This is an optimization exercise on Yosys and OpenROAD, whose aim is small area and a short achievable clock period, not a production implementation.
Where RTL was checked, it was by simulation tests only, not by an equivalence proof against the original.
Not every run is shown, and edits may drop behaviour that the tests do not exercise.
The RTL of run 2 was laid out without a check of its function.

==> flow/design.v <==
`timescale 1ns / 1ps
module alu(
     input clk,
     input reset,
     input [5:0] opcode_in,
     input [7:0] src_data_in,
	 input [17:0] src_info_in,
	 input [16:0] des_info_in,
	 input nop_alu_in,
	 output reg branch_valid_out,	 
	 output reg branch_out,
	 output reg stall_alu_out,
	 output nop_alu_out,
	 output reg [7:0] des_data_out,
	 output reg [7:0] A,
	 output reg [7:0] B,
	 output reg [7:0] PSW,
	 output reg [15:0] PC,
	 output reg [15:0] SP,
	 output reg [15:0] DPTR
    );
	integer i;	
	always@(posedge clk)stall_alu_out<=1'b0;
	wire [2:0] unit_select;
	wire [3:0] operation_select;
	wire c_in,ac_in,f0_in,ov_in,p_in;
	wire [1:0] rs_in;
	assign c_in  = PSW[7];
	assign ac_in = PSW[6];
	assign f0_in = PSW[5];
	assign rs_in = PSW[4:3];
	assign ov_in = PSW[2];
	assign p_in  = PSW[0];
	assign unit_select      = opcode_in[5:3];
	assign operation_select = opcode_in[2:0];
	wire[16:0] mulitplier_out;
	assign mulitplier_out = {8'b0, A} * {8'b0, B};
	assign nop_alu_out = (des_info_in[16:15]==2'b11);
	reg [7:0] SFR_src_one;
	reg [7:0] des_data_out_C;
	reg [7:0] des_data_out_branch;
	reg c_branch;
	reg [7:0] A_C;
	reg [7:0] B_C;
	reg [7:0] PSW_C;
	reg [15:0] DPTR_C;
	reg [15:0] PC_C;
	reg [15:0] SP_C;
	reg [4:0] tmp; 	
	always@(*)begin
		case(src_info_in[12:8])
				5'b10000:SFR_src_one = A;
				5'b01000:SFR_src_one = B;
				5'b11000:SFR_src_one = PSW;
				5'b00010:SFR_src_one = DPTR[7:0]; 
				5'b00011:SFR_src_one = DPTR[15:8]; 
				5'b00100:SFR_src_one = PC[7:0]; 
				5'b00101:SFR_src_one = PC[15:8]; 
				5'b00110:SFR_src_one = SP[7:0]; 
				5'b00111:SFR_src_one = SP[15:8];
			   default:SFR_src_one = 8'b0;
	   endcase	   
	end
	always@(*)
			if(reset)begin
					branch_valid_out=1'b0;
					branch_out=1'b0;
					des_data_out_branch=8'b0;
					c_branch=PSW[7];
			end
			else begin
				des_data_out_branch=8'b0;
				c_branch=1'b0;
				if(~nop_alu_in)begin
					case(opcode_in)
							6'b101001:begin
								if(~(|A))begin branch_valid_out=1'b1;branch_out=1'b1;end
								else begin branch_valid_out=1'b1;branch_out=1'b0;end
								des_data_out_branch = 8'b0;
							end
							6'b101010:begin
								if(|A)begin branch_valid_out=1'b1;branch_out=1'b1;end
								else begin branch_valid_out=1'b1;branch_out=1'b0;end
								des_data_out_branch = 8'b0;
							end
							6'b101011:begin
								if(PSW[7])begin branch_valid_out=1'b1;branch_out=1'b1;end
								else begin branch_valid_out=1'b1;branch_out=1'b0;end
								des_data_out_branch = 8'b0;
							end
							6'b101100:begin
								if(~PSW[7])begin branch_valid_out=1'b1;branch_out=1'b1;end
								else begin branch_valid_out=1'b1;branch_out=1'b0;end
								des_data_out_branch = 8'b0;
							end
							6'b101101:begin
									if(src_info_in[17]&&src_info_in[16])begin
											if(|(SFR_src_one&(8'b1<<src_info_in[2:0])))begin
													branch_valid_out=1'b1;branch_out=1'b1;					
											end
											else begin
													branch_valid_out=1'b1;branch_out=1'b0;
											end
									end
									else begin
											if(|(src_data_in&(8'b1<<src_info_in[10:8])))begin
													branch_valid_out=1'b1;branch_out=1'b1;					
											end
											else begin
													branch_valid_out=1'b1;branch_out=1'b0;
											end
									end
									des_data_out_branch = 8'b0;
							end
							6'b101110:begin
									if(src_info_in[17]&&src_info_in[16])begin
											if(~|(SFR_src_one&(8'b1<<src_info_in[2:0])))begin
													branch_valid_out=1'b1;branch_out=1'b1;					
											end
											else begin
													branch_valid_out=1'b1;branch_out=1'b0;
											end
									end
									else begin
											if(~|(src_data_in&(8'b1<<src_info_in[10:8])))begin
													branch_valid_out=1'b1;branch_out=1'b1;					
											end
											else begin
													branch_valid_out=1'b1;branch_out=1'b0;
											end
									end
									des_data_out_branch = 8'b0;
							end
							6'b101111:begin
									if(src_info_in[17]&&src_info_in[16])begin
											if(|(SFR_src_one&(8'b1<<src_info_in[2:0])))begin
													branch_valid_out=1'b1;branch_out=1'b1;
													des_data_out_branch = SFR_src_one&~(8'b1<<src_info_in[2:0]);					
											end
											else begin
													branch_valid_out=1'b1;branch_out=1'b0;
													des_data_out_branch = 8'b0;
											end
									end
									else begin
											if(|(src_data_in&(8'b1<<src_info_in[10:8])))begin
													branch_valid_out=1'b1;branch_out=1'b1;					
													des_data_out_branch = src_data_in&~(8'b1<<src_info_in[10:8]);					
											end
											else begin
													branch_valid_out=1'b1;branch_out=1'b0;
													des_data_out_branch = 8'b0;
											end
									end
							end
							6'b100111:begin
									if(src_info_in[17:16]==2'b11)begin
											if(A!=SFR_src_one)begin
													branch_valid_out=1'b1;branch_out=1'b1;if(A<SFR_src_one)c_branch=1'b1;else c_branch=1'b0;
											end
											else begin branch_valid_out=1'b1;branch_out=1'b0;end
									end
									else begin
											if(A!=src_data_in)begin
													branch_valid_out=1'b1;branch_out=1'b1;if(A<src_data_in)c_branch=1'b1;else c_branch=1'b0;
											end
											else begin branch_valid_out=1'b1;branch_out=1'b0;end
									end
							end
							6'b110000:begin
									if(A!=src_info_in[7:0])begin
											branch_valid_out=1'b1;branch_out=1'b1;if(A<src_info_in[7:0])c_branch=1'b1;else c_branch=1'b0;
									end
									else begin branch_valid_out=1'b1;branch_out=1'b0;end
							end
							6'b110001:begin
									if(src_data_in!=des_info_in[7:0])begin
											branch_valid_out=1'b1;branch_out=1'b1;if(src_data_in<des_info_in[7:0])c_branch=1'b1;else c_branch=1'b0;
									end
									else begin branch_valid_out=1'b1;branch_out=1'b0;end
							end
							6'b110010:begin
									if(src_data_in!=des_info_in[7:0])begin
											branch_valid_out=1'b1;branch_out=1'b1;if(src_data_in<des_info_in[7:0])c_branch=1'b1;else c_branch=1'b0;
									end
									else begin branch_valid_out=1'b1;branch_out=1'b0;end
							end
							6'b101000:begin
									if(src_info_in[17:16]==2'b11)begin
											des_data_out_branch=SFR_src_one-8'b1;
											if(|des_data_out_branch)begin
													branch_valid_out=1'b1;branch_out=1'b1;
											end
											else begin branch_valid_out=1'b1;branch_out=1'b0;end
									end
									else begin
											des_data_out_branch=src_data_in-8'b1;
											if(|des_data_out_branch)begin
													branch_valid_out=1'b1;branch_out=1'b1;
											end
											else begin branch_valid_out=1'b1;branch_out=1'b0;end
									end
							end
							default:begin branch_valid_out=1'b0;branch_out=1'b0;des_data_out_branch=8'b0;end
					endcase
				end
				else begin branch_valid_out=1'b0;branch_out=1'b0;des_data_out_branch=8'b0;c_branch=PSW[7];end
			end
	always@(posedge clk)
			if (reset)begin
					des_data_out <= 8'b0;
					A <= 8'b0;
					B <= 8'b0;
					PSW <= 8'b0;
					DPTR <= 16'b0;
					PC <= 16'b0;
					SP <= 16'b0;
			end
			else begin
					if(opcode_in==6'b101111||opcode_in==6'b101000)des_data_out <= des_data_out_branch;else des_data_out<=des_data_out_C;	
					A <= A_C;
					B <= B_C;
					if(opcode_in==6'b100111||opcode_in==6'b110000||opcode_in==6'b110001||opcode_in==6'b110010)
					PSW <= {c_branch,PSW_C[6:0]};
					else PSW<= PSW_C;
					DPTR <= DPTR_C;
					PC <= PC_C;
					SP <= SP_C;
			end
	always@(*) begin
		tmp = 5'b0;
		i = 0;
		if (reset) begin
			des_data_out_C = 8'b0;
			A_C = 8'b0;
			B_C = 8'b0;
			PSW_C = 8'b0;
			PC_C = 16'b0;
			SP_C = 16'b0;
			DPTR_C = 16'b0;
		end
		else begin
				des_data_out_C = des_data_out;
				A_C = A;
				B_C = B;
				PSW_C = PSW;
				PC_C = PC;
				SP_C = SP;
				DPTR_C = DPTR;
			if(~nop_alu_in)begin
			case (unit_select)
				3'b000:
					case (operation_select)
						3'b000: begin
							if(src_info_in[17]&&src_info_in[16]) begin 
						    		{PSW_C[7],A_C} = {1'b0,A} + {1'b0,SFR_src_one};
									tmp = {1'b0,A[3:0]}+{1'b0,SFR_src_one[3:0]};
							end
							else if (src_info_in[17]&&src_info_in[15])begin
									{PSW_C[7],A_C} = {1'b0,A} + {1'b0,src_info_in[7:0]};
									tmp = {1'b0,A[3:0]}+{1'b0,src_info_in[3:0]};
							end
							else begin
									{PSW_C[7],A_C} = {1'b0,A} + {1'b0,src_data_in};
									tmp = {1'b0,A[3:0]}+{1'b0,src_data_in[3:0]};
							end
							PSW_C[2] = PSW_C[7] ^ A_C[7];
							PSW_C[6] = tmp[4];
						end
						3'b001: begin
							if (src_info_in[17]&&src_info_in[16]) begin 
						    		{PSW_C[7],A_C} = {1'b0,A} + {1'b0,SFR_src_one} + {8'b0,c_in};
									tmp = {1'b0,A[3:0]}+{1'b0,SFR_src_one[3:0]}+{4'b0,c_in};
							end
							else if (src_info_in[17]&&src_info_in[15])begin
									{PSW_C[7],A_C} = {1'b0,A} + {1'b0,src_info_in[7:0]} + {8'b0,c_in};
									tmp = {1'b0,A[3:0]}+{1'b0,src_info_in[3:0]}+{4'b0,c_in};
							end
							else begin
									{PSW_C[7],A_C} = {1'b0,A} + {1'b0,src_data_in}+{8'b0,c_in};
									tmp = {1'b0,A[3:0]}+{1'b0,src_data_in[3:0]}+{4'b0,c_in};
							end
							PSW_C[2] = PSW_C[7] ^ A_C[7];
							PSW_C[6] = tmp[4];
						end
						3'b010: begin
							if (src_info_in[17]&&src_info_in[16]) begin 
						    		{PSW_C[7],A_C} = {1'b0,A} - {1'b0,SFR_src_one} - {8'b0,c_in};
									tmp = {1'b0,A[3:0]}-{1'b0,SFR_src_one[3:0]}-{4'b0,c_in};
						    end
							else if (src_info_in[17]&&src_info_in[15])begin
									{PSW_C[7],A_C} = {1'b0,A} - {1'b0,src_info_in[7:0]}-{8'b0,c_in};
									tmp = {1'b0,A[3:0]}-{1'b0,src_info_in[3:0]}-{4'b0,c_in};
							end
							else begin
									{PSW_C[7],A_C} = {1'b0,A} - {1'b0,src_data_in}-{8'b0,c_in};
									tmp = {1'b0,A[3:0]}-{1'b0,src_data_in[3:0]}-{4'b0,c_in};
							end
							PSW_C[2] = PSW_C[7] ^ A_C[7];
							PSW_C[6] = tmp[4];
						end
						3'b011: begin
							if (src_info_in[17]&&src_info_in[16]) begin 
									if (src_info_in[12:11]==2'b10)
										A_C = A + 8'b1;
									else if (src_info_in[12:11]==2'b01)
									    B_C = B + 8'b1;
									else if (src_info_in[12:11]==2'b11)
										PSW_C = PSW + 8'b1;
									else if (src_info_in[10:8]==3'b010)
										DPTR_C ={DPTR[15:8], DPTR[7:0] + 8'b1};
									else if (src_info_in[10:8]==3'b011)
										DPTR_C = {DPTR[15:8] + 8'b1,DPTR[7:0]};
									else if (src_info_in[10:8]==3'b100)
										PC_C = {PC[15:8],PC[7:0] + 8'b1};
									else if (src_info_in[10:8]==3'b101)
										PC_C = {PC[15:8] + 8'b1,PC[7:0]};
									else if (src_info_in[10:8]==3'b110)
										SP_C = {SP[15:8],SP[7:0] + 8'b1};
									else if (src_info_in[10:8]==3'b111)
										SP_C = {SP[15:8] + 8'b1,SP[7:0]};
						    end
							else
                                    des_data_out_C = src_data_in + 8'b1;
							PSW_C = {1'b0,PSW[6:0]};
						end
						3'b100:begin
							if (src_info_in[17]&&src_info_in[16]) begin 
									if (src_info_in[12:11]==2'b10)
										A_C = A - 8'b1;
									else if (src_info_in[12:11]==2'b01)
									    B_C = B - 8'b1;
									else if (src_info_in[12:11]==2'b11)
										PSW_C = PSW - 8'b1;
									else if (src_info_in[10:8]==3'b010)
										DPTR_C ={DPTR[15:8], DPTR[7:0] - 8'b1};
									else if (src_info_in[10:8]==3'b011)
										DPTR_C = {DPTR[15:8] - 8'b1,DPTR[7:0]};
									else if (src_info_in[10:8]==3'b100)
										PC_C = {PC[15:8],PC[7:0] - 8'b1};
									else if (src_info_in[10:8]==3'b101)
										PC_C = {PC[15:8] - 8'b1,PC[7:0]};
									else if (src_info_in[10:8]==3'b110)
										SP_C = {SP[15:8],SP[7:0] - 8'b1};
									else if (src_info_in[10:8]==3'b111)
										SP_C = {SP[15:8] - 8'b1,SP[7:0]};
						    end
							else
                                    des_data_out_C = src_data_in - 8'b1;
							PSW_C = {1'b0,PSW[6:0]};
						end		
						3'b101: begin
							A_C      = mulitplier_out[7:0];
							B_C      = mulitplier_out[15:8];
							PSW_C    = {1'b0,PSW[6:3],|B,PSW[1:0]};
						end
						3'b110: begin
							if (|B)begin
								A_C       = A / B;		
								B_C       = A % B;
							end
							PSW_C = {1'b0,PSW[6:3],~(&B),PSW[1:0]};
						end
						3'b111: begin
							A_C[3:0] = (A[3] & (A[2] | A[1]) & ac_in) ?  (A[3:0] + 4'b0110) : A[3:0];
							A_C[7:4] = (A[7] & (A[6] | A[5]) & c_in ) ?  (A[7:4] + 4'b0110) : A[7:4];
							PSW_C = {A[7] | (A[6] & ( A[2] | A[3] | A[4])),PSW[6:0]};
						end
					endcase
				3'b010:
					case (operation_select)
						3'b000:begin 
							if (src_info_in[17]&&src_info_in[16]) begin 
						    		A_C = A & SFR_src_one;
							end
							else if (src_info_in[17]&&src_info_in[15])
									A_C = A & src_info_in[7:0];
							else
									A_C = A & src_data_in;
						end
						3'b100:begin
								if(src_info_in[17]&&src_info_in[15])begin 
										if(des_info_in[16]&&des_info_in[15])begin
												if (des_info_in[4:3]==2'b10|des_info_in[8])
													A_C = A & src_info_in[7:0];
												else if (des_info_in[4:3]==2'b01)
												    B_C = B & src_info_in[7:0];
												else if (des_info_in[4:3]==2'b11)
													PSW_C = PSW & src_info_in[7:0];
												else if (des_info_in[2:0]==3'b010)
													DPTR_C = {DPTR[15:8],DPTR[7:0] & src_info_in[7:0]};
												else if (des_info_in[2:0]==3'b011)
													DPTR_C = {DPTR[15:8] & src_info_in[7:0],DPTR[7:0]};
												else if (des_info_in[2:0]==3'b100)
													PC_C = {PC[15:8],PC[7:0] & src_info_in[7:0]};
												else if (des_info_in[2:0]==3'b101)
													PC_C = {PC[15:8] & src_info_in[7:0],PC[7:0]};
												else if (des_info_in[2:0]==3'b110)
													SP_C = {SP[15:8],SP[7:0] & src_info_in[7:0]};
												else if (des_info_in[2:0]==3'b111)
													SP_C = {SP[15:8] & src_info_in[7:0],SP[7:0]};
										end
										else
												des_data_out_C = src_data_in & src_info_in[7:0];
								end
								else begin
										if(des_info_in[16]&&des_info_in[15])begin
												if (des_info_in[4:3]==2'b10|des_info_in[8])
													A_C = A & A;
												else if (des_info_in[4:3]==2'b01)
												    B_C = B & A;
												else if (des_info_in[4:3]==2'b11)
													PSW_C = PSW & A;
												else if (des_info_in[2:0]==3'b010)
													DPTR_C = {DPTR[15:8],DPTR[7:0] & A};
												else if (des_info_in[2:0]==3'b011)
													DPTR_C = {DPTR[15:8] & A,DPTR[7:0]};
												else if (des_info_in[2:0]==3'b100)
													PC_C = {PC[15:8],PC[7:0] & A};
												else if (des_info_in[2:0]==3'b101)
													PC_C = {PC[15:8] & A,PC[7:0]};
												else if (des_info_in[2:0]==3'b110)
													SP_C = {SP[15:8],SP[7:0] & A};
												else if (des_info_in[2:0]==3'b111)
													SP_C = {SP[15:8] & A,SP[7:0]};
										end
										else
												des_data_out_C = src_data_in & A;
								end
						end
						3'b001:begin
							if (src_info_in[17]&&src_info_in[16]) begin 
						    		A_C = A | SFR_src_one;
							end
							else if (src_info_in[17]&&src_info_in[15])
									A_C = A | src_info_in[7:0];
							else
									A_C = A | src_data_in;
						end
						3'b101:begin
								if(src_info_in[17]&&src_info_in[15])begin 
										if(des_info_in[16]&&des_info_in[15])begin
												if (des_info_in[4:3]==2'b10|des_info_in[8])
													A_C = A | src_info_in[7:0];
												else if (des_info_in[4:3]==2'b01)
												    B_C = B | src_info_in[7:0];
												else if (des_info_in[4:3]==2'b11)
													PSW_C = PSW | src_info_in[7:0];
												else if (des_info_in[2:0]==3'b010)
													DPTR_C = {DPTR[15:8],DPTR[7:0] | src_info_in[7:0]};
												else if (des_info_in[2:0]==3'b011)
													DPTR_C = {DPTR[15:8] | src_info_in[7:0],DPTR[7:0]};
												else if (des_info_in[2:0]==3'b100)
													PC_C = {PC[15:8],PC[7:0] | src_info_in[7:0]};
												else if (des_info_in[2:0]==3'b101)
													PC_C = {PC[15:8] | src_info_in[7:0],PC[7:0]};
												else if (des_info_in[2:0]==3'b110)
													SP_C = {SP[15:8],SP[7:0] | src_info_in[7:0]};
												else if (des_info_in[2:0]==3'b111)
													SP_C = {SP[15:8] | src_info_in[7:0],SP[7:0]};
										end
										else
												des_data_out_C = src_data_in | src_info_in[7:0];
								end
								else begin
										if(des_info_in[16]&&des_info_in[15])begin
												if (des_info_in[4:3]==2'b10|des_info_in[8])
													A_C = A | A;
												else if (des_info_in[4:3]==2'b01)
												    B_C = B | A;
												else if (des_info_in[4:3]==2'b11)
													PSW_C = PSW | A;
												else if (des_info_in[2:0]==3'b010)
													DPTR_C = {DPTR[15:8],DPTR[7:0] | A};
												else if (des_info_in[2:0]==3'b011)
													DPTR_C = {DPTR[15:8] | A,DPTR[7:0]};
												else if (des_info_in[2:0]==3'b100)
													PC_C = {PC[15:8],PC[7:0] | A};
												else if (des_info_in[2:0]==3'b101)
													PC_C = {PC[15:8] | A,PC[7:0]};
												else if (des_info_in[2:0]==3'b110)
													SP_C = {SP[15:8],SP[7:0] | A};
												else if (des_info_in[2:0]==3'b111)
													SP_C = {SP[15:8] | A,SP[7:0]};
										end
										else
												des_data_out_C = src_data_in | A;
								end
						end
						3'b010:begin 
							if (src_info_in[17]&&src_info_in[16]) begin 
						    		A_C = A ^ SFR_src_one;
							end
							else if (src_info_in[17]&&src_info_in[15])
									A_C = A ^ src_info_in[7:0];
							else
									A_C = A ^ src_data_in;
						end
						3'b110:begin
								if(src_info_in[17]&&src_info_in[15])begin 
										if(des_info_in[16]&&des_info_in[15])begin
												if (des_info_in[4:3]==2'b10|des_info_in[8])
													A_C = A ^ src_info_in[7:0];
												else if (des_info_in[4:3]==2'b01)
												    B_C = B ^ src_info_in[7:0];
												else if (des_info_in[4:3]==2'b11)
													PSW_C = PSW ^ src_info_in[7:0];
												else if (des_info_in[2:0]==3'b010)
													DPTR_C = {DPTR[15:8],DPTR[7:0] ^ src_info_in[7:0]};
												else if (des_info_in[2:0]==3'b011)
													DPTR_C = {DPTR[15:8] ^ src_info_in[7:0],DPTR[7:0]};
												else if (des_info_in[2:0]==3'b100)
													PC_C = {PC[15:8],PC[7:0] ^ src_info_in[7:0]};
												else if (des_info_in[2:0]==3'b101)
													PC_C = {PC[15:8] ^ src_info_in[7:0],PC[7:0]};
												else if (des_info_in[2:0]==3'b110)
													SP_C = {SP[15:8],SP[7:0] ^ src_info_in[7:0]};
												else if (des_info_in[2:0]==3'b111)
													SP_C = {SP[15:8] ^ src_info_in[7:0],SP[7:0]};
										end
										else
												des_data_out_C = src_data_in ^ src_info_in[7:0];
								end
								else begin
										if(des_info_in[16]&&des_info_in[15])begin
												if (des_info_in[4:3]==2'b10|des_info_in[8])
													A_C = A ^ A;
												else if (des_info_in[4:3]==2'b01)
												    B_C = B ^ A;
												else if (des_info_in[4:3]==2'b11)
													PSW_C = PSW ^ A;
												else if (des_info_in[2:0]==3'b010)
													DPTR_C = {DPTR[15:8],DPTR[7:0] ^ A};
												else if (des_info_in[2:0]==3'b011)
													DPTR_C = {DPTR[15:8] ^ A,DPTR[7:0]};
												else if (des_info_in[2:0]==3'b100)
													PC_C = {PC[15:8],PC[7:0] ^ A};
												else if (des_info_in[2:0]==3'b101)
													PC_C = {PC[15:8] ^ A,PC[7:0]};
												else if (des_info_in[2:0]==3'b110)
													SP_C = {SP[15:8],SP[7:0] ^ A};
												else if (des_info_in[2:0]==3'b111)
													SP_C = {SP[15:8] ^ A,SP[7:0]};
										end
										else
												des_data_out_C = src_data_in ^ A;
								end
						end
						3'b011: begin A_C = 8'b0; end
						3'b111: begin A_C = ~A; end									
					endcase
			3'b001:
					case (operation_select)
							3'b001          : begin A_C = {A[0],A[7:1]};end
							3'b010          : begin A_C = {A[6:0],A[7]};end
							3'b101         : begin PSW_C = {A[0],PSW[6:0]};	A_C = {c_in,A[7:1]};	end
							3'b110         : begin PSW_C = {A[7],PSW[6:0]};	A_C = {A[6:0],c_in};	end
						3'b000    : begin
							if(src_info_in[17]&&src_info_in[16])begin
										if(des_info_in[16]&&des_info_in[15])begin
												if(des_info_in[4:3]==2'b10|des_info_in[8])begin
														A_C = SFR_src_one;
												end
												else if(des_info_in[4:3]==2'b01)begin
														B_C = SFR_src_one;
												end
												else if(des_info_in[4:3]==2'b11)begin
														PSW_C = SFR_src_one;
												end
												else if(des_info_in[2:0]==3'b010)begin
														DPTR_C[7:0] = SFR_src_one;
												end
												else if(des_info_in[2:0]==3'b011)begin
														DPTR_C[15:8] = SFR_src_one;
												end
												else if(des_info_in[2:0]==3'b100)begin
														PC_C[7:0] = SFR_src_one;
												end
												else if(des_info_in[2:0]==3'b101)begin
														PC_C[15:8] = SFR_src_one;
												end
												else if(des_info_in[2:0]==3'b110)begin
														SP_C[7:0] = SFR_src_one;
												end
												else if(des_info_in[2:0]==3'b111)begin
														SP_C[15:8] = SFR_src_one;
												end
										end
										else begin
												des_data_out_C = SFR_src_one;
										end
							end
							else if(src_info_in[17]&&src_info_in[15])begin
								if(des_info_in[16]&&des_info_in[15])begin
										if(des_info_in[4:3]==2'b10|des_info_in[8])begin
												A_C = src_info_in[7:0];
										end
										else if(des_info_in[4:3]==2'b01)begin
												B_C = src_info_in[7:0];
										end
										else if(des_info_in[4:3]==2'b11)begin
												PSW_C = src_info_in[7:0];
										end
										else if(des_info_in[2:0]==3'b010)begin
												DPTR_C[7:0] = src_info_in[7:0];
										end
										else if(des_info_in[2:0]==3'b011)begin
												DPTR_C[15:8] = src_info_in[7:0];
										end
										else if(des_info_in[2:0]==3'b100)begin
												PC_C[7:0] = src_info_in[7:0];
										end
										else if(des_info_in[2:0]==3'b101)begin
												PC_C[15:8] = src_info_in[7:0];
										end
										else if(des_info_in[2:0]==3'b110)begin
												SP_C[7:0] = src_info_in[7:0];
										end
										else if(des_info_in[2:0]==3'b111)begin
												SP_C[15:8] = src_info_in[7:0];
										end
								end
								else begin
										des_data_out_C = src_info_in[7:0];
								end
							end
							else begin
								if(des_info_in[16]&&des_info_in[15])begin
										if(des_info_in[4:3]==2'b10|des_info_in[8])begin
												A_C = src_data_in;
										end
										else if(des_info_in[4:3]==2'b01)begin
												B_C = src_data_in;
										end
										else if(des_info_in[4:3]==2'b11)begin
												PSW_C = src_data_in;
										end
										else if(des_info_in[2:0]==3'b010)begin
												DPTR_C[7:0] = src_data_in;
										end
										else if(des_info_in[2:0]==3'b011)begin
												DPTR_C[15:8] = src_data_in;
										end
										else if(des_info_in[2:0]==3'b100)begin
												PC_C[7:0] = src_data_in;
										end
										else if(des_info_in[2:0]==3'b101)begin
												PC_C[15:8] = src_data_in;
										end
										else if(des_info_in[2:0]==3'b110)begin
												SP_C[7:0] = src_data_in;
										end
										else if(des_info_in[2:0]==3'b111)begin
												SP_C[15:8] = src_data_in;
										end
								end
								else begin
										des_data_out_C = src_data_in;
								end	
							end
						end
						3'b011        : begin
							if (src_info_in[17]&&src_info_in[16]) begin 
									if (src_info_in[12:11]==2'b10)begin
											A_C = A;end
									else if (src_info_in[12:11]==2'b01)begin
											A_C = B;B_C = A;end
									else if (src_info_in[12:11]==2'b11)begin
											A_C = PSW;PSW_C = A;end
									else if (src_info_in[10:8]==3'b010)begin
											A_C = DPTR[7:0];DPTR_C[7:0] = A;end
									else if (src_info_in[10:8]==3'b011)begin
											A_C = DPTR[15:8];DPTR_C[15:8] = A;end
									else if (src_info_in[10:8]==3'b100)begin
											A_C = PC[7:0];PC_C[7:0] = A;end
									else if (src_info_in[10:8]==3'b101)begin
											A_C = PC[15:8];PC_C[15:8] = A;end
									else if (src_info_in[10:8]==3'b110)begin
											A_C = SP[7:0];SP_C[7:0] = A;end
									else if (src_info_in[10:8]==3'b111)begin
											A_C = SP[15:8];SP_C[15:8] = A;end
						    end
							else begin
									A_C = src_data_in;des_data_out_C = A;end
						end
						3'b111 : begin A_C = {A[3:0],A[7:4]};end
					endcase
				3'b011:
					case (operation_select)
							3'b000 : begin
									if(src_info_in[17]&&src_info_in[16])begin
											if (src_info_in[12:11]==2'b10)begin
													A_C=A&~(8'b1<<src_info_in[2:0]);end
											else if (src_info_in[12:11]==2'b01)begin
													B_C=B&~(8'b1<<src_info_in[2:0]);end
											else if (src_info_in[12:11]==2'b11)begin
													PSW_C=PSW&~(8'b1<<src_info_in[2:0]);end
											else if (src_info_in[10:8]==3'b010)begin
													DPTR_C=DPTR&~(16'b1<<src_info_in[2:0]);end
											else if (src_info_in[10:8]==3'b011)begin
													DPTR_C=DPTR&~((16'b1<<src_info_in[2:0])<<8);end
											else if (src_info_in[10:8]==3'b100)begin
													PC_C=PC&~(16'b1<<src_info_in[2:0]);end
											else if (src_info_in[10:8]==3'b101)begin
													PC_C=PC&~((16'b1<<src_info_in[2:0])<<8);end
											else if (src_info_in[10:8]==3'b110)begin
													SP_C=SP&~(16'b1<<src_info_in[2:0]);end
											else if (src_info_in[10:8]==3'b111)begin
													SP_C=SP&~((16'b1<<src_info_in[2:0])<<8);end
									end
									else begin
											des_data_out_C=src_data_in &~(8'b1<<src_info_in[10:8]);
									end
							end
							3'b001 : begin
									if(src_info_in[17]&&src_info_in[16])begin
											if (src_info_in[12:11]==2'b10)begin
													A_C=A|(8'b1<<src_info_in[2:0]);end
											else if (src_info_in[12:11]==2'b01)begin
													B_C=B|(8'b1<<src_info_in[2:0]);end
											else if (src_info_in[12:11]==2'b11)begin
													PSW_C=PSW|(8'b1<<src_info_in[2:0]);end
											else if (src_info_in[10:8]==3'b010)begin
													DPTR_C=DPTR|(16'b1<<src_info_in[2:0]);end
											else if (src_info_in[10:8]==3'b011)begin
													DPTR_C=DPTR|((16'b1<<src_info_in[2:0])<<8);end
											else if (src_info_in[10:8]==3'b100)begin
													PC_C=PC|(16'b1<<src_info_in[2:0]);end
											else if (src_info_in[10:8]==3'b101)begin
													PC_C=PC|((16'b1<<src_info_in[2:0])<<8);end
											else if (src_info_in[10:8]==3'b110)begin
													SP_C=SP|(16'b1<<src_info_in[2:0]);end
											else if (src_info_in[10:8]==3'b111)begin
													SP_C=SP|((16'b1<<src_info_in[2:0])<<8);end
									end
									else begin
											des_data_out_C=src_data_in |(8'b1<<src_info_in[10:8]);
									end
							end
							3'b010 : begin
									if(src_info_in[17]&&src_info_in[16])begin
											if (src_info_in[12:11]==2'b10)begin
													A_C=A^(8'b1<<src_info_in[2:0]);end
											else if (src_info_in[12:11]==2'b01)begin
													B_C=B^(8'b1<<src_info_in[2:0]);end
											else if (src_info_in[12:11]==2'b11)begin
													PSW_C=PSW^(8'b1<<src_info_in[2:0]);end
											else if (src_info_in[10:8]==3'b010)begin
													DPTR_C=DPTR^(16'b1<<src_info_in[2:0]);end
											else if (src_info_in[10:8]==3'b011)begin
													DPTR_C=DPTR^((16'b1<<src_info_in[2:0])<<8);end
											else if (src_info_in[10:8]==3'b100)begin
													PC_C=PC^(16'b1<<src_info_in[2:0]);end
											else if (src_info_in[10:8]==3'b101)begin
													PC_C=PC^((16'b1<<src_info_in[2:0])<<8);end
											else if (src_info_in[10:8]==3'b110)begin
													SP_C=SP^(16'b1<<src_info_in[2:0]);end
											else if (src_info_in[10:8]==3'b111)begin
													SP_C=SP^((16'b1<<src_info_in[2:0])<<8);end
									end
									else begin
											des_data_out_C=src_data_in ^(8'b1<<src_info_in[10:8]);
									end
							end
							3'b011 : begin
									if(src_info_in[17]&&src_info_in[16])begin
											PSW_C[7] = PSW[7] & SFR_src_one[src_info_in[2:0]];
									end
									else begin
											PSW_C[7] = PSW[7] & src_data_in[src_info_in[10:8]];
									end
							end
							3'b100 : begin
									if(src_info_in[17]&&src_info_in[16])begin
											PSW_C[7] = PSW[7] & ~SFR_src_one[src_info_in[2:0]];
									end
									else begin
											PSW_C[7] = PSW[7] & ~src_data_in[src_info_in[10:8]];
									end
							end
							3'b101       : begin
									if(src_info_in[17]&&src_info_in[16])begin
											PSW_C[7] = PSW[7] | SFR_src_one[src_info_in[2:0]];
									end
									else begin
											PSW_C[7] = PSW[7] | src_data_in[src_info_in[10:8]];
									end
							end
							3'b110   : begin
									if(src_info_in[17]&&src_info_in[16])begin
											PSW_C[7] = PSW[7] | ~SFR_src_one[src_info_in[2:0]];
									end
									else begin
											PSW_C[7] = PSW[7] | ~src_data_in[src_info_in[10:8]];
									end
							end
							3'b111 : begin
									if(des_info_in[16:15]==2'b11 && des_info_in[4:3]==2'b11 &&des_info_in[7:5]==3'b111)begin
											if(src_info_in[17:16]==2'b11)begin
													PSW_C[7] = SFR_src_one[src_info_in[2:0]];
											end
									        else begin
									        		PSW_C[7] = src_data_in[src_info_in[2:0]];
									        end
									end	
								    else begin
											if(des_info_in[16]&&des_info_in[15])begin
												if (des_info_in[4:3]==2'b10|des_info_in[8])begin
														A_C[des_info_in[7:5]]=PSW[7];end
												else if (des_info_in[4:3]==2'b01)begin
														B_C[des_info_in[7:5]]=PSW[7];end
												else if (des_info_in[4:3]==2'b11)begin
														PSW_C[des_info_in[7:5]]=PSW[7];end
												else if (des_info_in[2:0]==3'b010)begin
														DPTR_C[des_info_in[7:5]]=PSW[7];end
												else if (des_info_in[2:0]==3'b011)begin
														DPTR_C[{1'b1,des_info_in[2:0]}]=PSW[7];end
												else if (des_info_in[2:0]==3'b100)begin
														PC_C[des_info_in[7:5]]=PSW[7];end
												else if (des_info_in[2:0]==3'b101)begin
														PC_C[{1'b1,des_info_in[2:0]}]=PSW[7];end
												else if (des_info_in[2:0]==3'b110)begin
														SP_C[des_info_in[7:5]]=PSW[7];end
												else if (des_info_in[2:0]==3'b111)begin
														SP_C[{1'b1,des_info_in[2:0]}]=PSW[7];end
											end
											else begin
												for(i = 0;i < 8;i=i+1)
														if (i==src_info_in[2:0])
																des_data_out_C[i] = PSW[7];
														else
																des_data_out_C[i] = src_data_in[i];
											end
									end
							end
					endcase
			endcase
		end	
	end
	end
	endmodule
module decode(clk,rst,ins0,ins1,ins2,source0,dest0,alu,op_length,pc_branch,pc_reladdr,pc_absaddr,branch_valid,branch_test,flush,nop_dec,stall,stall_addr);
output stall;
input stall_addr;
input clk, rst;
input [7:0] ins0,ins1,ins2;
output reg [17:0] source0;
output reg [16:0] dest0;
output reg [5:0] alu;
output reg [1:0] op_length;
output reg [1:0] pc_branch;
output reg [7:0] pc_reladdr;
output reg [15:0] pc_absaddr;
output reg flush;
output nop_dec;
input branch_valid, branch_test;
assign nop_dec = (!(|ins0) || (ins0 == 8'b0000_0010)) ? 1'b1 : 1'b0;
assign stall = (((state == WAIT) && (next_state != IDLE)) || (next_state == WAIT));
localparam WAIT = 2'b0, IDLE = 2'b1, DEL = 2'b10;
reg [1:0] state, next_state;
always@(*) begin
  next_state = state;
  case (state)
    WAIT : if(branch_valid) next_state = IDLE;
    IDLE : if(!stall_addr && (
    	(ins0 == 8'b0001_0000) || 
    	(ins0 == 8'b0010_0000) || 
    	(ins0 == 8'b0011_0000) || 
    	(ins0[7:3] == 5'b10111) ||
    	(ins0[7:1] == 7'b1011011) || 
    	(ins0 == 8'b1011_0101) || 
		(ins0 == 8'b1011_0100) || 
		(ins0 == 8'b1101_0101) || 
		(ins0[7:3] == 5'b11011) || 
		(ins0 == 8'b0100_0000) || 
		(ins0 == 8'b0101_0000) || 
		(ins0 == 8'b0110_0000) || 
		(ins0 == 8'b0111_0000)))
          next_state = WAIT;
  endcase
end
always@(posedge clk)
  if(rst) state <= IDLE;
  else state <= next_state;
always@(*) begin
	flush = 1'b0;
	pc_branch = 2'b0;
  	pc_reladdr = 8'b0;
  	pc_absaddr = 8'b0;
	if (branch_valid && branch_test) begin
		flush = 1'b1;
	    if ((ins0 == 8'b0100_0000) || (ins0 == 8'b0101_0000) || (ins0 == 8'b0110_0000) || (ins0 == 8'b0111_0000) || (ins0[7:3] == 5'b11011)) begin
	    	pc_reladdr = ins1;
	    	pc_branch = 2'b10;
	    end
		else begin
			pc_reladdr = ins2;
			pc_branch = 2'b01;
		end
	end
	else if (ins0 == 8'b1000_0000) begin
		pc_branch = 2'b10; 
		pc_reladdr = ins1;
	end
	else if (ins0 == 8'b0111_0011) begin
		pc_branch = 2'b10; 
		pc_reladdr = ins1;
	end
	else if (ins0 == 8'b0000_0010) begin
		pc_branch = 2'b11; 
		pc_absaddr = {ins1,ins2};
	end
end
always@(*)
begin
        casex (ins0)
          8'bxxx1_0001  : op_length = 2'h2;
          8'bxxx0_0001   : op_length = 2'h2;
          8'b1011_1xxx : op_length = 2'h3;
          8'b1101_1xxx : op_length = 2'h2;
          8'b1010_1xxx : op_length = 2'h2;
          8'b0111_1xxx : op_length = 2'h2;
          8'b1000_1xxx : op_length = 2'h2;
          8'b1011_011x : op_length = 2'h3;
          8'b1000_011x : op_length = 2'h2;
          8'b1010_011x : op_length = 2'h2;
          8'b0111_011x : op_length = 2'h2;
          8'b0010_0101  : op_length = 2'h2;
          8'b0010_0100  : op_length = 2'h2;
          8'b0011_0101 : op_length = 2'h2;
          8'b0011_0100 : op_length = 2'h2;
          8'b0101_0101  : op_length = 2'h2;
          8'b0101_0100  : op_length = 2'h2;
          8'b0101_0010 : op_length = 2'h2;
          8'b0101_0011 : op_length = 2'h3;
          8'b1000_0010  : op_length = 2'h2;
          8'b1011_0000 : op_length = 2'h2;
          8'b1011_0101 : op_length = 2'h3;
          8'b1011_0100 : op_length = 2'h3;
          8'b1100_0010  : op_length = 2'h2;
          8'b1011_0010  : op_length = 2'h2;
          8'b0001_0101  : op_length = 2'h2;
          8'b1101_0101 : op_length = 2'h3;
          8'b0000_0101  : op_length = 2'h2;
          8'b0010_0000     : op_length = 2'h3;
          8'b0001_0000    : op_length = 2'h3;
          8'b0100_0000     : op_length = 2'h2;
          8'b0011_0000    : op_length = 2'h3;
          8'b0101_0000    : op_length = 2'h2;
          8'b0111_0000    : op_length = 2'h2;
          8'b0110_0000     : op_length = 2'h2;
          8'b0001_0010  : op_length = 2'h3;
          8'b0000_0010   : op_length = 2'h3;
          8'b1110_0101  : op_length = 2'h2;
          8'b0111_0100  : op_length = 2'h2;
          8'b1111_0101 : op_length = 2'h2;
          8'b1000_0101 : op_length = 2'h3;
          8'b0111_0101 : op_length = 2'h3;
          8'b1010_0010 : op_length = 2'h2;
          8'b1001_0010 : op_length = 2'h2;
          8'b1001_0000 : op_length = 2'h3;
          8'b0100_0101  : op_length = 2'h2;
          8'b0100_0100  : op_length = 2'h2;
          8'b0100_0010 : op_length = 2'h2;
          8'b0100_0011 : op_length = 2'h3;
          8'b0111_0010  : op_length = 2'h2;
          8'b1010_0000 : op_length = 2'h2;
          8'b1101_0000    : op_length = 2'h2;
          8'b1100_0000   : op_length = 2'h2;
          8'b1101_0010 : op_length = 2'h2;
          8'b1000_0000   : op_length = 2'h2;
          8'b1001_0101 : op_length = 2'h2;
          8'b1001_0100 : op_length = 2'h2;
          8'b1100_0101  : op_length = 2'h2;
          8'b0110_0101  : op_length = 2'h2;
          8'b0110_0100  : op_length = 2'h2;
          8'b0110_0010 : op_length = 2'h2;
          8'b0110_0011 : op_length = 2'h3;
          default : op_length = 2'h1;
        endcase
end
always@(*) begin
casex(ins0)
	8'b0010_0100	  : alu = 6'b0;
	8'b0010_0101	  : alu = 6'b0;
	8'b0010_011x	  : alu = 6'b0;
	8'b0010_1xxx	  : alu = 6'b0;
	8'b0011_0100	  : alu = 6'b1;
	8'b0011_0101	  : alu = 6'b1;
	8'b0011_011x	  : alu = 6'b1;
	8'b0011_1xxx	  : alu = 6'b1;
	8'b1001_0100	  : alu = 6'b10;
	8'b1001_0101	  : alu = 6'b10;
	8'b1001_011x	  : alu = 6'b10;
	8'b1001_1xxx	  : alu = 6'b10;
	8'b0000_0100	  : alu = 6'b11;
	8'b0000_0101	  : alu = 6'b11;
	8'b0000_1xxx	  : alu = 6'b11;
	8'b0000_011x	  : alu = 6'b11;
	8'b0001_0100	  : alu = 6'b100;
	8'b0001_0101	  : alu = 6'b100;
	8'b0001_1xxx	  : alu = 6'b100;
	8'b0001_011x	  : alu = 6'b100;
	8'b1010_0100 	  : alu = 6'b101;
	8'b1000_0100	  : alu = 6'b110;
	8'b1101_0100 	  : alu = 6'b111;
	8'b0101_0100	  : alu = 6'b10000;
	8'b0101_0101	  : alu = 6'b10000;
	8'b0101_011x	  : alu = 6'b10000;
	8'b0101_1xxx	  : alu = 6'b10000;
	8'b0101_0100	  : alu = 6'b10100;
	8'b0101_0010	  : alu = 6'b10100;
	8'b0100_0100	  : alu = 6'b10001;
	8'b0100_0101	  : alu = 6'b10001;
	8'b0100_011x	  : alu = 6'b10001;
	8'b0100_1xxx	  : alu = 6'b10001;
	8'b0100_0100	  : alu = 6'b10101;
	8'b0100_0010	  : alu = 6'b10101;
	8'b0110_0100	  : alu = 6'b10010;
	8'b0110_0101	  : alu = 6'b10010;
	8'b0110_011x	  : alu = 6'b10010;
	8'b0110_1xxx	  : alu = 6'b10010;
	8'b0110_0010	  : alu = 6'b10110;
	8'b1110_0100	  : alu = 6'b10011;
	8'b1111_0100 	  : alu = 6'b10111;
	8'b0000_0011 	  : alu = 6'b01001;
	8'b0010_0011 	  : alu = 6'b01010;
	8'b0001_0011 	  : alu = 6'b01101;
	8'b0011_0011 	  : alu = 6'b01110;
	8'b1110_1xxx	  : alu = 6'b01000;
	8'b1110_0101	  : alu = 6'b01000;
	8'b1110_011x	  : alu = 6'b01000;
	8'b0111_0100	  : alu = 6'b01000;
	8'b1111_1xxx	  : alu = 6'b01000;
	8'b1010_1xxx	  : alu = 6'b01000;
	8'b0111_1xxx	  : alu = 6'b01000;
	8'b1111_0101	  : alu = 6'b01000;
	8'b1000_1xxx	  : alu = 6'b01000;
	8'b1000_0101	  : alu = 6'b01000;
	8'b1000_011x	  : alu = 6'b01000;
	8'b0111_0101	  : alu = 6'b01000;
	8'b1111_011x	  : alu = 6'b01000;
	8'b1010_011x	  : alu = 6'b01000;
	8'b0111_011x	  : alu = 6'b01000;
	8'b1110_011x	  : alu = 6'b01000;
	8'b1111_011x	  : alu = 6'b01000;
	8'b1100_1xxx	  : alu = 6'b01011;
	8'b1100_0101	  : alu = 6'b01011;
	8'b1100_011x	  : alu = 6'b01011;
	8'b1100_0101	  : alu = 6'b01011;
  	8'b1100_0100     : alu = 6'b01111;
  	8'b1100_0010    : alu = 6'b11000;
  	8'b1100_0011    : alu = 6'b11000;
  	8'b1101_0011   : alu = 6'b11001; 
  	8'b1101_0010   : alu = 6'b11001; 
  	8'b1011_0010    : alu = 6'b11010; 
  	8'b1011_0011    : alu = 6'b11010; 
  	8'b1000_0010    : alu = 6'b11011;
  	8'b1011_0000   : alu = 6'b11100;
  	8'b0111_0010    : alu = 6'b11101;
  	8'b1010_0000   : alu = 6'b11110;
  	8'b1010_0010   : alu = 6'b11111;
  	8'b1001_0010   : alu = 6'b11111;
  	8'bxxx1_0001    : alu = 6'b100000;
  	8'b0001_0010    : alu = 6'b100001;
  	8'b0010_0010      : alu = 6'b100010;
  	8'bxxx0_0001     : alu = 6'b100011;
  	8'b0000_0010     : alu = 6'b100100;
  	8'b1000_0000     : alu = 6'b100101;
  	8'b0111_0011    : alu = 6'b100110;
  	8'b1011_0100   : alu = 6'b110000;
  	8'b1011_1xxx   : alu = 6'b110001;
  	8'b1011_011x   : alu = 6'b110010;
  	8'b1011_0101   : alu = 6'b100111;
  	8'b1101_1xxx   : alu = 6'b101000;
  	8'b1101_0101   : alu = 6'b101000;
  	8'b0110_0000       : alu = 6'b101001;
  	8'b0111_0000      : alu = 6'b101010;
  	8'b0100_0000       : alu = 6'b101011;
  	8'b0101_0000      : alu = 6'b101100;
  	8'b0010_0000       : alu = 6'b101101;
  	8'b0011_0000      : alu = 6'b101110;
  	8'b0001_0000      : alu = 6'b101111;
  	default   : alu = 6'b111111;
endcase
end
always@(*) begin
casex(ins0)
  	8'b1011_011x   	: dest0 = {9'b0,ins1};
  	8'b1011_0100   	: dest0 = {9'b0,ins1};
	8'b1101_0101		: dest0 = {3'b101,6'b0,ins1};
	8'b1101_1xxx		: dest0 = {3'b101,2'b10,9'b0,ins0[2:0]};
	8'b0000_0011			: dest0 = {2'b11,7'b1,8'b0};
	8'b0001_0011		: dest0 = {2'b11,7'b1,8'b0};
	8'b0010_0011			: dest0 = {2'b11,7'b1,8'b0};
	8'b0011_0011		: dest0 = {2'b11,7'b1,8'b0};
	8'b1100_0100		: dest0 = {2'b11,7'b1,8'b0};	
	8'b1101_0100			: dest0 = {2'b11,7'b1,8'b0};
	8'b1110_0100		: dest0 = {2'b11,7'b1,8'b0};	
	8'b1111_0100		: dest0 = {2'b11,7'b1,8'b0};	
	8'b0000_0100		: dest0 = {2'b11,7'b1,8'b0};	
	8'b0001_0100		: dest0 = {2'b11,7'b1,8'b0};	
	8'b0010_0100		: dest0 = {2'b11,7'b1,8'b0};	
	8'b0011_0100		: dest0 = {2'b11,7'b1,8'b0};	
	8'b0100_0100		: dest0 = {2'b11,7'b1,8'b0};	
	8'b0101_0100		: dest0 = {2'b11,7'b1,8'b0};	
	8'b0110_0100		: dest0 = {2'b11,7'b1,8'b0};	
	8'b0111_0100		: dest0 = {2'b11,7'b1,8'b0};	
	8'b1001_0100		: dest0 = {2'b11,7'b1,8'b0};	
	8'b0010_0101		: dest0 = {2'b11,7'b1,8'b0};	
	8'b0011_0101		: dest0 = {2'b11,7'b1,8'b0};	
	8'b0100_0101		: dest0 = {2'b11,7'b1,8'b0};	
	8'b0101_0101		: dest0 = {2'b11,7'b1,8'b0};	
	8'b0110_0101		: dest0 = {2'b11,7'b1,8'b0};	
	8'b1001_0101		: dest0 = {2'b11,7'b1,8'b0};	
	8'b1110_0101		: dest0 = {2'b11,7'b1,8'b0};	
	8'b0010_011x		: dest0 = {2'b11,7'b1,8'b0};	
	8'b0011_011x		: dest0 = {2'b11,7'b1,8'b0};	
	8'b0100_011x		: dest0 = {2'b11,7'b1,8'b0};	
	8'b0101_011x		: dest0 = {2'b11,7'b1,8'b0};	
	8'b0110_011x		: dest0 = {2'b11,7'b1,8'b0};	
	8'b1001_011x		: dest0 = {2'b11,7'b1,8'b0};	
	8'b1110_011x		: dest0 = {2'b11,7'b1,8'b0};	
	8'b0010_1xxx		: dest0 = {2'b11,7'b1,8'b0};	
	8'b0011_1xxx		: dest0 = {2'b11,7'b1,8'b0};	
	8'b0100_1xxx		: dest0 = {2'b11,7'b1,8'b0};	
	8'b0101_1xxx		: dest0 = {2'b11,7'b1,8'b0};	
	8'b0110_1xxx		: dest0 = {2'b11,7'b1,8'b0};	
	8'b1001_1xxx		: dest0 = {2'b11,7'b1,8'b0};	
	8'b1110_1xxx		: dest0 = {2'b11,7'b1,8'b0};	
	8'b0000_0101		: dest0 = {3'b101,6'b0,ins1};
	8'b0001_0101		: dest0 = {3'b101,6'b0,ins1};
	8'b0111_0101		: dest0 = {3'b101,6'b0,ins1};
	8'b1000_0101		: dest0 = {3'b101,6'b0,ins1};
	8'b1111_0101		: dest0 = {3'b101,6'b0,ins1};
	8'b1000_011x		: dest0 = {3'b101,6'b0,ins1};
	8'b1000_1xxx		: dest0 = {3'b101,6'b0,ins1};
	8'b0111_011x		: dest0 = {3'b101,2'b01,11'b0,ins0[0]};
	8'b1111_011x		: dest0 = {3'b101,2'b01,11'b0,ins0[0]};
	8'b1010_011x		: dest0 = {3'b101,2'b01,11'b0,ins0[0]};
	8'b1100_0101		: dest0 = {3'b101,6'b1,ins1};
	8'b1000_0100		: dest0 = {2'b11,7'b1,3'b0,2'b1,3'b0};
	8'b1010_0100		: dest0 = {2'b11,7'b1,3'b0,2'b1,3'b0};
	8'b1100_011x		: dest0 = {3'b101,2'b01,4'b1,7'b0,ins0[0]};
	8'b1101_011x		: dest0 = {3'b101,2'b01,4'b1,7'b0,ins0[0]};
	8'b0000_1xxx		: dest0 = {3'b101,2'b10,9'b0,ins0[2:0]};
	8'b0001_1xxx		: dest0 = {3'b101,2'b10,9'b0,ins0[2:0]};
	8'b0111_1xxx		: dest0 = {3'b101,2'b10,9'b0,ins0[2:0]};
	8'b1010_1xxx		: dest0 = {3'b101,2'b10,9'b0,ins0[2:0]};
	8'b1111_1xxx		: dest0 = {3'b101,2'b10,9'b0,ins0[2:0]};
	8'b1100_1xxx		: dest0 = {3'b101,2'b10,4'b1,5'b0,ins0[2:0]};
	8'b0111_0010		: dest0 = {3'b110,6'b0,3'd7,2'b11,3'b0};
	8'b1000_0010		: dest0 = {3'b110,6'b0,3'd7,2'b11,3'b0};
	8'b1010_0010		: dest0 = {3'b110,6'b0,3'd7,2'b11,3'b0};
	8'b1010_0000		: dest0 = {3'b110,6'b0,3'd7,2'b11,3'b0};
	8'b1011_0000		: dest0 = {3'b110,6'b0,3'd7,2'b11,3'b0};
	8'b1011_0011		: dest0 = {3'b110,6'b0,3'd7,2'b11,3'b0};
	8'b1100_0011		: dest0 = {3'b110,6'b0,3'd7,2'b11,3'b0};
	8'b1101_0011		: dest0 = {3'b110,6'b0,3'd7,2'b11,3'b0};
	8'b1011_0010		: dest0 = {3'b101,2'b11,4'b0,ins1};
	8'b1100_0010		: dest0 = {3'b101,2'b11,4'b0,ins1};
	8'b1101_0010		: dest0 = {3'b101,2'b11,4'b0,ins1};
	8'b1001_0010		: dest0 = {3'b101,2'b11,4'b0,ins1};
	8'b0000_011x		: dest0 = {3'b100,2'b01,11'b0,ins0[0]};		
	8'b0001_011x		: dest0 = {3'b100,2'b01,11'b0,ins0[0]};		
	8'b0100_0010		: dest0 = {3'b101,6'b0,ins1};
	8'b0101_0010		: dest0 = {3'b101,6'b0,ins1};
	8'b0110_0010		: dest0 = {3'b101,6'b0,ins1};
	default		: dest0 = 17'b0;
endcase
casex(ins0)
	8'b1011_0100		: source0 = {3'b101,7'b0,ins1};			
	8'b1011_0101		: source0 = {3'b100,7'b0,ins1};			
	8'b1011_011x		: source0 = {3'b100,2'b01,12'b0,ins0[0]};		
	8'b1011_1xxx		: source0 = {3'b100,2'b10,10'b0,ins0[2:0]};		
	8'b1101_0101		: source0 = {3'b100,7'b0,ins1};			
	8'b1101_1xxx		: source0 = {3'b100,2'b10,10'b0,ins0[2:0]};		
	8'b1100_0100   	: source0 = {3'b101,15'b0};
	8'b1101_0100     	: source0 = {3'b101,15'b0};
	8'b1110_0100  	: source0 = {3'b101,15'b0};
	8'b1111_0100  	: source0 = {3'b101,15'b0};
	8'b0000_0011     	: source0 = {3'b101,15'b0};
	8'b0001_0011    	: source0 = {3'b101,15'b0};
	8'b0010_0011     	: source0 = {3'b101,15'b0};
	8'b0011_0011    	: source0 = {3'b101,15'b0};
	8'b0000_0100  	: source0 = {3'b110,2'b0,2'b10,11'b0};
	8'b0001_0100  	: source0 = {3'b110,2'b0,2'b10,11'b0};
	8'b1000_0100    	: source0 = {3'b110,2'b0,2'b10,11'b0};
	8'b1010_0100    	: source0 = {3'b110,2'b0,2'b10,11'b0};
	8'b1111_0101 	: source0 = {3'b110,2'b0,2'b10,11'b0};
	8'b1111_011x 	: source0 = {3'b110,2'b0,2'b10,11'b0};
	8'b1111_1xxx 	: source0 = {3'b110,2'b0,2'b10,11'b0};
	8'b0010_0100		: source0 = {3'b101,7'b0,ins1};			
	8'b0011_0100		: source0 = {3'b101,7'b0,ins1};		
	8'b0100_0100		: source0 = {3'b101,7'b0,ins1};		
	8'b0101_0100		: source0 = {3'b101,7'b0,ins1};		
	8'b0110_0100		: source0 = {3'b101,7'b0,ins1};		
	8'b0111_0100		: source0 = {3'b101,7'b0,ins1};		
	8'b1001_0100		: source0 = {3'b101,7'b0,ins1};		
	8'b0111_0101		: source0 = {3'b101,7'b0,ins2};	
	8'b0111_011x		: source0 = {3'b101,7'b0,ins1};	
	8'b0111_1xxx		: source0 = {3'b101,7'b0,ins1};	
	8'b0000_0101		: source0 = {3'b100,7'b0,ins1};		
	8'b0001_0101		: source0 = {3'b100,7'b0,ins1};		
	8'b0010_0101		: source0 = {3'b100,7'b0,ins1};			
	8'b0011_0101		: source0 = {3'b100,7'b0,ins1};		
	8'b0100_0101		: source0 = {3'b100,7'b0,ins1};			
	8'b0101_0101		: source0 = {3'b100,7'b0,ins1};			
	8'b0110_0101		: source0 = {3'b100,7'b0,ins1};			
	8'b1001_0101		: source0 = {3'b100,7'b0,ins1};		
	8'b1110_0101		: source0 = {3'b100,7'b0,ins1};			
	8'b1100_0101		: source0 = {3'b100,7'b0,ins1};		
	8'b1000_0101		: source0 = {3'b100,7'b0,ins1};		
	8'b1010_011x		: source0 = {3'b100,7'b0,ins1};		
	8'b1010_1xxx		: source0 = {3'b100,7'b0,ins1};	
	8'b0100_0010		: source0 = {3'b100,7'b0,ins1};
	8'b0101_0010		: source0 = {3'b100,7'b0,ins1};
	8'b0110_0010		: source0 = {3'b100,7'b0,ins1};
	8'b0000_011x		: source0 = {3'b100,2'b01,12'b0,ins0[0]};		
	8'b0001_011x		: source0 = {3'b100,2'b01,12'b0,ins0[0]};		
	8'b0010_011x		: source0 = {3'b100,2'b01,12'b0,ins0[0]};			
	8'b0011_011x		: source0 = {3'b100,2'b01,12'b0,ins0[0]};			
	8'b0100_011x		: source0 = {3'b100,2'b01,12'b0,ins0[0]};			
	8'b0101_011x		: source0 = {3'b100,2'b01,12'b0,ins0[0]};			
	8'b0110_011x		: source0 = {3'b100,2'b01,12'b0,ins0[0]};			
	8'b1001_011x		: source0 = {3'b100,2'b01,12'b0,ins0[0]};			
	8'b1110_011x		: source0 = {3'b100,2'b01,12'b0,ins0[0]};			
	8'b1000_011x		: source0 = {3'b100,2'b01,12'b0,ins0[0]};		
	8'b1100_011x		: source0 = {3'b100,2'b01,12'b0,ins0[0]};		
	8'b1101_011x		: source0 = {3'b100,2'b01,12'b0,ins0[0]};		
	8'b0000_1xxx		: source0 = {3'b100,2'b10,10'b0,ins0[2:0]};		
	8'b0001_1xxx		: source0 = {3'b100,2'b10,10'b0,ins0[2:0]};		
	8'b0010_1xxx		: source0 = {3'b100,2'b10,10'b0,ins0[2:0]};			
	8'b0011_1xxx		: source0 = {3'b100,2'b10,10'b0,ins0[2:0]};			
	8'b0100_1xxx		: source0 = {3'b100,2'b10,10'b0,ins0[2:0]};			
	8'b0101_1xxx		: source0 = {3'b100,2'b10,10'b0,ins0[2:0]};			
	8'b0110_1xxx		: source0 = {3'b100,2'b10,10'b0,ins0[2:0]};			
	8'b1001_1xxx		: source0 = {3'b100,2'b10,10'b0,ins0[2:0]};			
	8'b1110_1xxx		: source0 = {3'b100,2'b10,10'b0,ins0[2:0]};			
	8'b1000_1xxx		: source0 = {3'b100,2'b10,10'b0,ins0[2:0]};		
	8'b1100_1xxx		: source0 = {3'b100,2'b10,10'b0,ins0[2:0]};		
	8'b0111_0010		: source0 = {3'b100,2'b11,2'b0,ins1[2:0],ins1};		
	8'b1000_0010		: source0 = {3'b100,2'b11,2'b0,ins1[2:0],ins1};		
	8'b1010_0010		: source0 = {3'b100,2'b11,2'b0,ins1[2:0],ins1};		
	8'b1010_0000		: source0 = {3'b100,2'b11,2'b0,ins1[2:0],ins1};		
	8'b1011_0000		: source0 = {3'b100,2'b11,2'b0,ins1[2:0],ins1};		
	8'b1011_0010		: source0 = {3'b100,2'b11,2'b0,ins1[2:0],ins1};		
	8'b1100_0010		: source0 = {3'b100,2'b11,2'b0,ins1[2:0],ins1};		
	8'b1101_0010		: source0 = {3'b100,2'b11,2'b0,ins1[2:0],ins1};		
	8'b0010_0000			: source0 = {3'b100,2'b11,2'b0,ins1[2:0],ins1};		
	8'b0011_0000		: source0 = {3'b100,2'b11,2'b0,ins1[2:0],ins1};		
	8'b0001_0000		: source0 = {3'b100,2'b11,2'b0,ins1[2:0],ins1};		
	8'b1011_0011	  	: source0 = {3'b110,2'b0,2'b11,3'b0,8'd7};			
	8'b1100_0011    	: source0 = {3'b110,2'b0,2'b11,3'b0,8'd7};						
	8'b1101_0011   	: source0 = {3'b110,2'b0,2'b11,3'b0,8'd7};			
	8'b1001_0010   	: source0 = {3'b110,2'b0,2'b11,3'b0,8'd7};					  
	default 	: source0 = 18'b0;
endcase
end
endmodule
`timescale 1ns / 1ps
module instruction_fetch(
    input clk,
    input rst,
    input [23:0] rom_data,
    output reg [7:0] data1,
    output reg [7:0] data2,
    output reg [7:0] data3
    );
	always@(posedge clk) begin
		if (rst) begin
			data1 <= 8'h0;
			data2 <= 8'h0;
			data3 <= 8'h0;
		end else begin
			data1 <= rom_data[7:0];
			data2 <= rom_data[15:8];
			data3 <= rom_data[23:16];
		end
	end
endmodule
module opAddress(clk,rst,source0,dest0,source1,dest1,dest2,dest3,dest4,R0,R1,R0_valid,R1_valid,R_invalid,addr8,addr16,rom_read,i_ram_read,e_ram_read,bank,stall,stall_alu,stall_dec_addr,nop_dec,nop2,nop3,nop4,hazard);
input clk,rst;
input [17:0] source0;
input [16:0] dest0,dest2,dest3,dest4;
output reg [17:0] source1;
output reg [16:0] dest1;
output [7:0] addr8;
output [15:0] addr16;
output reg rom_read;
output reg i_ram_read;
output reg e_ram_read;
input [1:0] bank;
input [7:0] R1,R0;
input R0_valid, R1_valid, R_invalid;
input stall_alu, nop_dec;
input nop2, nop3, nop4;
input stall_dec_addr;
reg [7:0] add_src, add_dst;
output stall;
output hazard;
assign hazard = stall_s || stall_d;
assign stall = (stall_s || stall_d) && !stall_dec_addr;
reg stall_s, stall_d;
always@(*) begin
  if (source0[17] && !source0[16] && !source0[15]) begin
    case (source0[14:13])
      2'b00   : add_src = source0[7:0];
      2'b01   : add_src = source0[0] ? R1 : R0;
      2'b10   : add_src = {3'b0,bank,source0[2:0]};
      2'b11   : add_src = source0[7] ? {source0[7:3],3'b0} : {2'b0,1'b1,source0[7:3]};
      default : add_src = 8'b0;
    endcase
    if( source0[14:13] != 2'b11 ) 
      case (add_src)
        8'h82 : source1 = {5'b11100,2'b0,3'd2,add_src};   
        8'h83 : source1 = {5'b11100,2'b0,3'd3,add_src};   
        8'h81 : source1 = {5'b11100,2'b0,3'd7,add_src};   
        8'hF0 : source1 = {5'b11100,2'd1,3'b0,add_src};  
        8'hE0 : source1 = {5'b11100,2'd2,3'b0,add_src};  
        8'hD0 : source1 = {5'b11100,2'd3,3'b0,add_src};  
        default : source1 = {10'b1000000000,add_src};
      endcase
    else
      case (add_src)
        8'h82 : source1 = {5'b11100,2'b0,3'd2,source0[7:0]};   
        8'h83 : source1 = {5'b11100,2'b0,3'd3,source0[7:0]};   
        8'h81 : source1 = {5'b11100,2'b0,3'd7,source0[7:0]};   
        8'hF0 : source1 = {5'b11100,2'd1,3'b0,source0[7:0]};  
        8'hE0 : source1 = {5'b11100,2'd2,3'b0,source0[7:0]};  
        8'hD0 : source1 = {5'b11100,2'd3,3'b0,source0[7:0]};  
        default : source1 = {7'b1000000,source0[2:0],add_src};
      endcase
  end
  else begin
    source1 = source0;
    add_src = 8'b0;
  end
end
always@(*) begin
	if (source0[17] && !source0[16] && !source0[15]) begin
		case (source0[14:13])
			2'b00 	: 
          if (!nop2 && ((dest2[16] && !dest2[15] && dest2[14] && (source0[7:0] == dest2[7:0])) || 
              (dest2[16] && !dest2[15] && dest2[14] && (source0[7:0] == dest2[7:0])) ||
              (dest2[16] && !dest2[15] && dest2[14] && (source0[7:0] == dest2[7:0])))) begin
            stall_s = 1'b1; 
          end
          else if (!nop3 && ((dest3[16] && !dest3[15] && dest3[14] && (source0[7:0] == dest3[7:0])) || 
              (dest3[16] && !dest3[15] && dest3[14] && (source0[7:0] == dest3[7:0])) ||
              (dest3[16] && !dest3[15] && dest3[14] && (source0[7:0] == dest3[7:0])))) begin
            stall_s = 1'b1; 
          end
          else if (!nop4 && ((dest4[16] && !dest4[15] && dest4[14] && (source0[7:0] == dest4[7:0])) || 
              (dest4[16] && !dest4[15] && dest4[14] && (source0[7:0] == dest4[7:0])) ||
              (dest4[16] && !dest4[15] && dest4[14] && (source0[7:0] == dest4[7:0])))) begin
            stall_s = 1'b1;
          end
          else begin
            stall_s = 1'b0;            
          end
			2'b11 	: 
          if (source0[17] && !source0[16]) begin
            if (!nop2 && ((dest2[16] && !dest2[15] && dest2[14] && (add_src == dest2[7:0])) || 
                (dest2[16] && !dest2[15] && dest2[14] && (add_src == dest2[7:0])) ||
                (dest2[16] && !dest2[15] && dest2[14] && (add_src == dest2[7:0])))) begin
              stall_s = 1'b1; 
            end
            else if (!nop3 && ((dest3[16] && !dest3[15] && dest3[14] && (add_src == dest3[7:0])) || 
                (dest3[16] && !dest3[15] && dest3[14] && (add_src == dest3[7:0])) ||
                (dest3[16] && !dest3[15] && dest3[14] && (add_src == dest3[7:0])))) begin
              stall_s = 1'b1; 
            end
            else if (!nop4 && ((dest4[16] && !dest4[15] && dest4[14] && (source0[7:0] == dest4[7:0])) || 
                (dest4[16] && !dest4[15] && dest4[14] && (add_src == dest4[7:0])) ||
                (dest4[16] && !dest4[15] && dest4[14] && (add_src == dest4[7:0])))) begin
              stall_s = 1'b1;
            end
            else stall_s = 1'b0;
          end
          else stall_s = 1'b0;            
			2'b01 	: 
               if (!nop2 && ((dest2[16] && dest2[15] && dest2[4] && dest2[3]) || (dest2[16] && !dest2[15] && ((dest2[10] && !source0[0]) || (dest2[11] && source0[0]))))) stall_s = 1'b1;
          else if (!nop3 && ((dest3[16] && dest3[15] && dest3[4] && dest3[3]) || (dest3[16] && !dest3[15] && ((dest3[10] && !source0[0]) || (dest3[11] && source0[0]))))) stall_s = 1'b1;
          else if (!nop4 && ((dest4[16] && dest4[15] && dest4[4] && dest4[3]) || (dest4[16] && !dest4[15] && ((dest4[10] && !source0[0]) || (dest4[11] && source0[0]))))) stall_s = 1'b1;
          else if ((!source0[0] && (!R0_valid || R_invalid)) || (source0[0] && (!R1_valid || R_invalid))) stall_s = 1'b1;
          else if (!nop2 && dest2[16] && !dest2[15] && (source1[7:0] == dest2[7:0])) stall_s = 1'b1;
          else if (!nop3 && dest3[16] && !dest3[15] && (source1[7:0] == dest3[7:0])) stall_s = 1'b1;
          else if (!nop4 && dest4[16] && !dest4[15] && (source1[7:0] == dest4[7:0])) stall_s = 1'b1;
          else stall_s = 1'b0;            
      2'b10 	: 
          if((!nop2 && (dest2[16] && dest2[15] && dest2[4] && dest2[3])) ||
             (!nop3 && (dest3[16] && dest3[15] && dest3[4] && dest3[3])) ||
             (!nop4 && (dest4[16] && dest4[15] && dest4[4] && dest4[3])))
            stall_s = 1'b1; 
          else if (!nop2 && dest2[16] && !dest2[15] && (dest2[7:0] == add_src)) stall_s = 1'b1;
          else if (!nop3 && dest3[16] && !dest3[15] && (dest3[7:0] == add_src)) stall_s = 1'b1;
          else if (!nop4 && dest4[16] && !dest4[15] && (dest4[7:0] == add_src)) stall_s = 1'b1;
          else begin
            stall_s = 1'b0;            
          end
		endcase
	end
  else begin
    stall_s = 1'b0;
  end
end
always@(*) begin
  if (dest0[16] && !dest0[15]) begin
    case (dest0[13:12])
      2'b00   : add_dst = dest0[7:0];
      2'b01   : add_dst = dest0[0] ? R1 : R0;
      2'b10   : add_dst = {3'b0,bank,dest0[2:0]};
      2'b11   : add_dst = dest0[7] ? {dest0[7:3],3'b0} : {2'b0,1'b1,dest0[7:3]};
      default : add_dst = 8'b0;
    endcase
    case (add_dst)
      8'h82 : dest1 = {3'b110,4'b0,dest0[9:8],dest0[2:0],2'd0,3'd2};
      8'h83 : dest1 = {3'b110,4'b0,dest0[9:8],dest0[2:0],2'd0,3'd3};
      8'h81 : dest1 = {3'b110,4'b0,dest0[9:8],dest0[2:0],2'd0,3'd7};
      8'hF0 : dest1 = {3'b110,4'b0,dest0[9:8],dest0[2:0],2'd1,3'd0};
      8'hE0 : dest1 = {3'b110,4'b0,dest0[9:8],dest0[2:0],2'd2,3'd0};
      8'hD0 : dest1 = {3'b110,4'b0,dest0[9:8],dest0[2:0],2'd3,3'd0};
      default : begin
        if      (add_dst == {3'b0,bank,3'b0})  dest1 = {5'b10100,2'b01,dest0[9:8],add_dst}; 
        else if (add_dst == {3'b0,bank,3'b1})  dest1 = {5'b10100,2'b10,dest0[9:8],add_dst}; 
        else                                   dest1 = {5'b10100,2'b00,dest0[9:8],add_dst}; 
      end
    endcase
  end
  else begin
    dest1 = dest0;
    add_dst = 8'b0;
  end
end
always@(*) begin
	if (dest0[16] && !dest0[15] && dest0[14]) begin
		case (dest0[13:12])
			2'b01 	: 
          if (!nop2 && ((dest2[16] && !dest2[15] && dest2[10] && !dest0[0]) ||
              (dest2[16] && !dest2[15] && dest2[11] && dest0[0]) ||
              (dest2[16] && dest2[15] && dest2[4] && dest2[3]))) begin
            stall_d = 1'b1; 
          end
          else if (!nop3 && ((dest3[16] && !dest3[15] && dest3[10] && !dest0[0]) ||
              (dest3[16] && !dest3[15] && dest3[11] && dest0[0]) ||
              (dest3[16] && dest3[15] && dest3[4] && dest3[3]))) begin
            stall_d = 1'b1; 
          end
          else if (!nop4 && ((dest4[16] && !dest4[15] && dest4[10] && !dest0[0]) ||
              (dest4[16] && !dest4[15] && dest4[11] && dest0[0]) ||
              (dest4[16] && dest4[15] && dest4[4] && dest4[3]))) begin
            stall_d = 1'b1; 
          end
          else if (!nop2 && dest2[16] && !dest2[15] && ((dest2[10] && !dest0[0]) || (dest2[11] && dest0[0]))) stall_d = 1'b1;
          else if (!nop3 && dest3[16] && !dest3[15] && ((dest3[10] && !dest0[0]) || (dest3[11] && dest0[0]))) stall_d = 1'b1;
          else if (!nop4 && dest4[16] && !dest4[15] && ((dest4[10] && !dest0[0]) || (dest4[11] && dest0[0]))) stall_d = 1'b1;
          else if ((!dest0[0] && (!R0_valid || R_invalid)) || (dest0[0] && (!R1_valid || R_invalid))) stall_d = 1'b1;
          else if (!nop2 && dest2[16] && !dest2[15] && (dest1[7:0] == dest2[7:0])) stall_d = 1'b1;
          else if (!nop3 && dest3[16] && !dest3[15] && (dest1[7:0] == dest3[7:0])) stall_d = 1'b1;
          else if (!nop4 && dest4[16] && !dest4[15] && (dest1[7:0] == dest4[7:0])) stall_d = 1'b1;
          else stall_d = 1'b0;            
			2'b10 	: 
          if ((!nop2 && dest2[16] && dest2[15] && dest2[4] && dest2[3]) ||
              (!nop3 && dest3[16] && dest3[15] && dest3[4] && dest3[3]) ||
              (!nop4 && dest4[16] && dest4[15] && dest4[4] && dest4[3]))
            stall_d = 1'b1;
          else if (!nop2 && dest2[16] && !dest2[15] && (dest2[7:0] == add_dst)) stall_d = 1'b1;
          else if (!nop3 && dest3[16] && !dest3[15] && (dest3[7:0] == add_dst)) stall_d = 1'b1;
          else if (!nop4 && dest4[16] && !dest4[15] && (dest4[7:0] == add_dst)) stall_d = 1'b1;
          else begin
            stall_d = 1'b0;            
          end
			default : 
          begin stall_d = 1'b0; end
		endcase
	end
	else begin
    stall_d = 1'b0;
  end
end
assign addr16 = source1[15:0];
assign addr8 = (source1[14] && source1[13]) ? (source1[7] ? {source1[7:3],3'b0} : {2'b0,1'b1,source1[7:3]}) : source1[7:0];
always@(*) begin
rom_read = 1'b0;
i_ram_read = 1'b0;
e_ram_read = 1'b0;
if (rst || stall_alu || nop_dec) begin
  rom_read = 1'b0;
  i_ram_read = 1'b0;
  e_ram_read = 1'b0;
end
else if (!source1[17])  
  	if (!source1[16]) e_ram_read = 1'b1;
  	else rom_read = 1'b1;
else 
	if (!source1[15] && !source1[16]) i_ram_read = 1'b1;
end
endmodule
module opReceive(clk,rst,iram_data,eram_data,operand,source2,nop);
input clk,rst;
input [7:0] iram_data;
input [7:0] eram_data;
output reg [7:0] operand;
input [17:0] source2;
input nop;
always@(posedge clk)
  if (rst)
    operand <= 8'b0;
	else if 		(source2[17] && !source2[16] && !source2[15])
		operand <= iram_data;
	else if (source2[17] && !source2[16] && source2[15])
		operand <= source2[7:0];
	else if (source2[17] && source2[16] && source2[15])
    operand <= 8'b0;
endmodule
module pc_module(
    input clk,
	input reset,
	input pc_inc_in,					 
    input [1:0] incval_in,				 
	input [1:0] pc_branch_in,			 
    input [7:0] reladdr_in,				 
    input [15:0] absaddr_in,			 
    output reg [15:0] insfetch_pc_out);	 
	reg [15:0] PC;
	always@(*) begin
		if (reset)
			insfetch_pc_out = 16'h0000;
		else if (pc_branch_in == 2'b10)
      insfetch_pc_out = PC + {{9{reladdr_in[7]}},reladdr_in[6:0]} + 16'd2;
      else if (pc_branch_in == 2'b01)
      insfetch_pc_out = PC + {{9{reladdr_in[7]}},reladdr_in[6:0]} + 16'd3;
		else if (pc_branch_in == 2'b11)
			insfetch_pc_out = absaddr_in;
		else if (pc_inc_in)
			insfetch_pc_out = PC + incval_in;
		else
			insfetch_pc_out = PC;
	end
	always@(posedge clk) 
		if(reset) 	PC <= 16'b0;
		else 		    PC <= insfetch_pc_out;
endmodule
module ram(clk,rst,read,r_addr,r_data,write,w_addr,w_data);
input clk, rst;
input read,write;
input [7:0] r_addr,w_addr,w_data;
output reg [7:0] r_data;
reg [7:0] ram [0:255];
always@(posedge clk)
  if (rst) r_data <= 8'b0;
  else if (read) r_data <= ram[r_addr];
always@(posedge clk) begin
	if (write) ram[w_addr] <= w_data;	
end
endmodule
module ramController(clk,rst,addr8,addr16,read,r_data,w_addr,write,w_data,next_bank,R0,R1,R0_valid,R1_valid,R_invalid);
input clk,rst;
input [7:0] addr8;
input [15:0] addr16;
input read,write;
input [7:0] w_addr;
input [7:0] w_data;
output [7:0] r_data;
input [1:0] next_bank;
output reg R0_valid, R1_valid;
output R_invalid;
output reg [7:0] R0;
output reg [7:0] R1;
reg [1:0] bank;
reg Read;
reg [7:0] R_addr;
wire [7:0] R_data;
localparam INIT = 2'b00, FETCH_R0 = 2'b01, FETCH_R1 = 2'b10, VALID = 2'b11;
reg [1:0] state, next_state, prev_state;
ram ram(clk,rst,Read,R_addr,R_data,write,w_addr,w_data);
assign r_data = R_data;
always@(posedge clk)
	if (rst) state <= INIT;
  else state <= next_state;
always@(posedge clk)
  if (rst) prev_state <= INIT;
  else prev_state <= state;
always@(*) begin
  next_state = state;
	case(state)
    INIT:
      next_state = FETCH_R0;
    FETCH_R0:
      if(R0_valid && R1_valid)  next_state = VALID;
      else if (R0_valid)        next_state = FETCH_R1;
      else if(!read)            next_state = FETCH_R1;
    FETCH_R1:
      if(R0_valid && R1_valid)  next_state = VALID;
      else if (R1_valid)        next_state = FETCH_R0;
      else if(!read)            next_state = VALID;
    VALID:
      if(!R0_valid)             next_state = FETCH_R0;
      else if (!R1_valid)       next_state = FETCH_R1;
  endcase
end
always@(*) begin
  if (rst) begin
    R_addr = 8'b0;
    Read = 1'b0;
  end
  else if (read) begin
    R_addr = addr8;
    Read = 1'b1;
  end
  else begin
    case(state)
      FETCH_R0: begin
        R_addr = {3'b0,next_bank,3'b0};
        Read = 1'b1;
      end
      FETCH_R1: begin
        R_addr = {3'b0,next_bank,3'b1};
        Read = 1'b1;
      end
      default: begin
        R_addr = addr8;
        Read = read;
      end
    endcase
  end
end
assign R_invalid = (bank != next_bank);
always@(posedge clk)
  if (rst) R0_valid <= 1'b0;
  else if (write && (w_addr == {3'b0,next_bank,3'b0})) R0_valid <= 1'b1;
  else if ((prev_state == FETCH_R0)&&(state != FETCH_R0)) R0_valid <= 1'b1;
  else if (R_invalid) R0_valid <= 1'b0;
always@(posedge clk)
  if (rst) R1_valid <= 1'b0;
  else if (write && (w_addr == {3'b0,next_bank,3'b1})) R1_valid <= 1'b1;
  else if ((prev_state == FETCH_R1)&&(state != FETCH_R1)) R1_valid <= 1'b1;
  else if (R_invalid) R1_valid <= 1'b0;
always@(posedge clk)
  if (rst) R0 <= 8'b0;
  else if ((prev_state == FETCH_R0) && (state != FETCH_R0)) R0 <= R_data;
  else if (write && (w_addr == {3'b0,next_bank,3'b0})) R0 <= w_data;
always@(posedge clk)
  if (rst) R1 <= 8'b0;
  else if ((prev_state == FETCH_R1) && (state != FETCH_R1)) R1 <= R_data;
  else if (write && (w_addr == {3'b0,next_bank,3'b1})) R1 <= w_data;
always@(posedge clk)
	if (rst) bank <= 2'b0;
	else if (bank != next_bank) bank <= next_bank;
endmodule
module writeBack(clk,rst,data,source4,dest4,mem_data,mem_write,mem_addr,nop);
input clk,rst;
input [7:0] data;
input [17:0] source4;
input [16:0] dest4;
output [7:0]  mem_data;
output reg [7:0]  mem_addr;
output reg mem_write;
input nop;
assign mem_data = (source4[17] && !source4[16] && source4[15]) ? source4[7:0] : data;
always@(*) begin
  if(rst || nop) mem_write = 1'b0;
  else if(dest4[16] && !dest4[15] && dest4[14]) mem_write = 1'b1;
  else mem_write = 1'b0;
end
always@(*) begin
  if(rst) mem_addr = 8'b0;
  else if(dest4[16] && !dest4[15] && dest4[14]) mem_addr = dest4[7:0];
  else mem_addr = 8'b0;
end
endmodule
module top(rst,clk,acc,rom_addr,rom_data,ram_we,ram_waddr,ram_wdata);
output [7:0] acc;
input rst,clk;
output [15:0] rom_addr;
input [23:0] rom_data;
output ram_we;
output [7:0] ram_waddr;
output [7:0] ram_wdata;
wire [7:0] ins0,ins1,ins2;
wire [7:0] ACC,B,PSW;
wire [15:0] SP;
wire [15:0] DPTR, PC;
wire [7:0] R1,R0;
wire [17:0] source0,source1;
reg [17:0] source2,source3,source4;
wire [16:0] dest0,dest1;
reg [16:0] dest2,dest3,dest4;
wire [7:0] iram_read_data;
wire [7:0] eram_read_data;
wire [7:0] ram_write_data;
wire [7:0] ram_write_addr;
wire [7:0] operand,data; 
assign acc = ACC;
assign eram_read_data = 8'b0;
assign rom_addr = pc;
assign ram_we = ram_write;
assign ram_waddr = ram_write_addr;
assign ram_wdata = ram_write_data;
wire [7:0] addr8;      
wire [15:0] addr16;  	
wire ram_read;
wire ram_write;
wire [5:0] ctrl1;
reg [5:0] ctrl2,ctrl3;
wire flush,rom_read,i_ram_read,e_ram_read;
wire stall_dec;
wire addr_hazard;
wire stall_addr,stall_addr1,stall_alu,stall_alu1;
wire [1:0] pc_incval, pc_branch;
wire [7:0] pc_reladdr;
wire [15:0] pc_absaddr;
wire [15:0] pc;
wire stall;
assign stall = stall_addr || stall_alu || stall_dec;
wire stall_dec_addr;
reg stall_dec_delay;
always@(posedge clk) stall_dec_delay <= stall_dec;
assign stall_dec_addr = stall_dec || stall_dec_delay;
reg nop2, nop3, nop4;
instruction_fetch ins_fetch(clk, rst, rom_data, ins0, ins1, ins2);
reg rst_seq;
always@(posedge clk) rst_seq <= rst;
reg [1:0] state, next_state;
localparam NONE = 2'b0, S1 = 2'b1, S2 = 2'b10;
always@(posedge clk)
  if (rst) state <= NONE;
  else state <= next_state;
  always@(*) begin
  next_state = state;
  case(state)
    NONE:
      if(stall) next_state = S1;
    S1:
      if(!stall_dec_delay) next_state = S2;
    S2:
      next_state = NONE;
  endcase
  end
pc_module program_counter(
	.clk(clk),
	.reset(rst),
	.pc_inc_in(!stall && !rst_seq),
	.incval_in(pc_incval),
	.pc_branch_in(pc_branch),
	.reladdr_in(pc_reladdr),
	.absaddr_in(pc_absaddr),
	.insfetch_pc_out(pc));
reg nop_add;
wire nop_dec;
wire nop_alu,branch_valid,branch_test;
reg stall_seq;
always@(posedge clk) stall_seq <= stall;
wire R0_valid, R1_valid, R_invalid;
decode 		  dec(clk,rst,ins0,ins1,ins2,source0,dest0,ctrl1,pc_incval,pc_branch,pc_reladdr,pc_absaddr,branch_valid,branch_test,flush,nop_dec,stall_dec,addr_hazard);
opAddress 	  opAdd(clk,rst,source0,dest0,source1,dest1,dest2,dest3,dest4,R0,R1,R0_valid,R1_valid,R_invalid,addr8,addr16,rom_read,i_ram_read,e_ram_read,PSW[4:3],stall_addr,stall_alu,stall_dec_addr,nop_add,nop2,nop3,nop4,addr_hazard);
opReceive	  opRec(clk,rst,iram_read_data,eram_read_data,operand,source2,nop2);
alu           alu(clk,rst,ctrl3,operand,source3,dest3,nop3,branch_valid,branch_test,stall_alu,nop_alu,data,ACC,B,PSW,PC,SP,DPTR);
writeBack     writeBack(clk,rst,data,source4,dest4,ram_write_data,ram_write,ram_write_addr,nop4);
ramController ramCtrl(clk,rst,addr8,addr16,i_ram_read,iram_read_data,ram_write_addr,ram_write,ram_write_data,PSW[4:3],R0,R1,R0_valid,R1_valid,R_invalid);
always@(*)
  if (rst || flush || nop_dec || stall_alu) nop_add = 1'b1;
  else nop_add = 1'b0;
always@(posedge clk) begin
	if (rst || flush || ((nop_dec || stall_addr || stall_dec_delay) && !stall_alu))  nop2 <= 1'b1;
	else  nop2 <= 1'b0;
	if (rst || flush)  nop3 <= 1'b1;
	else  nop3 <= nop2;
	if (rst || nop_alu || stall_alu)   nop4 <= 1'b1;
	else  nop4 <= nop3;
	if (rst)								begin source2 <= 18'b0; dest2 <= 17'b0; end
	else if (!stall_addr && !stall_alu) 	begin source2 <= source1; dest2 <= dest1; end
	if (rst) 								begin source3 <= 18'b0; dest3 <= 17'b0; end
	else if (!stall_alu) 					begin source3 <= source2; dest3 <= dest2; end	
	if (rst) 								begin source4 <= 18'b0; dest4 <= 17'b0; end
	else if (!stall_alu) 					begin source4 <= source3; dest4 <= dest3; end
	if (!stall_addr && !stall_alu) 			ctrl2 <= ctrl1; 
	if (!stall_alu) 						ctrl3 <= ctrl2; 
end
endmodule
==> flow/run.sh <==
#!/bin/bash
# synth_recipe.tcl (not shown) runs the flow's synth.tcl, then flattens the netlist and writes it again
# the make line also repeats each setting of config.mk as NAME=value (left out here)
make -C /OpenROAD-flow-scripts/flow DESIGN_CONFIG=/design/flow/config.mk WORK_HOME=/design/flow/orfs CLKGATE_MAP_FILE= SYNTH_SCRIPT=/design/flow/synth_recipe.tcl finish
==> flow/config.mk <==
export PLATFORM = sky130hd
export DESIGN_NAME = top
export DESIGN_NICKNAME = top
export VERILOG_FILES = /design/flow/design.v
export SDC_FILE = /design/flow/constraint.sdc
export NUM_CORES = 4
export LEC_CHECK = 0
export CAP_MARGIN = 20
export CORE_MARGIN = 2
export CORE_UTILIZATION = 45
export PLACE_DENSITY = 0.6
export SLEW_MARGIN = 20
==> flow/constraint.sdc <==
create_clock -name core_clock -period 20.0 [get_ports {clk}]
set_input_delay 4.0000 -clock core_clock [delete_from_list [all_inputs] [get_ports {clk}]]
set_output_delay 4.0000 -clock core_clock [all_outputs]
set_load 0.01 [all_outputs]
run_1/metal_density.png
Scale bar: 200 um. 27 x 27 tiles, from white (low) to dark blue (high), scaled to the fullest tile. Values are wire area over tile area, all layers added.
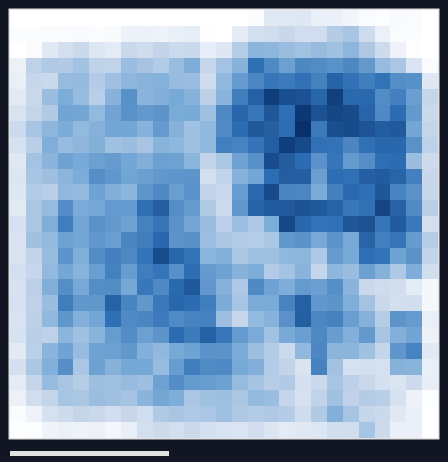
- mean over tiles: 0.34
- emptiest ninth of the die: top left
- nearly empty tiles: 4.0%
- fullest tile: 0.77
- tiles over half the peak: 41%

run_1/io_fan.png
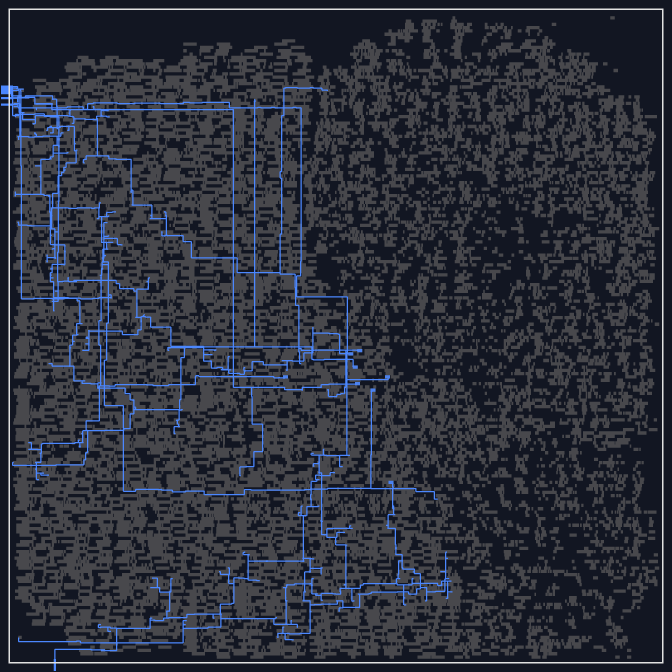
- blue: ram_wdata (direction output; edge 7 left, 1 bottom; end cells 8; buffers 8; wire 7870 um)

run_1/congestion.png
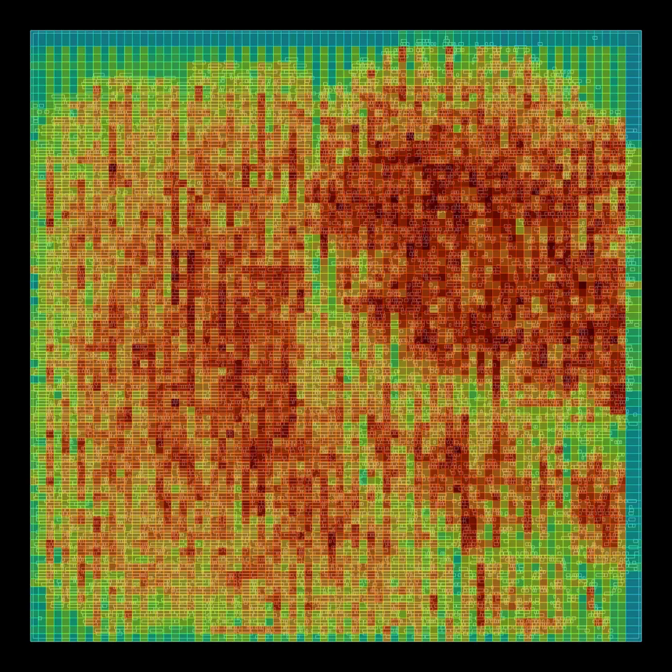
met3 usage: 8.95%
met2 Use GR: 56.2%

==> results_dict.tcl, run 1 <==
set metrics [dict create \
    outcome "timing/DRC/antenna clean" \
    initial_core_util_pct 45.1 \
    dp_cells 15800 \
    wl_met2_mm 242 \
    highest_layer "met5" \
    grt_setup_unrepaired "false" \
    fp.dieW_um 538 \
    fp.coreArea_um2 284000 \
    final_cells 16300 \
    ys_seq_elements 2311 \
    grt_max_degree 194 \
    ios 67 \
    synth_xor_xnor_area_share_pct 1.85 \
    yosysMostFrequentCell "nand2_1" \
    crit_path_max_incr_delay_ns 0.66 \
    cp-end-kind "output port" \
    tightestPinTransition_ns 1.34 \
    clkSinkCount 2311 \
    grt.total_usage_pct 37.4 \
    path_common_cell "o21ai_0" \
    cts_tree "done" \
    drc_errors 0 \
    critPathKind "reg -> out" \
    maxSlewViolCount 0 \
    cts_resized 0 \
    synthAdderAreaFrac_pct 7.62 \
    yosys.area.top_type_share_pct 48.0 \
    mappedNetlistArea_um2 128000 \
    antenna_found_initial 26 \
    worst_path_max_delay_cell "a311oi_1" \
    port_buffers 66 \
    placed_cell_area_um2 134000 \
    netlist_top_cells_area "edfxtp_1 (48%), ha_1 (6.8%), nand2_1 (6.7%)" \
    layout.nets 13100 \
    period_share_pct 80.5 \
    hpwl_mm 365 \
]
run 1: metal layers:
layer  global-route usage, %  up-vias
met4                    24.7       22
met3                    8.95     1861
met1                    48.1    53600
li1                        -    46000
met2                    56.2     7424
met5                       0        -
run 1: through the flow:
step / setup WS (ns) / hold slack (ns)
after global placement: 4.65 / 0.454
after detailed placement: 4.74 / 0.466
final: 3.89 / 0.460
after global routing: 2.97 / 0.472
after CTS: 3.95 / 0.462
after floorplan: 6.88 / 0.323
run 1: critical path, delay by kind of cell, from the launching register on:
family	cells	cell delay [ns]
buffers and inverters	8	2.04
adders and majority gates	3	0.90
xor gates and xnor gates	1	0.23
AOI/OAI and AO/OA	21	5.46
DFF	1	0.31
and+or+nand+nor	9	2.24
run 1: logic make-up (layout without fill, tap and decap cells):
kind of cell               after synthesis  in the layout
muxes                                  427            427
buffers and inverters                 1193           1201
xor gates and xnor gates               270            270
adders and majority gates              753            753
other                                    0             24
AOI/OAI and AO/OA                     2848           2848
DFF                                   2311           2311
and+or+nand+nor                       4696           4696
run 1: final timing paths:
check | start | to | slack (ns) | cells after the start
max reg2reg | alu.B[4]$_SDFFE_PP0P_ | alu.B[2]$_SDFFE_PP0P_ | 4.63 | 64
min | dest2[8]$_SDFFE_PP0N_ | dest3[8]$_SDFF_PP0_ | 0.46 | 1
min reg2reg | dest2[8]$_SDFFE_PP0N_ | dest3[8]$_SDFF_PP0_ | 0.46 | 1
max | source3[8]$_SDFF_PP0_ | rom_addr[14] | 3.89 | 42
run 1: cell type report:
class                   count  area, um^2  area share, %
flip-flops and latches   2311       66800           47.2
multi-input cells        8994       57100           40.3
clock buffers             286        6310           4.46
well taps                3762        4710           3.32
repair buffers            454        3770           2.66
clock inverters           168        1690           1.19
inverters                 293        1160          0.820
diodes                     24        60.1         0.0424
run 1: flip-flops by register name, summed over array words and instances (netlist names), 11 cells and up:
name	cells
ramCtrl.ram.ram	2048
dest3	14
source2	16
source3	16
alu.PC	16
dest4	13
alu.DPTR	16
program_counter.PC	16
alu.SP	16
dest2	14
source4	11
--- run 2 (changed files replaced; the others as in run 1) ---
==> flow/design.v <==
`timescale 1ns / 1ps
module alu(
     input clk,
     input reset,
     input [5:0] opcode_in,
     input [7:0] src_data_in,
	 input [17:0] src_info_in,
	 input [16:0] des_info_in,
	 input nop_alu_in,
	 output reg branch_valid_out,
	 output reg branch_out,
	 output nop_alu_out,
	 output reg [7:0] des_data_out,
	 output reg [7:0] A,
	 output reg [7:0] B,
	 output reg [7:0] PSW,
	 output [15:0] SP,
	 output [15:0] DPTR
    );
	wire [17:0] src = src_info_in;
	wire [16:0] des = des_info_in;
	wire [7:0] opnd = src_data_in;
	reg [7:0] SPH, DPL, DPH;
	assign SP = {SPH, 8'b0};
	assign DPTR = {DPH, DPL};
	wire c_in  = PSW[7];
	wire ac_in = PSW[6];
	assign nop_alu_out = (des[16:15] == 2'b11);
	wire s_sfr = src[17] & src[16];
	wire s_imm = src[17] & src[15];
	reg [7:0] sfrv;
	always @(*) begin
		case (src[12:8])
			5'b10000: sfrv = A;
			5'b01000: sfrv = B;
			5'b11000: sfrv = PSW;
			5'b00010: sfrv = DPL;
			5'b00011: sfrv = DPH;
			5'b00111: sfrv = SPH;
			default:  sfrv = 8'b0;
		endcase
	end
	wire [7:0] sv = s_sfr ? sfrv : s_imm ? src[7:0] : opnd;
	wire ts_a  = (src[12:11] == 2'b10);
	wire ts_b  = (src[12:11] == 2'b01);
	wire ts_p  = (src[12:11] == 2'b11);
	wire ts_lo = (src[12:11] == 2'b00);
	wire ts_dl = ts_lo & (src[10:8] == 3'b010);
	wire ts_dh = ts_lo & (src[10:8] == 3'b011);
	wire ts_sh = ts_lo & (src[10:8] == 3'b111);
	wire ts_pc = ts_lo & ((src[10:8] == 3'b100) | (src[10:8] == 3'b101) | (src[10:8] == 3'b110));
	wire [7:0] tsv = ts_a ? A : ts_b ? B : ts_p ? PSW : ts_dl ? DPL : ts_dh ? DPH : ts_sh ? SPH : ts_pc ? 8'b0 : A;
	wire d_sfr = des[16] & des[15];
	wire td_a  = (des[4:3] == 2'b10) | des[8];
	wire td_b  = ~td_a & (des[4:3] == 2'b01);
	wire td_p  = ~td_a & (des[4:3] == 2'b11);
	wire td_lo = ~td_a & (des[4:3] == 2'b00);
	wire td_dl = td_lo & (des[2:0] == 3'b010);
	wire td_dh = td_lo & (des[2:0] == 3'b011);
	wire td_sh = td_lo & (des[2:0] == 3'b111);
	wire [7:0] tdv = td_a ? A : td_b ? B : td_p ? PSW : td_dl ? DPL : td_dh ? DPH : td_sh ? SPH : 8'b0;
	wire d_is_c = (des[16:15] == 2'b11) && (des[4:3] == 2'b11) && (des[7:5] == 3'b111);
	wire v = ~nop_alu_in;
	wire [2:0] u = opcode_in[5:3];
	wire [2:0] o = opcode_in[2:0];
	wire u_ar = v & (u == 3'b000);
	wire u_tr = v & (u == 3'b001);
	wire u_lg = v & (u == 3'b010);
	wire u_bo = v & (u == 3'b011);
	wire op_addsub = u_ar & (o == 3'd0 || o == 3'd1 || o == 3'd2);
	wire op_incdec = u_ar & (o == 3'd3 || o == 3'd4);
	wire op_mul    = u_ar & (o == 3'd5);
	wire op_div    = u_ar & (o == 3'd6);
	wire op_da     = u_ar & (o == 3'd7);
	wire op_mov    = u_tr & (o == 3'd0);
	wire op_rr     = u_tr & (o == 3'd1);
	wire op_rl     = u_tr & (o == 3'd2);
	wire op_xch    = u_tr & (o == 3'd3);
	wire op_rrc    = u_tr & (o == 3'd5);
	wire op_rlc    = u_tr & (o == 3'd6);
	wire op_swapn  = u_tr & (o == 3'd7);
	wire op_lga    = u_lg & (o == 3'd0 || o == 3'd1 || o == 3'd2);
	wire op_lgd    = u_lg & (o == 3'd4 || o == 3'd5 || o == 3'd6);
	wire op_clra   = u_lg & (o == 3'd3);
	wire op_cpla   = u_lg & (o == 3'd7);
	wire op_bmod   = u_bo & (o == 3'd0 || o == 3'd1 || o == 3'd2);
	wire op_cbit   = u_bo & (o == 3'd3 || o == 3'd4 || o == 3'd5 || o == 3'd6);
	wire op_movb   = u_bo & (o == 3'd7);
	wire sub = (o == 3'd2);
	wire cin = (o == 3'd0) ? sub : (sub ? ~c_in : c_in);
	wire [7:0] sv_x = sub ? ~sv : sv;
	wire [4:0] lo_sum = {1'b0, A[3:0]} + {1'b0, sv_x[3:0]} + {4'b0, cin};
	wire [4:0] hi_sum = {1'b0, A[7:4]} + {1'b0, sv_x[7:4]} + {4'b0, lo_sum[4]};
	wire [7:0] as_res = {hi_sum[3:0], lo_sum[3:0]};
	wire as_c  = hi_sum[4] ^ sub;
	wire as_ac = lo_sum[4] ^ sub;
	wire [7:0] id_in  = s_sfr ? tsv : opnd;
	wire [7:0] id_res = (o == 3'd3) ? id_in + 8'd1 : id_in - 8'd1;
	wire [15:0] mul_res = A * B;
	wire [7:0] div_q, div_r;
	wire [9:0] div_b1 = {2'b0, B};
	wire [9:0] div_b2 = {1'b0, B, 1'b0};
	wire [9:0] div_b3 = div_b1 + div_b2;
	wire [1:0] div_p3 = A[7:6];
	wire [10:0] div_e3_1 = {9'b0, div_p3} - {1'b0, div_b1};
	wire [10:0] div_e3_2 = {9'b0, div_p3} - {1'b0, div_b2};
	wire [10:0] div_e3_3 = {9'b0, div_p3} - {1'b0, div_b3};
	wire [1:0] div_q3 = ~div_e3_3[10] ? 2'd3 : ~div_e3_2[10] ? 2'd2 : ~div_e3_1[10] ? 2'd1 : 2'd0;
	wire [1:0] div_r3 = ~div_e3_3[10] ? div_e3_3[1:0] : ~div_e3_2[10] ? div_e3_2[1:0] : ~div_e3_1[10] ? div_e3_1[1:0] : div_p3;
	wire [3:0] div_p2 = {div_r3, A[5:4]};
	wire [10:0] div_e2_1 = {7'b0, div_p2} - {1'b0, div_b1};
	wire [10:0] div_e2_2 = {7'b0, div_p2} - {1'b0, div_b2};
	wire [10:0] div_e2_3 = {7'b0, div_p2} - {1'b0, div_b3};
	wire [1:0] div_q2 = ~div_e2_3[10] ? 2'd3 : ~div_e2_2[10] ? 2'd2 : ~div_e2_1[10] ? 2'd1 : 2'd0;
	wire [3:0] div_r2 = ~div_e2_3[10] ? div_e2_3[3:0] : ~div_e2_2[10] ? div_e2_2[3:0] : ~div_e2_1[10] ? div_e2_1[3:0] : div_p2;
	wire [5:0] div_p1 = {div_r2, A[3:2]};
	wire [10:0] div_e1_1 = {5'b0, div_p1} - {1'b0, div_b1};
	wire [10:0] div_e1_2 = {5'b0, div_p1} - {1'b0, div_b2};
	wire [10:0] div_e1_3 = {5'b0, div_p1} - {1'b0, div_b3};
	wire [1:0] div_q1 = ~div_e1_3[10] ? 2'd3 : ~div_e1_2[10] ? 2'd2 : ~div_e1_1[10] ? 2'd1 : 2'd0;
	wire [5:0] div_r1 = ~div_e1_3[10] ? div_e1_3[5:0] : ~div_e1_2[10] ? div_e1_2[5:0] : ~div_e1_1[10] ? div_e1_1[5:0] : div_p1;
	wire [7:0] div_p0 = {div_r1, A[1:0]};
	wire [10:0] div_e0_1 = {3'b0, div_p0} - {1'b0, div_b1};
	wire [10:0] div_e0_2 = {3'b0, div_p0} - {1'b0, div_b2};
	wire [10:0] div_e0_3 = {3'b0, div_p0} - {1'b0, div_b3};
	wire [1:0] div_q0 = ~div_e0_3[10] ? 2'd3 : ~div_e0_2[10] ? 2'd2 : ~div_e0_1[10] ? 2'd1 : 2'd0;
	assign div_r = ~div_e0_3[10] ? div_e0_3[7:0] : ~div_e0_2[10] ? div_e0_2[7:0] : ~div_e0_1[10] ? div_e0_1[7:0] : div_p0;
	assign div_q = {div_q3, div_q2, div_q1, div_q0};
	wire b_nz = |B;
	wire [7:0] da_res;
	assign da_res[3:0] = (A[3] & (A[2] | A[1]) & ac_in) ? (A[3:0] + 4'b0110) : A[3:0];
	assign da_res[7:4] = (A[7] & (A[6] | A[5]) & c_in) ? (A[7:4] + 4'b0110) : A[7:4];
	wire da_c = A[7] | (A[6] & (A[2] | A[3] | A[4]));
	function [7:0] lop;
		input [1:0] f;
		input [7:0] x, y;
		lop = (f == 2'b00) ? (x & y) : (f == 2'b01) ? (x | y) : (x ^ y);
	endfunction
	wire [7:0] lx = (src[17] & src[15]) ? src[7:0] : A;
	function [7:0] bmod;
		input [1:0] f;
		input [7:0] x;
		input [2:0] i;
		reg [7:0] m;
		begin
			m = 8'b1 << i;
			bmod = (f == 2'b00) ? (x & ~m) : (f == 2'b01) ? (x | m) : (x ^ m);
		end
	endfunction
	wire bitv = s_sfr ? sfrv[src[2:0]] : opnd[src[10:8]];
	wire [2:0] td_bit = td_dh ? 3'd3 : td_sh ? 3'd7 : des[7:5];
	wire we_s = s_sfr & (op_incdec | op_xch | op_bmod);
	wire [7:0] ws = op_incdec ? id_res : op_xch ? A : bmod(o[1:0], tsv, src[2:0]);
	wire we_d = d_sfr & (op_mov | op_lgd | (op_movb & ~d_is_c));
	reg [7:0] wd;
	always @(*) begin
		wd = tdv;
		if (op_mov) wd = sv;
		else if (op_lgd) wd = lop(o[1:0], tdv, lx);
		else wd[td_bit] = c_in;
	end
	reg [7:0] A_C, B_C, PSW_C, DPL_C, DPH_C, SPH_C, dd_C;
	always @(*) begin
		A_C = A;
		if (op_addsub)                 A_C = as_res;
		if (op_mul)                    A_C = mul_res[7:0];
		if (op_div & b_nz)             A_C = div_q;
		if (op_da)                     A_C = da_res;
		if (op_rr)                     A_C = {A[0], A[7:1]};
		if (op_rl)                     A_C = {A[6:0], A[7]};
		if (op_rrc)                    A_C = {c_in, A[7:1]};
		if (op_rlc)                    A_C = {A[6:0], c_in};
		if (op_swapn)                  A_C = {A[3:0], A[7:4]};
		if (op_xch)                    A_C = s_sfr ? tsv : opnd;
		if (op_lga)                    A_C = lop(o[1:0], A, sv);
		if (op_clra)                   A_C = 8'b0;
		if (op_cpla)                   A_C = ~A;
		if (we_s & ts_a & ~op_xch)     A_C = ws;
		if (we_d & td_a)               A_C = wd;
		B_C = B;
		if (op_mul)                    B_C = mul_res[15:8];
		if (op_div & b_nz)             B_C = div_r;
		if (we_s & ts_b)               B_C = ws;
		if (we_d & td_b)               B_C = wd;
		PSW_C = PSW;
		if (op_addsub)                 PSW_C = {as_c, as_ac, PSW[5:3], as_c ^ as_res[7], PSW[1:0]};
		if (op_mul)                    PSW_C = {1'b0, PSW[6:3], b_nz, PSW[1:0]};
		if (op_div)                    PSW_C = {1'b0, PSW[6:3], ~(&B), PSW[1:0]};
		if (op_da)                     PSW_C = {da_c, PSW[6:0]};
		if (op_rrc)                    PSW_C = {A[0], PSW[6:0]};
		if (op_rlc)                    PSW_C = {A[7], PSW[6:0]};
		if (we_s & ts_p & ~op_incdec)  PSW_C = ws;
		if (op_incdec)                 PSW_C = {1'b0, PSW[6:0]};
		if (we_d & td_p)               PSW_C = wd;
		if (op_cbit)                   PSW_C = {(o == 3'd3) ? (c_in & bitv) : (o == 3'd4) ? (c_in & ~bitv) :
		                                        (o == 3'd5) ? (c_in | bitv) : (c_in | ~bitv), PSW[6:0]};
		if (op_movb & d_is_c)          PSW_C = {(src[17:16] == 2'b11) ? sfrv[src[2:0]] : opnd[src[2:0]], PSW[6:0]};
		DPL_C = DPL;
		if (we_s & ts_dl)              DPL_C = ws;
		if (we_d & td_dl)              DPL_C = wd;
		DPH_C = DPH;
		if (we_s & ts_dh)              DPH_C = ws;
		if (we_d & td_dh)              DPH_C = wd;
		SPH_C = SPH;
		if (we_s & ts_sh)              SPH_C = ws;
		if (we_d & td_sh)              SPH_C = wd;
		dd_C = des_data_out;
		if (op_incdec & ~s_sfr)        dd_C = id_res;
		if (op_mov & ~d_sfr)           dd_C = sv;
		if (op_xch & ~s_sfr)           dd_C = A;
		if (op_lgd & ~d_sfr)           dd_C = lop(o[1:0], opnd, lx);
		if (op_bmod & ~s_sfr)          dd_C = bmod(o[1:0], opnd, src[10:8]);
		if (op_movb & ~d_is_c & ~d_sfr) begin dd_C = opnd; dd_C[src[2:0]] = c_in; end
	end
	reg [7:0] dd_branch;
	reg c_branch;
	wire [7:0] bval = (src[17:16] == 2'b11) ? sfrv : opnd;
	wire [7:0] dj = bval - 8'b1;
	wire [7:0] jbc_clr = s_sfr ? (sfrv & ~(8'b1 << src[2:0])) : (opnd & ~(8'b1 << src[10:8]));
	wire [7:0] cj_x = (opcode_in == 6'b110001 || opcode_in == 6'b110010) ? opnd : A;
	wire [7:0] cj_y = (opcode_in == 6'b110001 || opcode_in == 6'b110010) ? des[7:0] :
	                  (opcode_in == 6'b110000) ? src[7:0] : bval;
	wire cj_ne = (cj_x != cj_y);
	wire cj_lt = (cj_x < cj_y);
	always @(*) begin
		branch_valid_out = 1'b0;
		branch_out = 1'b0;
		dd_branch = 8'b0;
		c_branch = PSW[7];
		if (v) begin
			c_branch = 1'b0;
			case (opcode_in)
				6'b101001:  begin branch_valid_out = 1'b1; branch_out = ~(|A); end
				6'b101010: begin branch_valid_out = 1'b1; branch_out = |A; end
				6'b101011:  begin branch_valid_out = 1'b1; branch_out = c_in; end
				6'b101100: begin branch_valid_out = 1'b1; branch_out = ~c_in; end
				6'b101101:  begin branch_valid_out = 1'b1; branch_out = bitv; end
				6'b101110: begin branch_valid_out = 1'b1; branch_out = ~bitv; end
				6'b101111: begin branch_valid_out = 1'b1; branch_out = bitv; dd_branch = bitv ? jbc_clr : 8'b0; end
				6'b100111, 6'b110000, 6'b110001, 6'b110010:
				          begin branch_valid_out = 1'b1; branch_out = cj_ne; c_branch = cj_ne & cj_lt; end
				6'b101000: begin branch_valid_out = 1'b1; branch_out = |dj; dd_branch = dj; end
				default: ;
			endcase
		end
	end
	wire is_cjne = (opcode_in == 6'b100111) || (opcode_in == 6'b110000) ||
	               (opcode_in == 6'b110001) || (opcode_in == 6'b110010);
	always@(posedge clk)
		if (reset) begin
			des_data_out <= 8'b0;
			A <= 8'b0;
			B <= 8'b0;
			PSW <= 8'b0;
			DPL <= 8'b0;
			DPH <= 8'b0;
			SPH <= 8'b0;
		end
		else begin
			des_data_out <= (opcode_in == 6'b101111 || opcode_in == 6'b101000) ? dd_branch : dd_C;
			A <= A_C;
			B <= B_C;
			PSW <= is_cjne ? {c_branch, PSW_C[6:0]} : PSW_C;
			DPL <= DPL_C;
			DPH <= DPH_C;
			SPH <= SPH_C;
		end
endmodule
module decode(ins0,ins1,ins2,source0,dest0,alu,op_length);
input [7:0] ins0,ins1,ins2;
output reg [17:0] source0;
output reg [16:0] dest0;
output reg [5:0] alu;
output reg [1:0] op_length;
always@(*)
begin
        casex (ins0)
          8'bxxx1_0001  : op_length = 2'h2;
          8'bxxx0_0001   : op_length = 2'h2;
          8'b1011_1xxx : op_length = 2'h3;
          8'b1101_1xxx : op_length = 2'h2;
          8'b1010_1xxx : op_length = 2'h2;
          8'b0111_1xxx : op_length = 2'h2;
          8'b1000_1xxx : op_length = 2'h2;
          8'b1011_011x : op_length = 2'h3;
          8'b1000_011x : op_length = 2'h2;
          8'b1010_011x : op_length = 2'h2;
          8'b0111_011x : op_length = 2'h2;
          8'b0010_0101  : op_length = 2'h2;
          8'b0010_0100  : op_length = 2'h2;
          8'b0011_0101 : op_length = 2'h2;
          8'b0011_0100 : op_length = 2'h2;
          8'b0101_0101  : op_length = 2'h2;
          8'b0101_0100  : op_length = 2'h2;
          8'b0101_0010 : op_length = 2'h2;
          8'b0101_0011 : op_length = 2'h3;
          8'b1000_0010  : op_length = 2'h2;
          8'b1011_0000 : op_length = 2'h2;
          8'b1011_0101 : op_length = 2'h3;
          8'b1011_0100 : op_length = 2'h3;
          8'b1100_0010  : op_length = 2'h2;
          8'b1011_0010  : op_length = 2'h2;
          8'b0001_0101  : op_length = 2'h2;
          8'b1101_0101 : op_length = 2'h3;
          8'b0000_0101  : op_length = 2'h2;
          8'b0010_0000     : op_length = 2'h3;
          8'b0001_0000    : op_length = 2'h3;
          8'b0100_0000     : op_length = 2'h2;
          8'b0011_0000    : op_length = 2'h3;
          8'b0101_0000    : op_length = 2'h2;
          8'b0111_0000    : op_length = 2'h2;
          8'b0110_0000     : op_length = 2'h2;
          8'b0001_0010  : op_length = 2'h3;
          8'b0000_0010   : op_length = 2'h3;
          8'b1110_0101  : op_length = 2'h2;
          8'b0111_0100  : op_length = 2'h2;
          8'b1111_0101 : op_length = 2'h2;
          8'b1000_0101 : op_length = 2'h3;
          8'b0111_0101 : op_length = 2'h3;
          8'b1010_0010 : op_length = 2'h2;
          8'b1001_0010 : op_length = 2'h2;
          8'b1001_0000 : op_length = 2'h3;
          8'b0100_0101  : op_length = 2'h2;
          8'b0100_0100  : op_length = 2'h2;
          8'b0100_0010 : op_length = 2'h2;
          8'b0100_0011 : op_length = 2'h3;
          8'b0111_0010  : op_length = 2'h2;
          8'b1010_0000 : op_length = 2'h2;
          8'b1101_0000    : op_length = 2'h2;
          8'b1100_0000   : op_length = 2'h2;
          8'b1101_0010 : op_length = 2'h2;
          8'b1000_0000   : op_length = 2'h2;
          8'b1001_0101 : op_length = 2'h2;
          8'b1001_0100 : op_length = 2'h2;
          8'b1100_0101  : op_length = 2'h2;
          8'b0110_0101  : op_length = 2'h2;
          8'b0110_0100  : op_length = 2'h2;
          8'b0110_0010 : op_length = 2'h2;
          8'b0110_0011 : op_length = 2'h3;
          default : op_length = 2'h1;
        endcase
end
always@(*) begin
casex(ins0)
	8'b0010_0100	  : alu = 6'b0;
	8'b0010_0101	  : alu = 6'b0;
	8'b0010_011x	  : alu = 6'b0;
	8'b0010_1xxx	  : alu = 6'b0;
	8'b0011_0100	  : alu = 6'b1;
	8'b0011_0101	  : alu = 6'b1;
	8'b0011_011x	  : alu = 6'b1;
	8'b0011_1xxx	  : alu = 6'b1;
	8'b1001_0100	  : alu = 6'b10;
	8'b1001_0101	  : alu = 6'b10;
	8'b1001_011x	  : alu = 6'b10;
	8'b1001_1xxx	  : alu = 6'b10;
	8'b0000_0100	  : alu = 6'b11;
	8'b0000_0101	  : alu = 6'b11;
	8'b0000_1xxx	  : alu = 6'b11;
	8'b0000_011x	  : alu = 6'b11;
	8'b0001_0100	  : alu = 6'b100;
	8'b0001_0101	  : alu = 6'b100;
	8'b0001_1xxx	  : alu = 6'b100;
	8'b0001_011x	  : alu = 6'b100;
	8'b1010_0100 	  : alu = 6'b101;
	8'b1000_0100	  : alu = 6'b110;
	8'b1101_0100 	  : alu = 6'b111;
	8'b0101_0100	  : alu = 6'b10000;
	8'b0101_0101	  : alu = 6'b10000;
	8'b0101_011x	  : alu = 6'b10000;
	8'b0101_1xxx	  : alu = 6'b10000;
	8'b0101_0100	  : alu = 6'b10100;
	8'b0101_0010	  : alu = 6'b10100;
	8'b0100_0100	  : alu = 6'b10001;
	8'b0100_0101	  : alu = 6'b10001;
	8'b0100_011x	  : alu = 6'b10001;
	8'b0100_1xxx	  : alu = 6'b10001;
	8'b0100_0100	  : alu = 6'b10101;
	8'b0100_0010	  : alu = 6'b10101;
	8'b0110_0100	  : alu = 6'b10010;
	8'b0110_0101	  : alu = 6'b10010;
	8'b0110_011x	  : alu = 6'b10010;
	8'b0110_1xxx	  : alu = 6'b10010;
	8'b0110_0010	  : alu = 6'b10110;
	8'b1110_0100	  : alu = 6'b10011;
	8'b1111_0100 	  : alu = 6'b10111;
	8'b0000_0011 	  : alu = 6'b01001;
	8'b0010_0011 	  : alu = 6'b01010;
	8'b0001_0011 	  : alu = 6'b01101;
	8'b0011_0011 	  : alu = 6'b01110;
	8'b1110_1xxx	  : alu = 6'b01000;
	8'b1110_0101	  : alu = 6'b01000;
	8'b1110_011x	  : alu = 6'b01000;
	8'b0111_0100	  : alu = 6'b01000;
	8'b1111_1xxx	  : alu = 6'b01000;
	8'b1010_1xxx	  : alu = 6'b01000;
	8'b0111_1xxx	  : alu = 6'b01000;
	8'b1111_0101	  : alu = 6'b01000;
	8'b1000_1xxx	  : alu = 6'b01000;
	8'b1000_0101	  : alu = 6'b01000;
	8'b1000_011x	  : alu = 6'b01000;
	8'b0111_0101	  : alu = 6'b01000;
	8'b1111_011x	  : alu = 6'b01000;
	8'b1010_011x	  : alu = 6'b01000;
	8'b0111_011x	  : alu = 6'b01000;
	8'b1110_011x	  : alu = 6'b01000;
	8'b1111_011x	  : alu = 6'b01000;
	8'b1100_1xxx	  : alu = 6'b01011;
	8'b1100_0101	  : alu = 6'b01011;
	8'b1100_011x	  : alu = 6'b01011;
	8'b1100_0101	  : alu = 6'b01011;
  	8'b1100_0100     : alu = 6'b01111;
  	8'b1100_0010    : alu = 6'b11000;
  	8'b1100_0011    : alu = 6'b11000;
  	8'b1101_0011   : alu = 6'b11001; 
  	8'b1101_0010   : alu = 6'b11001; 
  	8'b1011_0010    : alu = 6'b11010; 
  	8'b1011_0011    : alu = 6'b11010; 
  	8'b1000_0010    : alu = 6'b11011;
  	8'b1011_0000   : alu = 6'b11100;
  	8'b0111_0010    : alu = 6'b11101;
  	8'b1010_0000   : alu = 6'b11110;
  	8'b1010_0010   : alu = 6'b11111;
  	8'b1001_0010   : alu = 6'b11111;
  	8'bxxx1_0001    : alu = 6'b100000;
  	8'b0001_0010    : alu = 6'b100001;
  	8'b0010_0010      : alu = 6'b100010;
  	8'bxxx0_0001     : alu = 6'b100011;
  	8'b0000_0010     : alu = 6'b100100;
  	8'b1000_0000     : alu = 6'b100101;
  	8'b0111_0011    : alu = 6'b100110;
  	8'b1011_0100   : alu = 6'b110000;
  	8'b1011_1xxx   : alu = 6'b110001;
  	8'b1011_011x   : alu = 6'b110010;
  	8'b1011_0101   : alu = 6'b100111;
  	8'b1101_1xxx   : alu = 6'b101000;
  	8'b1101_0101   : alu = 6'b101000;
  	8'b0110_0000       : alu = 6'b101001;
  	8'b0111_0000      : alu = 6'b101010;
  	8'b0100_0000       : alu = 6'b101011;
  	8'b0101_0000      : alu = 6'b101100;
  	8'b0010_0000       : alu = 6'b101101;
  	8'b0011_0000      : alu = 6'b101110;
  	8'b0001_0000      : alu = 6'b101111;
  	default   : alu = 6'b111111;
endcase
end
always@(*) begin
casex(ins0)
  	8'b1011_011x   	: dest0 = {9'b0,ins1};
  	8'b1011_0100   	: dest0 = {9'b0,ins1};
	8'b1101_0101		: dest0 = {3'b101,6'b0,ins1};
	8'b1101_1xxx		: dest0 = {3'b101,2'b10,9'b0,ins0[2:0]};
	8'b0000_0011			: dest0 = {2'b11,7'b1,8'b0};
	8'b0001_0011		: dest0 = {2'b11,7'b1,8'b0};
	8'b0010_0011			: dest0 = {2'b11,7'b1,8'b0};
	8'b0011_0011		: dest0 = {2'b11,7'b1,8'b0};
	8'b1100_0100		: dest0 = {2'b11,7'b1,8'b0};	
	8'b1101_0100			: dest0 = {2'b11,7'b1,8'b0};
	8'b1110_0100		: dest0 = {2'b11,7'b1,8'b0};	
	8'b1111_0100		: dest0 = {2'b11,7'b1,8'b0};	
	8'b0000_0100		: dest0 = {2'b11,7'b1,8'b0};	
	8'b0001_0100		: dest0 = {2'b11,7'b1,8'b0};	
	8'b0010_0100		: dest0 = {2'b11,7'b1,8'b0};	
	8'b0011_0100		: dest0 = {2'b11,7'b1,8'b0};	
	8'b0100_0100		: dest0 = {2'b11,7'b1,8'b0};	
	8'b0101_0100		: dest0 = {2'b11,7'b1,8'b0};	
	8'b0110_0100		: dest0 = {2'b11,7'b1,8'b0};	
	8'b0111_0100		: dest0 = {2'b11,7'b1,8'b0};	
	8'b1001_0100		: dest0 = {2'b11,7'b1,8'b0};	
	8'b0010_0101		: dest0 = {2'b11,7'b1,8'b0};	
	8'b0011_0101		: dest0 = {2'b11,7'b1,8'b0};	
	8'b0100_0101		: dest0 = {2'b11,7'b1,8'b0};	
	8'b0101_0101		: dest0 = {2'b11,7'b1,8'b0};	
	8'b0110_0101		: dest0 = {2'b11,7'b1,8'b0};	
	8'b1001_0101		: dest0 = {2'b11,7'b1,8'b0};	
	8'b1110_0101		: dest0 = {2'b11,7'b1,8'b0};	
	8'b0010_011x		: dest0 = {2'b11,7'b1,8'b0};	
	8'b0011_011x		: dest0 = {2'b11,7'b1,8'b0};	
	8'b0100_011x		: dest0 = {2'b11,7'b1,8'b0};	
	8'b0101_011x		: dest0 = {2'b11,7'b1,8'b0};	
	8'b0110_011x		: dest0 = {2'b11,7'b1,8'b0};	
	8'b1001_011x		: dest0 = {2'b11,7'b1,8'b0};	
	8'b1110_011x		: dest0 = {2'b11,7'b1,8'b0};	
	8'b0010_1xxx		: dest0 = {2'b11,7'b1,8'b0};	
	8'b0011_1xxx		: dest0 = {2'b11,7'b1,8'b0};	
	8'b0100_1xxx		: dest0 = {2'b11,7'b1,8'b0};	
	8'b0101_1xxx		: dest0 = {2'b11,7'b1,8'b0};	
	8'b0110_1xxx		: dest0 = {2'b11,7'b1,8'b0};	
	8'b1001_1xxx		: dest0 = {2'b11,7'b1,8'b0};	
	8'b1110_1xxx		: dest0 = {2'b11,7'b1,8'b0};	
	8'b0000_0101		: dest0 = {3'b101,6'b0,ins1};
	8'b0001_0101		: dest0 = {3'b101,6'b0,ins1};
	8'b0111_0101		: dest0 = {3'b101,6'b0,ins1};
	8'b1000_0101		: dest0 = {3'b101,6'b0,ins1};
	8'b1111_0101		: dest0 = {3'b101,6'b0,ins1};
	8'b1000_011x		: dest0 = {3'b101,6'b0,ins1};
	8'b1000_1xxx		: dest0 = {3'b101,6'b0,ins1};
	8'b0111_011x		: dest0 = {3'b101,2'b01,11'b0,ins0[0]};
	8'b1111_011x		: dest0 = {3'b101,2'b01,11'b0,ins0[0]};
	8'b1010_011x		: dest0 = {3'b101,2'b01,11'b0,ins0[0]};
	8'b1100_0101		: dest0 = {3'b101,6'b1,ins1};
	8'b1000_0100		: dest0 = {2'b11,7'b1,3'b0,2'b1,3'b0};
	8'b1010_0100		: dest0 = {2'b11,7'b1,3'b0,2'b1,3'b0};
	8'b1100_011x		: dest0 = {3'b101,2'b01,4'b1,7'b0,ins0[0]};
	8'b1101_011x		: dest0 = {3'b101,2'b01,4'b1,7'b0,ins0[0]};
	8'b0000_1xxx		: dest0 = {3'b101,2'b10,9'b0,ins0[2:0]};
	8'b0001_1xxx		: dest0 = {3'b101,2'b10,9'b0,ins0[2:0]};
	8'b0111_1xxx		: dest0 = {3'b101,2'b10,9'b0,ins0[2:0]};
	8'b1010_1xxx		: dest0 = {3'b101,2'b10,9'b0,ins0[2:0]};
	8'b1111_1xxx		: dest0 = {3'b101,2'b10,9'b0,ins0[2:0]};
	8'b1100_1xxx		: dest0 = {3'b101,2'b10,4'b1,5'b0,ins0[2:0]};
	8'b0111_0010		: dest0 = {3'b110,6'b0,3'd7,2'b11,3'b0};
	8'b1000_0010		: dest0 = {3'b110,6'b0,3'd7,2'b11,3'b0};
	8'b1010_0010		: dest0 = {3'b110,6'b0,3'd7,2'b11,3'b0};
	8'b1010_0000		: dest0 = {3'b110,6'b0,3'd7,2'b11,3'b0};
	8'b1011_0000		: dest0 = {3'b110,6'b0,3'd7,2'b11,3'b0};
	8'b1011_0011		: dest0 = {3'b110,6'b0,3'd7,2'b11,3'b0};
	8'b1100_0011		: dest0 = {3'b110,6'b0,3'd7,2'b11,3'b0};
	8'b1101_0011		: dest0 = {3'b110,6'b0,3'd7,2'b11,3'b0};
	8'b1011_0010		: dest0 = {3'b101,2'b11,4'b0,ins1};
	8'b1100_0010		: dest0 = {3'b101,2'b11,4'b0,ins1};
	8'b1101_0010		: dest0 = {3'b101,2'b11,4'b0,ins1};
	8'b1001_0010		: dest0 = {3'b101,2'b11,4'b0,ins1};
	8'b0000_011x		: dest0 = {3'b100,2'b01,11'b0,ins0[0]};		
	8'b0001_011x		: dest0 = {3'b100,2'b01,11'b0,ins0[0]};		
	8'b0100_0010		: dest0 = {3'b101,6'b0,ins1};
	8'b0101_0010		: dest0 = {3'b101,6'b0,ins1};
	8'b0110_0010		: dest0 = {3'b101,6'b0,ins1};
	default		: dest0 = 17'b0;
endcase
casex(ins0)
	8'b1011_0100		: source0 = {3'b101,7'b0,ins1};			
	8'b1011_0101		: source0 = {3'b100,7'b0,ins1};			
	8'b1011_011x		: source0 = {3'b100,2'b01,12'b0,ins0[0]};		
	8'b1011_1xxx		: source0 = {3'b100,2'b10,10'b0,ins0[2:0]};		
	8'b1101_0101		: source0 = {3'b100,7'b0,ins1};			
	8'b1101_1xxx		: source0 = {3'b100,2'b10,10'b0,ins0[2:0]};		
	8'b1100_0100   	: source0 = {3'b101,15'b0};
	8'b1101_0100     	: source0 = {3'b101,15'b0};
	8'b1110_0100  	: source0 = {3'b101,15'b0};
	8'b1111_0100  	: source0 = {3'b101,15'b0};
	8'b0000_0011     	: source0 = {3'b101,15'b0};
	8'b0001_0011    	: source0 = {3'b101,15'b0};
	8'b0010_0011     	: source0 = {3'b101,15'b0};
	8'b0011_0011    	: source0 = {3'b101,15'b0};
	8'b0000_0100  	: source0 = {3'b110,2'b0,2'b10,11'b0};
	8'b0001_0100  	: source0 = {3'b110,2'b0,2'b10,11'b0};
	8'b1000_0100    	: source0 = {3'b110,2'b0,2'b10,11'b0};
	8'b1010_0100    	: source0 = {3'b110,2'b0,2'b10,11'b0};
	8'b1111_0101 	: source0 = {3'b110,2'b0,2'b10,11'b0};
	8'b1111_011x 	: source0 = {3'b110,2'b0,2'b10,11'b0};
	8'b1111_1xxx 	: source0 = {3'b110,2'b0,2'b10,11'b0};
	8'b0010_0100		: source0 = {3'b101,7'b0,ins1};			
	8'b0011_0100		: source0 = {3'b101,7'b0,ins1};		
	8'b0100_0100		: source0 = {3'b101,7'b0,ins1};		
	8'b0101_0100		: source0 = {3'b101,7'b0,ins1};		
	8'b0110_0100		: source0 = {3'b101,7'b0,ins1};		
	8'b0111_0100		: source0 = {3'b101,7'b0,ins1};		
	8'b1001_0100		: source0 = {3'b101,7'b0,ins1};		
	8'b0111_0101		: source0 = {3'b101,7'b0,ins2};	
	8'b0111_011x		: source0 = {3'b101,7'b0,ins1};	
	8'b0111_1xxx		: source0 = {3'b101,7'b0,ins1};	
	8'b0000_0101		: source0 = {3'b100,7'b0,ins1};		
	8'b0001_0101		: source0 = {3'b100,7'b0,ins1};		
	8'b0010_0101		: source0 = {3'b100,7'b0,ins1};			
	8'b0011_0101		: source0 = {3'b100,7'b0,ins1};		
	8'b0100_0101		: source0 = {3'b100,7'b0,ins1};			
	8'b0101_0101		: source0 = {3'b100,7'b0,ins1};			
	8'b0110_0101		: source0 = {3'b100,7'b0,ins1};			
	8'b1001_0101		: source0 = {3'b100,7'b0,ins1};		
	8'b1110_0101		: source0 = {3'b100,7'b0,ins1};			
	8'b1100_0101		: source0 = {3'b100,7'b0,ins1};		
	8'b1000_0101		: source0 = {3'b100,7'b0,ins1};		
	8'b1010_011x		: source0 = {3'b100,7'b0,ins1};		
	8'b1010_1xxx		: source0 = {3'b100,7'b0,ins1};	
	8'b0100_0010		: source0 = {3'b100,7'b0,ins1};
	8'b0101_0010		: source0 = {3'b100,7'b0,ins1};
	8'b0110_0010		: source0 = {3'b100,7'b0,ins1};
	8'b0000_011x		: source0 = {3'b100,2'b01,12'b0,ins0[0]};		
	8'b0001_011x		: source0 = {3'b100,2'b01,12'b0,ins0[0]};		
	8'b0010_011x		: source0 = {3'b100,2'b01,12'b0,ins0[0]};			
	8'b0011_011x		: source0 = {3'b100,2'b01,12'b0,ins0[0]};			
	8'b0100_011x		: source0 = {3'b100,2'b01,12'b0,ins0[0]};			
	8'b0101_011x		: source0 = {3'b100,2'b01,12'b0,ins0[0]};			
	8'b0110_011x		: source0 = {3'b100,2'b01,12'b0,ins0[0]};			
	8'b1001_011x		: source0 = {3'b100,2'b01,12'b0,ins0[0]};			
	8'b1110_011x		: source0 = {3'b100,2'b01,12'b0,ins0[0]};			
	8'b1000_011x		: source0 = {3'b100,2'b01,12'b0,ins0[0]};		
	8'b1100_011x		: source0 = {3'b100,2'b01,12'b0,ins0[0]};		
	8'b1101_011x		: source0 = {3'b100,2'b01,12'b0,ins0[0]};		
	8'b0000_1xxx		: source0 = {3'b100,2'b10,10'b0,ins0[2:0]};		
	8'b0001_1xxx		: source0 = {3'b100,2'b10,10'b0,ins0[2:0]};		
	8'b0010_1xxx		: source0 = {3'b100,2'b10,10'b0,ins0[2:0]};			
	8'b0011_1xxx		: source0 = {3'b100,2'b10,10'b0,ins0[2:0]};			
	8'b0100_1xxx		: source0 = {3'b100,2'b10,10'b0,ins0[2:0]};			
	8'b0101_1xxx		: source0 = {3'b100,2'b10,10'b0,ins0[2:0]};			
	8'b0110_1xxx		: source0 = {3'b100,2'b10,10'b0,ins0[2:0]};			
	8'b1001_1xxx		: source0 = {3'b100,2'b10,10'b0,ins0[2:0]};			
	8'b1110_1xxx		: source0 = {3'b100,2'b10,10'b0,ins0[2:0]};			
	8'b1000_1xxx		: source0 = {3'b100,2'b10,10'b0,ins0[2:0]};		
	8'b1100_1xxx		: source0 = {3'b100,2'b10,10'b0,ins0[2:0]};		
	8'b0111_0010		: source0 = {3'b100,2'b11,2'b0,ins1[2:0],ins1};		
	8'b1000_0010		: source0 = {3'b100,2'b11,2'b0,ins1[2:0],ins1};		
	8'b1010_0010		: source0 = {3'b100,2'b11,2'b0,ins1[2:0],ins1};		
	8'b1010_0000		: source0 = {3'b100,2'b11,2'b0,ins1[2:0],ins1};		
	8'b1011_0000		: source0 = {3'b100,2'b11,2'b0,ins1[2:0],ins1};		
	8'b1011_0010		: source0 = {3'b100,2'b11,2'b0,ins1[2:0],ins1};		
	8'b1100_0010		: source0 = {3'b100,2'b11,2'b0,ins1[2:0],ins1};		
	8'b1101_0010		: source0 = {3'b100,2'b11,2'b0,ins1[2:0],ins1};		
	8'b0010_0000			: source0 = {3'b100,2'b11,2'b0,ins1[2:0],ins1};		
	8'b0011_0000		: source0 = {3'b100,2'b11,2'b0,ins1[2:0],ins1};		
	8'b0001_0000		: source0 = {3'b100,2'b11,2'b0,ins1[2:0],ins1};		
	8'b1011_0011	  	: source0 = {3'b110,2'b0,2'b11,3'b0,8'd7};			
	8'b1100_0011    	: source0 = {3'b110,2'b0,2'b11,3'b0,8'd7};						
	8'b1101_0011   	: source0 = {3'b110,2'b0,2'b11,3'b0,8'd7};			
	8'b1001_0010   	: source0 = {3'b110,2'b0,2'b11,3'b0,8'd7};					  
	default 	: source0 = 18'b0;
endcase
end
endmodule
module opAddress(clk,rst,source0,dest0,source1,dest1,dest2,dest3,dest4,R0,R1,R0_valid,R1_valid,R_invalid,addr8,addr16,rom_read,i_ram_read,e_ram_read,bank,nop_dec,nop2,nop3,nop4,hazard);
input clk,rst;
input [17:0] source0;
input [16:0] dest0,dest2,dest3,dest4;
output reg [17:0] source1;
output reg [16:0] dest1;
output [7:0] addr8;
output [15:0] addr16;
output reg rom_read;
output reg i_ram_read;
output reg e_ram_read;
input [1:0] bank;
input [7:0] R1,R0;
input R0_valid, R1_valid, R_invalid;
input nop_dec;
input nop2, nop3, nop4;
reg [7:0] add_src, add_dst;
output hazard;
assign hazard = stall_s || stall_d;
reg stall_s, stall_d;
always@(*) begin
  if (source0[17] && !source0[16] && !source0[15]) begin
    case (source0[14:13])
      2'b00   : add_src = source0[7:0];
      2'b01   : add_src = source0[0] ? R1 : R0;
      2'b10   : add_src = {3'b0,bank,source0[2:0]};
      2'b11   : add_src = source0[7] ? {source0[7:3],3'b0} : {2'b0,1'b1,source0[7:3]};
      default : add_src = 8'b0;
    endcase
    if( source0[14:13] != 2'b11 ) 
      case (add_src)
        8'h82 : source1 = {5'b11100,2'b0,3'd2,add_src};   
        8'h83 : source1 = {5'b11100,2'b0,3'd3,add_src};   
        8'h81 : source1 = {5'b11100,2'b0,3'd7,add_src};   
        8'hF0 : source1 = {5'b11100,2'd1,3'b0,add_src};  
        8'hE0 : source1 = {5'b11100,2'd2,3'b0,add_src};  
        8'hD0 : source1 = {5'b11100,2'd3,3'b0,add_src};  
        default : source1 = {10'b1000000000,add_src};
      endcase
    else
      case (add_src)
        8'h82 : source1 = {5'b11100,2'b0,3'd2,source0[7:0]};   
        8'h83 : source1 = {5'b11100,2'b0,3'd3,source0[7:0]};   
        8'h81 : source1 = {5'b11100,2'b0,3'd7,source0[7:0]};   
        8'hF0 : source1 = {5'b11100,2'd1,3'b0,source0[7:0]};  
        8'hE0 : source1 = {5'b11100,2'd2,3'b0,source0[7:0]};  
        8'hD0 : source1 = {5'b11100,2'd3,3'b0,source0[7:0]};  
        default : source1 = {7'b1000000,source0[2:0],add_src};
      endcase
  end
  else begin
    source1 = source0;
    add_src = 8'b0;
  end
end
always@(*) begin
	if (source0[17] && !source0[16] && !source0[15]) begin
		case (source0[14:13])
			2'b00 	: 
          if (!nop2 && ((dest2[16] && !dest2[15] && dest2[14] && (source0[7:0] == dest2[7:0])) || 
              (dest2[16] && !dest2[15] && dest2[14] && (source0[7:0] == dest2[7:0])) ||
              (dest2[16] && !dest2[15] && dest2[14] && (source0[7:0] == dest2[7:0])))) begin
            stall_s = 1'b1; 
          end
          else if (!nop3 && ((dest3[16] && !dest3[15] && dest3[14] && (source0[7:0] == dest3[7:0])) || 
              (dest3[16] && !dest3[15] && dest3[14] && (source0[7:0] == dest3[7:0])) ||
              (dest3[16] && !dest3[15] && dest3[14] && (source0[7:0] == dest3[7:0])))) begin
            stall_s = 1'b1; 
          end
          else if (!nop4 && ((dest4[16] && !dest4[15] && dest4[14] && (source0[7:0] == dest4[7:0])) || 
              (dest4[16] && !dest4[15] && dest4[14] && (source0[7:0] == dest4[7:0])) ||
              (dest4[16] && !dest4[15] && dest4[14] && (source0[7:0] == dest4[7:0])))) begin
            stall_s = 1'b1;
          end
          else begin
            stall_s = 1'b0;            
          end
			2'b11 	: 
          if (source0[17] && !source0[16]) begin
            if (!nop2 && ((dest2[16] && !dest2[15] && dest2[14] && (add_src == dest2[7:0])) || 
                (dest2[16] && !dest2[15] && dest2[14] && (add_src == dest2[7:0])) ||
                (dest2[16] && !dest2[15] && dest2[14] && (add_src == dest2[7:0])))) begin
              stall_s = 1'b1; 
            end
            else if (!nop3 && ((dest3[16] && !dest3[15] && dest3[14] && (add_src == dest3[7:0])) || 
                (dest3[16] && !dest3[15] && dest3[14] && (add_src == dest3[7:0])) ||
                (dest3[16] && !dest3[15] && dest3[14] && (add_src == dest3[7:0])))) begin
              stall_s = 1'b1; 
            end
            else if (!nop4 && ((dest4[16] && !dest4[15] && dest4[14] && (source0[7:0] == dest4[7:0])) || 
                (dest4[16] && !dest4[15] && dest4[14] && (add_src == dest4[7:0])) ||
                (dest4[16] && !dest4[15] && dest4[14] && (add_src == dest4[7:0])))) begin
              stall_s = 1'b1;
            end
            else stall_s = 1'b0;
          end
          else stall_s = 1'b0;            
			2'b01 	: 
               if (!nop2 && ((dest2[16] && dest2[15] && dest2[4] && dest2[3]) || (dest2[16] && !dest2[15] && ((dest2[10] && !source0[0]) || (dest2[11] && source0[0]))))) stall_s = 1'b1;
          else if (!nop3 && ((dest3[16] && dest3[15] && dest3[4] && dest3[3]) || (dest3[16] && !dest3[15] && ((dest3[10] && !source0[0]) || (dest3[11] && source0[0]))))) stall_s = 1'b1;
          else if (!nop4 && ((dest4[16] && dest4[15] && dest4[4] && dest4[3]) || (dest4[16] && !dest4[15] && ((dest4[10] && !source0[0]) || (dest4[11] && source0[0]))))) stall_s = 1'b1;
          else if ((!source0[0] && (!R0_valid || R_invalid)) || (source0[0] && (!R1_valid || R_invalid))) stall_s = 1'b1;
          else if (!nop2 && dest2[16] && !dest2[15] && (source1[7:0] == dest2[7:0])) stall_s = 1'b1;
          else if (!nop3 && dest3[16] && !dest3[15] && (source1[7:0] == dest3[7:0])) stall_s = 1'b1;
          else if (!nop4 && dest4[16] && !dest4[15] && (source1[7:0] == dest4[7:0])) stall_s = 1'b1;
          else stall_s = 1'b0;            
      2'b10 	: 
          if((!nop2 && (dest2[16] && dest2[15] && dest2[4] && dest2[3])) ||
             (!nop3 && (dest3[16] && dest3[15] && dest3[4] && dest3[3])) ||
             (!nop4 && (dest4[16] && dest4[15] && dest4[4] && dest4[3])))
            stall_s = 1'b1; 
          else if (!nop2 && dest2[16] && !dest2[15] && (dest2[7:0] == add_src)) stall_s = 1'b1;
          else if (!nop3 && dest3[16] && !dest3[15] && (dest3[7:0] == add_src)) stall_s = 1'b1;
          else if (!nop4 && dest4[16] && !dest4[15] && (dest4[7:0] == add_src)) stall_s = 1'b1;
          else begin
            stall_s = 1'b0;            
          end
		endcase
	end
  else begin
    stall_s = 1'b0;
  end
end
always@(*) begin
  if (dest0[16] && !dest0[15]) begin
    case (dest0[13:12])
      2'b00   : add_dst = dest0[7:0];
      2'b01   : add_dst = dest0[0] ? R1 : R0;
      2'b10   : add_dst = {3'b0,bank,dest0[2:0]};
      2'b11   : add_dst = dest0[7] ? {dest0[7:3],3'b0} : {2'b0,1'b1,dest0[7:3]};
      default : add_dst = 8'b0;
    endcase
    case (add_dst)
      8'h82 : dest1 = {3'b110,4'b0,dest0[9:8],dest0[2:0],2'd0,3'd2};
      8'h83 : dest1 = {3'b110,4'b0,dest0[9:8],dest0[2:0],2'd0,3'd3};
      8'h81 : dest1 = {3'b110,4'b0,dest0[9:8],dest0[2:0],2'd0,3'd7};
      8'hF0 : dest1 = {3'b110,4'b0,dest0[9:8],dest0[2:0],2'd1,3'd0};
      8'hE0 : dest1 = {3'b110,4'b0,dest0[9:8],dest0[2:0],2'd2,3'd0};
      8'hD0 : dest1 = {3'b110,4'b0,dest0[9:8],dest0[2:0],2'd3,3'd0};
      default : begin
        if      (add_dst == {3'b0,bank,3'b0})  dest1 = {5'b10100,2'b01,dest0[9:8],add_dst}; 
        else if (add_dst == {3'b0,bank,3'b1})  dest1 = {5'b10100,2'b10,dest0[9:8],add_dst}; 
        else                                   dest1 = {5'b10100,2'b00,dest0[9:8],add_dst}; 
      end
    endcase
  end
  else begin
    dest1 = dest0;
    add_dst = 8'b0;
  end
end
always@(*) begin
	if (dest0[16] && !dest0[15] && dest0[14]) begin
		case (dest0[13:12])
			2'b01 	: 
          if (!nop2 && ((dest2[16] && !dest2[15] && dest2[10] && !dest0[0]) ||
              (dest2[16] && !dest2[15] && dest2[11] && dest0[0]) ||
              (dest2[16] && dest2[15] && dest2[4] && dest2[3]))) begin
            stall_d = 1'b1; 
          end
          else if (!nop3 && ((dest3[16] && !dest3[15] && dest3[10] && !dest0[0]) ||
              (dest3[16] && !dest3[15] && dest3[11] && dest0[0]) ||
              (dest3[16] && dest3[15] && dest3[4] && dest3[3]))) begin
            stall_d = 1'b1; 
          end
          else if (!nop4 && ((dest4[16] && !dest4[15] && dest4[10] && !dest0[0]) ||
              (dest4[16] && !dest4[15] && dest4[11] && dest0[0]) ||
              (dest4[16] && dest4[15] && dest4[4] && dest4[3]))) begin
            stall_d = 1'b1; 
          end
          else if (!nop2 && dest2[16] && !dest2[15] && ((dest2[10] && !dest0[0]) || (dest2[11] && dest0[0]))) stall_d = 1'b1;
          else if (!nop3 && dest3[16] && !dest3[15] && ((dest3[10] && !dest0[0]) || (dest3[11] && dest0[0]))) stall_d = 1'b1;
          else if (!nop4 && dest4[16] && !dest4[15] && ((dest4[10] && !dest0[0]) || (dest4[11] && dest0[0]))) stall_d = 1'b1;
          else if ((!dest0[0] && (!R0_valid || R_invalid)) || (dest0[0] && (!R1_valid || R_invalid))) stall_d = 1'b1;
          else if (!nop2 && dest2[16] && !dest2[15] && (dest1[7:0] == dest2[7:0])) stall_d = 1'b1;
          else if (!nop3 && dest3[16] && !dest3[15] && (dest1[7:0] == dest3[7:0])) stall_d = 1'b1;
          else if (!nop4 && dest4[16] && !dest4[15] && (dest1[7:0] == dest4[7:0])) stall_d = 1'b1;
          else stall_d = 1'b0;            
			2'b10 	: 
          if ((!nop2 && dest2[16] && dest2[15] && dest2[4] && dest2[3]) ||
              (!nop3 && dest3[16] && dest3[15] && dest3[4] && dest3[3]) ||
              (!nop4 && dest4[16] && dest4[15] && dest4[4] && dest4[3]))
            stall_d = 1'b1;
          else if (!nop2 && dest2[16] && !dest2[15] && (dest2[7:0] == add_dst)) stall_d = 1'b1;
          else if (!nop3 && dest3[16] && !dest3[15] && (dest3[7:0] == add_dst)) stall_d = 1'b1;
          else if (!nop4 && dest4[16] && !dest4[15] && (dest4[7:0] == add_dst)) stall_d = 1'b1;
          else begin
            stall_d = 1'b0;            
          end
			default : 
          begin stall_d = 1'b0; end
		endcase
	end
	else begin
    stall_d = 1'b0;
  end
end
assign addr16 = source1[15:0];
assign addr8 = (source1[14] && source1[13]) ? (source1[7] ? {source1[7:3],3'b0} : {2'b0,1'b1,source1[7:3]}) : source1[7:0];
always@(*) begin
rom_read = 1'b0;
i_ram_read = 1'b0;
e_ram_read = 1'b0;
if (rst || nop_dec) begin
  rom_read = 1'b0;
  i_ram_read = 1'b0;
  e_ram_read = 1'b0;
end
else if (!source1[17])  
  	if (!source1[16]) e_ram_read = 1'b1;
  	else rom_read = 1'b1;
else 
	if (!source1[15] && !source1[16]) i_ram_read = 1'b1;
end
endmodule
module opReceive(clk,rst,iram_data,operand,source2);
input clk,rst;
input [7:0] iram_data;
output reg [7:0] operand;
input [17:0] source2;
always@(posedge clk)
  if (rst)
    operand <= 8'b0;
  else if (source2[17] && !source2[16] && !source2[15])
    operand <= iram_data;
  else if (source2[17] && !source2[16] && source2[15])
    operand <= source2[7:0];
  else if (source2[17] && source2[16] && source2[15])
    operand <= 8'b0;
endmodule
module ram(clk,rst,read,r_addr,fetch,fbank,fsel,r_data,write,w_addr,w_data);
input clk, rst;
input read, fetch, write;
input [7:0] r_addr, w_addr, w_data;
input [1:0] fbank;
input fsel;
output reg [7:0] r_data;
function is_sfr;
  input [7:0] a;
  is_sfr = (a == 8'h81) || (a == 8'h82) || (a == 8'h83) || (a == 8'hD0) || (a == 8'hE0) || (a == 8'hF0);
endfunction
reg [7:0] mem [0:255];
wire [15:0] rh = 16'b1 << r_addr[7:4];
wire [15:0] rl = 16'b1 << r_addr[3:0];
wire [15:0] wh = 16'b1 << w_addr[7:4];
wire [15:0] wl = {16{write}} & (16'b1 << w_addr[3:0]);
reg [7:0] rd;
integer i;
always @(*) begin
  rd = 8'b0;
  for (i = 0; i < 256; i = i + 1)
    if (!is_sfr(i)) rd = rd | (mem[i] & {8{rh[i >> 4] & rl[i & 15]}});
end
wire [7:0] fd = mem[{3'b0, fbank, 2'b0, fsel}];
always@(posedge clk)
  if (rst) r_data <= 8'b0;
  else if (read) r_data <= rd;
  else if (fetch) r_data <= fd;
genvar g;
generate for (g = 0; g < 256; g = g + 1) begin : w
  if (!((g == 8'h81) || (g == 8'h82) || (g == 8'h83) || (g == 8'hD0) || (g == 8'hE0) || (g == 8'hF0))) begin : b
    always @(posedge clk) if (wh[g >> 4] & wl[g & 15]) mem[g] <= w_data;
  end
end endgenerate
endmodule
module ramController(clk,rst,addr8,read,r_data,w_addr,write,w_data,next_bank,R0,R1,R0_valid,R1_valid,R_invalid);
input clk,rst;
input [7:0] addr8;
input read,write;
input [7:0] w_addr;
input [7:0] w_data;
output [7:0] r_data;
input [1:0] next_bank;
output reg R0_valid, R1_valid;
output R_invalid;
output reg [7:0] R0;
output reg [7:0] R1;
reg [1:0] bank;
localparam INIT = 2'b00, FETCH_R0 = 2'b01, FETCH_R1 = 2'b10, VALID = 2'b11;
reg [1:0] state, next_state, prev_state;
wire fetch = (state == FETCH_R0) || (state == FETCH_R1);
ram ram(clk,rst,read,addr8,fetch,next_bank,state[1],r_data,write,w_addr,w_data);
always@(posedge clk)
	if (rst) state <= INIT;
  else state <= next_state;
always@(posedge clk)
  if (rst) prev_state <= INIT;
  else prev_state <= state;
always@(*) begin
  next_state = state;
	case(state)
    INIT:
      next_state = FETCH_R0;
    FETCH_R0:
      if(R0_valid && R1_valid)  next_state = VALID;
      else if (R0_valid)        next_state = FETCH_R1;
      else if(!read)            next_state = FETCH_R1;
    FETCH_R1:
      if(R0_valid && R1_valid)  next_state = VALID;
      else if (R1_valid)        next_state = FETCH_R0;
      else if(!read)            next_state = VALID;
    VALID:
      if(!R0_valid)             next_state = FETCH_R0;
      else if (!R1_valid)       next_state = FETCH_R1;
  endcase
end
assign R_invalid = (bank != next_bank);
wire w_r0 = write && (w_addr == {3'b0,next_bank,3'b0});
wire w_r1 = write && (w_addr == {3'b0,next_bank,3'b1});
wire got_r0 = (prev_state == FETCH_R0) && (state != FETCH_R0);
wire got_r1 = (prev_state == FETCH_R1) && (state != FETCH_R1);
always@(posedge clk)
  if (rst) R0_valid <= 1'b0;
  else if (w_r0) R0_valid <= 1'b1;
  else if (got_r0) R0_valid <= 1'b1;
  else if (R_invalid) R0_valid <= 1'b0;
always@(posedge clk)
  if (rst) R1_valid <= 1'b0;
  else if (w_r1) R1_valid <= 1'b1;
  else if (got_r1) R1_valid <= 1'b1;
  else if (R_invalid) R1_valid <= 1'b0;
always@(posedge clk)
  if (rst) R0 <= 8'b0;
  else if (got_r0) R0 <= r_data;
  else if (w_r0) R0 <= w_data;
always@(posedge clk)
  if (rst) R1 <= 8'b0;
  else if (got_r1) R1 <= r_data;
  else if (w_r1) R1 <= w_data;
always@(posedge clk)
	if (rst) bank <= 2'b0;
	else if (bank != next_bank) bank <= next_bank;
endmodule
module top(rst,clk,acc,rom_addr,rom_data,ram_we,ram_waddr,ram_wdata);
output [7:0] acc;
input rst,clk;
output [15:0] rom_addr;
input [23:0] rom_data;
output ram_we;
output [7:0] ram_waddr;
output [7:0] ram_wdata;
wire [7:0] ACC,B,PSW;
wire [15:0] SP;
wire [15:0] DPTR, PC_alu;
wire [7:0] R1,R0;
wire R0_valid, R1_valid, R_invalid;
wire [17:0] source0,source1;
reg [17:0] source2,source3,source4;
wire [16:0] dest0,dest1;
reg [16:0] dest2,dest3,dest4;
wire [5:0] ctrl1;
reg [5:0] ctrl2,ctrl3;
reg nop2, nop3, nop4;
wire [7:0] iram_read_data;
wire [7:0] operand, data;
wire [7:0] addr8;
wire [15:0] addr16;
wire rom_read, i_ram_read, e_ram_read;
wire [1:0] op_len;
wire [7:0] f0 = rst ? 8'h00 : rom_data[7:0];
wire [7:0] f1 = rst ? 8'h00 : rom_data[15:8];
wire [7:0] f2 = rst ? 8'h00 : rom_data[23:16];
wire [17:0] f_source0;
wire [16:0] f_dest0;
wire [5:0] f_ctrl1;
wire [1:0] f_op_len;
decode dec(f0,f1,f2,f_source0,f_dest0,f_ctrl1,f_op_len);
reg [7:0] ins1, ins2;
reg [17:0] source0_r;
reg [16:0] dest0_r;
reg [5:0] ctrl1_r;
reg [1:0] op_len_r;
reg nop_dec, is_short, is_condbr, is_rjmp, is_ljmp;
always@(posedge clk) begin
  ins1 <= f1; ins2 <= f2;
  source0_r <= f_source0; dest0_r <= f_dest0; ctrl1_r <= f_ctrl1; op_len_r <= f_op_len;
  nop_dec   <= (f0 == 8'h00) || (f0 == 8'b0000_0010);
  is_short  <= (f0 == 8'b0100_0000) || (f0 == 8'b0101_0000) || (f0 == 8'b0110_0000) || (f0 == 8'b0111_0000) || (f0[7:3] == 5'b11011);
  is_condbr <= (f0 == 8'b0001_0000) || (f0 == 8'b0010_0000) || (f0 == 8'b0011_0000) || (f0[7:3] == 5'b10111) ||
               (f0[7:1] == 7'b1011011) || (f0 == 8'b1011_0101) || (f0 == 8'b1011_0100) || (f0 == 8'b1101_0101) ||
               (f0[7:3] == 5'b11011) || (f0 == 8'b0100_0000) || (f0 == 8'b0101_0000) || (f0 == 8'b0110_0000) || (f0 == 8'b0111_0000);
  is_rjmp   <= (f0 == 8'b1000_0000) || (f0 == 8'b0111_0011);
  is_ljmp   <= (f0 == 8'b0000_0010);
end
assign source0 = source0_r;
assign dest0 = dest0_r;
assign ctrl1 = ctrl1_r;
assign op_len = op_len_r;
reg rst_seq;
always@(posedge clk) rst_seq <= rst;
wire bv_nr, bt_nr;
wire bv = bv_nr & ~rst;
wire bt = bt_nr & ~rst;
wire flush = bv & bt;
reg dwait;
wire hazard;
wire stall_dec    = dwait ? ~bv    : (~hazard & is_condbr);
wire stall_dec_nr = dwait ? ~bv_nr : (~hazard & is_condbr);
always@(posedge clk)
  if (rst) dwait <= 1'b0;
  else if (dwait) dwait <= ~bv;
  else dwait <= ~hazard & is_condbr;
reg stall_dec_delay;
always@(posedge clk) stall_dec_delay <= stall_dec;
wire stall_addr    = hazard & ~(stall_dec    | stall_dec_delay);
wire stall_addr_nr = hazard & ~(stall_dec_nr | stall_dec_delay);
wire stall    = stall_addr    | stall_dec;
wire stall_nr = stall_addr_nr | stall_dec_nr;
reg [15:0] PC;
wire [15:0] pc_t1 = PC + {{8{ins1[7]}}, ins1} + 16'd2;
wire [15:0] pc_t2 = PC + {{8{ins2[7]}}, ins2} + 16'd3;
wire [15:0] pc_t4 = PC + {14'b0, op_len};
wire pc_inc_nr = ~stall_nr & ~rst_seq;
wire taken_nr = bv_nr & bt_nr;
wire [15:0] pc_jmp = is_rjmp ? pc_t1 : is_ljmp ? {ins1, ins2} : pc_t4;
wire [15:0] pc_tkn = is_short ? pc_t1 : pc_t2;
wire pc_go = is_rjmp | is_ljmp | pc_inc_nr;
wire [15:0] pc_nr = taken_nr ? pc_tkn : pc_go ? pc_jmp : PC;
assign rom_addr = rst ? 16'h0000 : pc_nr;
always@(posedge clk) PC <= rom_addr;
wire nop_add = rst || flush || nop_dec;
opAddress opAdd(clk,rst,source0,dest0,source1,dest1,dest2,dest3,dest4,R0,R1,R0_valid,R1_valid,R_invalid,addr8,addr16,rom_read,i_ram_read,e_ram_read,PSW[4:3],nop_add,nop2,nop3,nop4,hazard);
wire nop_alu;
always@(posedge clk) begin
  if (rst || flush || nop_dec || stall_addr || stall_dec_delay) nop2 <= 1'b1;
  else nop2 <= 1'b0;
  if (rst || flush) nop3 <= 1'b1;
  else nop3 <= nop2;
  if (rst || nop_alu) nop4 <= 1'b1;
  else nop4 <= nop3;
  if (rst)              begin source2 <= 18'b0; dest2 <= 17'b0; end
  else if (!stall_addr) begin source2 <= source1; dest2 <= dest1; end
  if (rst) begin source3 <= 18'b0; dest3 <= 17'b0; end
  else     begin source3 <= source2; dest3 <= dest2; end
  if (rst) begin source4 <= 18'b0; dest4 <= 17'b0; end
  else     begin source4 <= source3; dest4 <= dest3; end
  if (!stall_addr) ctrl2 <= ctrl1;
  ctrl3 <= ctrl2;
end
opReceive opRec(clk,rst,iram_read_data,operand,source2);
alu alu(clk,rst,ctrl3,operand,source3,dest3,nop3,bv_nr,bt_nr,nop_alu,data,ACC,B,PSW,SP,DPTR);
assign acc = ACC;
wire wb_dst_ram = dest4[16] && !dest4[15] && dest4[14];
wire ram_write = !rst && !nop4 && wb_dst_ram;
wire [7:0] ram_write_addr = (!rst && wb_dst_ram) ? dest4[7:0] : 8'b0;
wire [7:0] ram_write_data = (source4[17] && !source4[16] && source4[15]) ? source4[7:0] : data;
assign ram_we = ram_write;
assign ram_waddr = ram_write_addr;
assign ram_wdata = ram_write_data;
ramController ramCtrl(clk,rst,addr8,i_ram_read,iram_read_data,ram_write_addr,ram_write,ram_write_data,PSW[4:3],R0,R1,R0_valid,R1_valid,R_invalid);
endmodule
run_2/metal_density.png
Scale bar: 100 um. 25 x 25 tiles, from white (low) to dark blue (high), scaled to the fullest tile. Values are wire area over tile area, all layers added.
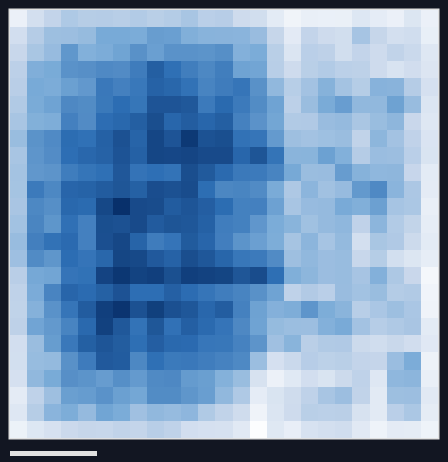
- fullest tile: 1.0
- nearly empty tiles: 0.20%
- tiles over half the peak: 46%
- mean over tiles: 0.52

==> results_dict.tcl, run 2 <==
set metrics [dict create \
    fp.coreArea_um2 237000 \
    mappedNetlistArea_um2 107000 \
    clkSinkCount 2274 \
    initial_core_util_pct 45.1 \
    grt_max_degree 177 \
    path_common_cell "a21oi_1" \
    worst_path_max_delay_cell "o21ai_1" \
    worst-path-buf-inv 4 \
    largestRegisters "ramCtrl.ram.mem x2000, source0_r x17" \
    antenna_found_initial 92 \
    ios 67 \
    layout.nets 9437 \
    ys_seq_elements 2274 \
    cp-end-kind "flip-flop" \
    registers.top_by_ff_count "ramCtrl.ram.mem" \
    drc_errors 0 \
    holdBufCountCts 0 \
    maxSlewViolCount 4 \
    yosysMostFrequentCell "edfxtp_1" \
    critPathKind "reg -> reg" \
    fp.dieW_um 492 \
    tightestPinTransition_ns 1.53 \
    layout_commonest_cell "edfxtp_1" \
    crit_path_max_incr_delay_ns 0.70 \
    final_cells 12500 \
    largest_reg_flops 2000 \
    port_buffers 66 \
    worst-r2r-setup-slack_ns 8.51 \
    placed_cell_area_um2 115000 \
    cts_tree "done" \
    period_share_pct 57.4 \
    maxCapViolations 3 \
    hold_class "reg -> reg" \
    yosys.area.top_type_share_pct 56.2 \
    hpwl_mm 442 \
    netlist_top_cells_area "edfxtp_1 (56%), dfxtp_1 (5.0%), ha_1 (3.4%)" \
    outcome "complete, but fails checks" \
    failed_checks "max-capacitance violations, max-slew violations" \
]
run_2/io_fan.png
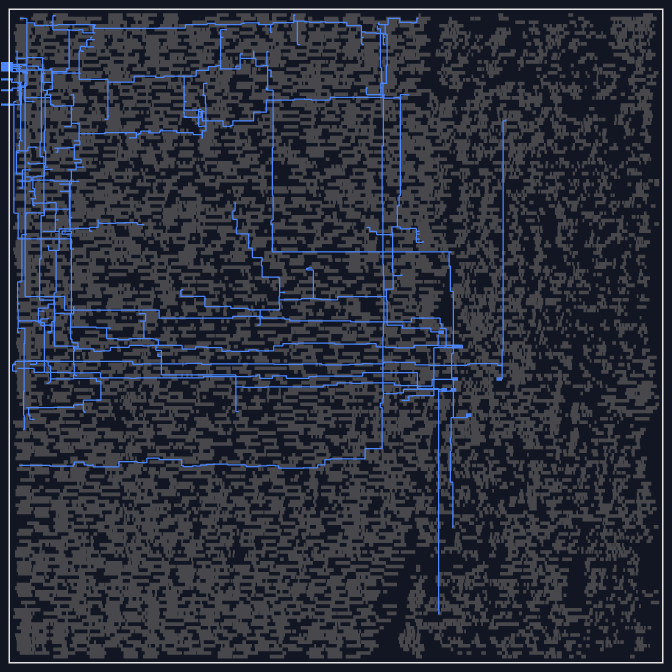
- blue: ram_wdata (direction output; edge left; end cells 8; buffers 8; wire 8020 um)

[run 2: path summary, 6_finish.rpt]
kind	startpoint	endpoint	cells after the start
worst max register to register	alu.B[3]$_SDFFE_PP0P_	alu.B[0]$_SDFFE_PP0P_	42
worst max-delay path	alu.B[3]$_SDFFE_PP0P_	alu.B[0]$_SDFFE_PP0P_	42
worst min register to register	ctrl2[3]$_DFFE_PN_	ctrl3[3]$_DFF_P_	0
worst min-delay path	ctrl2[3]$_DFFE_PN_	ctrl3[3]$_DFF_P_	0
[run 2: kinds of logic (layout without fill, tap and decap cells)]
logic type,Yosys count,after routing,synth area share (%)
and+or+nand+nor,2473,2473,11.0
DFF,2274,2274,61.2
muxes,154,154,1.63
buffers and inverters,787,1296,2.88
other,0,99,0
adders and majority gates,350,350,4.48
AOI/OAI and AO/OA,2527,2527,17.2
xor gates and xnor gates,191,191,1.56
[run 2: metal layers]
layer / up-vias / wire length, um / GRT usage (%)
met3: 3043 / 109000 / 28.6
li1: 35200 / - / -
met1: 48100 / 214000 / 60.7
met4: 58 / 70800 / 43.3
met5: - / 1160 / 2.22
met2: 10800 / 256000 / 70.2
[run 2: stage by stage]
| step | worst slack (ns) | util [%] | hold WS (ns) |
|---|---|---|---|
| final | 8.51 | 52.0 | 0.339 |
| after global routing | 7.39 | 51.9 | 0.343 |
| after CTS | 8.52 | 51.7 | 0.345 |
| after detailed placement | 8.60 | 48.5 | 0.334 |
| after global placement | 8.44 | 48.4 | 0.331 |
| after floorplan | 10.12 | - | 0.323 |
[run 2: layout make-up]
type	instances	area [um^2]	area share, %
Clock buffer	289	6140	4.98
Clock inverter	152	1470	1.19
Multi-Input combinational cell	5695	39900	32.4
Tap cell	3167	3960	3.21
Sequential cell	2274	65600	53.1
Timing Repair Buffer	631	5180	4.20
Inverter	224	901	0.730
Antenna cell	99	248	0.201
--- run 3: outline of the changes from run 2 ---
flow/design.v: 1072 -> 1031 lines; modules unchanged: 0
  ram: edited, 35 -> 46 lines
  ram_aoi3: new, 6 lines
  top: edited, 118 -> 979 lines
  removed: alu, decode, opAddress, opReceive, ramController
==> module ram as of run 3 <==
module ram(clk,rst,read,r_addr,fetch,fbank,fsel,r_data,write,w_addr,w_data);
input clk, rst;
input read, fetch, write;
input [7:0] r_addr, w_addr, w_data;
input [1:0] fbank;
input fsel;
output reg [7:0] r_data;
function is_sfr;
  input integer a;
  is_sfr = (a == 8'h81) || (a == 8'h82) || (a == 8'h83) || (a == 8'hD0) || (a == 8'hE0) || (a == 8'hF0);
endfunction
reg [7:0] mem [0:255];
wire [15:0] rh = 16'b1 << r_addr[7:4];
wire [15:0] rl = 16'b1 << r_addr[3:0];
wire [15:0] wh = 16'b1 << w_addr[7:4];
wire [15:0] wl = {16{write}} & (16'b1 << w_addr[3:0]);
localparam NG = 86;
wire [8*NG-1:0] grp_n;
genvar g;
generate for (g = 0; g < NG; g = g + 1) begin : rg
  wire [7:0] d0 = is_sfr(3*g)   ? 8'b0 : mem[3*g];
  wire [7:0] d1 = (3*g+1 > 255 || is_sfr(3*g+1)) ? 8'b0 : mem[(3*g+1) & 255];
  wire [7:0] d2 = (3*g+2 > 255 || is_sfr(3*g+2)) ? 8'b0 : mem[(3*g+2) & 255];
  wire s0 = rh[(3*g) >> 4] & rl[(3*g) & 15];
  wire s1 = (3*g+1 > 255) ? 1'b0 : rh[((3*g+1) >> 4) & 15] & rl[(3*g+1) & 15];
  wire s2 = (3*g+2 > 255) ? 1'b0 : rh[((3*g+2) >> 4) & 15] & rl[(3*g+2) & 15];
  ram_aoi3 a(d0, d1, d2, s0, s1, s2, grp_n[8*g +: 8]);
end endgenerate
reg [7:0] rd;
integer i;
always @(*) begin
  rd = 8'b0;
  for (i = 0; i < NG; i = i + 1)
    rd = rd | ~grp_n[8*i +: 8];
end
wire [7:0] fd = mem[{3'b0, fbank, 2'b0, fsel}];
always@(posedge clk)
  if (rst) r_data <= 8'b0;
  else if (read) r_data <= rd;
  else if (fetch) r_data <= fd;
generate for (g = 0; g < 256; g = g + 1) begin : w
  if (!is_sfr(g)) begin : b
    always @(posedge clk) if (wh[g >> 4] & wl[g & 15]) mem[g] <= w_data;
  end
end endgenerate
endmodule
==> module ram_aoi3 as of run 3 <==
module ram_aoi3(d0, d1, d2, s0, s1, s2, y_n);
input [7:0] d0, d1, d2;
input s0, s1, s2;
output [7:0] y_n;
assign y_n = ~((d0 & {8{s0}}) | (d1 & {8{s1}}) | (d2 & {8{s2}}));
endmodule
==> flow/flow/run.sh (new file) <==
#!/bin/bash
# The standard layout, with timing repair aiming past the clock period so that
# the resizer works on the paths that set the achieved period.
set -euo pipefail
export SETUP_SLACK_MARGIN=11
export TNS_END_PERCENT=100
bash standard.sh > flow_standard.log 2>&1
==> flow/standard.sh (new file) <==
#!/bin/bash
# synth_recipe.tcl (not shown) runs the flow's synth.tcl, then flattens the netlist and writes it again
# the make line also repeats each setting of config.mk as NAME=value (left out here)
make -C /OpenROAD-flow-scripts/flow DESIGN_CONFIG=/design/flow/config.mk WORK_HOME=/design/flow/orfs CLKGATE_MAP_FILE= SYNTH_SCRIPT=/design/flow/synth_recipe.tcl "${@:-finish}"
--- a/flow/config.mk
+++ b/flow/config.mk
@@ -6,7 +6,8 @@
 export NUM_CORES = 4
 export LEC_CHECK = 0
-export CAP_MARGIN = 20
+export CAP_MARGIN = 45
 export CORE_MARGIN = 2
 export CORE_UTILIZATION = 45
 export PLACE_DENSITY = 0.6
-export SLEW_MARGIN = 20
+export SLEW_MARGIN = 45
+export SYNTH_HIERARCHICAL = 1
removed: flow/run.sh
run_3/io_fan.png
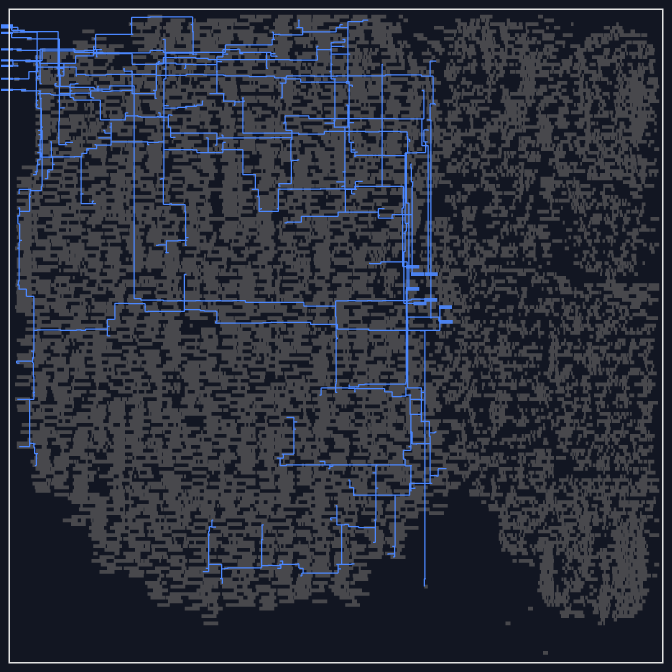
- blue: ram_wdata (direction output; edge left; end cells 8; buffers 8; wire 7650 um)

==> results_dict.tcl, run 3 <==
set metrics [dict create \
    mappedNetlistArea_um2 103000 \
    drc_errors 0 \
    rows 175 \
    hpwl_mm 236 \
    netlist_top_cells_area "edfxtp_1 (59%), a222oi_1 (6.8%), dfxtp_1 (5.5%)" \
    maxSlewViolCount 0 \
    synth_common_cells "edfxtp_1 (2006), nor2_1 (949), a222oi_1 (703), nand2_1 (437), a21oi_1 (327)" \
    period_share_pct 47.9 \
    registers.top_by_ff_count "ram.mem" \
    maxCapViolations 0 \
    critPathLaunchType "flip-flop" \
    ios 67 \
    clockBufferDepth 3 \
    fp.coreArea_um2 227000 \
    cp-end-kind "output port" \
    antenna_found_initial 16 \
    yosysMostFrequentCell "edfxtp_1" \
    port_buffers 66 \
    outcome "timing/DRC/antenna clean" \
    synth_edf_count 2006 \
    routabilityCongestion 0.985 \
    pre_cts_slack_ns 9.52 \
    layout.nets 8459 \
    multi_input_area_um2 35900 \
    h-tree-depth 4 \
    largestRegisters "ram.mem x2000, source0_r x17" \
    worst_path_max_delay_cell "or4_4" \
    cts_tree "done" \
    largest_reg_flops 2000 \
    tightestPinTransition_ns 0.871 \
    final_cells 11300 \
    layout_commonest_cell "edfxtp_1" \
    holdBufCountCts 0 \
    initial_core_util_pct 45.3 \
    drive_gt1_share_pct 13.8 \
    critPathKind "reg -> out" \
    regArea_um2 66000 \
    fp.dieW_um 482 \
    grt_max_degree 171 \
    avgSynthCellArea_um2 13.1 \
    ys_seq_elements 2290 \
    yosys.area.top_type_share_pct 58.5 \
    clkSinkCount 2290 \
    firstDrtPassIters 11 \
    hold_class "reg -> reg" \
    worst-path-buf-inv 4 \
    crit_path_max_incr_delay_ns 0.58 \
]
run_3/cell_density.png
Scale bar: 100 um. 24 x 24 tiles, from white (low) to dark blue (high), 0 to 100% covered.
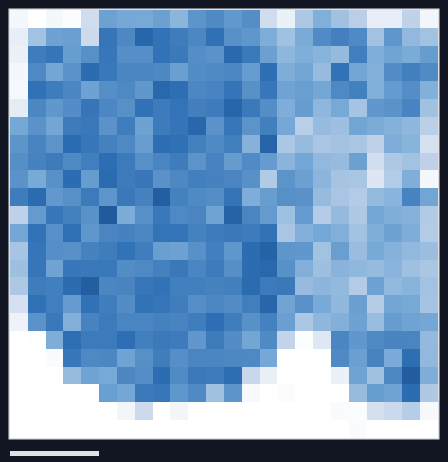
- mean over tiles: 49%
- tiles over 75% full: 5.0%
- fullest tile: 83%
- nearly empty tiles: 11%

[run 3: Yosys stat by module (local to each module, per instance)]
| module | flops+latches | cells inside | times used | cell area, um^2 |
|---|---|---|---|---|
| ram_aoi3 | 0 | 10 | 86 | 90.1 |
| top | 282 | 4030 | 1 | 30200 |
| ram | 2008 | 2997 | 1 | 65000 |
[run 3: through the flow]
step,hold slack (ns),area (um^2),utilization (%)
after floorplan,0.323,103000,-
after global placement,0.329,107000,47.0
after detailed placement,0.329,108000,47.3
after CTS,0.336,116000,51.1
after global routing,0.342,118000,51.7
final,0.337,118000,51.7
[run 3: worst paths after layout]
kind	startpoint	to	slack [ns]	cells after the start
worst max-delay path	dest0_r[12]$_DFF_P_	rom_addr[10]	10.42	18
worst min-delay path	ctrl2[5]$_DFFE_PN_	ctrl3[5]$_DFF_P_	0.34	0
worst max register to register	B[1]$_SDFFE_PP0P_	ACC[4]$_SDFFE_PP0P_	11.07	58
worst min register to register	ctrl2[5]$_DFFE_PN_	ctrl3[5]$_DFF_P_	0.34	0
[run 3: layout make-up]
cell class              count  area share, %
well taps                3009           3.20
flip-flops and latches   2290           56.1
multi-input cells        4913           30.5
repair buffers            416           2.97
diodes                      2        0.00426
inverters                 240          0.778
clock inverters           152           1.39
clock buffers             264           4.97
[run 3: logic make-up after synthesis]
logic type               count (synthesis)  share of synthesized area, %
multiplexers                           177                          2.02
adder cells (fa/ha/maj)                348                          4.64
other                                    1                       0.00364
AO/OA/AOI/OAI                         1896                          14.5
AND/OR/NAND/NOR                       2217                          10.0
XOR/XNOR                               207                          1.76
flip-flops                            2290                          64.0
buffers and inverters                  751                          3.05
[run 3: repair_timing]
| action | in CTS | in global routing |
|---|---|---|
| pin swaps | 42 | 52 |
| gates cloned | 5 | 0 |
| endpoints found under the setup margin | 35 | 29 |
| gates resized for setup | 218 | 112 |
| setup buffers | 90 | 47 |
[run 3: per-layer routing]
layer / GRT usage [%] / part of all wire (%) / vias to the layer above
li1: - / - / 31800
met1: 41.4 / 39 / 37500
met2: 47.4 / 46 / 4859
met3: 5.37 / 11 / 844
met4: 12.9 / 4.8 / 8
met5: 0 / 0.017 / -
==> run 4: changes to the inputs <==
==> flow/run.sh (new file) <==
#!/bin/bash
# synth_recipe.tcl (not shown) runs the flow's synth.tcl, then flattens the netlist and writes it again
# the make line also repeats each setting of config.mk as NAME=value (left out here)
make -C /OpenROAD-flow-scripts/flow DESIGN_CONFIG=/design/flow/config.mk WORK_HOME=/design/flow/orfs CLKGATE_MAP_FILE= SYNTH_SCRIPT=/design/flow/synth_recipe.tcl finish
removed: flow/flow/run.sh
removed: flow/standard.sh
run_4/io_fan.png
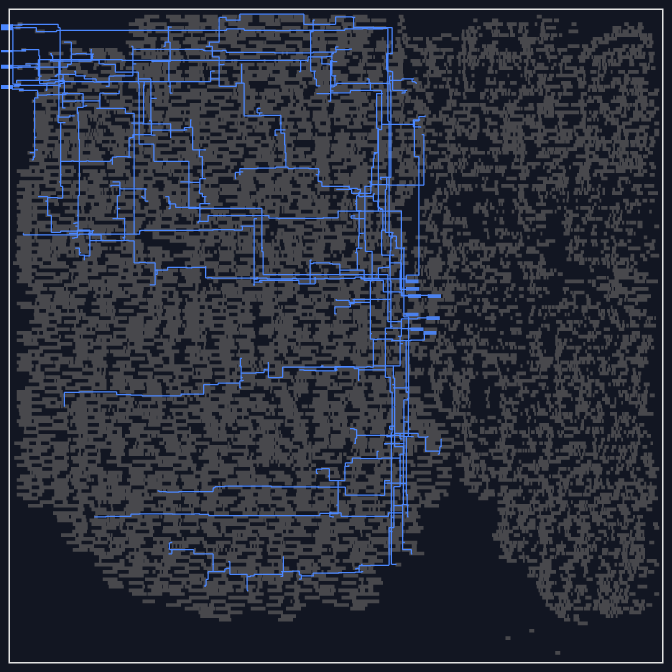
- blue: ram_wdata (direction output; edge left; end cells 8; buffers 8; wire 8670 um)

==> results_dict.tcl, run 4 <==
set metrics [dict create \
    outcome "timing/DRC/antenna clean" \
    worstHoldStart "ctrl2[4]$_DFFE_PN_" \
    timing.rr.end "ACC[0]$_SDFFE_PP0P_" \
    synth_common_cells "edfxtp_1 (2006), nor2_1 (949), a222oi_1 (703), nand2_1 (437), a21oi_1 (327)" \
    post_cts.repair.setup_buffers 0 \
    cp-end-kind "output port" \
    maxSlewViolCount 0 \
    critPathKind "reg -> out" \
    registers.top_by_ff_count "ram.mem" \
    grt_max_degree 137 \
    netlist_top_cells_area "edfxtp_1 (59%), a222oi_1 (6.8%), dfxtp_1 (5.5%)" \
    firstDrtPassIters 13 \
    met1_length_mm 142 \
    ios 67 \
    avgSynthCellArea_um2 13.1 \
    use_met1_pct 42.0 \
    multi_input_area_um2 35000 \
    layout.nets 8313 \
    utilization_pct 50.6 \
    fp.coreArea_um2 227000 \
    tightestPinTransition_ns 0.978 \
    hold_path_depth 0 \
    routabilityCongestion 0.974 \
    h-tree-depth 4 \
    yosys.area.top_type_share_pct 58.5 \
    regArea_um2 65900 \
    maxCapViolations 0 \
    largest_reg_flops 2000 \
    rows 175 \
    largestRegisters "ram.mem x2000, source0_r x17" \
    layout_commonest_cell "edfxtp_1" \
]
run_4/cell_density.png
Scale bar: 100 um. 24 x 24 tiles, from white (low) to dark blue (high), 0 to 100% covered.
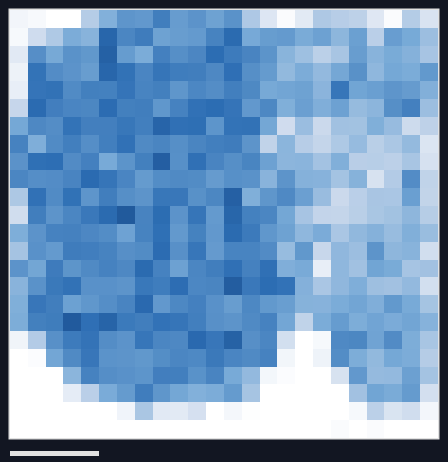
- nearly empty tiles: 9.5%
- fullest tile: 83%
- mean over tiles: 48%

run 4: logic make-up after synthesis:
logic type | count (synthesis) | synth area share, %
AOI/OAI and AO/OA | 1896 | 14.5
xor gates and xnor gates | 207 | 1.76
adders and majority gates | 348 | 4.64
buffers and inverters | 751 | 3.05
DFF | 2290 | 64.0
muxes | 177 | 2.02
other | 1 | 0.00364
and+or+nand+nor | 2217 | 10.0
run 4: layout make-up:
type                            instances  share of cell area [%]
Inverter                              240                   0.783
Sequential cell                      2290                    57.3
Antenna cell                            7                  0.0152
Clock inverter                        134                    1.06
Timing Repair Buffer                  270                    1.94
Tap cell                             3009                    3.27
Clock buffer                          283                    5.24
Multi-Input combinational cell       4911                    30.4
run 4: critical path: stages, from the launching register on:
cell and delay [ns]:
dfxtp_1 0.56, nor4bb_1 0.71, nor2b_1 0.57, a22o_1 0.28, a221oi_1 0.10, a21oi_1 0.48
nor2_1 0.07, o21ai_0 0.17, o221ai_1 0.14, ha_1 0.33, nand4_1 0.12, o21ai_0 0.53
o21a_1 0.21, o211ai_1 0.09, o21bai_1 0.45, nand2b_2 0.46, o32ai_1 0.45, clkdlybuf4s50_1 0.60
run 4: how the worst max path moves through the flow:
stage / from / end / slack (ns) / depth (start not counted)
detailed placement: B[3]$_SDFFE_PP0P_ / ACC[0]$_SDFFE_PP0P_ / 9.66 / 42
global route: source3[11]$_SDFF_PP0_ / rom_addr[13] / 8.64 / 17
CTS: source3[11]$_SDFF_PP0_ / rom_addr[13] / 8.98 / 17
finish: source3[11]$_SDFF_PP0_ / rom_addr[13] / 8.82 / 17
floorplan: rst / ram_we / 10.23 / 7
global placement: B[3]$_SDFFE_PP0P_ / ACC[1]$_SDFFE_PP0P_ / 9.76 / 41
run 4: per-stage QoR:
stage          cell area [um^2]  instances  setup slack (ns)
2_1_floorplan            103000       7952             10.23
3_3_place_gp             107000      10700              9.76
3_5_place_dp             107000      10700              9.66
4_1_cts                  115000      11100              8.98
5_1_grt                  115000      11100              8.64
6_report                 115000      11100              8.82
==> run 5: changes to the inputs <==
--- a/flow/design.v
+++ b/flow/design.v
@@ -59,4 +59,6 @@
 output [7:0] ram_waddr;
 output [7:0] ram_wdata;
+reg [10:0] brf;
+reg [20:0] opf;
 reg [7:0] Rs, Rd;
 reg [17:0] f_source0;
@@ -73,5 +75,4 @@
 wire  hazard;
 reg [7:0] add_src, add_dst;
-reg stall_s, stall_d;
 reg [7:0] operand;
 reg  bv_nr;
@@ -161,5 +162,5 @@
 wire pc_go = is_rjmp | is_ljmp | pc_inc_nr;
 wire [15:0] pc_nr = taken_nr ? pc_tkn : pc_go ? pc_jmp : PC;
-assign rom_addr = rst ? 16'h0000 : pc_nr;
+rst_gate #(16) rom_addr_gate(rst, pc_nr, rom_addr);
 always@(posedge clk) PC <= rom_addr;
 wire nop_add = rst || flush || nop_dec;
@@ -185,6 +186,6 @@
 wire [7:0] ram_write_addr = (!rst && wb_dst_ram) ? dest4[7:0] : 8'b0;
 wire [7:0] ram_write_data = (source4[17] && !source4[16] && source4[15]) ? source4[7:0] : data;
-assign ram_we = ram_write;
-assign ram_waddr = ram_write_addr;
+rst_gate #(1) ram_we_gate(rst, !nop4 && wb_dst_ram, ram_we);
+rst_gate #(8) ram_waddr_gate(rst, wb_dst_ram ? dest4[7:0] : 8'b0, ram_waddr);
 assign ram_wdata = ram_write_data;
 always@(*)
@@ -534,5 +535,4 @@
 endcase
 end
-assign hazard = stall_s || stall_d;
 always@(*) begin
   if (source0[17] && !source0[16] && !source0[15]) begin
@@ -571,72 +571,4 @@
 end
 always@(*) begin
-	if (source0[17] && !source0[16] && !source0[15]) begin
-		case (source0[14:13])
-			2'b00 	: 
-          if (!nop2 && ((dest2[16] && !dest2[15] && dest2[14] && (source0[7:0] == dest2[7:0])) || 
-              (dest2[16] && !dest2[15] && dest2[14] && (source0[7:0] == dest2[7:0])) ||
-              (dest2[16] && !dest2[15] && dest2[14] && (source0[7:0] == dest2[7:0])))) begin
-            stall_s = 1'b1; 
-          end
-          else if (!nop3 && ((dest3[16] && !dest3[15] && dest3[14] && (source0[7:0] == dest3[7:0])) || 
-              (dest3[16] && !dest3[15] && dest3[14] && (source0[7:0] == dest3[7:0])) ||
-              (dest3[16] && !dest3[15] && dest3[14] && (source0[7:0] == dest3[7:0])))) begin
-            stall_s = 1'b1; 
-          end
-          else if (!nop4 && ((dest4[16] && !dest4[15] && dest4[14] && (source0[7:0] == dest4[7:0])) || 
-              (dest4[16] && !dest4[15] && dest4[14] && (source0[7:0] == dest4[7:0])) ||
-              (dest4[16] && !dest4[15] && dest4[14] && (source0[7:0] == dest4[7:0])))) begin
-            stall_s = 1'b1;
-          end
-          else begin
-            stall_s = 1'b0;            
-          end
-			2'b11 	: 
-          if (source0[17] && !source0[16]) begin
-            if (!nop2 && ((dest2[16] && !dest2[15] && dest2[14] && (add_src == dest2[7:0])) || 
-                (dest2[16] && !dest2[15] && dest2[14] && (add_src == dest2[7:0])) ||
-                (dest2[16] && !dest2[15] && dest2[14] && (add_src == dest2[7:0])))) begin
-              stall_s = 1'b1; 
-            end
-            else if (!nop3 && ((dest3[16] && !dest3[15] && dest3[14] && (add_src == dest3[7:0])) || 
-                (dest3[16] && !dest3[15] && dest3[14] && (add_src == dest3[7:0])) ||
-                (dest3[16] && !dest3[15] && dest3[14] && (add_src == dest3[7:0])))) begin
-              stall_s = 1'b1; 
-            end
-            else if (!nop4 && ((dest4[16] && !dest4[15] && dest4[14] && (source0[7:0] == dest4[7:0])) || 
-                (dest4[16] && !dest4[15] && dest4[14] && (add_src == dest4[7:0])) ||
-                (dest4[16] && !dest4[15] && dest4[14] && (add_src == dest4[7:0])))) begin
-              stall_s = 1'b1;
-            end
-            else stall_s = 1'b0;
-          end
-          else stall_s = 1'b0;            
-			2'b01 	: 
-               if (!nop2 && ((dest2[16] && dest2[15] && dest2[4] && dest2[3]) || (dest2[16] && !dest2[15] && ((dest2[10] && !source0[0]) || (dest2[11] && source0[0]))))) stall_s = 1'b1;
-          else if (!nop3 && ((dest3[16] && dest3[15] && dest3[4] && dest3[3]) || (dest3[16] && !dest3[15] && ((dest3[10] && !source0[0]) || (dest3[11] && source0[0]))))) stall_s = 1'b1;
-          else if (!nop4 && ((dest4[16] && dest4[15] && dest4[4] && dest4[3]) || (dest4[16] && !dest4[15] && ((dest4[10] && !source0[0]) || (dest4[11] && source0[0]))))) stall_s = 1'b1;
-          else if ((!source0[0] && (!R0_valid || R_invalid)) || (source0[0] && (!R1_valid || R_invalid))) stall_s = 1'b1;
-          else if (!nop2 && dest2[16] && !dest2[15] && (source1[7:0] == dest2[7:0])) stall_s = 1'b1;
-          else if (!nop3 && dest3[16] && !dest3[15] && (source1[7:0] == dest3[7:0])) stall_s = 1'b1;
-          else if (!nop4 && dest4[16] && !dest4[15] && (source1[7:0] == dest4[7:0])) stall_s = 1'b1;
-          else stall_s = 1'b0;            
-      2'b10 	: 
-          if((!nop2 && (dest2[16] && dest2[15] && dest2[4] && dest2[3])) ||
-             (!nop3 && (dest3[16] && dest3[15] && dest3[4] && dest3[3])) ||
-             (!nop4 && (dest4[16] && dest4[15] && dest4[4] && dest4[3])))
-            stall_s = 1'b1; 
-          else if (!nop2 && dest2[16] && !dest2[15] && (dest2[7:0] == add_src)) stall_s = 1'b1;
-          else if (!nop3 && dest3[16] && !dest3[15] && (dest3[7:0] == add_src)) stall_s = 1'b1;
-          else if (!nop4 && dest4[16] && !dest4[15] && (dest4[7:0] == add_src)) stall_s = 1'b1;
-          else begin
-            stall_s = 1'b0;            
-          end
-		endcase
-	end
-  else begin
-    stall_s = 1'b0;
-  end
-end
-always@(*) begin
   if (dest0[16] && !dest0[15]) begin
     case (dest0[13:12])
@@ -666,50 +598,4 @@
   end
 end
-always@(*) begin
-	if (dest0[16] && !dest0[15] && dest0[14]) begin
-		case (dest0[13:12])
-			2'b01 	: 
-          if (!nop2 && ((dest2[16] && !dest2[15] && dest2[10] && !dest0[0]) ||
-              (dest2[16] && !dest2[15] && dest2[11] && dest0[0]) ||
-              (dest2[16] && dest2[15] && dest2[4] && dest2[3]))) begin
-            stall_d = 1'b1; 
-          end
-          else if (!nop3 && ((dest3[16] && !dest3[15] && dest3[10] && !dest0[0]) ||
-              (dest3[16] && !dest3[15] && dest3[11] && dest0[0]) ||
-              (dest3[16] && dest3[15] && dest3[4] && dest3[3]))) begin
-            stall_d = 1'b1; 
-          end
-          else if (!nop4 && ((dest4[16] && !dest4[15] && dest4[10] && !dest0[0]) ||
-              (dest4[16] && !dest4[15] && dest4[11] && dest0[0]) ||
-              (dest4[16] && dest4[15] && dest4[4] && dest4[3]))) begin
-            stall_d = 1'b1; 
-          end
-          else if (!nop2 && dest2[16] && !dest2[15] && ((dest2[10] && !dest0[0]) || (dest2[11] && dest0[0]))) stall_d = 1'b1;
-          else if (!nop3 && dest3[16] && !dest3[15] && ((dest3[10] && !dest0[0]) || (dest3[11] && dest0[0]))) stall_d = 1'b1;
-          else if (!nop4 && dest4[16] && !dest4[15] && ((dest4[10] && !dest0[0]) || (dest4[11] && dest0[0]))) stall_d = 1'b1;
-          else if ((!dest0[0] && (!R0_valid || R_invalid)) || (dest0[0] && (!R1_valid || R_invalid))) stall_d = 1'b1;
-          else if (!nop2 && dest2[16] && !dest2[15] && (dest1[7:0] == dest2[7:0])) stall_d = 1'b1;
-          else if (!nop3 && dest3[16] && !dest3[15] && (dest1[7:0] == dest3[7:0])) stall_d = 1'b1;
-          else if (!nop4 && dest4[16] && !dest4[15] && (dest1[7:0] == dest4[7:0])) stall_d = 1'b1;
-          else stall_d = 1'b0;            
-			2'b10 	: 
-          if ((!nop2 && dest2[16] && dest2[15] && dest2[4] && dest2[3]) ||
-              (!nop3 && dest3[16] && dest3[15] && dest3[4] && dest3[3]) ||
-              (!nop4 && dest4[16] && dest4[15] && dest4[4] && dest4[3]))
-            stall_d = 1'b1;
-          else if (!nop2 && dest2[16] && !dest2[15] && (dest2[7:0] == add_dst)) stall_d = 1'b1;
-          else if (!nop3 && dest3[16] && !dest3[15] && (dest3[7:0] == add_dst)) stall_d = 1'b1;
-          else if (!nop4 && dest4[16] && !dest4[15] && (dest4[7:0] == add_dst)) stall_d = 1'b1;
-          else begin
-            stall_d = 1'b0;            
-          end
-			default : 
-          begin stall_d = 1'b0; end
-		endcase
-	end
-	else begin
-    stall_d = 1'b0;
-  end
-end
 assign addr16 = source1[15:0];
 assign addr8 = (source1[14] && source1[13]) ? (source1[7] ? {source1[7:3],3'b0} : {2'b0,1'b1,source1[7:3]}) : source1[7:0];
@@ -729,4 +615,58 @@
 	if (!source1[15] && !source1[16]) i_ram_read = 1'b1;
 end
+function [7:0] bitbyte;
+  input [7:0] b;
+  bitbyte = b[7] ? {b[7:3], 3'b0} : {2'b0, 1'b1, b[7:3]};
+endfunction
+function is_sfr_addr;
+  input [7:0] a;
+  is_sfr_addr = (a == 8'h81) || (a == 8'h82) || (a == 8'h83) || (a == 8'hD0) || (a == 8'hE0) || (a == 8'hF0);
+endfunction
+function [4:0] sfr_code;
+  input [7:0] a;
+  sfr_code = (a == 8'h82) ? {2'd0, 3'd2} : (a == 8'h83) ? {2'd0, 3'd3} : (a == 8'h81) ? {2'd0, 3'd7} :
+             (a == 8'hF0) ? {2'd1, 3'd0} : (a == 8'hE0) ? {2'd2, 3'd0} : {2'd3, 3'd0};
+endfunction
+wire [7:0] hz_dir_n = f_source0[7:0];                        
+wire [7:0] hz_bit_n = bitbyte(f_source0[7:0]);               
+wire [7:0] hz_rs_n  = f_source0[0] ? R1_next : R0_next;      
+wire [7:0] hz_rdr_n = f_dest0[0] ? R1_next : R0_next;        
+wire [7:0] hz_rd_n  = is_sfr_addr(hz_rdr_n) ? {f_dest0[2:0], sfr_code(hz_rdr_n)} : hz_rdr_n;
+wire [7:0] d2_next = stall_addr ? dest2[7:0] : dest1[7:0];
+reg [2:0] eq_dir, eq_bit, eq_rs, eq_rd;    
+reg [2:0] eq_rsn, eq_rdn;                  
+reg eq_dir4;
+always@(posedge clk) begin
+  eq_dir <= {hz_dir_n == dest3[7:0], hz_dir_n == dest2[7:0], hz_dir_n == d2_next};
+  eq_bit <= {hz_bit_n == dest3[7:0], hz_bit_n == dest2[7:0], hz_bit_n == d2_next};
+  eq_rs  <= {hz_rs_n  == dest3[7:0], hz_rs_n  == dest2[7:0], hz_rs_n  == d2_next};
+  eq_rd  <= {hz_rd_n  == dest3[7:0], hz_rd_n  == dest2[7:0], hz_rd_n  == d2_next};
+  eq_rsn <= {dest3[7:5] == 3'b0 && dest3[2:0] == f_source0[2:0], dest2[7:5] == 3'b0 && dest2[2:0] == f_source0[2:0],
+             d2_next[7:5] == 3'b0 && d2_next[2:0] == f_source0[2:0]};
+  eq_rdn <= {dest3[7:5] == 3'b0 && dest3[2:0] == f_dest0[2:0], dest2[7:5] == 3'b0 && dest2[2:0] == f_dest0[2:0],
+             d2_next[7:5] == 3'b0 && d2_next[2:0] == f_dest0[2:0]};
+end
+wire [2:0] hz_nop  = {nop4, nop3, nop2};
+wire [16:0] dk0 = dest2, dk1 = dest3, dk2 = dest4;
+wire [2:0] ramw   = ~hz_nop & {dk2[16] & ~dk2[15], dk1[16] & ~dk1[15], dk0[16] & ~dk0[15]};
+wire [2:0] ramw14 = ramw & {dk2[14], dk1[14], dk0[14]};
+wire [2:0] pswk   = ~hz_nop & {dk2[16] & dk2[15] & dk2[4] & dk2[3], dk1[16] & dk1[15] & dk1[4] & dk1[3], dk0[16] & dk0[15] & dk0[4] & dk0[3]};
+wire [2:0] ri0    = ramw & {dk2[10], dk1[10], dk0[10]};
+wire [2:0] ri1    = ramw & {dk2[11], dk1[11], dk0[11]};
+wire [2:0] bankeq = {dk2[4:3] == PSW[4:3], dk1[4:3] == PSW[4:3], dk0[4:3] == PSW[4:3]};
+wire s_dir = source0[17:13] == 5'b10000;
+wire s_ind = source0[17:13] == 5'b10001;
+wire s_reg = source0[17:13] == 5'b10010;
+wire s_bit = source0[17:13] == 5'b10011;
+wire d_ind = dest0[16:12] == 5'b10101;
+wire d_reg = dest0[16:12] == 5'b10110;
+wire s_sel = source0[0], d_sel = dest0[0];
+wire hz_s = (s_dir & |(ramw14 & eq_dir)) |
+            (s_bit & (|(ramw14[1:0] & eq_bit[1:0]) | (ramw14[2] & (eq_dir[2] | eq_bit[2])))) |
+            (s_ind & (|pswk | |(s_sel ? ri1 : ri0) | (s_sel ? ~R1_valid : ~R0_valid) | R_invalid | |(ramw & eq_rs))) |
+            (s_reg & (|pswk | |(ramw & eq_rsn & bankeq)));
+wire hz_d = (d_ind & (|pswk | |(d_sel ? ri1 : ri0) | (d_sel ? ~R1_valid : ~R0_valid) | R_invalid | |(ramw & eq_rd))) |
+            (d_reg & (|pswk | |(ramw & eq_rdn & bankeq)));
+assign hazard = hz_s | hz_d;
 always@(posedge clk)
   if (rst)
@@ -782,27 +722,53 @@
 	wire [2:0] u = ctrl3[5:3];
 	wire [2:0] o = ctrl3[2:0];
-	wire u_ar = v & (u == 3'b000);
-	wire u_tr = v & (u == 3'b001);
-	wire u_lg = v & (u == 3'b010);
-	wire u_bo = v & (u == 3'b011);
-	wire op_addsub = u_ar & (o == 3'd0 || o == 3'd1 || o == 3'd2);
-	wire op_incdec = u_ar & (o == 3'd3 || o == 3'd4);
-	wire op_mul    = u_ar & (o == 3'd5);
-	wire op_div    = u_ar & (o == 3'd6);
-	wire op_da     = u_ar & (o == 3'd7);
-	wire op_mov    = u_tr & (o == 3'd0);
-	wire op_rr     = u_tr & (o == 3'd1);
-	wire op_rl     = u_tr & (o == 3'd2);
-	wire op_xch    = u_tr & (o == 3'd3);
-	wire op_rrc    = u_tr & (o == 3'd5);
-	wire op_rlc    = u_tr & (o == 3'd6);
-	wire op_swapn  = u_tr & (o == 3'd7);
-	wire op_lga    = u_lg & (o == 3'd0 || o == 3'd1 || o == 3'd2);
-	wire op_lgd    = u_lg & (o == 3'd4 || o == 3'd5 || o == 3'd6);
-	wire op_clra   = u_lg & (o == 3'd3);
-	wire op_cpla   = u_lg & (o == 3'd7);
-	wire op_bmod   = u_bo & (o == 3'd0 || o == 3'd1 || o == 3'd2);
-	wire op_cbit   = u_bo & (o == 3'd3 || o == 3'd4 || o == 3'd5 || o == 3'd6);
-	wire op_movb   = u_bo & (o == 3'd7);
+	function [20:0] opdec;
+		input [5:0] c;
+		reg [2:0] uu, oo;
+		begin
+			uu = c[5:3]; oo = c[2:0];
+			opdec = 21'b0;
+			opdec[0]  = (uu == 3'b000) & (oo == 3'd0 || oo == 3'd1 || oo == 3'd2);
+			opdec[1]  = (uu == 3'b000) & (oo == 3'd3 || oo == 3'd4);
+			opdec[2]  = (uu == 3'b000) & (oo == 3'd5);
+			opdec[3]  = (uu == 3'b000) & (oo == 3'd6);
+			opdec[4]  = (uu == 3'b000) & (oo == 3'd7);
+			opdec[5]  = (uu == 3'b001) & (oo == 3'd0);
+			opdec[6]  = (uu == 3'b001) & (oo == 3'd1);
+			opdec[7]  = (uu == 3'b001) & (oo == 3'd2);
+			opdec[8]  = (uu == 3'b001) & (oo == 3'd3);
+			opdec[9]  = (uu == 3'b001) & (oo == 3'd5);
+			opdec[10] = (uu == 3'b001) & (oo == 3'd6);
+			opdec[11] = (uu == 3'b001) & (oo == 3'd7);
+			opdec[12] = (uu == 3'b010) & (oo == 3'd0 || oo == 3'd1 || oo == 3'd2);
+			opdec[13] = (uu == 3'b010) & (oo == 3'd4 || oo == 3'd5 || oo == 3'd6);
+			opdec[14] = (uu == 3'b010) & (oo == 3'd3);
+			opdec[15] = (uu == 3'b010) & (oo == 3'd7);
+			opdec[16] = (uu == 3'b011) & (oo == 3'd0 || oo == 3'd1 || oo == 3'd2);
+			opdec[17] = (uu == 3'b011) & (oo == 3'd3 || oo == 3'd4 || oo == 3'd5 || oo == 3'd6);
+			opdec[18] = (uu == 3'b011) & (oo == 3'd7);
+			opdec[19] = (c == 6'b101111) || (c == 6'b101000);
+			opdec[20] = (c == 6'b100111) || (c == 6'b110000) || (c == 6'b110001) || (c == 6'b110010);
+		end
+	endfunction
+	always@(posedge clk) opf <= opdec(ctrl2);
+	wire op_addsub = v & opf[0];
+	wire op_incdec = v & opf[1];
+	wire op_mul    = v & opf[2];
+	wire op_div    = v & opf[3];
+	wire op_da     = v & opf[4];
+	wire op_mov    = v & opf[5];
+	wire op_rr     = v & opf[6];
+	wire op_rl     = v & opf[7];
+	wire op_xch    = v & opf[8];
+	wire op_rrc    = v & opf[9];
+	wire op_rlc    = v & opf[10];
+	wire op_swapn  = v & opf[11];
+	wire op_lga    = v & opf[12];
+	wire op_lgd    = v & opf[13];
+	wire op_clra   = v & opf[14];
+	wire op_cpla   = v & opf[15];
+	wire op_bmod   = v & opf[16];
+	wire op_cbit   = v & opf[17];
+	wire op_movb   = v & opf[18];
 	wire sub = (o == 3'd2);
 	wire cin = (o == 3'd0) ? sub : (sub ? ~c_in : c_in);
@@ -874,6 +840,4 @@
 		A_C = ACC;
 		if (op_addsub)                 A_C = as_res;
-		if (op_mul)                    A_C = mul_res[7:0];
-		if (op_div & b_nz)             A_C = div_q;
 		if (op_da)                     A_C = da_res;
 		if (op_rr)                     A_C = {ACC[0], ACC[7:1]};
@@ -888,9 +852,11 @@
 		if (we_s & ts_a & ~op_xch)     A_C = ws;
 		if (we_d & td_a)               A_C = wd;
+		if (op_mul)                    A_C = mul_res[7:0];
+		if (op_div & b_nz)             A_C = div_q;
 		B_C = B;
-		if (op_mul)                    B_C = mul_res[15:8];
-		if (op_div & b_nz)             B_C = div_r;
 		if (we_s & ts_b)               B_C = ws;
 		if (we_d & td_b)               B_C = wd;
+		if (op_mul)                    B_C = mul_res[15:8];
+		if (op_div & b_nz)             B_C = div_r;
 		PSW_C = PSW;
 		if (op_addsub)                 PSW_C = {as_c, as_ac, PSW[5:3], as_c ^ as_res[7], PSW[1:0]};
@@ -926,30 +892,34 @@
 	wire [7:0] dj = bval - 8'b1;
 	wire [7:0] jbc_clr = s_sfr ? (sfrv & ~(8'b1 << src[2:0])) : (opnd & ~(8'b1 << src[10:8]));
-	wire [7:0] cj_x = (ctrl3 == 6'b110001 || ctrl3 == 6'b110010) ? opnd : ACC;
-	wire [7:0] cj_y = (ctrl3 == 6'b110001 || ctrl3 == 6'b110010) ? des[7:0] :
-	                  (ctrl3 == 6'b110000) ? src[7:0] : bval;
-	wire cj_ne = (cj_x != cj_y);
-	wire cj_lt = (cj_x < cj_y);
+	always@(posedge clk) begin
+		brf[0]  <= ctrl2 == 6'b101001;
+		brf[1]  <= ctrl2 == 6'b101010;
+		brf[2]  <= ctrl2 == 6'b101011;
+		brf[3]  <= ctrl2 == 6'b101100;
+		brf[4]  <= ctrl2 == 6'b101101;
+		brf[5]  <= ctrl2 == 6'b101110;
+		brf[6]  <= ctrl2 == 6'b101111;
+		brf[7]  <= (ctrl2 == 6'b100111) || (ctrl2 == 6'b110000) || (ctrl2 == 6'b110001) || (ctrl2 == 6'b110010);
+		brf[8]  <= (ctrl2 == 6'b110001) || (ctrl2 == 6'b110010);
+		brf[9]  <= ctrl2 == 6'b110000;
+		brf[10] <= ctrl2 == 6'b101000;
+	end
+	wire ne_r = (opnd != des[7:0]);
+	wire lt_r = (opnd < des[7:0]);
+	wire ne_i = (ACC != src[7:0]);
+	wire lt_i = (ACC < src[7:0]);
+	wire ne_b = (ACC != bval);
+	wire lt_b = (ACC < bval);
+	wire cj_ne = brf[8] ? ne_r : brf[9] ? ne_i : ne_b;
+	wire cj_lt = brf[8] ? lt_r : brf[9] ? lt_i : lt_b;
+	wire acc_nz = |ACC;
 	always @(*) begin
-		bv_nr = 1'b0;
-		bt_nr = 1'b0;
+		bv_nr = v & (|brf[7:0] | brf[10]);
+		bt_nr = v & ((brf[0] & ~acc_nz) | (brf[1] & acc_nz) | (brf[2] & c_in) | (brf[3] & ~c_in) |
+		             ((brf[4] | brf[6]) & bitv) | (brf[5] & ~bitv) | (brf[7] & cj_ne) | (brf[10] & (bval != 8'h01)));
 		dd_branch = 8'b0;
-		c_branch = PSW[7];
-		if (v) begin
-			c_branch = 1'b0;
-			case (ctrl3)
-				6'b101001:  begin bv_nr = 1'b1; bt_nr = ~(|ACC); end
-				6'b101010: begin bv_nr = 1'b1; bt_nr = |ACC; end
-				6'b101011:  begin bv_nr = 1'b1; bt_nr = c_in; end
-				6'b101100: begin bv_nr = 1'b1; bt_nr = ~c_in; end
-				6'b101101:  begin bv_nr = 1'b1; bt_nr = bitv; end
-				6'b101110: begin bv_nr = 1'b1; bt_nr = ~bitv; end
-				6'b101111: begin bv_nr = 1'b1; bt_nr = bitv; dd_branch = bitv ? jbc_clr : 8'b0; end
-				6'b100111, 6'b110000, 6'b110001, 6'b110010:
-				          begin bv_nr = 1'b1; bt_nr = cj_ne; c_branch = cj_ne & cj_lt; end
-				6'b101000: begin bv_nr = 1'b1; bt_nr = |dj; dd_branch = dj; end
-				default: ;
-			endcase
-		end
+		if (v & brf[6] & bitv) dd_branch = jbc_clr;
+		if (v & brf[10])       dd_branch = dj;
+		c_branch = v ? (brf[7] & cj_ne & cj_lt) : PSW[7];
 	end
 	wire is_cjne = (ctrl3 == 6'b100111) || (ctrl3 == 6'b110000) ||
@@ -966,8 +936,8 @@
 		end
 		else begin
-			data <= (ctrl3 == 6'b101111 || ctrl3 == 6'b101000) ? dd_branch : dd_C;
+			data <= opf[19] ? dd_branch : dd_C;
 			ACC <= A_C;
 			B <= B_C;
-			PSW <= is_cjne ? {c_branch, PSW_C[6:0]} : PSW_C;
+			PSW <= opf[20] ? {c_branch, PSW_C[6:0]} : PSW_C;
 			DPL <= DPL_C;
 			DPH <= DPH_C;
@@ -1030,2 +1000,8 @@
 	else if (bank != PSW[4:3]) bank <= PSW[4:3];
 endmodule
+module rst_gate #(parameter W = 1) (rst, d, q);
+input rst;
+input [W-1:0] d;
+output [W-1:0] q;
+assign q = d & {W{~rst}};
+endmodule
==> flow/flow/run.sh (new file) <==
#!/bin/bash
# The standard layout, with timing repair aiming past the clock period so that
# the resizer works on the paths that set the achieved period.
set -euo pipefail
export SETUP_SLACK_MARGIN=11
export TNS_END_PERCENT=100
bash standard.sh > flow_standard.log 2>&1
==> flow/standard.sh (new file) <==
#!/bin/bash
# synth_recipe.tcl (not shown) runs the flow's synth.tcl, then flattens the netlist and writes it again
# the make line also repeats each setting of config.mk as NAME=value (left out here)
make -C /OpenROAD-flow-scripts/flow DESIGN_CONFIG=/design/flow/config.mk WORK_HOME=/design/flow/orfs CLKGATE_MAP_FILE= SYNTH_SCRIPT=/design/flow/synth_recipe.tcl "${@:-finish}"
--- a/flow/config.mk
+++ b/flow/config.mk
@@ -9,4 +9,6 @@
 export CORE_MARGIN = 2
 export CORE_UTILIZATION = 45
+export CTS_CLUSTER_DIAMETER = 100
+export CTS_CLUSTER_SIZE = 22
 export PLACE_DENSITY = 0.6
 export SLEW_MARGIN = 45
removed: flow/run.sh
run_5/cell_density.png
Scale bar: 100 um. 24 x 24 tiles, from white (low) to dark blue (high), 0 to 100% covered.
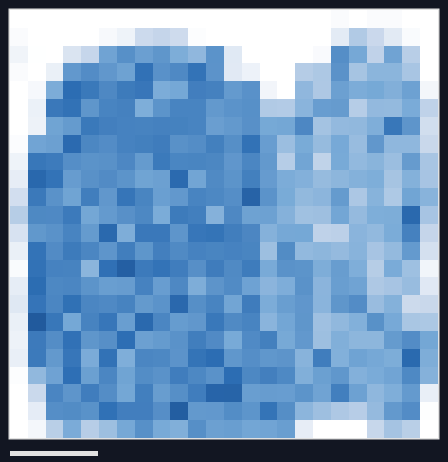
- mean over tiles: 47%
- nearly empty tiles: 10%
- fullest tile: 83%
- tiles over 75% full: 3.1%

==> results_dict.tcl, run 5 <==
set metrics [dict create \
    placed_cell_area_um2 109000 \
    fp.coreArea_um2 230000 \
    postLayoutCellArea_um2 114000 \
    n_all_inverters 283 \
    worst_path_max_delay_cell "clkdlybuf4s50_1" \
    multi_input_area_share_pct 31.4 \
    h-tree-depth 3 \
    cp-endpoint "ram_waddr[1]" \
    maxCapViolations 0 \
    area_share_clock_buf_inv_pct 3.03 \
    routabilityCongestion 0.956 \
    grt_max_degree 140 \
    crit_family "buffers and inverters" \
    finalHoldViolations 0 \
    num_antenna_cells 6 \
    cp_cell_sequence "clkbuf_16, nor2b_1, clkdlybuf4s50_1" \
    worst-path-buf-inv 2 \
    synth_common_cells "edfxtp_1 (2006), nor2_1 (980), a222oi_1 (690), nand2_1 (423), dfxtp_1 (330)" \
    cp.depth 3 \
    crit_path_max_incr_delay_ns 0.56 \
    firstDrtPassIters 9 \
    tap_cells 3026 \
    utilization_pct 49.4 \
    cp-end-kind "output port" \
    cp-startpoint "rst" \
    outcome "timing/DRC/antenna clean" \
    rows 176 \
    timing.rr.end "B[3]$_SDFFE_PP0P_" \
    layout_commonest_cell "edfxtp_1" \
    seqAreaFraction_pct 58.8 \
    registers.top_by_ff_count "ram.mem" \
    multi_input_area_um2 35700 \
    tightestPinTransition_ns 0.953 \
    final_cells 11100 \
    clkbuf_count 146 \
    yosys.area.top_type_share_pct 57.6 \
    nMultiInputCombCells 4980 \
    dp_cells 10900 \
    netlist_top_cells_area "edfxtp_1 (58%), a222oi_1 (6.6%), dfxtp_1 (6.3%)" \
    largestRegisters "ram.mem x2000, opf x20, source0_r x17" \
    largest_reg_flops 2000 \
    avgSynthCellArea_um2 13.0 \
]
run_5/metal_density.png
Scale bar: 100 um. 24 x 24 tiles, from white (low) to dark blue (high), scaled to the fullest tile. Values are wire area over tile area, all layers added.
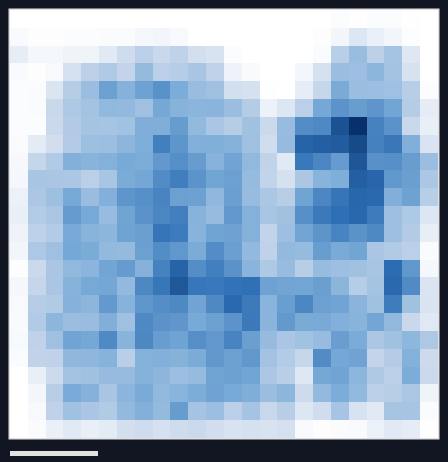
- nearly empty tiles: 9.9%
- mean over tiles: 0.26
- tiles over half the peak: 28%
- fullest tile: 0.72
- emptiest ninth of the die: top left

-- run 5: Yosys stat by module (local to each module, per instance), a selection --
module	times used	flops+latches	cells inside	cell area [um^2]
ram	1	2008	2997	65000
ram_aoi3	86	0	10	90.1
top	1	328	4132	31500
-- run 5: how the worst min path moves through the flow --
stage / to / startpoint / slack, ns / cells after the start
6_report: ctrl2[5]$_DFFE_PN_ / ctrl1_r[5]$_DFF_P_ / 0.41 / 0
5_1_grt: ctrl2[5]$_DFFE_PN_ / ctrl1_r[5]$_DFF_P_ / 0.42 / 0
4_1_cts: ctrl2[2]$_DFFE_PN_ / ctrl1_r[2]$_DFF_P_ / 0.41 / 0
3_5_place_dp: ctrl2[2]$_DFFE_PN_ / ctrl1_r[2]$_DFF_P_ / 0.39 / 0
3_3_place_gp: ctrl2[1]$_DFFE_PN_ / ctrl1_r[1]$_DFF_P_ / 0.39 / 0
2_1_floorplan: ctrl3[0]$_DFF_P_ / ctrl2[0]$_DFFE_PN_ / 0.35 / 0
-- run 5: cells by family (layout without fill, tap and decap cells) --
family / count (synthesis) / in the layout / share of synthesized area [%]
and+or+nand+nor: 2383 / 2384 / 11.0
DFF: 2336 / 2336 / 64.0
AOI/OAI and AO/OA: 1798 / 1798 / 13.7
buffers and inverters: 766 / 773 / 3.07
adders and majority gates: 361 / 361 / 4.72
xor gates and xnor gates: 207 / 207 / 1.76
muxes: 163 / 164 / 1.83
other: 1 / 72 / 0.00359
-- run 5: per-layer routing --
layer	GRT usage [%]	vias up	routed length, um	share of wire, %
met5	0	-	36	0.010
met1	40.5	37300	140000	39
met3	4.76	722	36300	10
met4	11.9	6	16400	4.6
li1	-	31700	-	-
met2	47.0	4556	167000	46
-- run 5: through the flow --
stage / setup WS, ns
global placement: 9.27
global route: 10.89
finish: 11.05
CTS: 10.91
detailed placement: 9.26
floorplan: 11.30
-- run 5: timing repair --
| action | 4_1_cts | 5_1_grt |
|---|---|---|
| pin swaps | 22 | 27 |
| hold buffers | 0 | 0 |
| cloned | 4 | 1 |
| gates resized for setup | 142 | 62 |
| endpoints found under the setup margin | 35 | 27 |
| buffers inserted | 36 | 24 |
==> run 6: changes to the inputs <==
--- a/flow/design.v
+++ b/flow/design.v
@@ -59,4 +59,5 @@
 output [7:0] ram_waddr;
 output [7:0] ram_wdata;
+reg [5:0] s3sel;
 reg [10:0] brf;
 reg [20:0] opf;
@@ -689,14 +690,11 @@
 	wire s_imm = src[17] & src[15];
 	always @(*) begin
-		case (src[12:8])
-			5'b10000: sfrv = ACC;
-			5'b01000: sfrv = B;
-			5'b11000: sfrv = PSW;
-			5'b00010: sfrv = DPL;
-			5'b00011: sfrv = DPH;
-			5'b00111: sfrv = SPH;
-			default:  sfrv = 8'b0;
-		endcase
+		sfrv = ({8{s3sel[0]}} & ACC) | ({8{s3sel[1]}} & B) | ({8{s3sel[2]}} & PSW) |
+		       ({8{s3sel[3]}} & DPL) | ({8{s3sel[4]}} & DPH) | ({8{s3sel[5]}} & SPH);
 	end
+	always@(posedge clk)
+		if (rst) s3sel <= 6'b0;
+		else s3sel <= {source2[12:8] == 5'b00111, source2[12:8] == 5'b00011, source2[12:8] == 5'b00010,
+		               source2[12:8] == 5'b11000, source2[12:8] == 5'b01000, source2[12:8] == 5'b10000};
 	wire [7:0] sv = s_sfr ? sfrv : s_imm ? src[7:0] : opnd;
 	wire ts_a  = (src[12:11] == 2'b10);
@@ -909,5 +907,7 @@
 	wire ne_i = (ACC != src[7:0]);
 	wire lt_i = (ACC < src[7:0]);
-	wire ne_b = (ACC != bval);
+	wire ne_sfr = (s3sel[1] & (ACC != B)) | (s3sel[2] & (ACC != PSW)) | (s3sel[3] & (ACC != DPL)) |
+	              (s3sel[4] & (ACC != DPH)) | (s3sel[5] & (ACC != SPH)) | (~(|s3sel) & (|ACC));
+	wire ne_b = s_sfr ? ne_sfr : (ACC != opnd);
 	wire lt_b = (ACC < bval);
 	wire cj_ne = brf[8] ? ne_r : brf[9] ? ne_i : ne_b;
==> flow/flow/run.sh (replaced) <==
#!/bin/bash
# The standard layout, with two changes: timing repair aims past the clock
# period, so that the resizer works on the paths that set the achieved period;
# and the port buffers are plain buffers (sky130_fd_sc_hd__buf_4) that the
# resizer may size, instead of the delay cells buffer_ports picks by itself.
set -euo pipefail
export SETUP_SLACK_MARGIN=11
export TNS_END_PERCENT=100
export BUFFER_PORTS_ARGS="-buffer_cell sky130_fd_sc_hd__buf_4"
bash standard.sh > flow_standard.log 2>&1
run_6/metal_density.png
Scale bar: 100 um. 24 x 24 tiles, from white (low) to dark blue (high), scaled to the fullest tile. Values are wire area over tile area, all layers added.
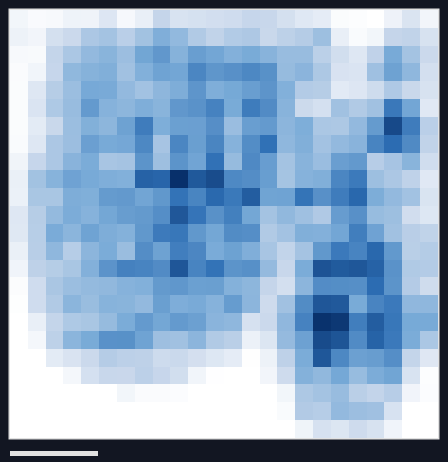
- mean over tiles: 0.26
- nearly empty tiles: 11%
- densest ninth of the die: middle
- tiles over half the peak: 30%
- fullest tile: 0.69

==> results_dict.tcl, run 6 <==
set metrics [dict create \
    outcome "timing/DRC/antenna clean" \
    gr-usage-met2_pct 46.0 \
    holdBufCountCts 0 \
    cp-end-kind "output port" \
    netlist_top_cells_area "edfxtp_1 (57%), a222oi_1 (6.6%), dfxtp_1 (6.4%)" \
    firstDrtPassIters 13 \
    avgSynthCellArea_um2 13.1 \
    fp.coreArea_um2 232000 \
    yosys.area.top_type_share_pct 57.3 \
    postLayoutCellArea_um2 114000 \
    tightestPinTransition_ns 0.980 \
    synth_edf_count 2006 \
    utilization_pct 49.0 \
    cts_resized 47 \
    h-tree-depth 3 \
    grt_util_met3_pct 4.78 \
    routabilityCongestion 0.973 \
    rows 177 \
    maxCapViolations 0 \
    synth_common_cells "edfxtp_1 (2006), nor2_1 (979), a222oi_1 (689), nand2_1 (379), dfxtp_1 (336)" \
    largestRegisters "ram.mem x2000, opf x20, source0_r x17" \
    registers.top_by_ff_count "ram.mem" \
    busiest_layer "met2" \
    post_cts.repair.setup_buffers 14 \
    fin_worst_skew_ns 0.0691 \
    placed_cell_area_um2 109000 \
    grt_max_degree 155 \
    postSynthCellCount 8030 \
    use_met1_pct 41.4 \
    hpwl_mm 243 \
    final_antenna_net_count 0 \
    layout_commonest_cell "edfxtp_1" \
]
run_6/io_fan.png
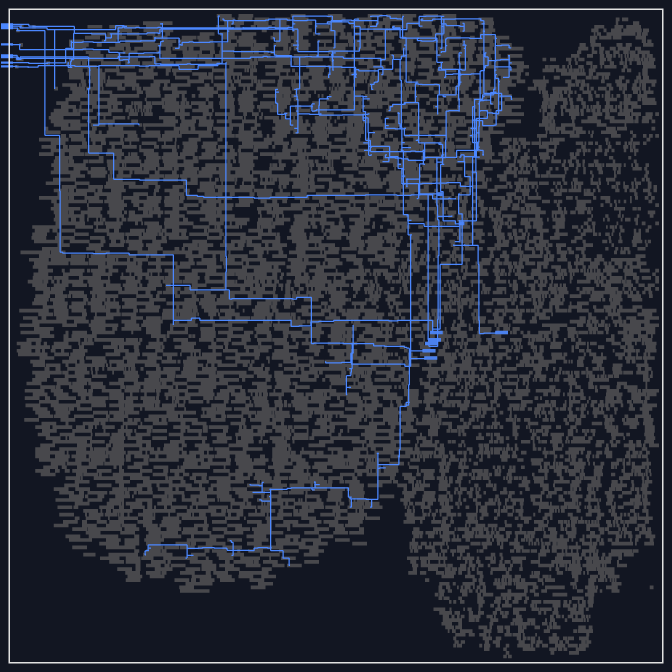
- blue: ram_wdata (direction output; edge left; end cells 8; buffers 8; wire 7760 um)

[run 6: cell count changes after synthesis, moves of 23 or more]
cell	before	now
o21ai_0	234	210
a21oi_1	252	295
xnor2_1	142	180
nand2_1	423	379
mux2i_1	109	86
a211oi_1	93	53
[run 6: Yosys stat by module, one instance, submodules excluded, a selection]
module,cells,flops+latches,area (um^2),times used
ram_aoi3,10,0,90.1,86
ram,2997,2008,65000,1
top,4147,334,32100,1
[run 6: path summary, 6_finish.rpt]
| check | from | slack [ns] | cells after the start | endpoint |
|---|---|---|---|---|
| setup / recovery | rst | 11.03 | 3 | rom_addr[2] |
| hold / removal | ctrl1_r[0]$_DFF_P_ | 0.41 | 0 | ctrl2[0]$_DFFE_PN_ |
| setup reg to reg | source0_r[14]$_DFF_P_ | 11.42 | 19 | ram.r_data[2]$_SDFFE_PP0P_ |
| hold reg to reg | ctrl1_r[0]$_DFF_P_ | 0.41 | 0 | ctrl2[0]$_DFFE_PN_ |
[run 6: cell type report]
| class | count | area, um^2 |
|---|---|---|
| multi-input cells | 4994 | 36000 |
| clock inverters | 14 | 235 |
| clock buffers | 154 | 3170 |
| well taps | 3043 | 3810 |
| fillers | 20100 | 119000 |
| inverters | 282 | 1100 |
| repair buffers | 299 | 2490 |
| diodes | 3 | 7.51 |
| flip-flops and latches | 2342 | 67000 |
[run 6: cell families (layout without fill, tap and decap cells)]
group,count (synthesis),after routing,synth area share [%]
flip-flops,2342,2342,63.8
AND/OR/NAND/NOR,2334,2334,10.7
AO/OA/AOI/OAI,1807,1807,13.7
buffers and inverters,759,749,3.03
adder cells (fa/ha/maj),365,365,4.75
XOR/XNOR,254,254,2.12
multiplexers,168,168,2.00
other,1,69,0.00357
[run 6: through the flow]
| stage | setup slack [ns] | instances |
|---|---|---|
| after CTS | 11.01 | 11100 |
| final | 11.03 | 11100 |
| after global routing | 11.00 | 11100 |
| after global placement | 9.35 | 10900 |
| after detailed placement | 9.33 | 10900 |
| after floorplan | 11.31 | 8095 |
[run 6: metal layers]
layer | share of wire [%] | wire length (um) | vias to the layer above
li1 | - | - | 31700
met1 | 40 | 142000 | 37600
met2 | 45 | 163000 | 4575
met3 | 11 | 38100 | 714
met4 | 4.4 | 15800 | 4
met5 | 0.0064 | 23 | -
[run 6: worst max-delay path: stages]
cell      delay [ns]
clkbuf_8        0.47
and2b_2         0.30
buf_4           0.15
==> run 7: changes to the inputs <==
--- a/flow/flow/run.sh
+++ b/flow/flow/run.sh
@@ -5,5 +5,5 @@
 # resizer may size, instead of the delay cells buffer_ports picks by itself.
 set -euo pipefail
-export SETUP_SLACK_MARGIN=11
+export SETUP_SLACK_MARGIN=12
 export TNS_END_PERCENT=100
 export BUFFER_PORTS_ARGS="-buffer_cell sky130_fd_sc_hd__buf_4"
run_7/io_fan.png
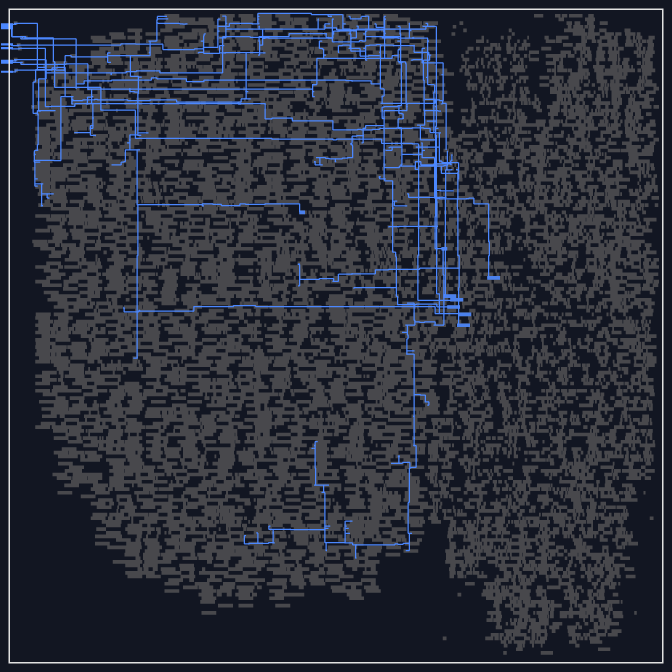
- blue: ram_wdata (direction output; edge left; end cells 8; buffers 8; wire 7380 um)

==> results_dict.tcl, run 7 <==
set metrics [dict create \
    dp_cells 10900 \
    fin_worst_skew_ns 0.0589 \
    outcome "timing/DRC/antenna clean" \
    worst_path_max_delay_cell "o211ai_1" \
    final_antenna_net_count 0 \
    grt_max_degree 168 \
    hpwl_mm 244 \
    maxCapViolations 0 \
    hold_path_depth 0 \
    final_cells 11300 \
    hold_end "ctrl2[3]$_DFFE_PN_" \
    yosys.area.top_type_share_pct 57.3 \
    avgSynthCellArea_um2 13.1 \
    postLayoutCellArea_um2 117000 \
    netlist_top_cells_area "edfxtp_1 (57%), a222oi_1 (6.6%), dfxtp_1 (6.4%)" \
    r2r_cells 19 \
    firstDrtPassIters 14 \
    tightestPinTransition_ns 0.935 \
    worst-r2r-setup-slack_ns 12.01 \
    postSynthCellCount 8030 \
    worst-path-buf-inv 4 \
    placed_cell_area_um2 110000 \
    synth_common_cells "edfxtp_1 (2006), nor2_1 (979), a222oi_1 (689), nand2_1 (379), dfxtp_1 (336)" \
    rows 177 \
    routabilityCongestion 0.956 \
    h-tree-depth 4 \
]
run_7/metal_density.png
Scale bar: 100 um. 24 x 24 tiles, from white (low) to dark blue (high), scaled to the fullest tile. Values are wire area over tile area, all layers added.
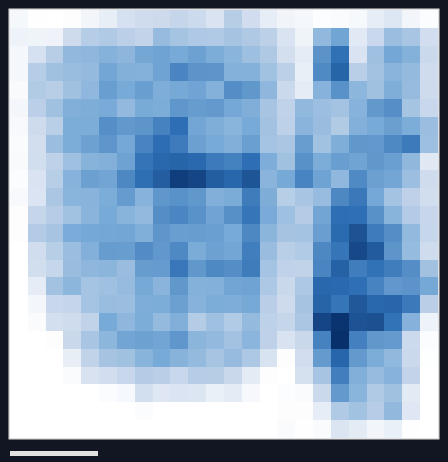
- fullest tile: 0.71
- mean over tiles: 0.27
- nearly empty tiles: 12%
- emptiest ninth of the die: bottom left
- tiles over half the peak: 31%

run 7: worst max path at each step:
stage          slack (ns)  cells past startpoint                start           endpoint
2_1_floorplan       11.73                      2                  rst       rom_addr[10]
3_3_place_gp        10.05                     38    B[3]$_SDFFE_PP0P_  B[5]$_SDFFE_PP0P_
3_5_place_dp        10.02                     37    B[3]$_SDFFE_PP0P_  B[5]$_SDFFE_PP0P_
4_1_cts             11.48                      4                  rst       ram_waddr[3]
5_1_grt             11.41                     16  ACC[4]$_SDFFE_PP0P_        rom_addr[2]
6_report            11.48                     16  ACC[4]$_SDFFE_PP0P_        rom_addr[9]
run 7: routing by layer:
metal	up-vias	wire (um)	share of wire, %	GRT usage (%)
met1	38200	145000	39	42.3
met2	4916	169000	46	46.9
li1	32000	-	-	-
met5	-	54	0.015	0
met3	731	40300	11	5.49
met4	8	15700	4.3	11.3
run 7: logic make-up after synthesis:
kind of cell    after synthesis  synth area share, %
flops                      2342                 63.8
other cells                   1              0.00357
mux                         168                 2.00
simple gates               2334                 10.7
xor+xnor                    254                 2.12
compound gates             1807                 13.7
buf+inv                     759                 3.03
fa+ha+maj                   365                 4.75
run 7: cell type report:
cell class	instances	area, um^2
clock inverter	23	380
fill	19600	115000
clock buffer	155	3420
timing repair buffer	417	4220
multi-input combinational	4994	37000
inverter	282	1100
tap	3043	3810
antenna	7	17.5
sequential	2342	67100
run 7: timing repair:
item,4_1_cts,5_1_grt
buffers inserted,91,46
pin swaps,49,81
setup endpoints to repair,44,41
gates cloned,17,1
gates resized for setup,219,145
run 7: metrics by stage:
stage	utilization (%)	worst slack, ns
after global routing	50.4	11.41
after floorplan	-	11.73
final	50.4	11.48
after global placement	46.9	10.05
after CTS	49.8	11.48
after detailed placement	47.2	10.02
run 7: Yosys stat by module (local to each module, per instance), excerpt:
module    flops+latches  times used  cell area (um^2)
ram_aoi3              0          86              90.1
top                 334           1             32100
ram                2008           1             65000
==> run 8: changes to the inputs <==
--- a/flow/design.v
+++ b/flow/design.v
@@ -185,8 +185,8 @@
 wire wb_dst_ram = dest4[16] && !dest4[15] && dest4[14];
 wire ram_write = !rst && !nop4 && wb_dst_ram;
-wire [7:0] ram_write_addr = (!rst && wb_dst_ram) ? dest4[7:0] : 8'b0;
+wire [7:0] ram_write_addr = dest4[7:0];
 wire [7:0] ram_write_data = (source4[17] && !source4[16] && source4[15]) ? source4[7:0] : data;
 rst_gate #(1) ram_we_gate(rst, !nop4 && wb_dst_ram, ram_we);
-rst_gate #(8) ram_waddr_gate(rst, wb_dst_ram ? dest4[7:0] : 8'b0, ram_waddr);
+assign ram_waddr = ram_write_addr;
 assign ram_wdata = ram_write_data;
 always@(*)
run_8/metal_density.png
Scale bar: 100 um. 24 x 24 tiles, from white (low) to dark blue (high), scaled to the fullest tile. Values are wire area over tile area, all layers added.
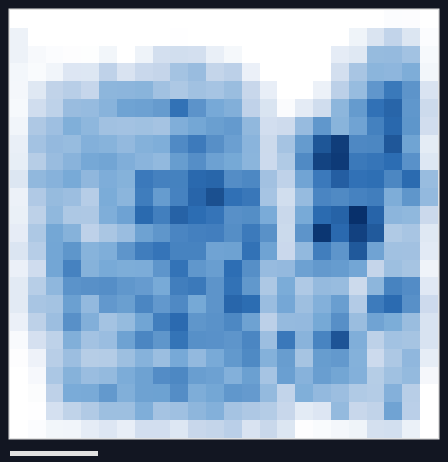
- mean over tiles: 0.26
- nearly empty tiles: 12%
- tiles over half the peak: 34%
- emptiest ninth of the die: top left

==> results_dict.tcl, run 8 <==
set metrics [dict create \
    maxCapViolations 0 \
    tightestPinTransition_ns 0.954 \
    hpwl_mm 239 \
    worst-r2r-setup-slack_ns 11.85 \
    postSynthCellCount 8033 \
    worstHoldStart "ctrl1_r[1]$_DFF_P_" \
    numCtsBuffers 121 \
    grt_util_met3_pct 5.22 \
    fillers 19900 \
    cp-startpoint "rst" \
    initial_core_util_pct 45.2 \
    required_ns 16.00 \
    rows 177 \
    routabilityCongestion 0.986 \
    netlist_top_cells_area "edfxtp_1 (58%), a222oi_1 (6.6%), dfxtp_1 (6.4%)" \
    max_freq_ghz 0.117 \
    yosys.area.top_type_share_pct 57.5 \
    die_area_um2 237000 \
    busiest_layer "met2" \
    outcome "timing/DRC/antenna clean" \
    critPathKind "in -> out" \
    h-tree-depth 3 \
    gr-usage-met2_pct 47.2 \
    grt_first_pass_wirelength_mm 514 \
    postLayoutCellArea_um2 115000 \
    whs_ns 0.412 \
    placed_cell_area_um2 109000 \
    fin_ws_ns 11.48 \
    pre_cts_slack_ns 10.20 \
    fp.dieW_um 486 \
    avgSynthCellArea_um2 13.0 \
    dp_cells 10900 \
    grt_max_degree 165 \
    synth_ff_type "edfxtp_1" \
    use_met1_pct 40.1 \
    holdBufCountCts 0 \
    final_antenna_net_count 0 \
    fin_worst_skew_ns 0.0652 \
    final_cells 11200 \
    firstDrtPassIters 13 \
    wirelength_mm 363 \
]
run_8/cell_density.png
Scale bar: 100 um. 24 x 24 tiles, from white (low) to dark blue (high), 0 to 100% covered.
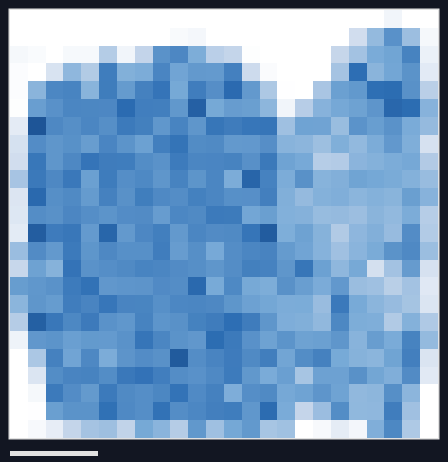
- fullest tile: 85%
- tiles over 75% full: 3.3%
- mean over tiles: 47%

[run 8: changes by cell type after synthesis, moves of 11 or more]
cell	previous run	this run
a31oi_1	39	60
clkbuf_1	233	267
a211oi_1	53	70
a22oi_1	48	66
and2_1	44	18
o21a_1	33	22
a21oi_1	295	323
xnor2_1	180	163
mux2_2	47	34
a21o_1	53	38
[run 8: worst max-delay path: stages]
cell and delay [ns]:
clkbuf_16 0.15, buf_12 0.14, nor2b_4 0.11, buf_6 0.11
[run 8: final cells by class]
type                            count  area (um^2)  area share (%)
Inverter                          281         1090           0.944
Multi-Input combinational cell   4976        36600            31.7
Timing Repair Buffer              367         3390            2.94
Antenna cell                        7         17.5          0.0152
Tap cell                         3043         3810            3.30
Clock inverter                     17          268           0.232
Sequential cell                  2342        67000            58.1
Clock buffer                      150         3170            2.75
[run 8: per-module statistics from Yosys (local to each module, per instance), a selection]
module	area [um^2]	cells inside	flip-flops and latches	times used
ram	65000	2997	2008	1
ram_aoi3	90.1	10	0	86
top	31800	4158	334	1
[run 8: worst paths after layout]
path / end / depth (start not counted)
max: rom_addr[10] / 4
min: ctrl2[1]$_DFFE_PN_ / 0
max reg2reg: B[6]$_SDFFE_PP0P_ / 41
min reg2reg: ctrl2[1]$_DFFE_PN_ / 0
[run 8: kinds of logic after synthesis]
logic type | synth area share (%)
other cells | 0.00358
buf+inv | 3.10
compound gates | 13.8
fa+ha+maj | 4.76
flops | 64.0
simple gates | 10.5
mux | 1.89
xor+xnor | 2.04
[run 8: what timing repair did]
| action | in CTS | in global routing |
|---|---|---|
| resized for setup | 186 | 109 |
| gates cloned | 7 | 2 |
| endpoints found under the setup margin | 28 | 35 |
| buffers inserted | 83 | 36 |
| pin swaps | 62 | 83 |
[run 8: routing by layer]
metal / wire length (um) / vias to the layer above
met5: 97 / -
li1: - / 31800
met2: 167000 / 4508
met1: 140000 / 37500
met3: 36700 / 783
met4: 18800 / 14
[run 8: through the flow]
step	util (%)
floorplan	-
global placement	46.8
detailed placement	47.0
global route	49.8
finish	49.8
CTS	49.3
==> run 9: changes to the inputs <==
--- a/flow/flow/run.sh
+++ b/flow/flow/run.sh
@@ -5,5 +5,5 @@
 # resizer may size, instead of the delay cells buffer_ports picks by itself.
 set -euo pipefail
-export SETUP_SLACK_MARGIN=12
+export SETUP_SLACK_MARGIN=11.5
 export TNS_END_PERCENT=100
 export BUFFER_PORTS_ARGS="-buffer_cell sky130_fd_sc_hd__buf_4"
run_9/io_fan.png
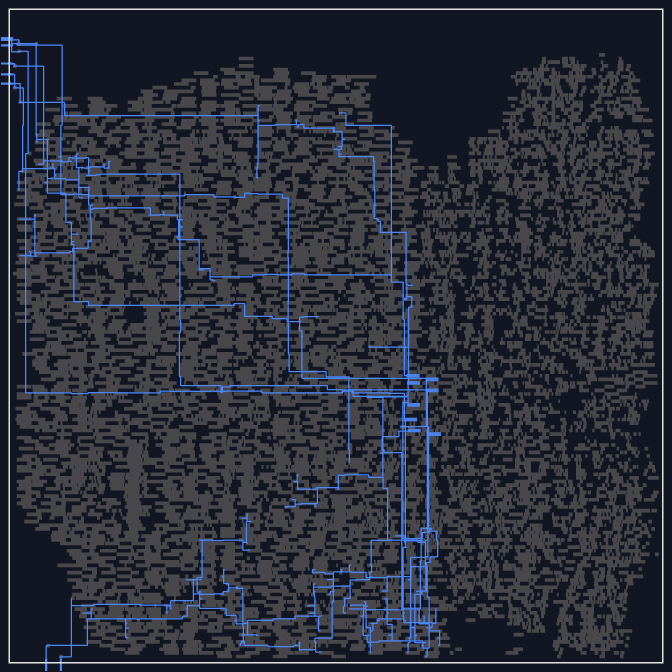
- blue: ram_wdata (direction output; edge 6 left, 2 bottom; end cells 8; buffers 8; wire 7160 um)

==> results_dict.tcl, run 9 <==
set metrics [dict create \
    outcome "timing/DRC/antenna clean" \
    final_cells 11200 \
    utilization_pct 49.8 \
    required_ns 16.00 \
    h-tree-depth 4 \
    cp_cell_sequence "clkbuf_16, buf_12, nor2b_4, buf_4" \
    firstDrtPassIters 13 \
    setup_tns_ns 0 \
    wirelength_mm 364 \
    grt_util_met3_pct 5.02 \
    highest_layer "met5" \
    grt_pass1_vias 70200 \
    rows 177 \
    multi_input_area_um2 36400 \
    yosys.area.top_type_share_pct 57.5 \
    die_area_um2 237000 \
    grt_first_pass_wirelength_mm 514 \
    path_max_fanout 5 \
    max_freq_ghz 0.118 \
    worst-path-buf-inv 3 \
    fin_worst_skew_ns 0.0547 \
    busiest_layer "met2" \
    avgSynthCellArea_um2 13.0 \
    netlist_top_cells_area "edfxtp_1 (58%), a222oi_1 (6.6%), dfxtp_1 (6.4%)" \
    met1_length_mm 141 \
    fin_ws_ns 11.51 \
    viasPerCell 6.69 \
    placed_cell_area_um2 109000 \
    postLayoutCellArea_um2 115000 \
    regArea_um2 67000 \
    holdBufCountCts 0 \
    routabilityCongestion 0.968 \
    tightestPinTransition_ns 0.946 \
    dp_cells 10900 \
    pre_cts_slack_ns 9.41 \
    synth_common_cells "edfxtp_1 (2006), nor2_1 (979), a222oi_1 (689), nand2_1 (387), dfxtp_1 (336)" \
    grt_max_degree 161 \
    hpwl_mm 240 \
    maxCapViolations 0 \
    worst_path_max_delay_cell "clkbuf_16" \
    numCtsBuffers 130 \
    postSynthCellCount 8033 \
    fp.dieW_um 486 \
    wl_met2_mm 169 \
    crit_family "buffers and inverters" \
    final_antenna_net_count 0 \
    use_met1_pct 40.9 \
    crit_path_max_incr_delay_ns 0.15 \
]
run_9/cell_density.png
Scale bar: 100 um. 24 x 24 tiles, from white (low) to dark blue (high), 0 to 100% covered.
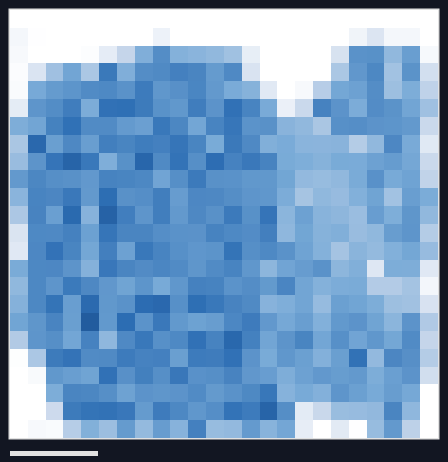
- mean over tiles: 47%
- fullest tile: 82%
- tiles over 75% full: 2.4%
- nearly empty tiles: 12%
- emptiest ninth of the die: top right

-- run 9: changes by cell type in the layout (fill, tap and decap cells not counted), sizes merged --
cell,delta
clkdlybuf4s18,+1
clkinvlp,-1
clkinv,+5
bufinv,+1
bufbuf,+2
inv,+3
clkbuf,+3
diode,-1
-- run 9: worst paths after layout --
check | from | to | slack, ns | cells after the start
hold reg to reg | ctrl1_r[3]$_DFF_P_ | ctrl2[3]$_DFFE_PN_ | 0.41 | 0
setup reg to reg | source0_r[14]$_DFF_P_ | ram.r_data[1]$_SDFFE_PP0P_ | 11.55 | 18
setup / recovery | rst | ram_we | 11.51 | 4
hold / removal | ctrl1_r[3]$_DFF_P_ | ctrl2[3]$_DFFE_PN_ | 0.41 | 0
-- run 9: final cells by class --
| cell class | instances | share of cell area [%] |
|---|---|---|
| Antenna cell | 6 | 0.0130 |
| Clock buffer | 149 | 2.90 |
| Clock inverter | 25 | 0.338 |
| Inverter | 281 | 0.936 |
| Multi-Input combinational cell | 4976 | 31.5 |
| Sequential cell | 2342 | 58.1 |
| Tap cell | 3043 | 3.30 |
| Timing Repair Buffer | 374 | 2.94 |
-- run 9: modules after synthesis (local to each module, per instance), excerpt --
module / cells / flip-flops and latches / copies in the design / cell area (um^2)
ram: 2997 / 2008 / 1 / 65000
top: 4158 / 334 / 1 / 31800
ram_aoi3: 10 / 0 / 86 / 90.1
-- run 9: cells by family (layout without fill, tap and decap cells) --
kind of cell,after synthesis,count (layout),synth area share (%)
flops,2342,2342,64.0
simple gates,2309,2309,10.5
compound gates,1834,1834,13.8
buf+inv,780,829,3.10
fa+ha+maj,365,365,4.76
xor+xnor,244,244,2.04
mux,158,158,1.89
other cells,1,72,0.00358
-- run 9: timing repair --
| item | CTS | global route |
|---|---|---|
| pin swaps | 19 | 87 |
| gates resized for setup | 132 | 153 |
| setup buffers | 51 | 62 |
| setup endpoints to repair | 27 | 26 |
| cloned | 9 | 3 |
| hold endpoints to repair | 0 | 0 |
-- run 9: per-stage QoR --
step	hold WS, ns
floorplan	0.346
detailed placement	0.389
CTS	0.410
global route	0.415
finish	0.409
global placement	0.389
==> run 10: changes to the inputs <==
--- a/flow/flow/run.sh
+++ b/flow/flow/run.sh
@@ -5,5 +5,5 @@
 # resizer may size, instead of the delay cells buffer_ports picks by itself.
 set -euo pipefail
-export SETUP_SLACK_MARGIN=11.5
+export SETUP_SLACK_MARGIN=13
 export TNS_END_PERCENT=100
 export BUFFER_PORTS_ARGS="-buffer_cell sky130_fd_sc_hd__buf_4"
run_10/io_fan.png
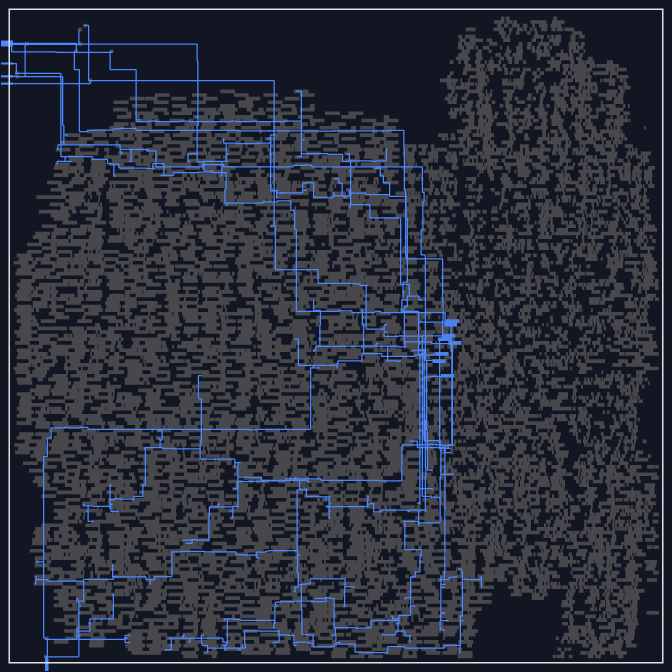
- blue: ram_wdata (direction output; edge 6 left, 2 bottom; end cells 8; buffers 9; wire 8080 um)

==> results_dict.tcl, run 10 <==
set metrics [dict create \
    routabilityCongestion 0.958 \
    fp.dieW_um 486 \
    crit_family "buffers and inverters" \
    final_cells 11200 \
    cp.depth 3 \
    netlist_top_cells_area "edfxtp_1 (58%), a222oi_1 (6.6%), dfxtp_1 (6.4%)" \
    r2r_cells 40 \
    worst_path_max_delay_cell "and2b_2" \
    holdBufCountCts 0 \
    dp_cells 10900 \
    cp_cell_sequence "clkbuf_16, and2b_2, buf_6" \
    worst-path-buf-inv 2 \
    rr_startpoint "B[1]$_SDFFE_PP0P_" \
    h-tree-depth 3 \
    avgSynthCellArea_um2 13.0 \
    viasPerCell 6.66 \
    grt_first_pass_wirelength_mm 518 \
    path_max_fanout 6 \
    maxCapViolations 0 \
    required_ns 16.00 \
    whs_ns 0.400 \
    outcome "timing/DRC/antenna clean" \
]
run_10/congestion.png
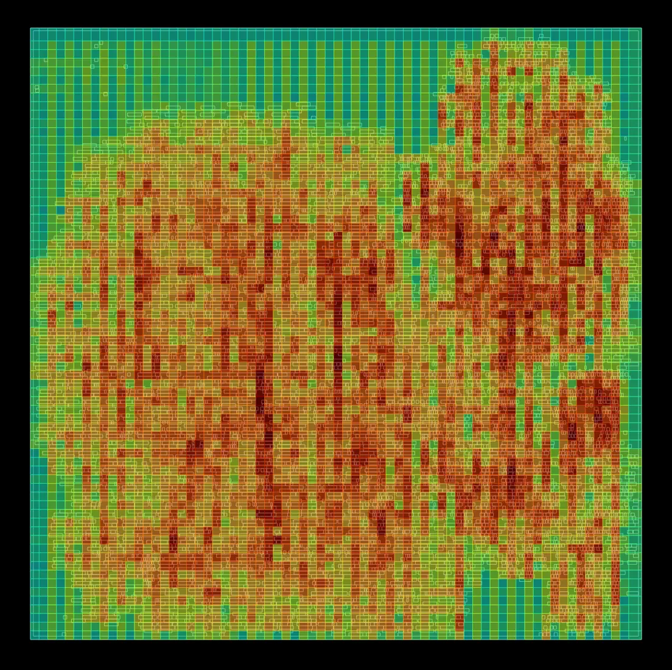
WL/cell: 32.7 um
GR Util All Layers: 30.1%
most used routing layer: met2
met1 usage: 41.2%
met3 usage: 5.66%

==> run 10: cell types whose count changed in the layout (fill, tap and decap cells not counted), sizes merged, moves of 2 or more <==
cell,before,now
clkinv,20,18
clkbuf,162,156
diode,6,1
buf,345,415
inv,280,273
==> run 10: cells by family after synthesis <==
logic type / after synthesis / share of synthesized area [%]
AO/OA/AOI/OAI: 1834 / 13.8
multiplexers: 158 / 1.89
XOR/XNOR: 244 / 2.04
AND/OR/NAND/NOR: 2309 / 10.5
adder cells (fa/ha/maj): 365 / 4.76
other: 1 / 0.00358
buffers and inverters: 780 / 3.10
flip-flops: 2342 / 64.0
==> run 10: what timing repair did <==
| item | in CTS | in global routing |
|---|---|---|
| endpoints found under the setup margin | 249 | 143 |
| setup buffers | 106 | 56 |
| pin swaps | 75 | 88 |
| gates cloned | 11 | 1 |
| gates resized for setup | 255 | 150 |
==> run 10: path summary, 6_finish.rpt <==
check                  endpoint  slack [ns]
min reg2reg  ctrl2[1]$_DFFE_PN_        0.40
max reg2reg   B[6]$_SDFFE_PP0P_       11.67
min          ctrl2[1]$_DFFE_PN_        0.40
max                 rom_addr[3]       11.52
==> run 10: metrics by stage <==
stage | area (um^2) | worst slack, ns | util, %
2_1_floorplan | 105000 | 11.73 | -
3_3_place_gp | 109000 | 10.30 | 46.9
3_5_place_dp | 109000 | 10.42 | 47.1
4_1_cts | 115000 | 11.52 | 49.5
5_1_grt | 116000 | 11.32 | 50.2
6_report | 116000 | 11.52 | 50.2
==> run 10: metal layers <==
| metal | up-vias | track usage (%) | wire [um] |
|---|---|---|---|
| met5 | - | 0 | 59 |
| met4 | 10 | 12.0 | 17200 |
| met1 | 37600 | 41.2 | 143000 |
| li1 | 31900 | - | - |
| met3 | 706 | 5.66 | 38400 |
| met2 | 4614 | 47.4 | 169000 |
==> run 10: layout make-up <==
class / instances / share of cell area (%)
Sequential cell: 2342 / 57.6
Multi-Input combinational cell: 4976 / 31.8
Timing Repair Buffer: 442 / 3.57
Tap cell: 3043 / 3.27
Clock buffer: 147 / 2.65
Inverter: 281 / 0.933
Clock inverter: 14 / 0.227
Antenna cell: 1 / 0.00215
==> run 11: changes to the inputs <==
--- a/flow/flow/run.sh
+++ b/flow/flow/run.sh
@@ -5,5 +5,5 @@
 # resizer may size, instead of the delay cells buffer_ports picks by itself.
 set -euo pipefail
-export SETUP_SLACK_MARGIN=13
+export SETUP_SLACK_MARGIN=12
 export TNS_END_PERCENT=100
 export BUFFER_PORTS_ARGS="-buffer_cell sky130_fd_sc_hd__buf_4"
--- a/flow/config.mk
+++ b/flow/config.mk
@@ -8,8 +8,8 @@
 export CAP_MARGIN = 45
 export CORE_MARGIN = 2
-export CORE_UTILIZATION = 45
+export CORE_UTILIZATION = 60
 export CTS_CLUSTER_DIAMETER = 100
 export CTS_CLUSTER_SIZE = 22
-export PLACE_DENSITY = 0.6
+export PLACE_DENSITY = 0.7
 export SLEW_MARGIN = 45
 export SYNTH_HIERARCHICAL = 1
run_11/congestion.png
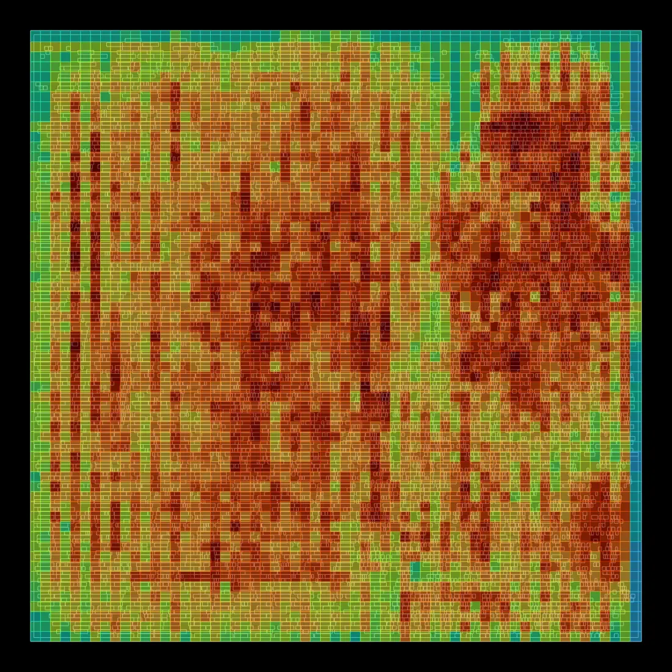
GR Util All Layers: 38.3%
met2 Use GR: 58.6%
met3 usage: 7.77%
met1 usage: 51.1%
utilization after layout: 66.1%

==> results_dict.tcl, run 11 <==
set metrics [dict create \
    maxCapViolations 0 \
    wl_met2_mm 160 \
    synth_ff_type "edfxtp_1" \
    outcome "timing/DRC/antenna clean" \
    timing.rr.end "B[6]$_SDFFE_PP0P_" \
    setup_tns_ns 0 \
    worstHoldStart "ctrl1_r[1]$_DFF_P_" \
    h-tree-depth 3 \
    avgRoutedWirePerCell_um 33.6 \
    worst_path_max_delay_cell "a2111oi_4" \
    highest_layer "met5" \
    fin_worst_skew_ns 0.0729 \
    viasPerCell 7.27 \
    grt_first_pass_wirelength_mm 497 \
    whs_ns 0.412 \
    routabilityCongestion 1.01 \
    grt_setup_unrepaired "true" \
    hold_end "ctrl2[1]$_DFFE_PN_" \
    pre_cts_slack_ns 10.10 \
    rr_startpoint "B[1]$_SDFFE_PP0P_" \
    r2r_cells 39 \
    placed_cell_area_um2 108000 \
    netlist_top_cells_area "edfxtp_1 (58%), a222oi_1 (6.6%), dfxtp_1 (6.4%)" \
    fin_ws_ns 11.52 \
    postLayoutCellArea_um2 115000 \
    path_max_fanout 5 \
    postSynthCellCount 8033 \
    routed-wl-met3_mm 43.2 \
    met1_length_mm 125 \
    dp_cells 10200 \
    largestRegisters "ram.mem x2000, opf x20, source0_r x17" \
    synth_common_cells "edfxtp_1 (2006), nor2_1 (979), a222oi_1 (689), nand2_1 (387), dfxtp_1 (336)" \
    busiest_layer "met2" \
    holdBufCountCts 0 \
    worst-r2r-setup-slack_ns 11.52 \
    final_cells 10500 \
    fp.dieW_um 422 \
    avgSynthCellArea_um2 13.0 \
    required_ns 20.69 \
]
run_11/cell_density.png
Scale bar: 100 um. 21 x 21 tiles, from white (low) to dark blue (high), 0 to 100% covered.
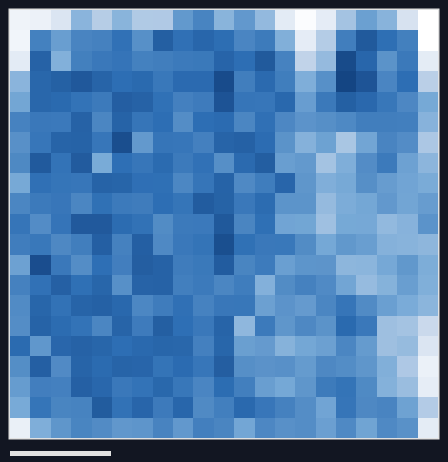
- tiles over 75% full: 23%
- nearly empty tiles: 0.70%
- fullest tile: 92%
- mean over tiles: 63%

-- run 11: cell counts after synthesis --
No cell type changed its count.
-- run 11: worst max path at each step --
stage / from / to / slack [ns] / depth (start not counted)
floorplan: rst / rom_addr[10] / 11.73 / 2
global placement: B[3]$_SDFFE_PP0P_ / B[3]$_SDFFE_PP0P_ / 9.64 / 33
detailed placement: B[3]$_SDFFE_PP0P_ / B[3]$_SDFFE_PP0P_ / 10.10 / 39
CTS: rst / rom_addr[3] / 11.53 / 3
global route: B[1]$_SDFFE_PP0P_ / B[4]$_SDFFE_PP0P_ / 11.27 / 41
finish: B[1]$_SDFFE_PP0P_ / B[6]$_SDFFE_PP0P_ / 11.52 / 39
-- run 11: area by class of cell --
| type | instances | area (um^2) | share of cell area (%) |
|---|---|---|---|
| Multi-Input combinational cell | 4976 | 36400 | 31.7 |
| Clock buffer | 137 | 3060 | 2.66 |
| Tap cell | 2325 | 2910 | 2.53 |
| Timing Repair Buffer | 435 | 4080 | 3.56 |
| Sequential cell | 2342 | 67000 | 58.4 |
| Antenna cell | 5 | 12.5 | 0.0109 |
| Clock inverter | 12 | 204 | 0.178 |
| Inverter | 281 | 1090 | 0.951 |
-- run 11: cells by family (layout without fill, tap and decap cells) --
logic type / after synthesis / count (layout) / synth area share (%)
flops: 2342 / 2342 / 64.0
other cells: 1 / 71 / 0.00358
buf+inv: 780 / 865 / 3.10
mux: 158 / 158 / 1.89
fa+ha+maj: 365 / 365 / 4.76
xor+xnor: 244 / 244 / 2.04
compound gates: 1834 / 1834 / 13.8
simple gates: 2309 / 2309 / 10.5
-- run 11: what timing repair did --
item / CTS / global route
resized for setup: 166 / 163
gates cloned: 7 / 7
endpoints found under the setup margin: 27 / 31
pin swaps: 42 / 75
setup buffers: 131 / 52
-- run 11: worst max-delay path: cells and delay by family, from the launching register on --
kind | cells | cell delay [ns]
AOI/OAI and AO/OA | 20 | 3.60
adders and majority gates | 5 | 1.74
buffers and inverters | 5 | 0.63
DFF | 1 | 0.36
muxes | 3 | 1.07
and+or+nand+nor | 6 | 0.97
==> run 12: changes to the inputs <==
--- a/flow/flow/run.sh
+++ b/flow/flow/run.sh
@@ -5,5 +5,5 @@
 # resizer may size, instead of the delay cells buffer_ports picks by itself.
 set -euo pipefail
-export SETUP_SLACK_MARGIN=12
+export SETUP_SLACK_MARGIN=11.5
 export TNS_END_PERCENT=100
 export BUFFER_PORTS_ARGS="-buffer_cell sky130_fd_sc_hd__buf_4"
run_12/congestion.png
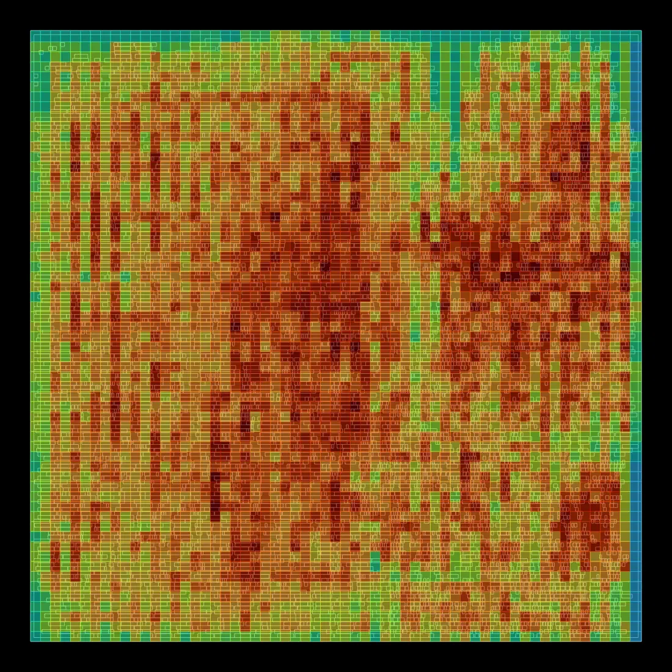
met3 usage: 7.72%
GR Util All Layers: 38.2%
met1 usage: 51.7%
WL/cell: 33.5 um
utilization after layout: 65.4%

==> results_dict.tcl, run 12 <==
set metrics [dict create \
    grt_setup_unrepaired "true" \
    fp.coreArea_um2 174000 \
    worst-r2r-setup-slack_ns 11.82 \
    fin_worst_skew_ns 0.0752 \
    synth_common_cells "edfxtp_1 (2006), nor2_1 (979), a222oi_1 (689), nand2_1 (387), dfxtp_1 (336)" \
    layout_commonest_cell "edfxtp_1" \
    cp-startpoint "rst" \
    synth-async-reset-ratio_pct 0 \
    cp_cell_sequence "clkbuf_16, and2b_2, buf_4" \
    routabilityCongestion 0.979 \
    required_ns 16.00 \
    worstHoldStart "ctrl1_r[2]$_DFF_P_" \
    netlist_top_cells_area "edfxtp_1 (58%), a222oi_1 (6.6%), dfxtp_1 (6.4%)" \
    fillers 12800 \
    post_cts.repair.setup_buffers 51 \
    multi_input_area_um2 36100 \
    holdBufCountCts 0 \
    h-tree-depth 3 \
    hpwl_mm 229 \
    avgSynthCellArea_um2 13.0 \
    largestRegisters "ram.mem x2000, opf x20, source0_r x17" \
    cts_resized 125 \
    rr_startpoint "B[0]$_SDFFE_PP0P_" \
    path_max_fanout 6 \
    fp.dieW_um 422 \
    postSynthCellCount 8033 \
    clk-insertion-delay-late_ns 0.84 \
    timing.rr.end "B[3]$_SDFFE_PP0P_" \
    setup_tns_ns 0 \
    ys_types 117 \
    postLayoutCellArea_um2 114000 \
    worst_path_max_delay_cell "and2b_2" \
    drc_errors 0 \
    r2r_cells 38 \
    synth_ff_type "edfxtp_1" \
    viasPerCell 7.25 \
    clkSinkCount 2342 \
    placed_cell_area_um2 108000 \
    critPathLaunchType "primary input" \
    outcome "timing/DRC/antenna clean" \
    maxCapViolations 0 \
    hold_end "ctrl2[2]$_DFFE_PN_" \
    regArea_um2 67000 \
    critPathKind "in -> out" \
]
run_12/cell_density.png
Scale bar: 100 um. 21 x 21 tiles, from white (low) to dark blue (high), 0 to 100% covered.
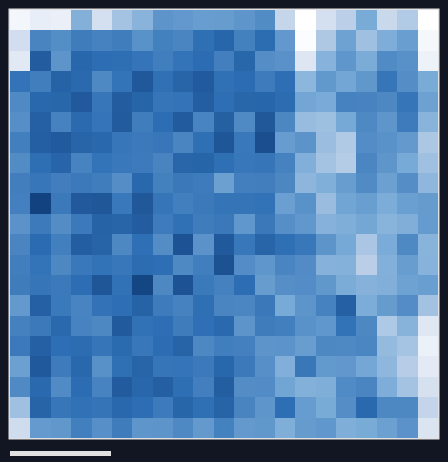
- emptiest ninth of the die: top right
- mean over tiles: 62%
- fullest tile: 93%
- tiles over 75% full: 20%

-- run 12: kinds of logic (layout without fill, tap and decap cells) --
logic type / count (synthesis) / count (layout) / share of synthesized area [%]
multiplexers: 158 / 158 / 1.89
buffers and inverters: 780 / 790 / 3.10
AO/OA/AOI/OAI: 1834 / 1834 / 13.8
adder cells (fa/ha/maj): 365 / 365 / 4.76
AND/OR/NAND/NOR: 2309 / 2309 / 10.5
XOR/XNOR: 244 / 244 / 2.04
other: 1 / 76 / 0.00358
flip-flops: 2342 / 2342 / 64.0
-- run 12: layout make-up --
type	instances	area share, %
diodes	10	0.0220
clock buffers	155	2.79
clock inverters	12	0.199
inverters	281	0.954
multi-input cells	4976	31.8
flip-flops and latches	2342	59.0
well taps	2325	2.56
repair buffers	342	2.71
-- run 12: through the flow --
step / hold slack (ns) / util, % / setup WS [ns] / instances
after floorplan: 0.346 / - / 11.51 / 8098
after global placement: 0.390 / 61.9 / 9.86 / 10100
after detailed placement: 0.389 / 62.2 / 9.74 / 10200
after CTS: 0.411 / 64.7 / 11.48 / 10400
after global routing: 0.415 / 65.4 / 11.46 / 10400
final: 0.409 / 65.4 / 11.51 / 10400
-- run 12: how the worst max path moves through the flow --
stage | to | cells past startpoint
floorplan | B[6]$_SDFFE_PP0P_ | 41
global placement | B[6]$_SDFFE_PP0P_ | 40
detailed placement | B[6]$_SDFFE_PP0P_ | 40
CTS | rom_addr[0] | 16
global route | B[4]$_SDFFE_PP0P_ | 41
finish | rom_addr[1] | 3
-- run 12: critical path: cells and delay by family --
kind / cells / cell delay [ns]
AND/OR/NAND/NOR: 1 / 0.22
buffers and inverters: 2 / 0.26
-- run 12: routing by layer --
metal  GRT usage, %  up-vias  part of all wire, %
met3           7.72     1075                   12
met1           51.7    37300                   36
li1               -    31800                    -
met4           20.5       10                  6.3
met5              0        -                0.020
met2           58.5     5626                   45
-- run 12: Yosys stat by module (local to each module, per instance), excerpt --
| module | area [um^2] | cells inside | flops+latches |
|---|---|---|---|
| top | 31800 | 4158 | 334 |
| ram_aoi3 | 90.1 | 10 | 0 |
| ram | 65000 | 2997 | 2008 |
==> run 13: changes to the inputs <==
--- a/flow/flow/run.sh
+++ b/flow/flow/run.sh
@@ -5,5 +5,5 @@
 # resizer may size, instead of the delay cells buffer_ports picks by itself.
 set -euo pipefail
-export SETUP_SLACK_MARGIN=11.5
+export SETUP_SLACK_MARGIN=12
 export TNS_END_PERCENT=100
 export BUFFER_PORTS_ARGS="-buffer_cell sky130_fd_sc_hd__buf_4"
--- a/flow/config.mk
+++ b/flow/config.mk
@@ -8,8 +8,8 @@
 export CAP_MARGIN = 45
 export CORE_MARGIN = 2
-export CORE_UTILIZATION = 60
+export CORE_UTILIZATION = 70
 export CTS_CLUSTER_DIAMETER = 100
 export CTS_CLUSTER_SIZE = 22
-export PLACE_DENSITY = 0.7
+export PLACE_DENSITY = 0.8
 export SLEW_MARGIN = 45
 export SYNTH_HIERARCHICAL = 1
run_13/cell_density.png
Scale bar: 100 um. 39 x 39 tiles, from white (low) to dark blue (high), 0 to 100% covered.
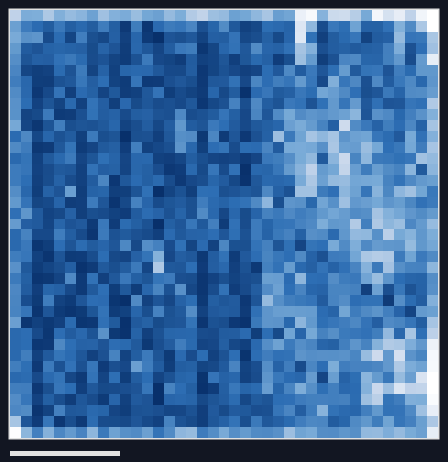
- tiles over 75% full: 54%
- nearly empty tiles: 0.30%
- mean over tiles: 73%
- fullest tile: 100%

==> results_dict.tcl, run 13 <==
set metrics [dict create \
    outcome "timing/DRC/antenna clean" \
    synth-async-reset-ratio_pct 0 \
    setup_tns_ns 0 \
    ys_types 117 \
    layout_commonest_cell "edfxtp_1" \
    fp.dieW_um 391 \
    timing.rr.end "B[6]$_SDFFE_PP0P_" \
    clk-insertion-delay-late_ns 0.86 \
    muxShareOfSynthArea_pct 1.89 \
    largestRegisters "ram.mem x2000, opf x20, source0_r x17" \
    path_max_fanout 6 \
    hold_end "ctrl2[4]$_DFFE_PN_" \
    worstHoldStart "ctrl1_r[4]$_DFF_P_" \
    synth_common_cells "edfxtp_1 (2006), nor2_1 (979), a222oi_1 (689), nand2_1 (387), dfxtp_1 (336)" \
    avgRoutedWirePerCell_um 34.2 \
    postSynthCellCount 8033 \
    regArea_um2 67000 \
    critPathKind "in -> out" \
    grt.total_usage_pct 44.4 \
    avgSynthCellArea_um2 13.0 \
    fillers 8984 \
]
run_13/metal_density.png
Scale bar: 100 um. 39 x 39 tiles, from white (low) to dark blue (high), scaled to the fullest tile. Values are wire area over tile area, all layers added.
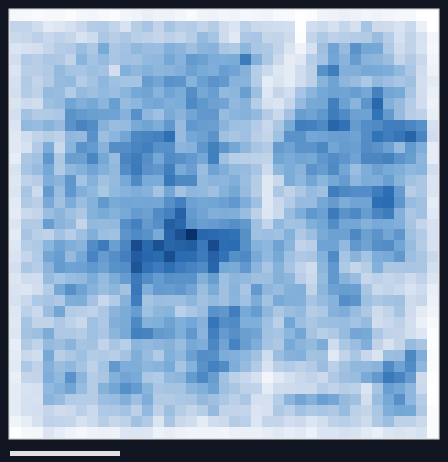
- tiles over half the peak: 28%
- fullest tile: 1.1
- nearly empty tiles: 0.80%
- densest ninth of the die: middle
- mean over tiles: 0.42

==> run 13: cell counts after synthesis <==
Identical to the previous run, type by type.
==> run 13: logic make-up (layout without fill, tap and decap cells) <==
family	count (synthesis)	in the layout
compound gates	1834	1834
simple gates	2309	2309
xor+xnor	244	244
fa+ha+maj	365	365
buf+inv	780	839
flops	2342	2342
other cells	1	79
mux	158	158
==> run 13: worst max path at each step <==
stage	from	to	cells past startpoint
after floorplan	rst	rom_addr[10]	2
after global placement	B[3]$_SDFFE_PP0P_	B[3]$_SDFFE_PP0P_	33
after detailed placement	B[3]$_SDFFE_PP0P_	B[3]$_SDFFE_PP0P_	40
after CTS	rst	rom_addr[1]	3
after global routing	PC[1]$_DFF_P_	rom_addr[15]	19
final	rst	rom_addr[1]	3
==> run 13: area by class of cell <==
cell class	count	area share (%)
Sequential cell	2342	58.8
Clock inverter	16	0.283
Timing Repair Buffer	393	3.11
Inverter	281	0.963
Antenna cell	13	0.0285
Multi-Input combinational cell	4976	31.9
Tap cell	1930	2.12
Clock buffer	149	2.71
==> run 13: through the flow <==
step | util, %
finish | 76.9
global route | 76.9
CTS | 76.0
detailed placement | 72.4
global placement | 72.1
floorplan | -
==> run 13: repair_timing <==
item	in CTS	in global routing
setup buffers	116	45
gates resized for setup	185	127
cloned	8	2
pin swaps	45	75
setup endpoints to repair	27	30
==> run 13: modules after synthesis (local to each module, per instance), excerpt <==
| module | flip-flops and latches | cells | times used | area [um^2] |
|---|---|---|---|---|
| top | 334 | 4158 | 1 | 31800 |
| ram_aoi3 | 0 | 10 | 86 | 90.1 |
| ram | 2008 | 2997 | 1 | 65000 |
==> run 13: layer usage <==
metal / part of all wire (%) / GRT usage (%) / up-vias
li1: - / - / 31900
met1: 33 / 58.7 / 37300
met2: 44 / 66.0 / 7228
met3: 15 / 12.7 / 1494
met4: 7.7 / 26.6 / 24
met5: 0.067 / 0 / -
--- run 14: outline of the changes from run 13 ---
flow/design.v: 1007 -> 1037 lines; modules unchanged: 3
  top: edited, 949 -> 979 lines
==> flow/flow/run.sh (replaced) <==
#!/bin/bash
# The standard layout, with timing repair aiming past the clock period so that
# the resizer works on the paths that set the achieved period.
set -euo pipefail
export SETUP_SLACK_MARGIN=11
export TNS_END_PERCENT=100
bash standard.sh > flow_standard.log 2>&1
--- a/flow/config.mk
+++ b/flow/config.mk
@@ -8,8 +8,8 @@
 export CAP_MARGIN = 45
 export CORE_MARGIN = 2
-export CORE_UTILIZATION = 70
+export CORE_UTILIZATION = 45
 export CTS_CLUSTER_DIAMETER = 100
 export CTS_CLUSTER_SIZE = 22
-export PLACE_DENSITY = 0.8
+export PLACE_DENSITY = 0.6
 export SLEW_MARGIN = 45
 export SYNTH_HIERARCHICAL = 1
run_14/cell_density.png
Scale bar: 100 um. 24 x 24 tiles, from white (low) to dark blue (high), 0 to 100% covered.
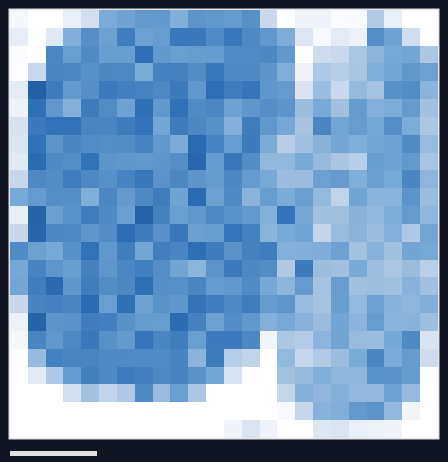
- tiles over 75% full: 2.4%
- nearly empty tiles: 9.9%
- mean over tiles: 47%
- fullest tile: 81%

==> results_dict.tcl, run 14 <==
set metrics [dict create \
    outcome "timing/DRC/antenna clean" \
    synth_common_cells "edfxtp_1 (2006), nor2_1 (994), a222oi_1 (691), nand2_1 (427), ha_1 (350)" \
    busiest_layer "met2" \
    grt_util_met3_pct 5.24 \
    seq_cells 2336 \
    postSynthCellCount 8210 \
    clk-insertion-delay-late_ns 0.86 \
    setup_tns_ns 0 \
    fillers 20400 \
    hold_end "ctrl2[1]$_DFFE_PN_" \
    clkbuf_count 149 \
    n_all_buffers 326 \
    buf_share_pct 2.43 \
    use_met1_pct 41.4 \
    multi_input_area_share_pct 32.3 \
    avgSynthCellArea_um2 12.9 \
    path_max_fanout 36 \
    met1_length_mm 147 \
    synth-async-reset-ratio_pct 0 \
    fp.dieW_um 490 \
    wl_met2_mm 168 \
    n_all_inverters 282 \
    area_share_clock_buf_inv_pct 2.96 \
    ys_types 124 \
    routed-wl-met3_mm 36.1 \
    tap_cells 3150 \
    timing.rr.end "B[0]$_SDFFE_PP0P_" \
    layout_commonest_cell "edfxtp_1" \
    grt.total_usage_pct 29.7 \
    num_antenna_cells 24 \
    gr-usage-met2_pct 46.4 \
    highest_layer "met5" \
    largestRegisters "ram.mem x2000, opf x20, source0_r x17" \
    regArea_um2 66900 \
]
run_14/metal_density.png
Scale bar: 100 um. 24 x 24 tiles, from white (low) to dark blue (high), scaled to the fullest tile. Values are wire area over tile area, all layers added.
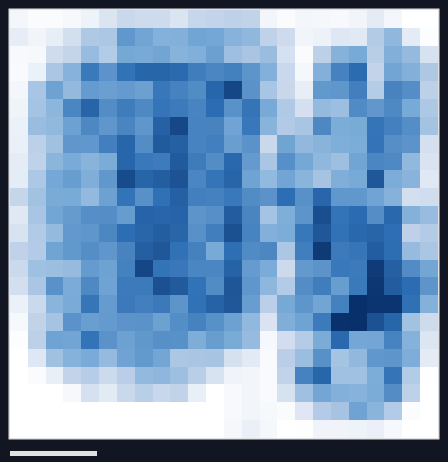
- tiles over half the peak: 48%
- mean over tiles: 0.26
- densest ninth of the die: middle

==> run 14: worst max-delay path by stage <==
stage | from | to
floorplan | rst | rom_addr[11]
global placement | source3[11]$_SDFF_PP0_ | rom_addr[0]
detailed placement | source3[11]$_SDFF_PP0_ | rom_addr[0]
CTS | source3[12]$_SDFF_PP0_ | rom_addr[1]
global route | source3[12]$_SDFF_PP0_ | rom_addr[4]
finish | rst | ram_waddr[1]
==> run 14: stage by stage <==
| step | utilization (%) | cell area [um^2] | instances | hold WS [ns] | worst slack (ns) |
|---|---|---|---|---|---|
| 6_report | 49.2 | 116000 | 11500 | 0.414 | 11.05 |
| 5_1_grt | 49.2 | 116000 | 11500 | 0.418 | 10.97 |
| 4_1_cts | 48.9 | 115000 | 11400 | 0.415 | 10.88 |
| 3_5_place_dp | 47.1 | 111000 | 11200 | 0.392 | 10.30 |
| 3_3_place_gp | 46.9 | 110000 | 11200 | 0.391 | 9.76 |
| 2_1_floorplan | - | 106000 | 8275 | 0.346 | 11.66 |
==> run 14: Yosys stat by module, one instance, submodules excluded, a selection <==
| module | copies in the design | cells inside | area, um^2 | flip-flops and latches |
|---|---|---|---|---|
| top | 1 | 4327 | 33200 | 328 |
| ram_aoi3 | 86 | 10 | 90.1 | 0 |
| ram | 1 | 2997 | 65000 | 2008 |
==> run 14: repair_timing <==
action,4_1_cts,5_1_grt
gates resized for setup,122,74
buffers inserted,40,16
pin swaps,16,23
cloned,4,0
setup endpoints to repair,28,27
==> run 14: logic make-up (layout without fill, tap and decap cells) <==
group | after synthesis | after routing | share of synthesized area, %
and+or+nand+nor | 2419 | 2419 | 10.9
DFF | 2336 | 2336 | 62.9
AOI/OAI and AO/OA | 1878 | 1878 | 13.9
buffers and inverters | 759 | 773 | 3.01
adders and majority gates | 416 | 416 | 5.37
xor gates and xnor gates | 230 | 230 | 1.90
muxes | 171 | 172 | 1.93
other | 1 | 90 | 0.00353
==> run 14: worst max-delay path: stages <==
cell	delay, ns
buf_16	0.17
buf_16	0.19
buf_4	0.15
nor2b_1	0.11
dlygate4sd2_1	0.28

==> notes/layouts.md <==
Pictures saved along the way, in no particular order.

Cell density map.
shot_01.png
Scale bar: 100 um. 25 x 25 tiles, from white (low) to dark blue (high), 0 to 100% covered.
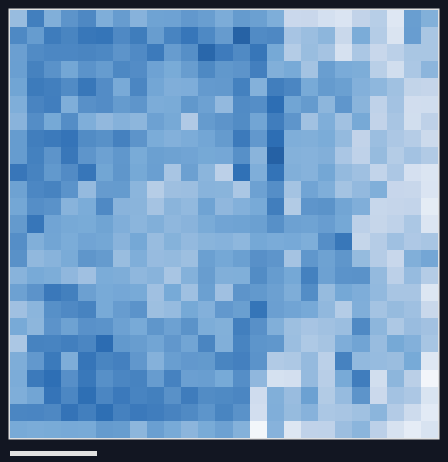
shot_02.png
Scale bar: 100 um. 24 x 24 tiles, from white (low) to dark blue (high), 0 to 100% covered.
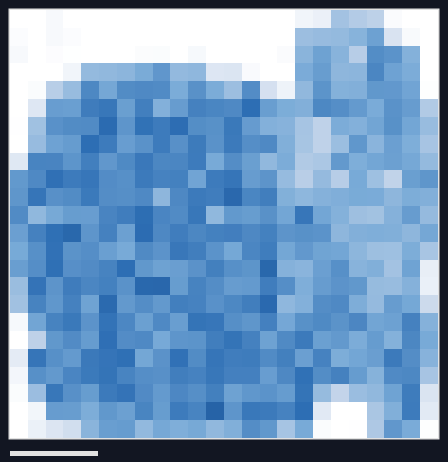
shot_03.png
Scale bar: 100 um. 24 x 24 tiles, from white (low) to dark blue (high), 0 to 100% covered.
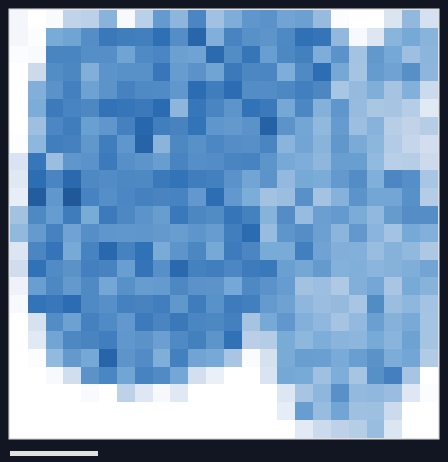
shot_04.png
Scale bar: 200 um. 27 x 27 tiles, from white (low) to dark blue (high), 0 to 100% covered.
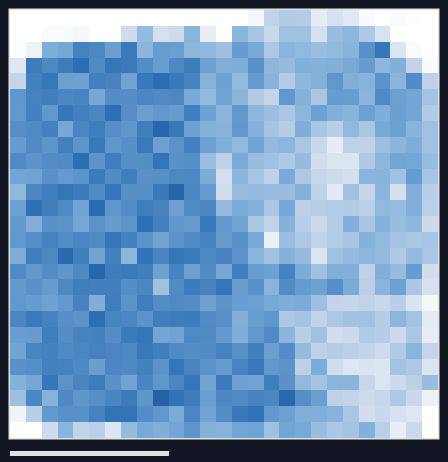
shot_05.png
Scale bar: 100 um. 24 x 24 tiles, from white (low) to dark blue (high), 0 to 100% covered.
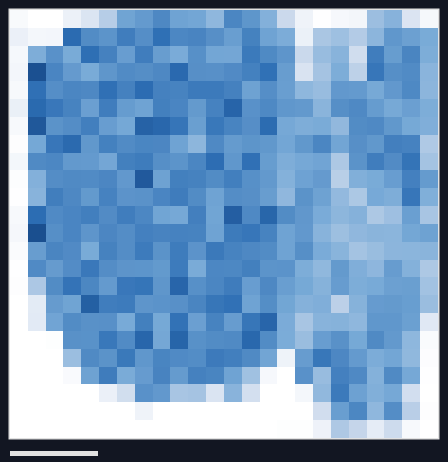
For run 10, see shot_02.png.
For run 6, see shot_03.png.
For run 1, see shot_04.png.
For run 7, see shot_05.png.
For run 2, see shot_01.png.
Of these, largest die: shot_04.png


==> screenshots <==
Nets reached from selected ports.
picture 1
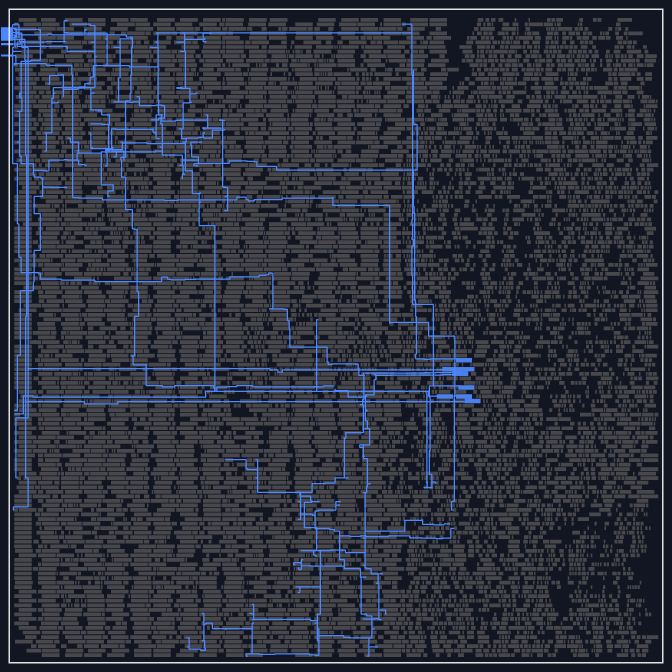
picture 2
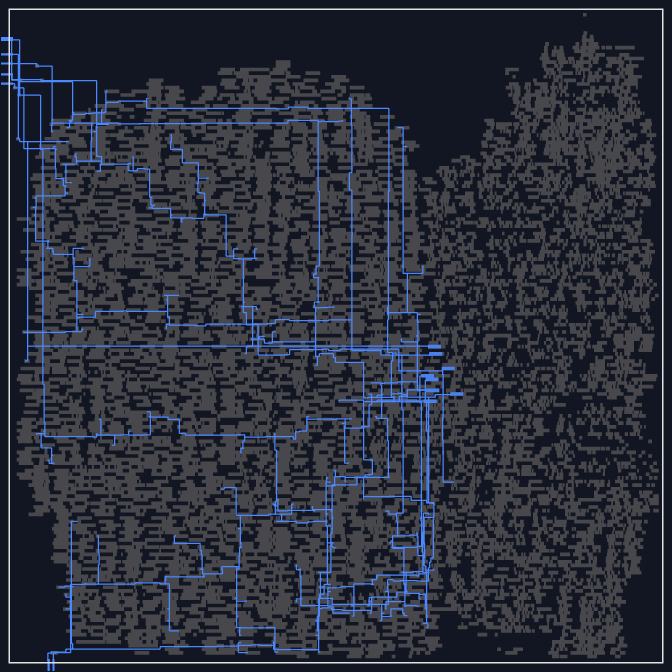
picture 3
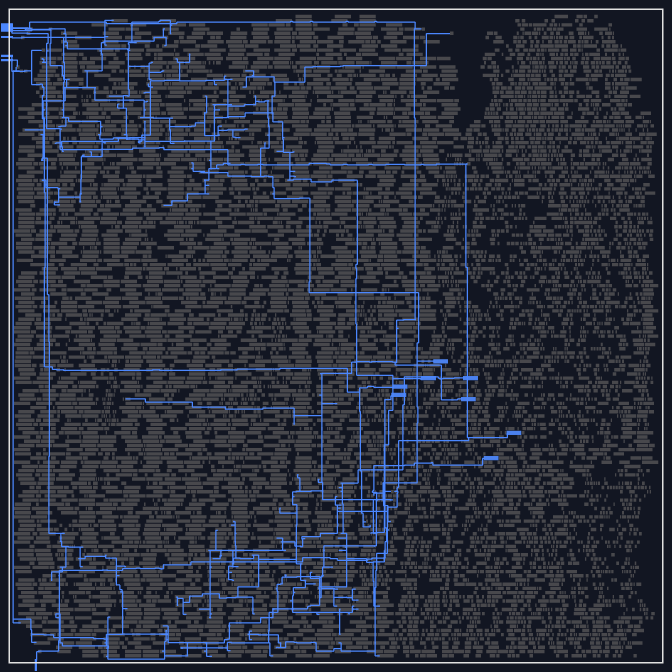
picture 4
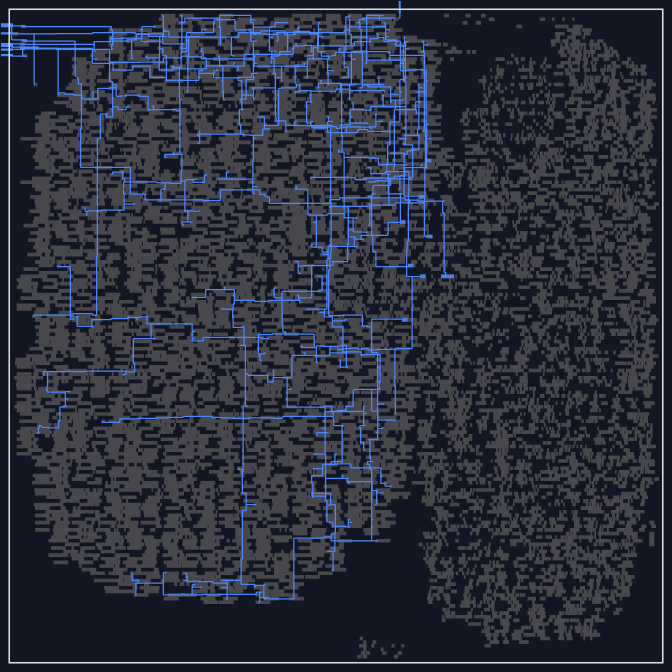
run 11: picture 3
run 14: picture 4
run 8: picture 2
run 13: picture 1

## separate check: timing with driven ports
Ports are ideal in the flow. The routed layouts listed here were re-timed in OpenROAD. Step 1 (the two cells are an assumption about what drives the block):
set clk [get_ports {clk}]
set_driving_cell -lib_cell sky130_fd_sc_hd__clkbuf_16 $clk
set_driving_cell -lib_cell sky130_fd_sc_hd__buf_2 [delete_from_list [all_inputs] $clk]
Step 2 moves the port delays by t, midway between the first and last clock arrival at a register: inputs arrive t later, outputs are due t later. That takes back most of the time a late clock gives input paths. a / b / c = no drivers / after step 1 / after step 2; a / b = the first two.
run	t, ns	slack for setup (ns)	worst setup path at the end	latest minus earliest clock arrival (ns)
run 1	1.018	3.893 / 3.794 / 4.631	register to register	0.205 / 0.205
run 2	1.059	8.512 / 8.457 / 8.512	register to register	0.139 / 0.139
run 3	0.950	10.424 / 10.334 / 10.788	input to output	0.098 / 0.099
run 4	0.971	8.820 / 8.740 / 9.437	register to register	0.099 / 0.099
run 5	0.903	11.045 / 10.952 / 10.677	input to register	0.093 / 0.094
run 6	0.904	11.029 / 10.972 / 10.991	input to output	0.069 / 0.069
run 7	0.903	11.476 / 11.145 / 11.145	input to output	0.065 / 0.065
run 8	0.908	11.475 / 11.241 / 11.236	input to register	0.080 / 0.079
run 9	0.924	11.510 / 11.213 / 11.213	input to output	0.061 / 0.061
run 10	0.925	11.525 / 11.122 / 11.122	input to output	0.084 / 0.084
run 11	0.890	11.516 / 11.164 / 11.164	input to output	0.075 / 0.076
run 12	0.886	11.514 / 11.239 / 11.239	input to output	0.086 / 0.086
run 13	0.910	11.516 / 11.167 / 11.167	input to output	0.087 / 0.087
run 14	0.913	11.047 / 10.917 / 10.801	input to register	0.082 / 0.082
The setup slack of run 10, which loses most, moves by -0.403 ns with the drivers and by -0.403 ns with both steps.
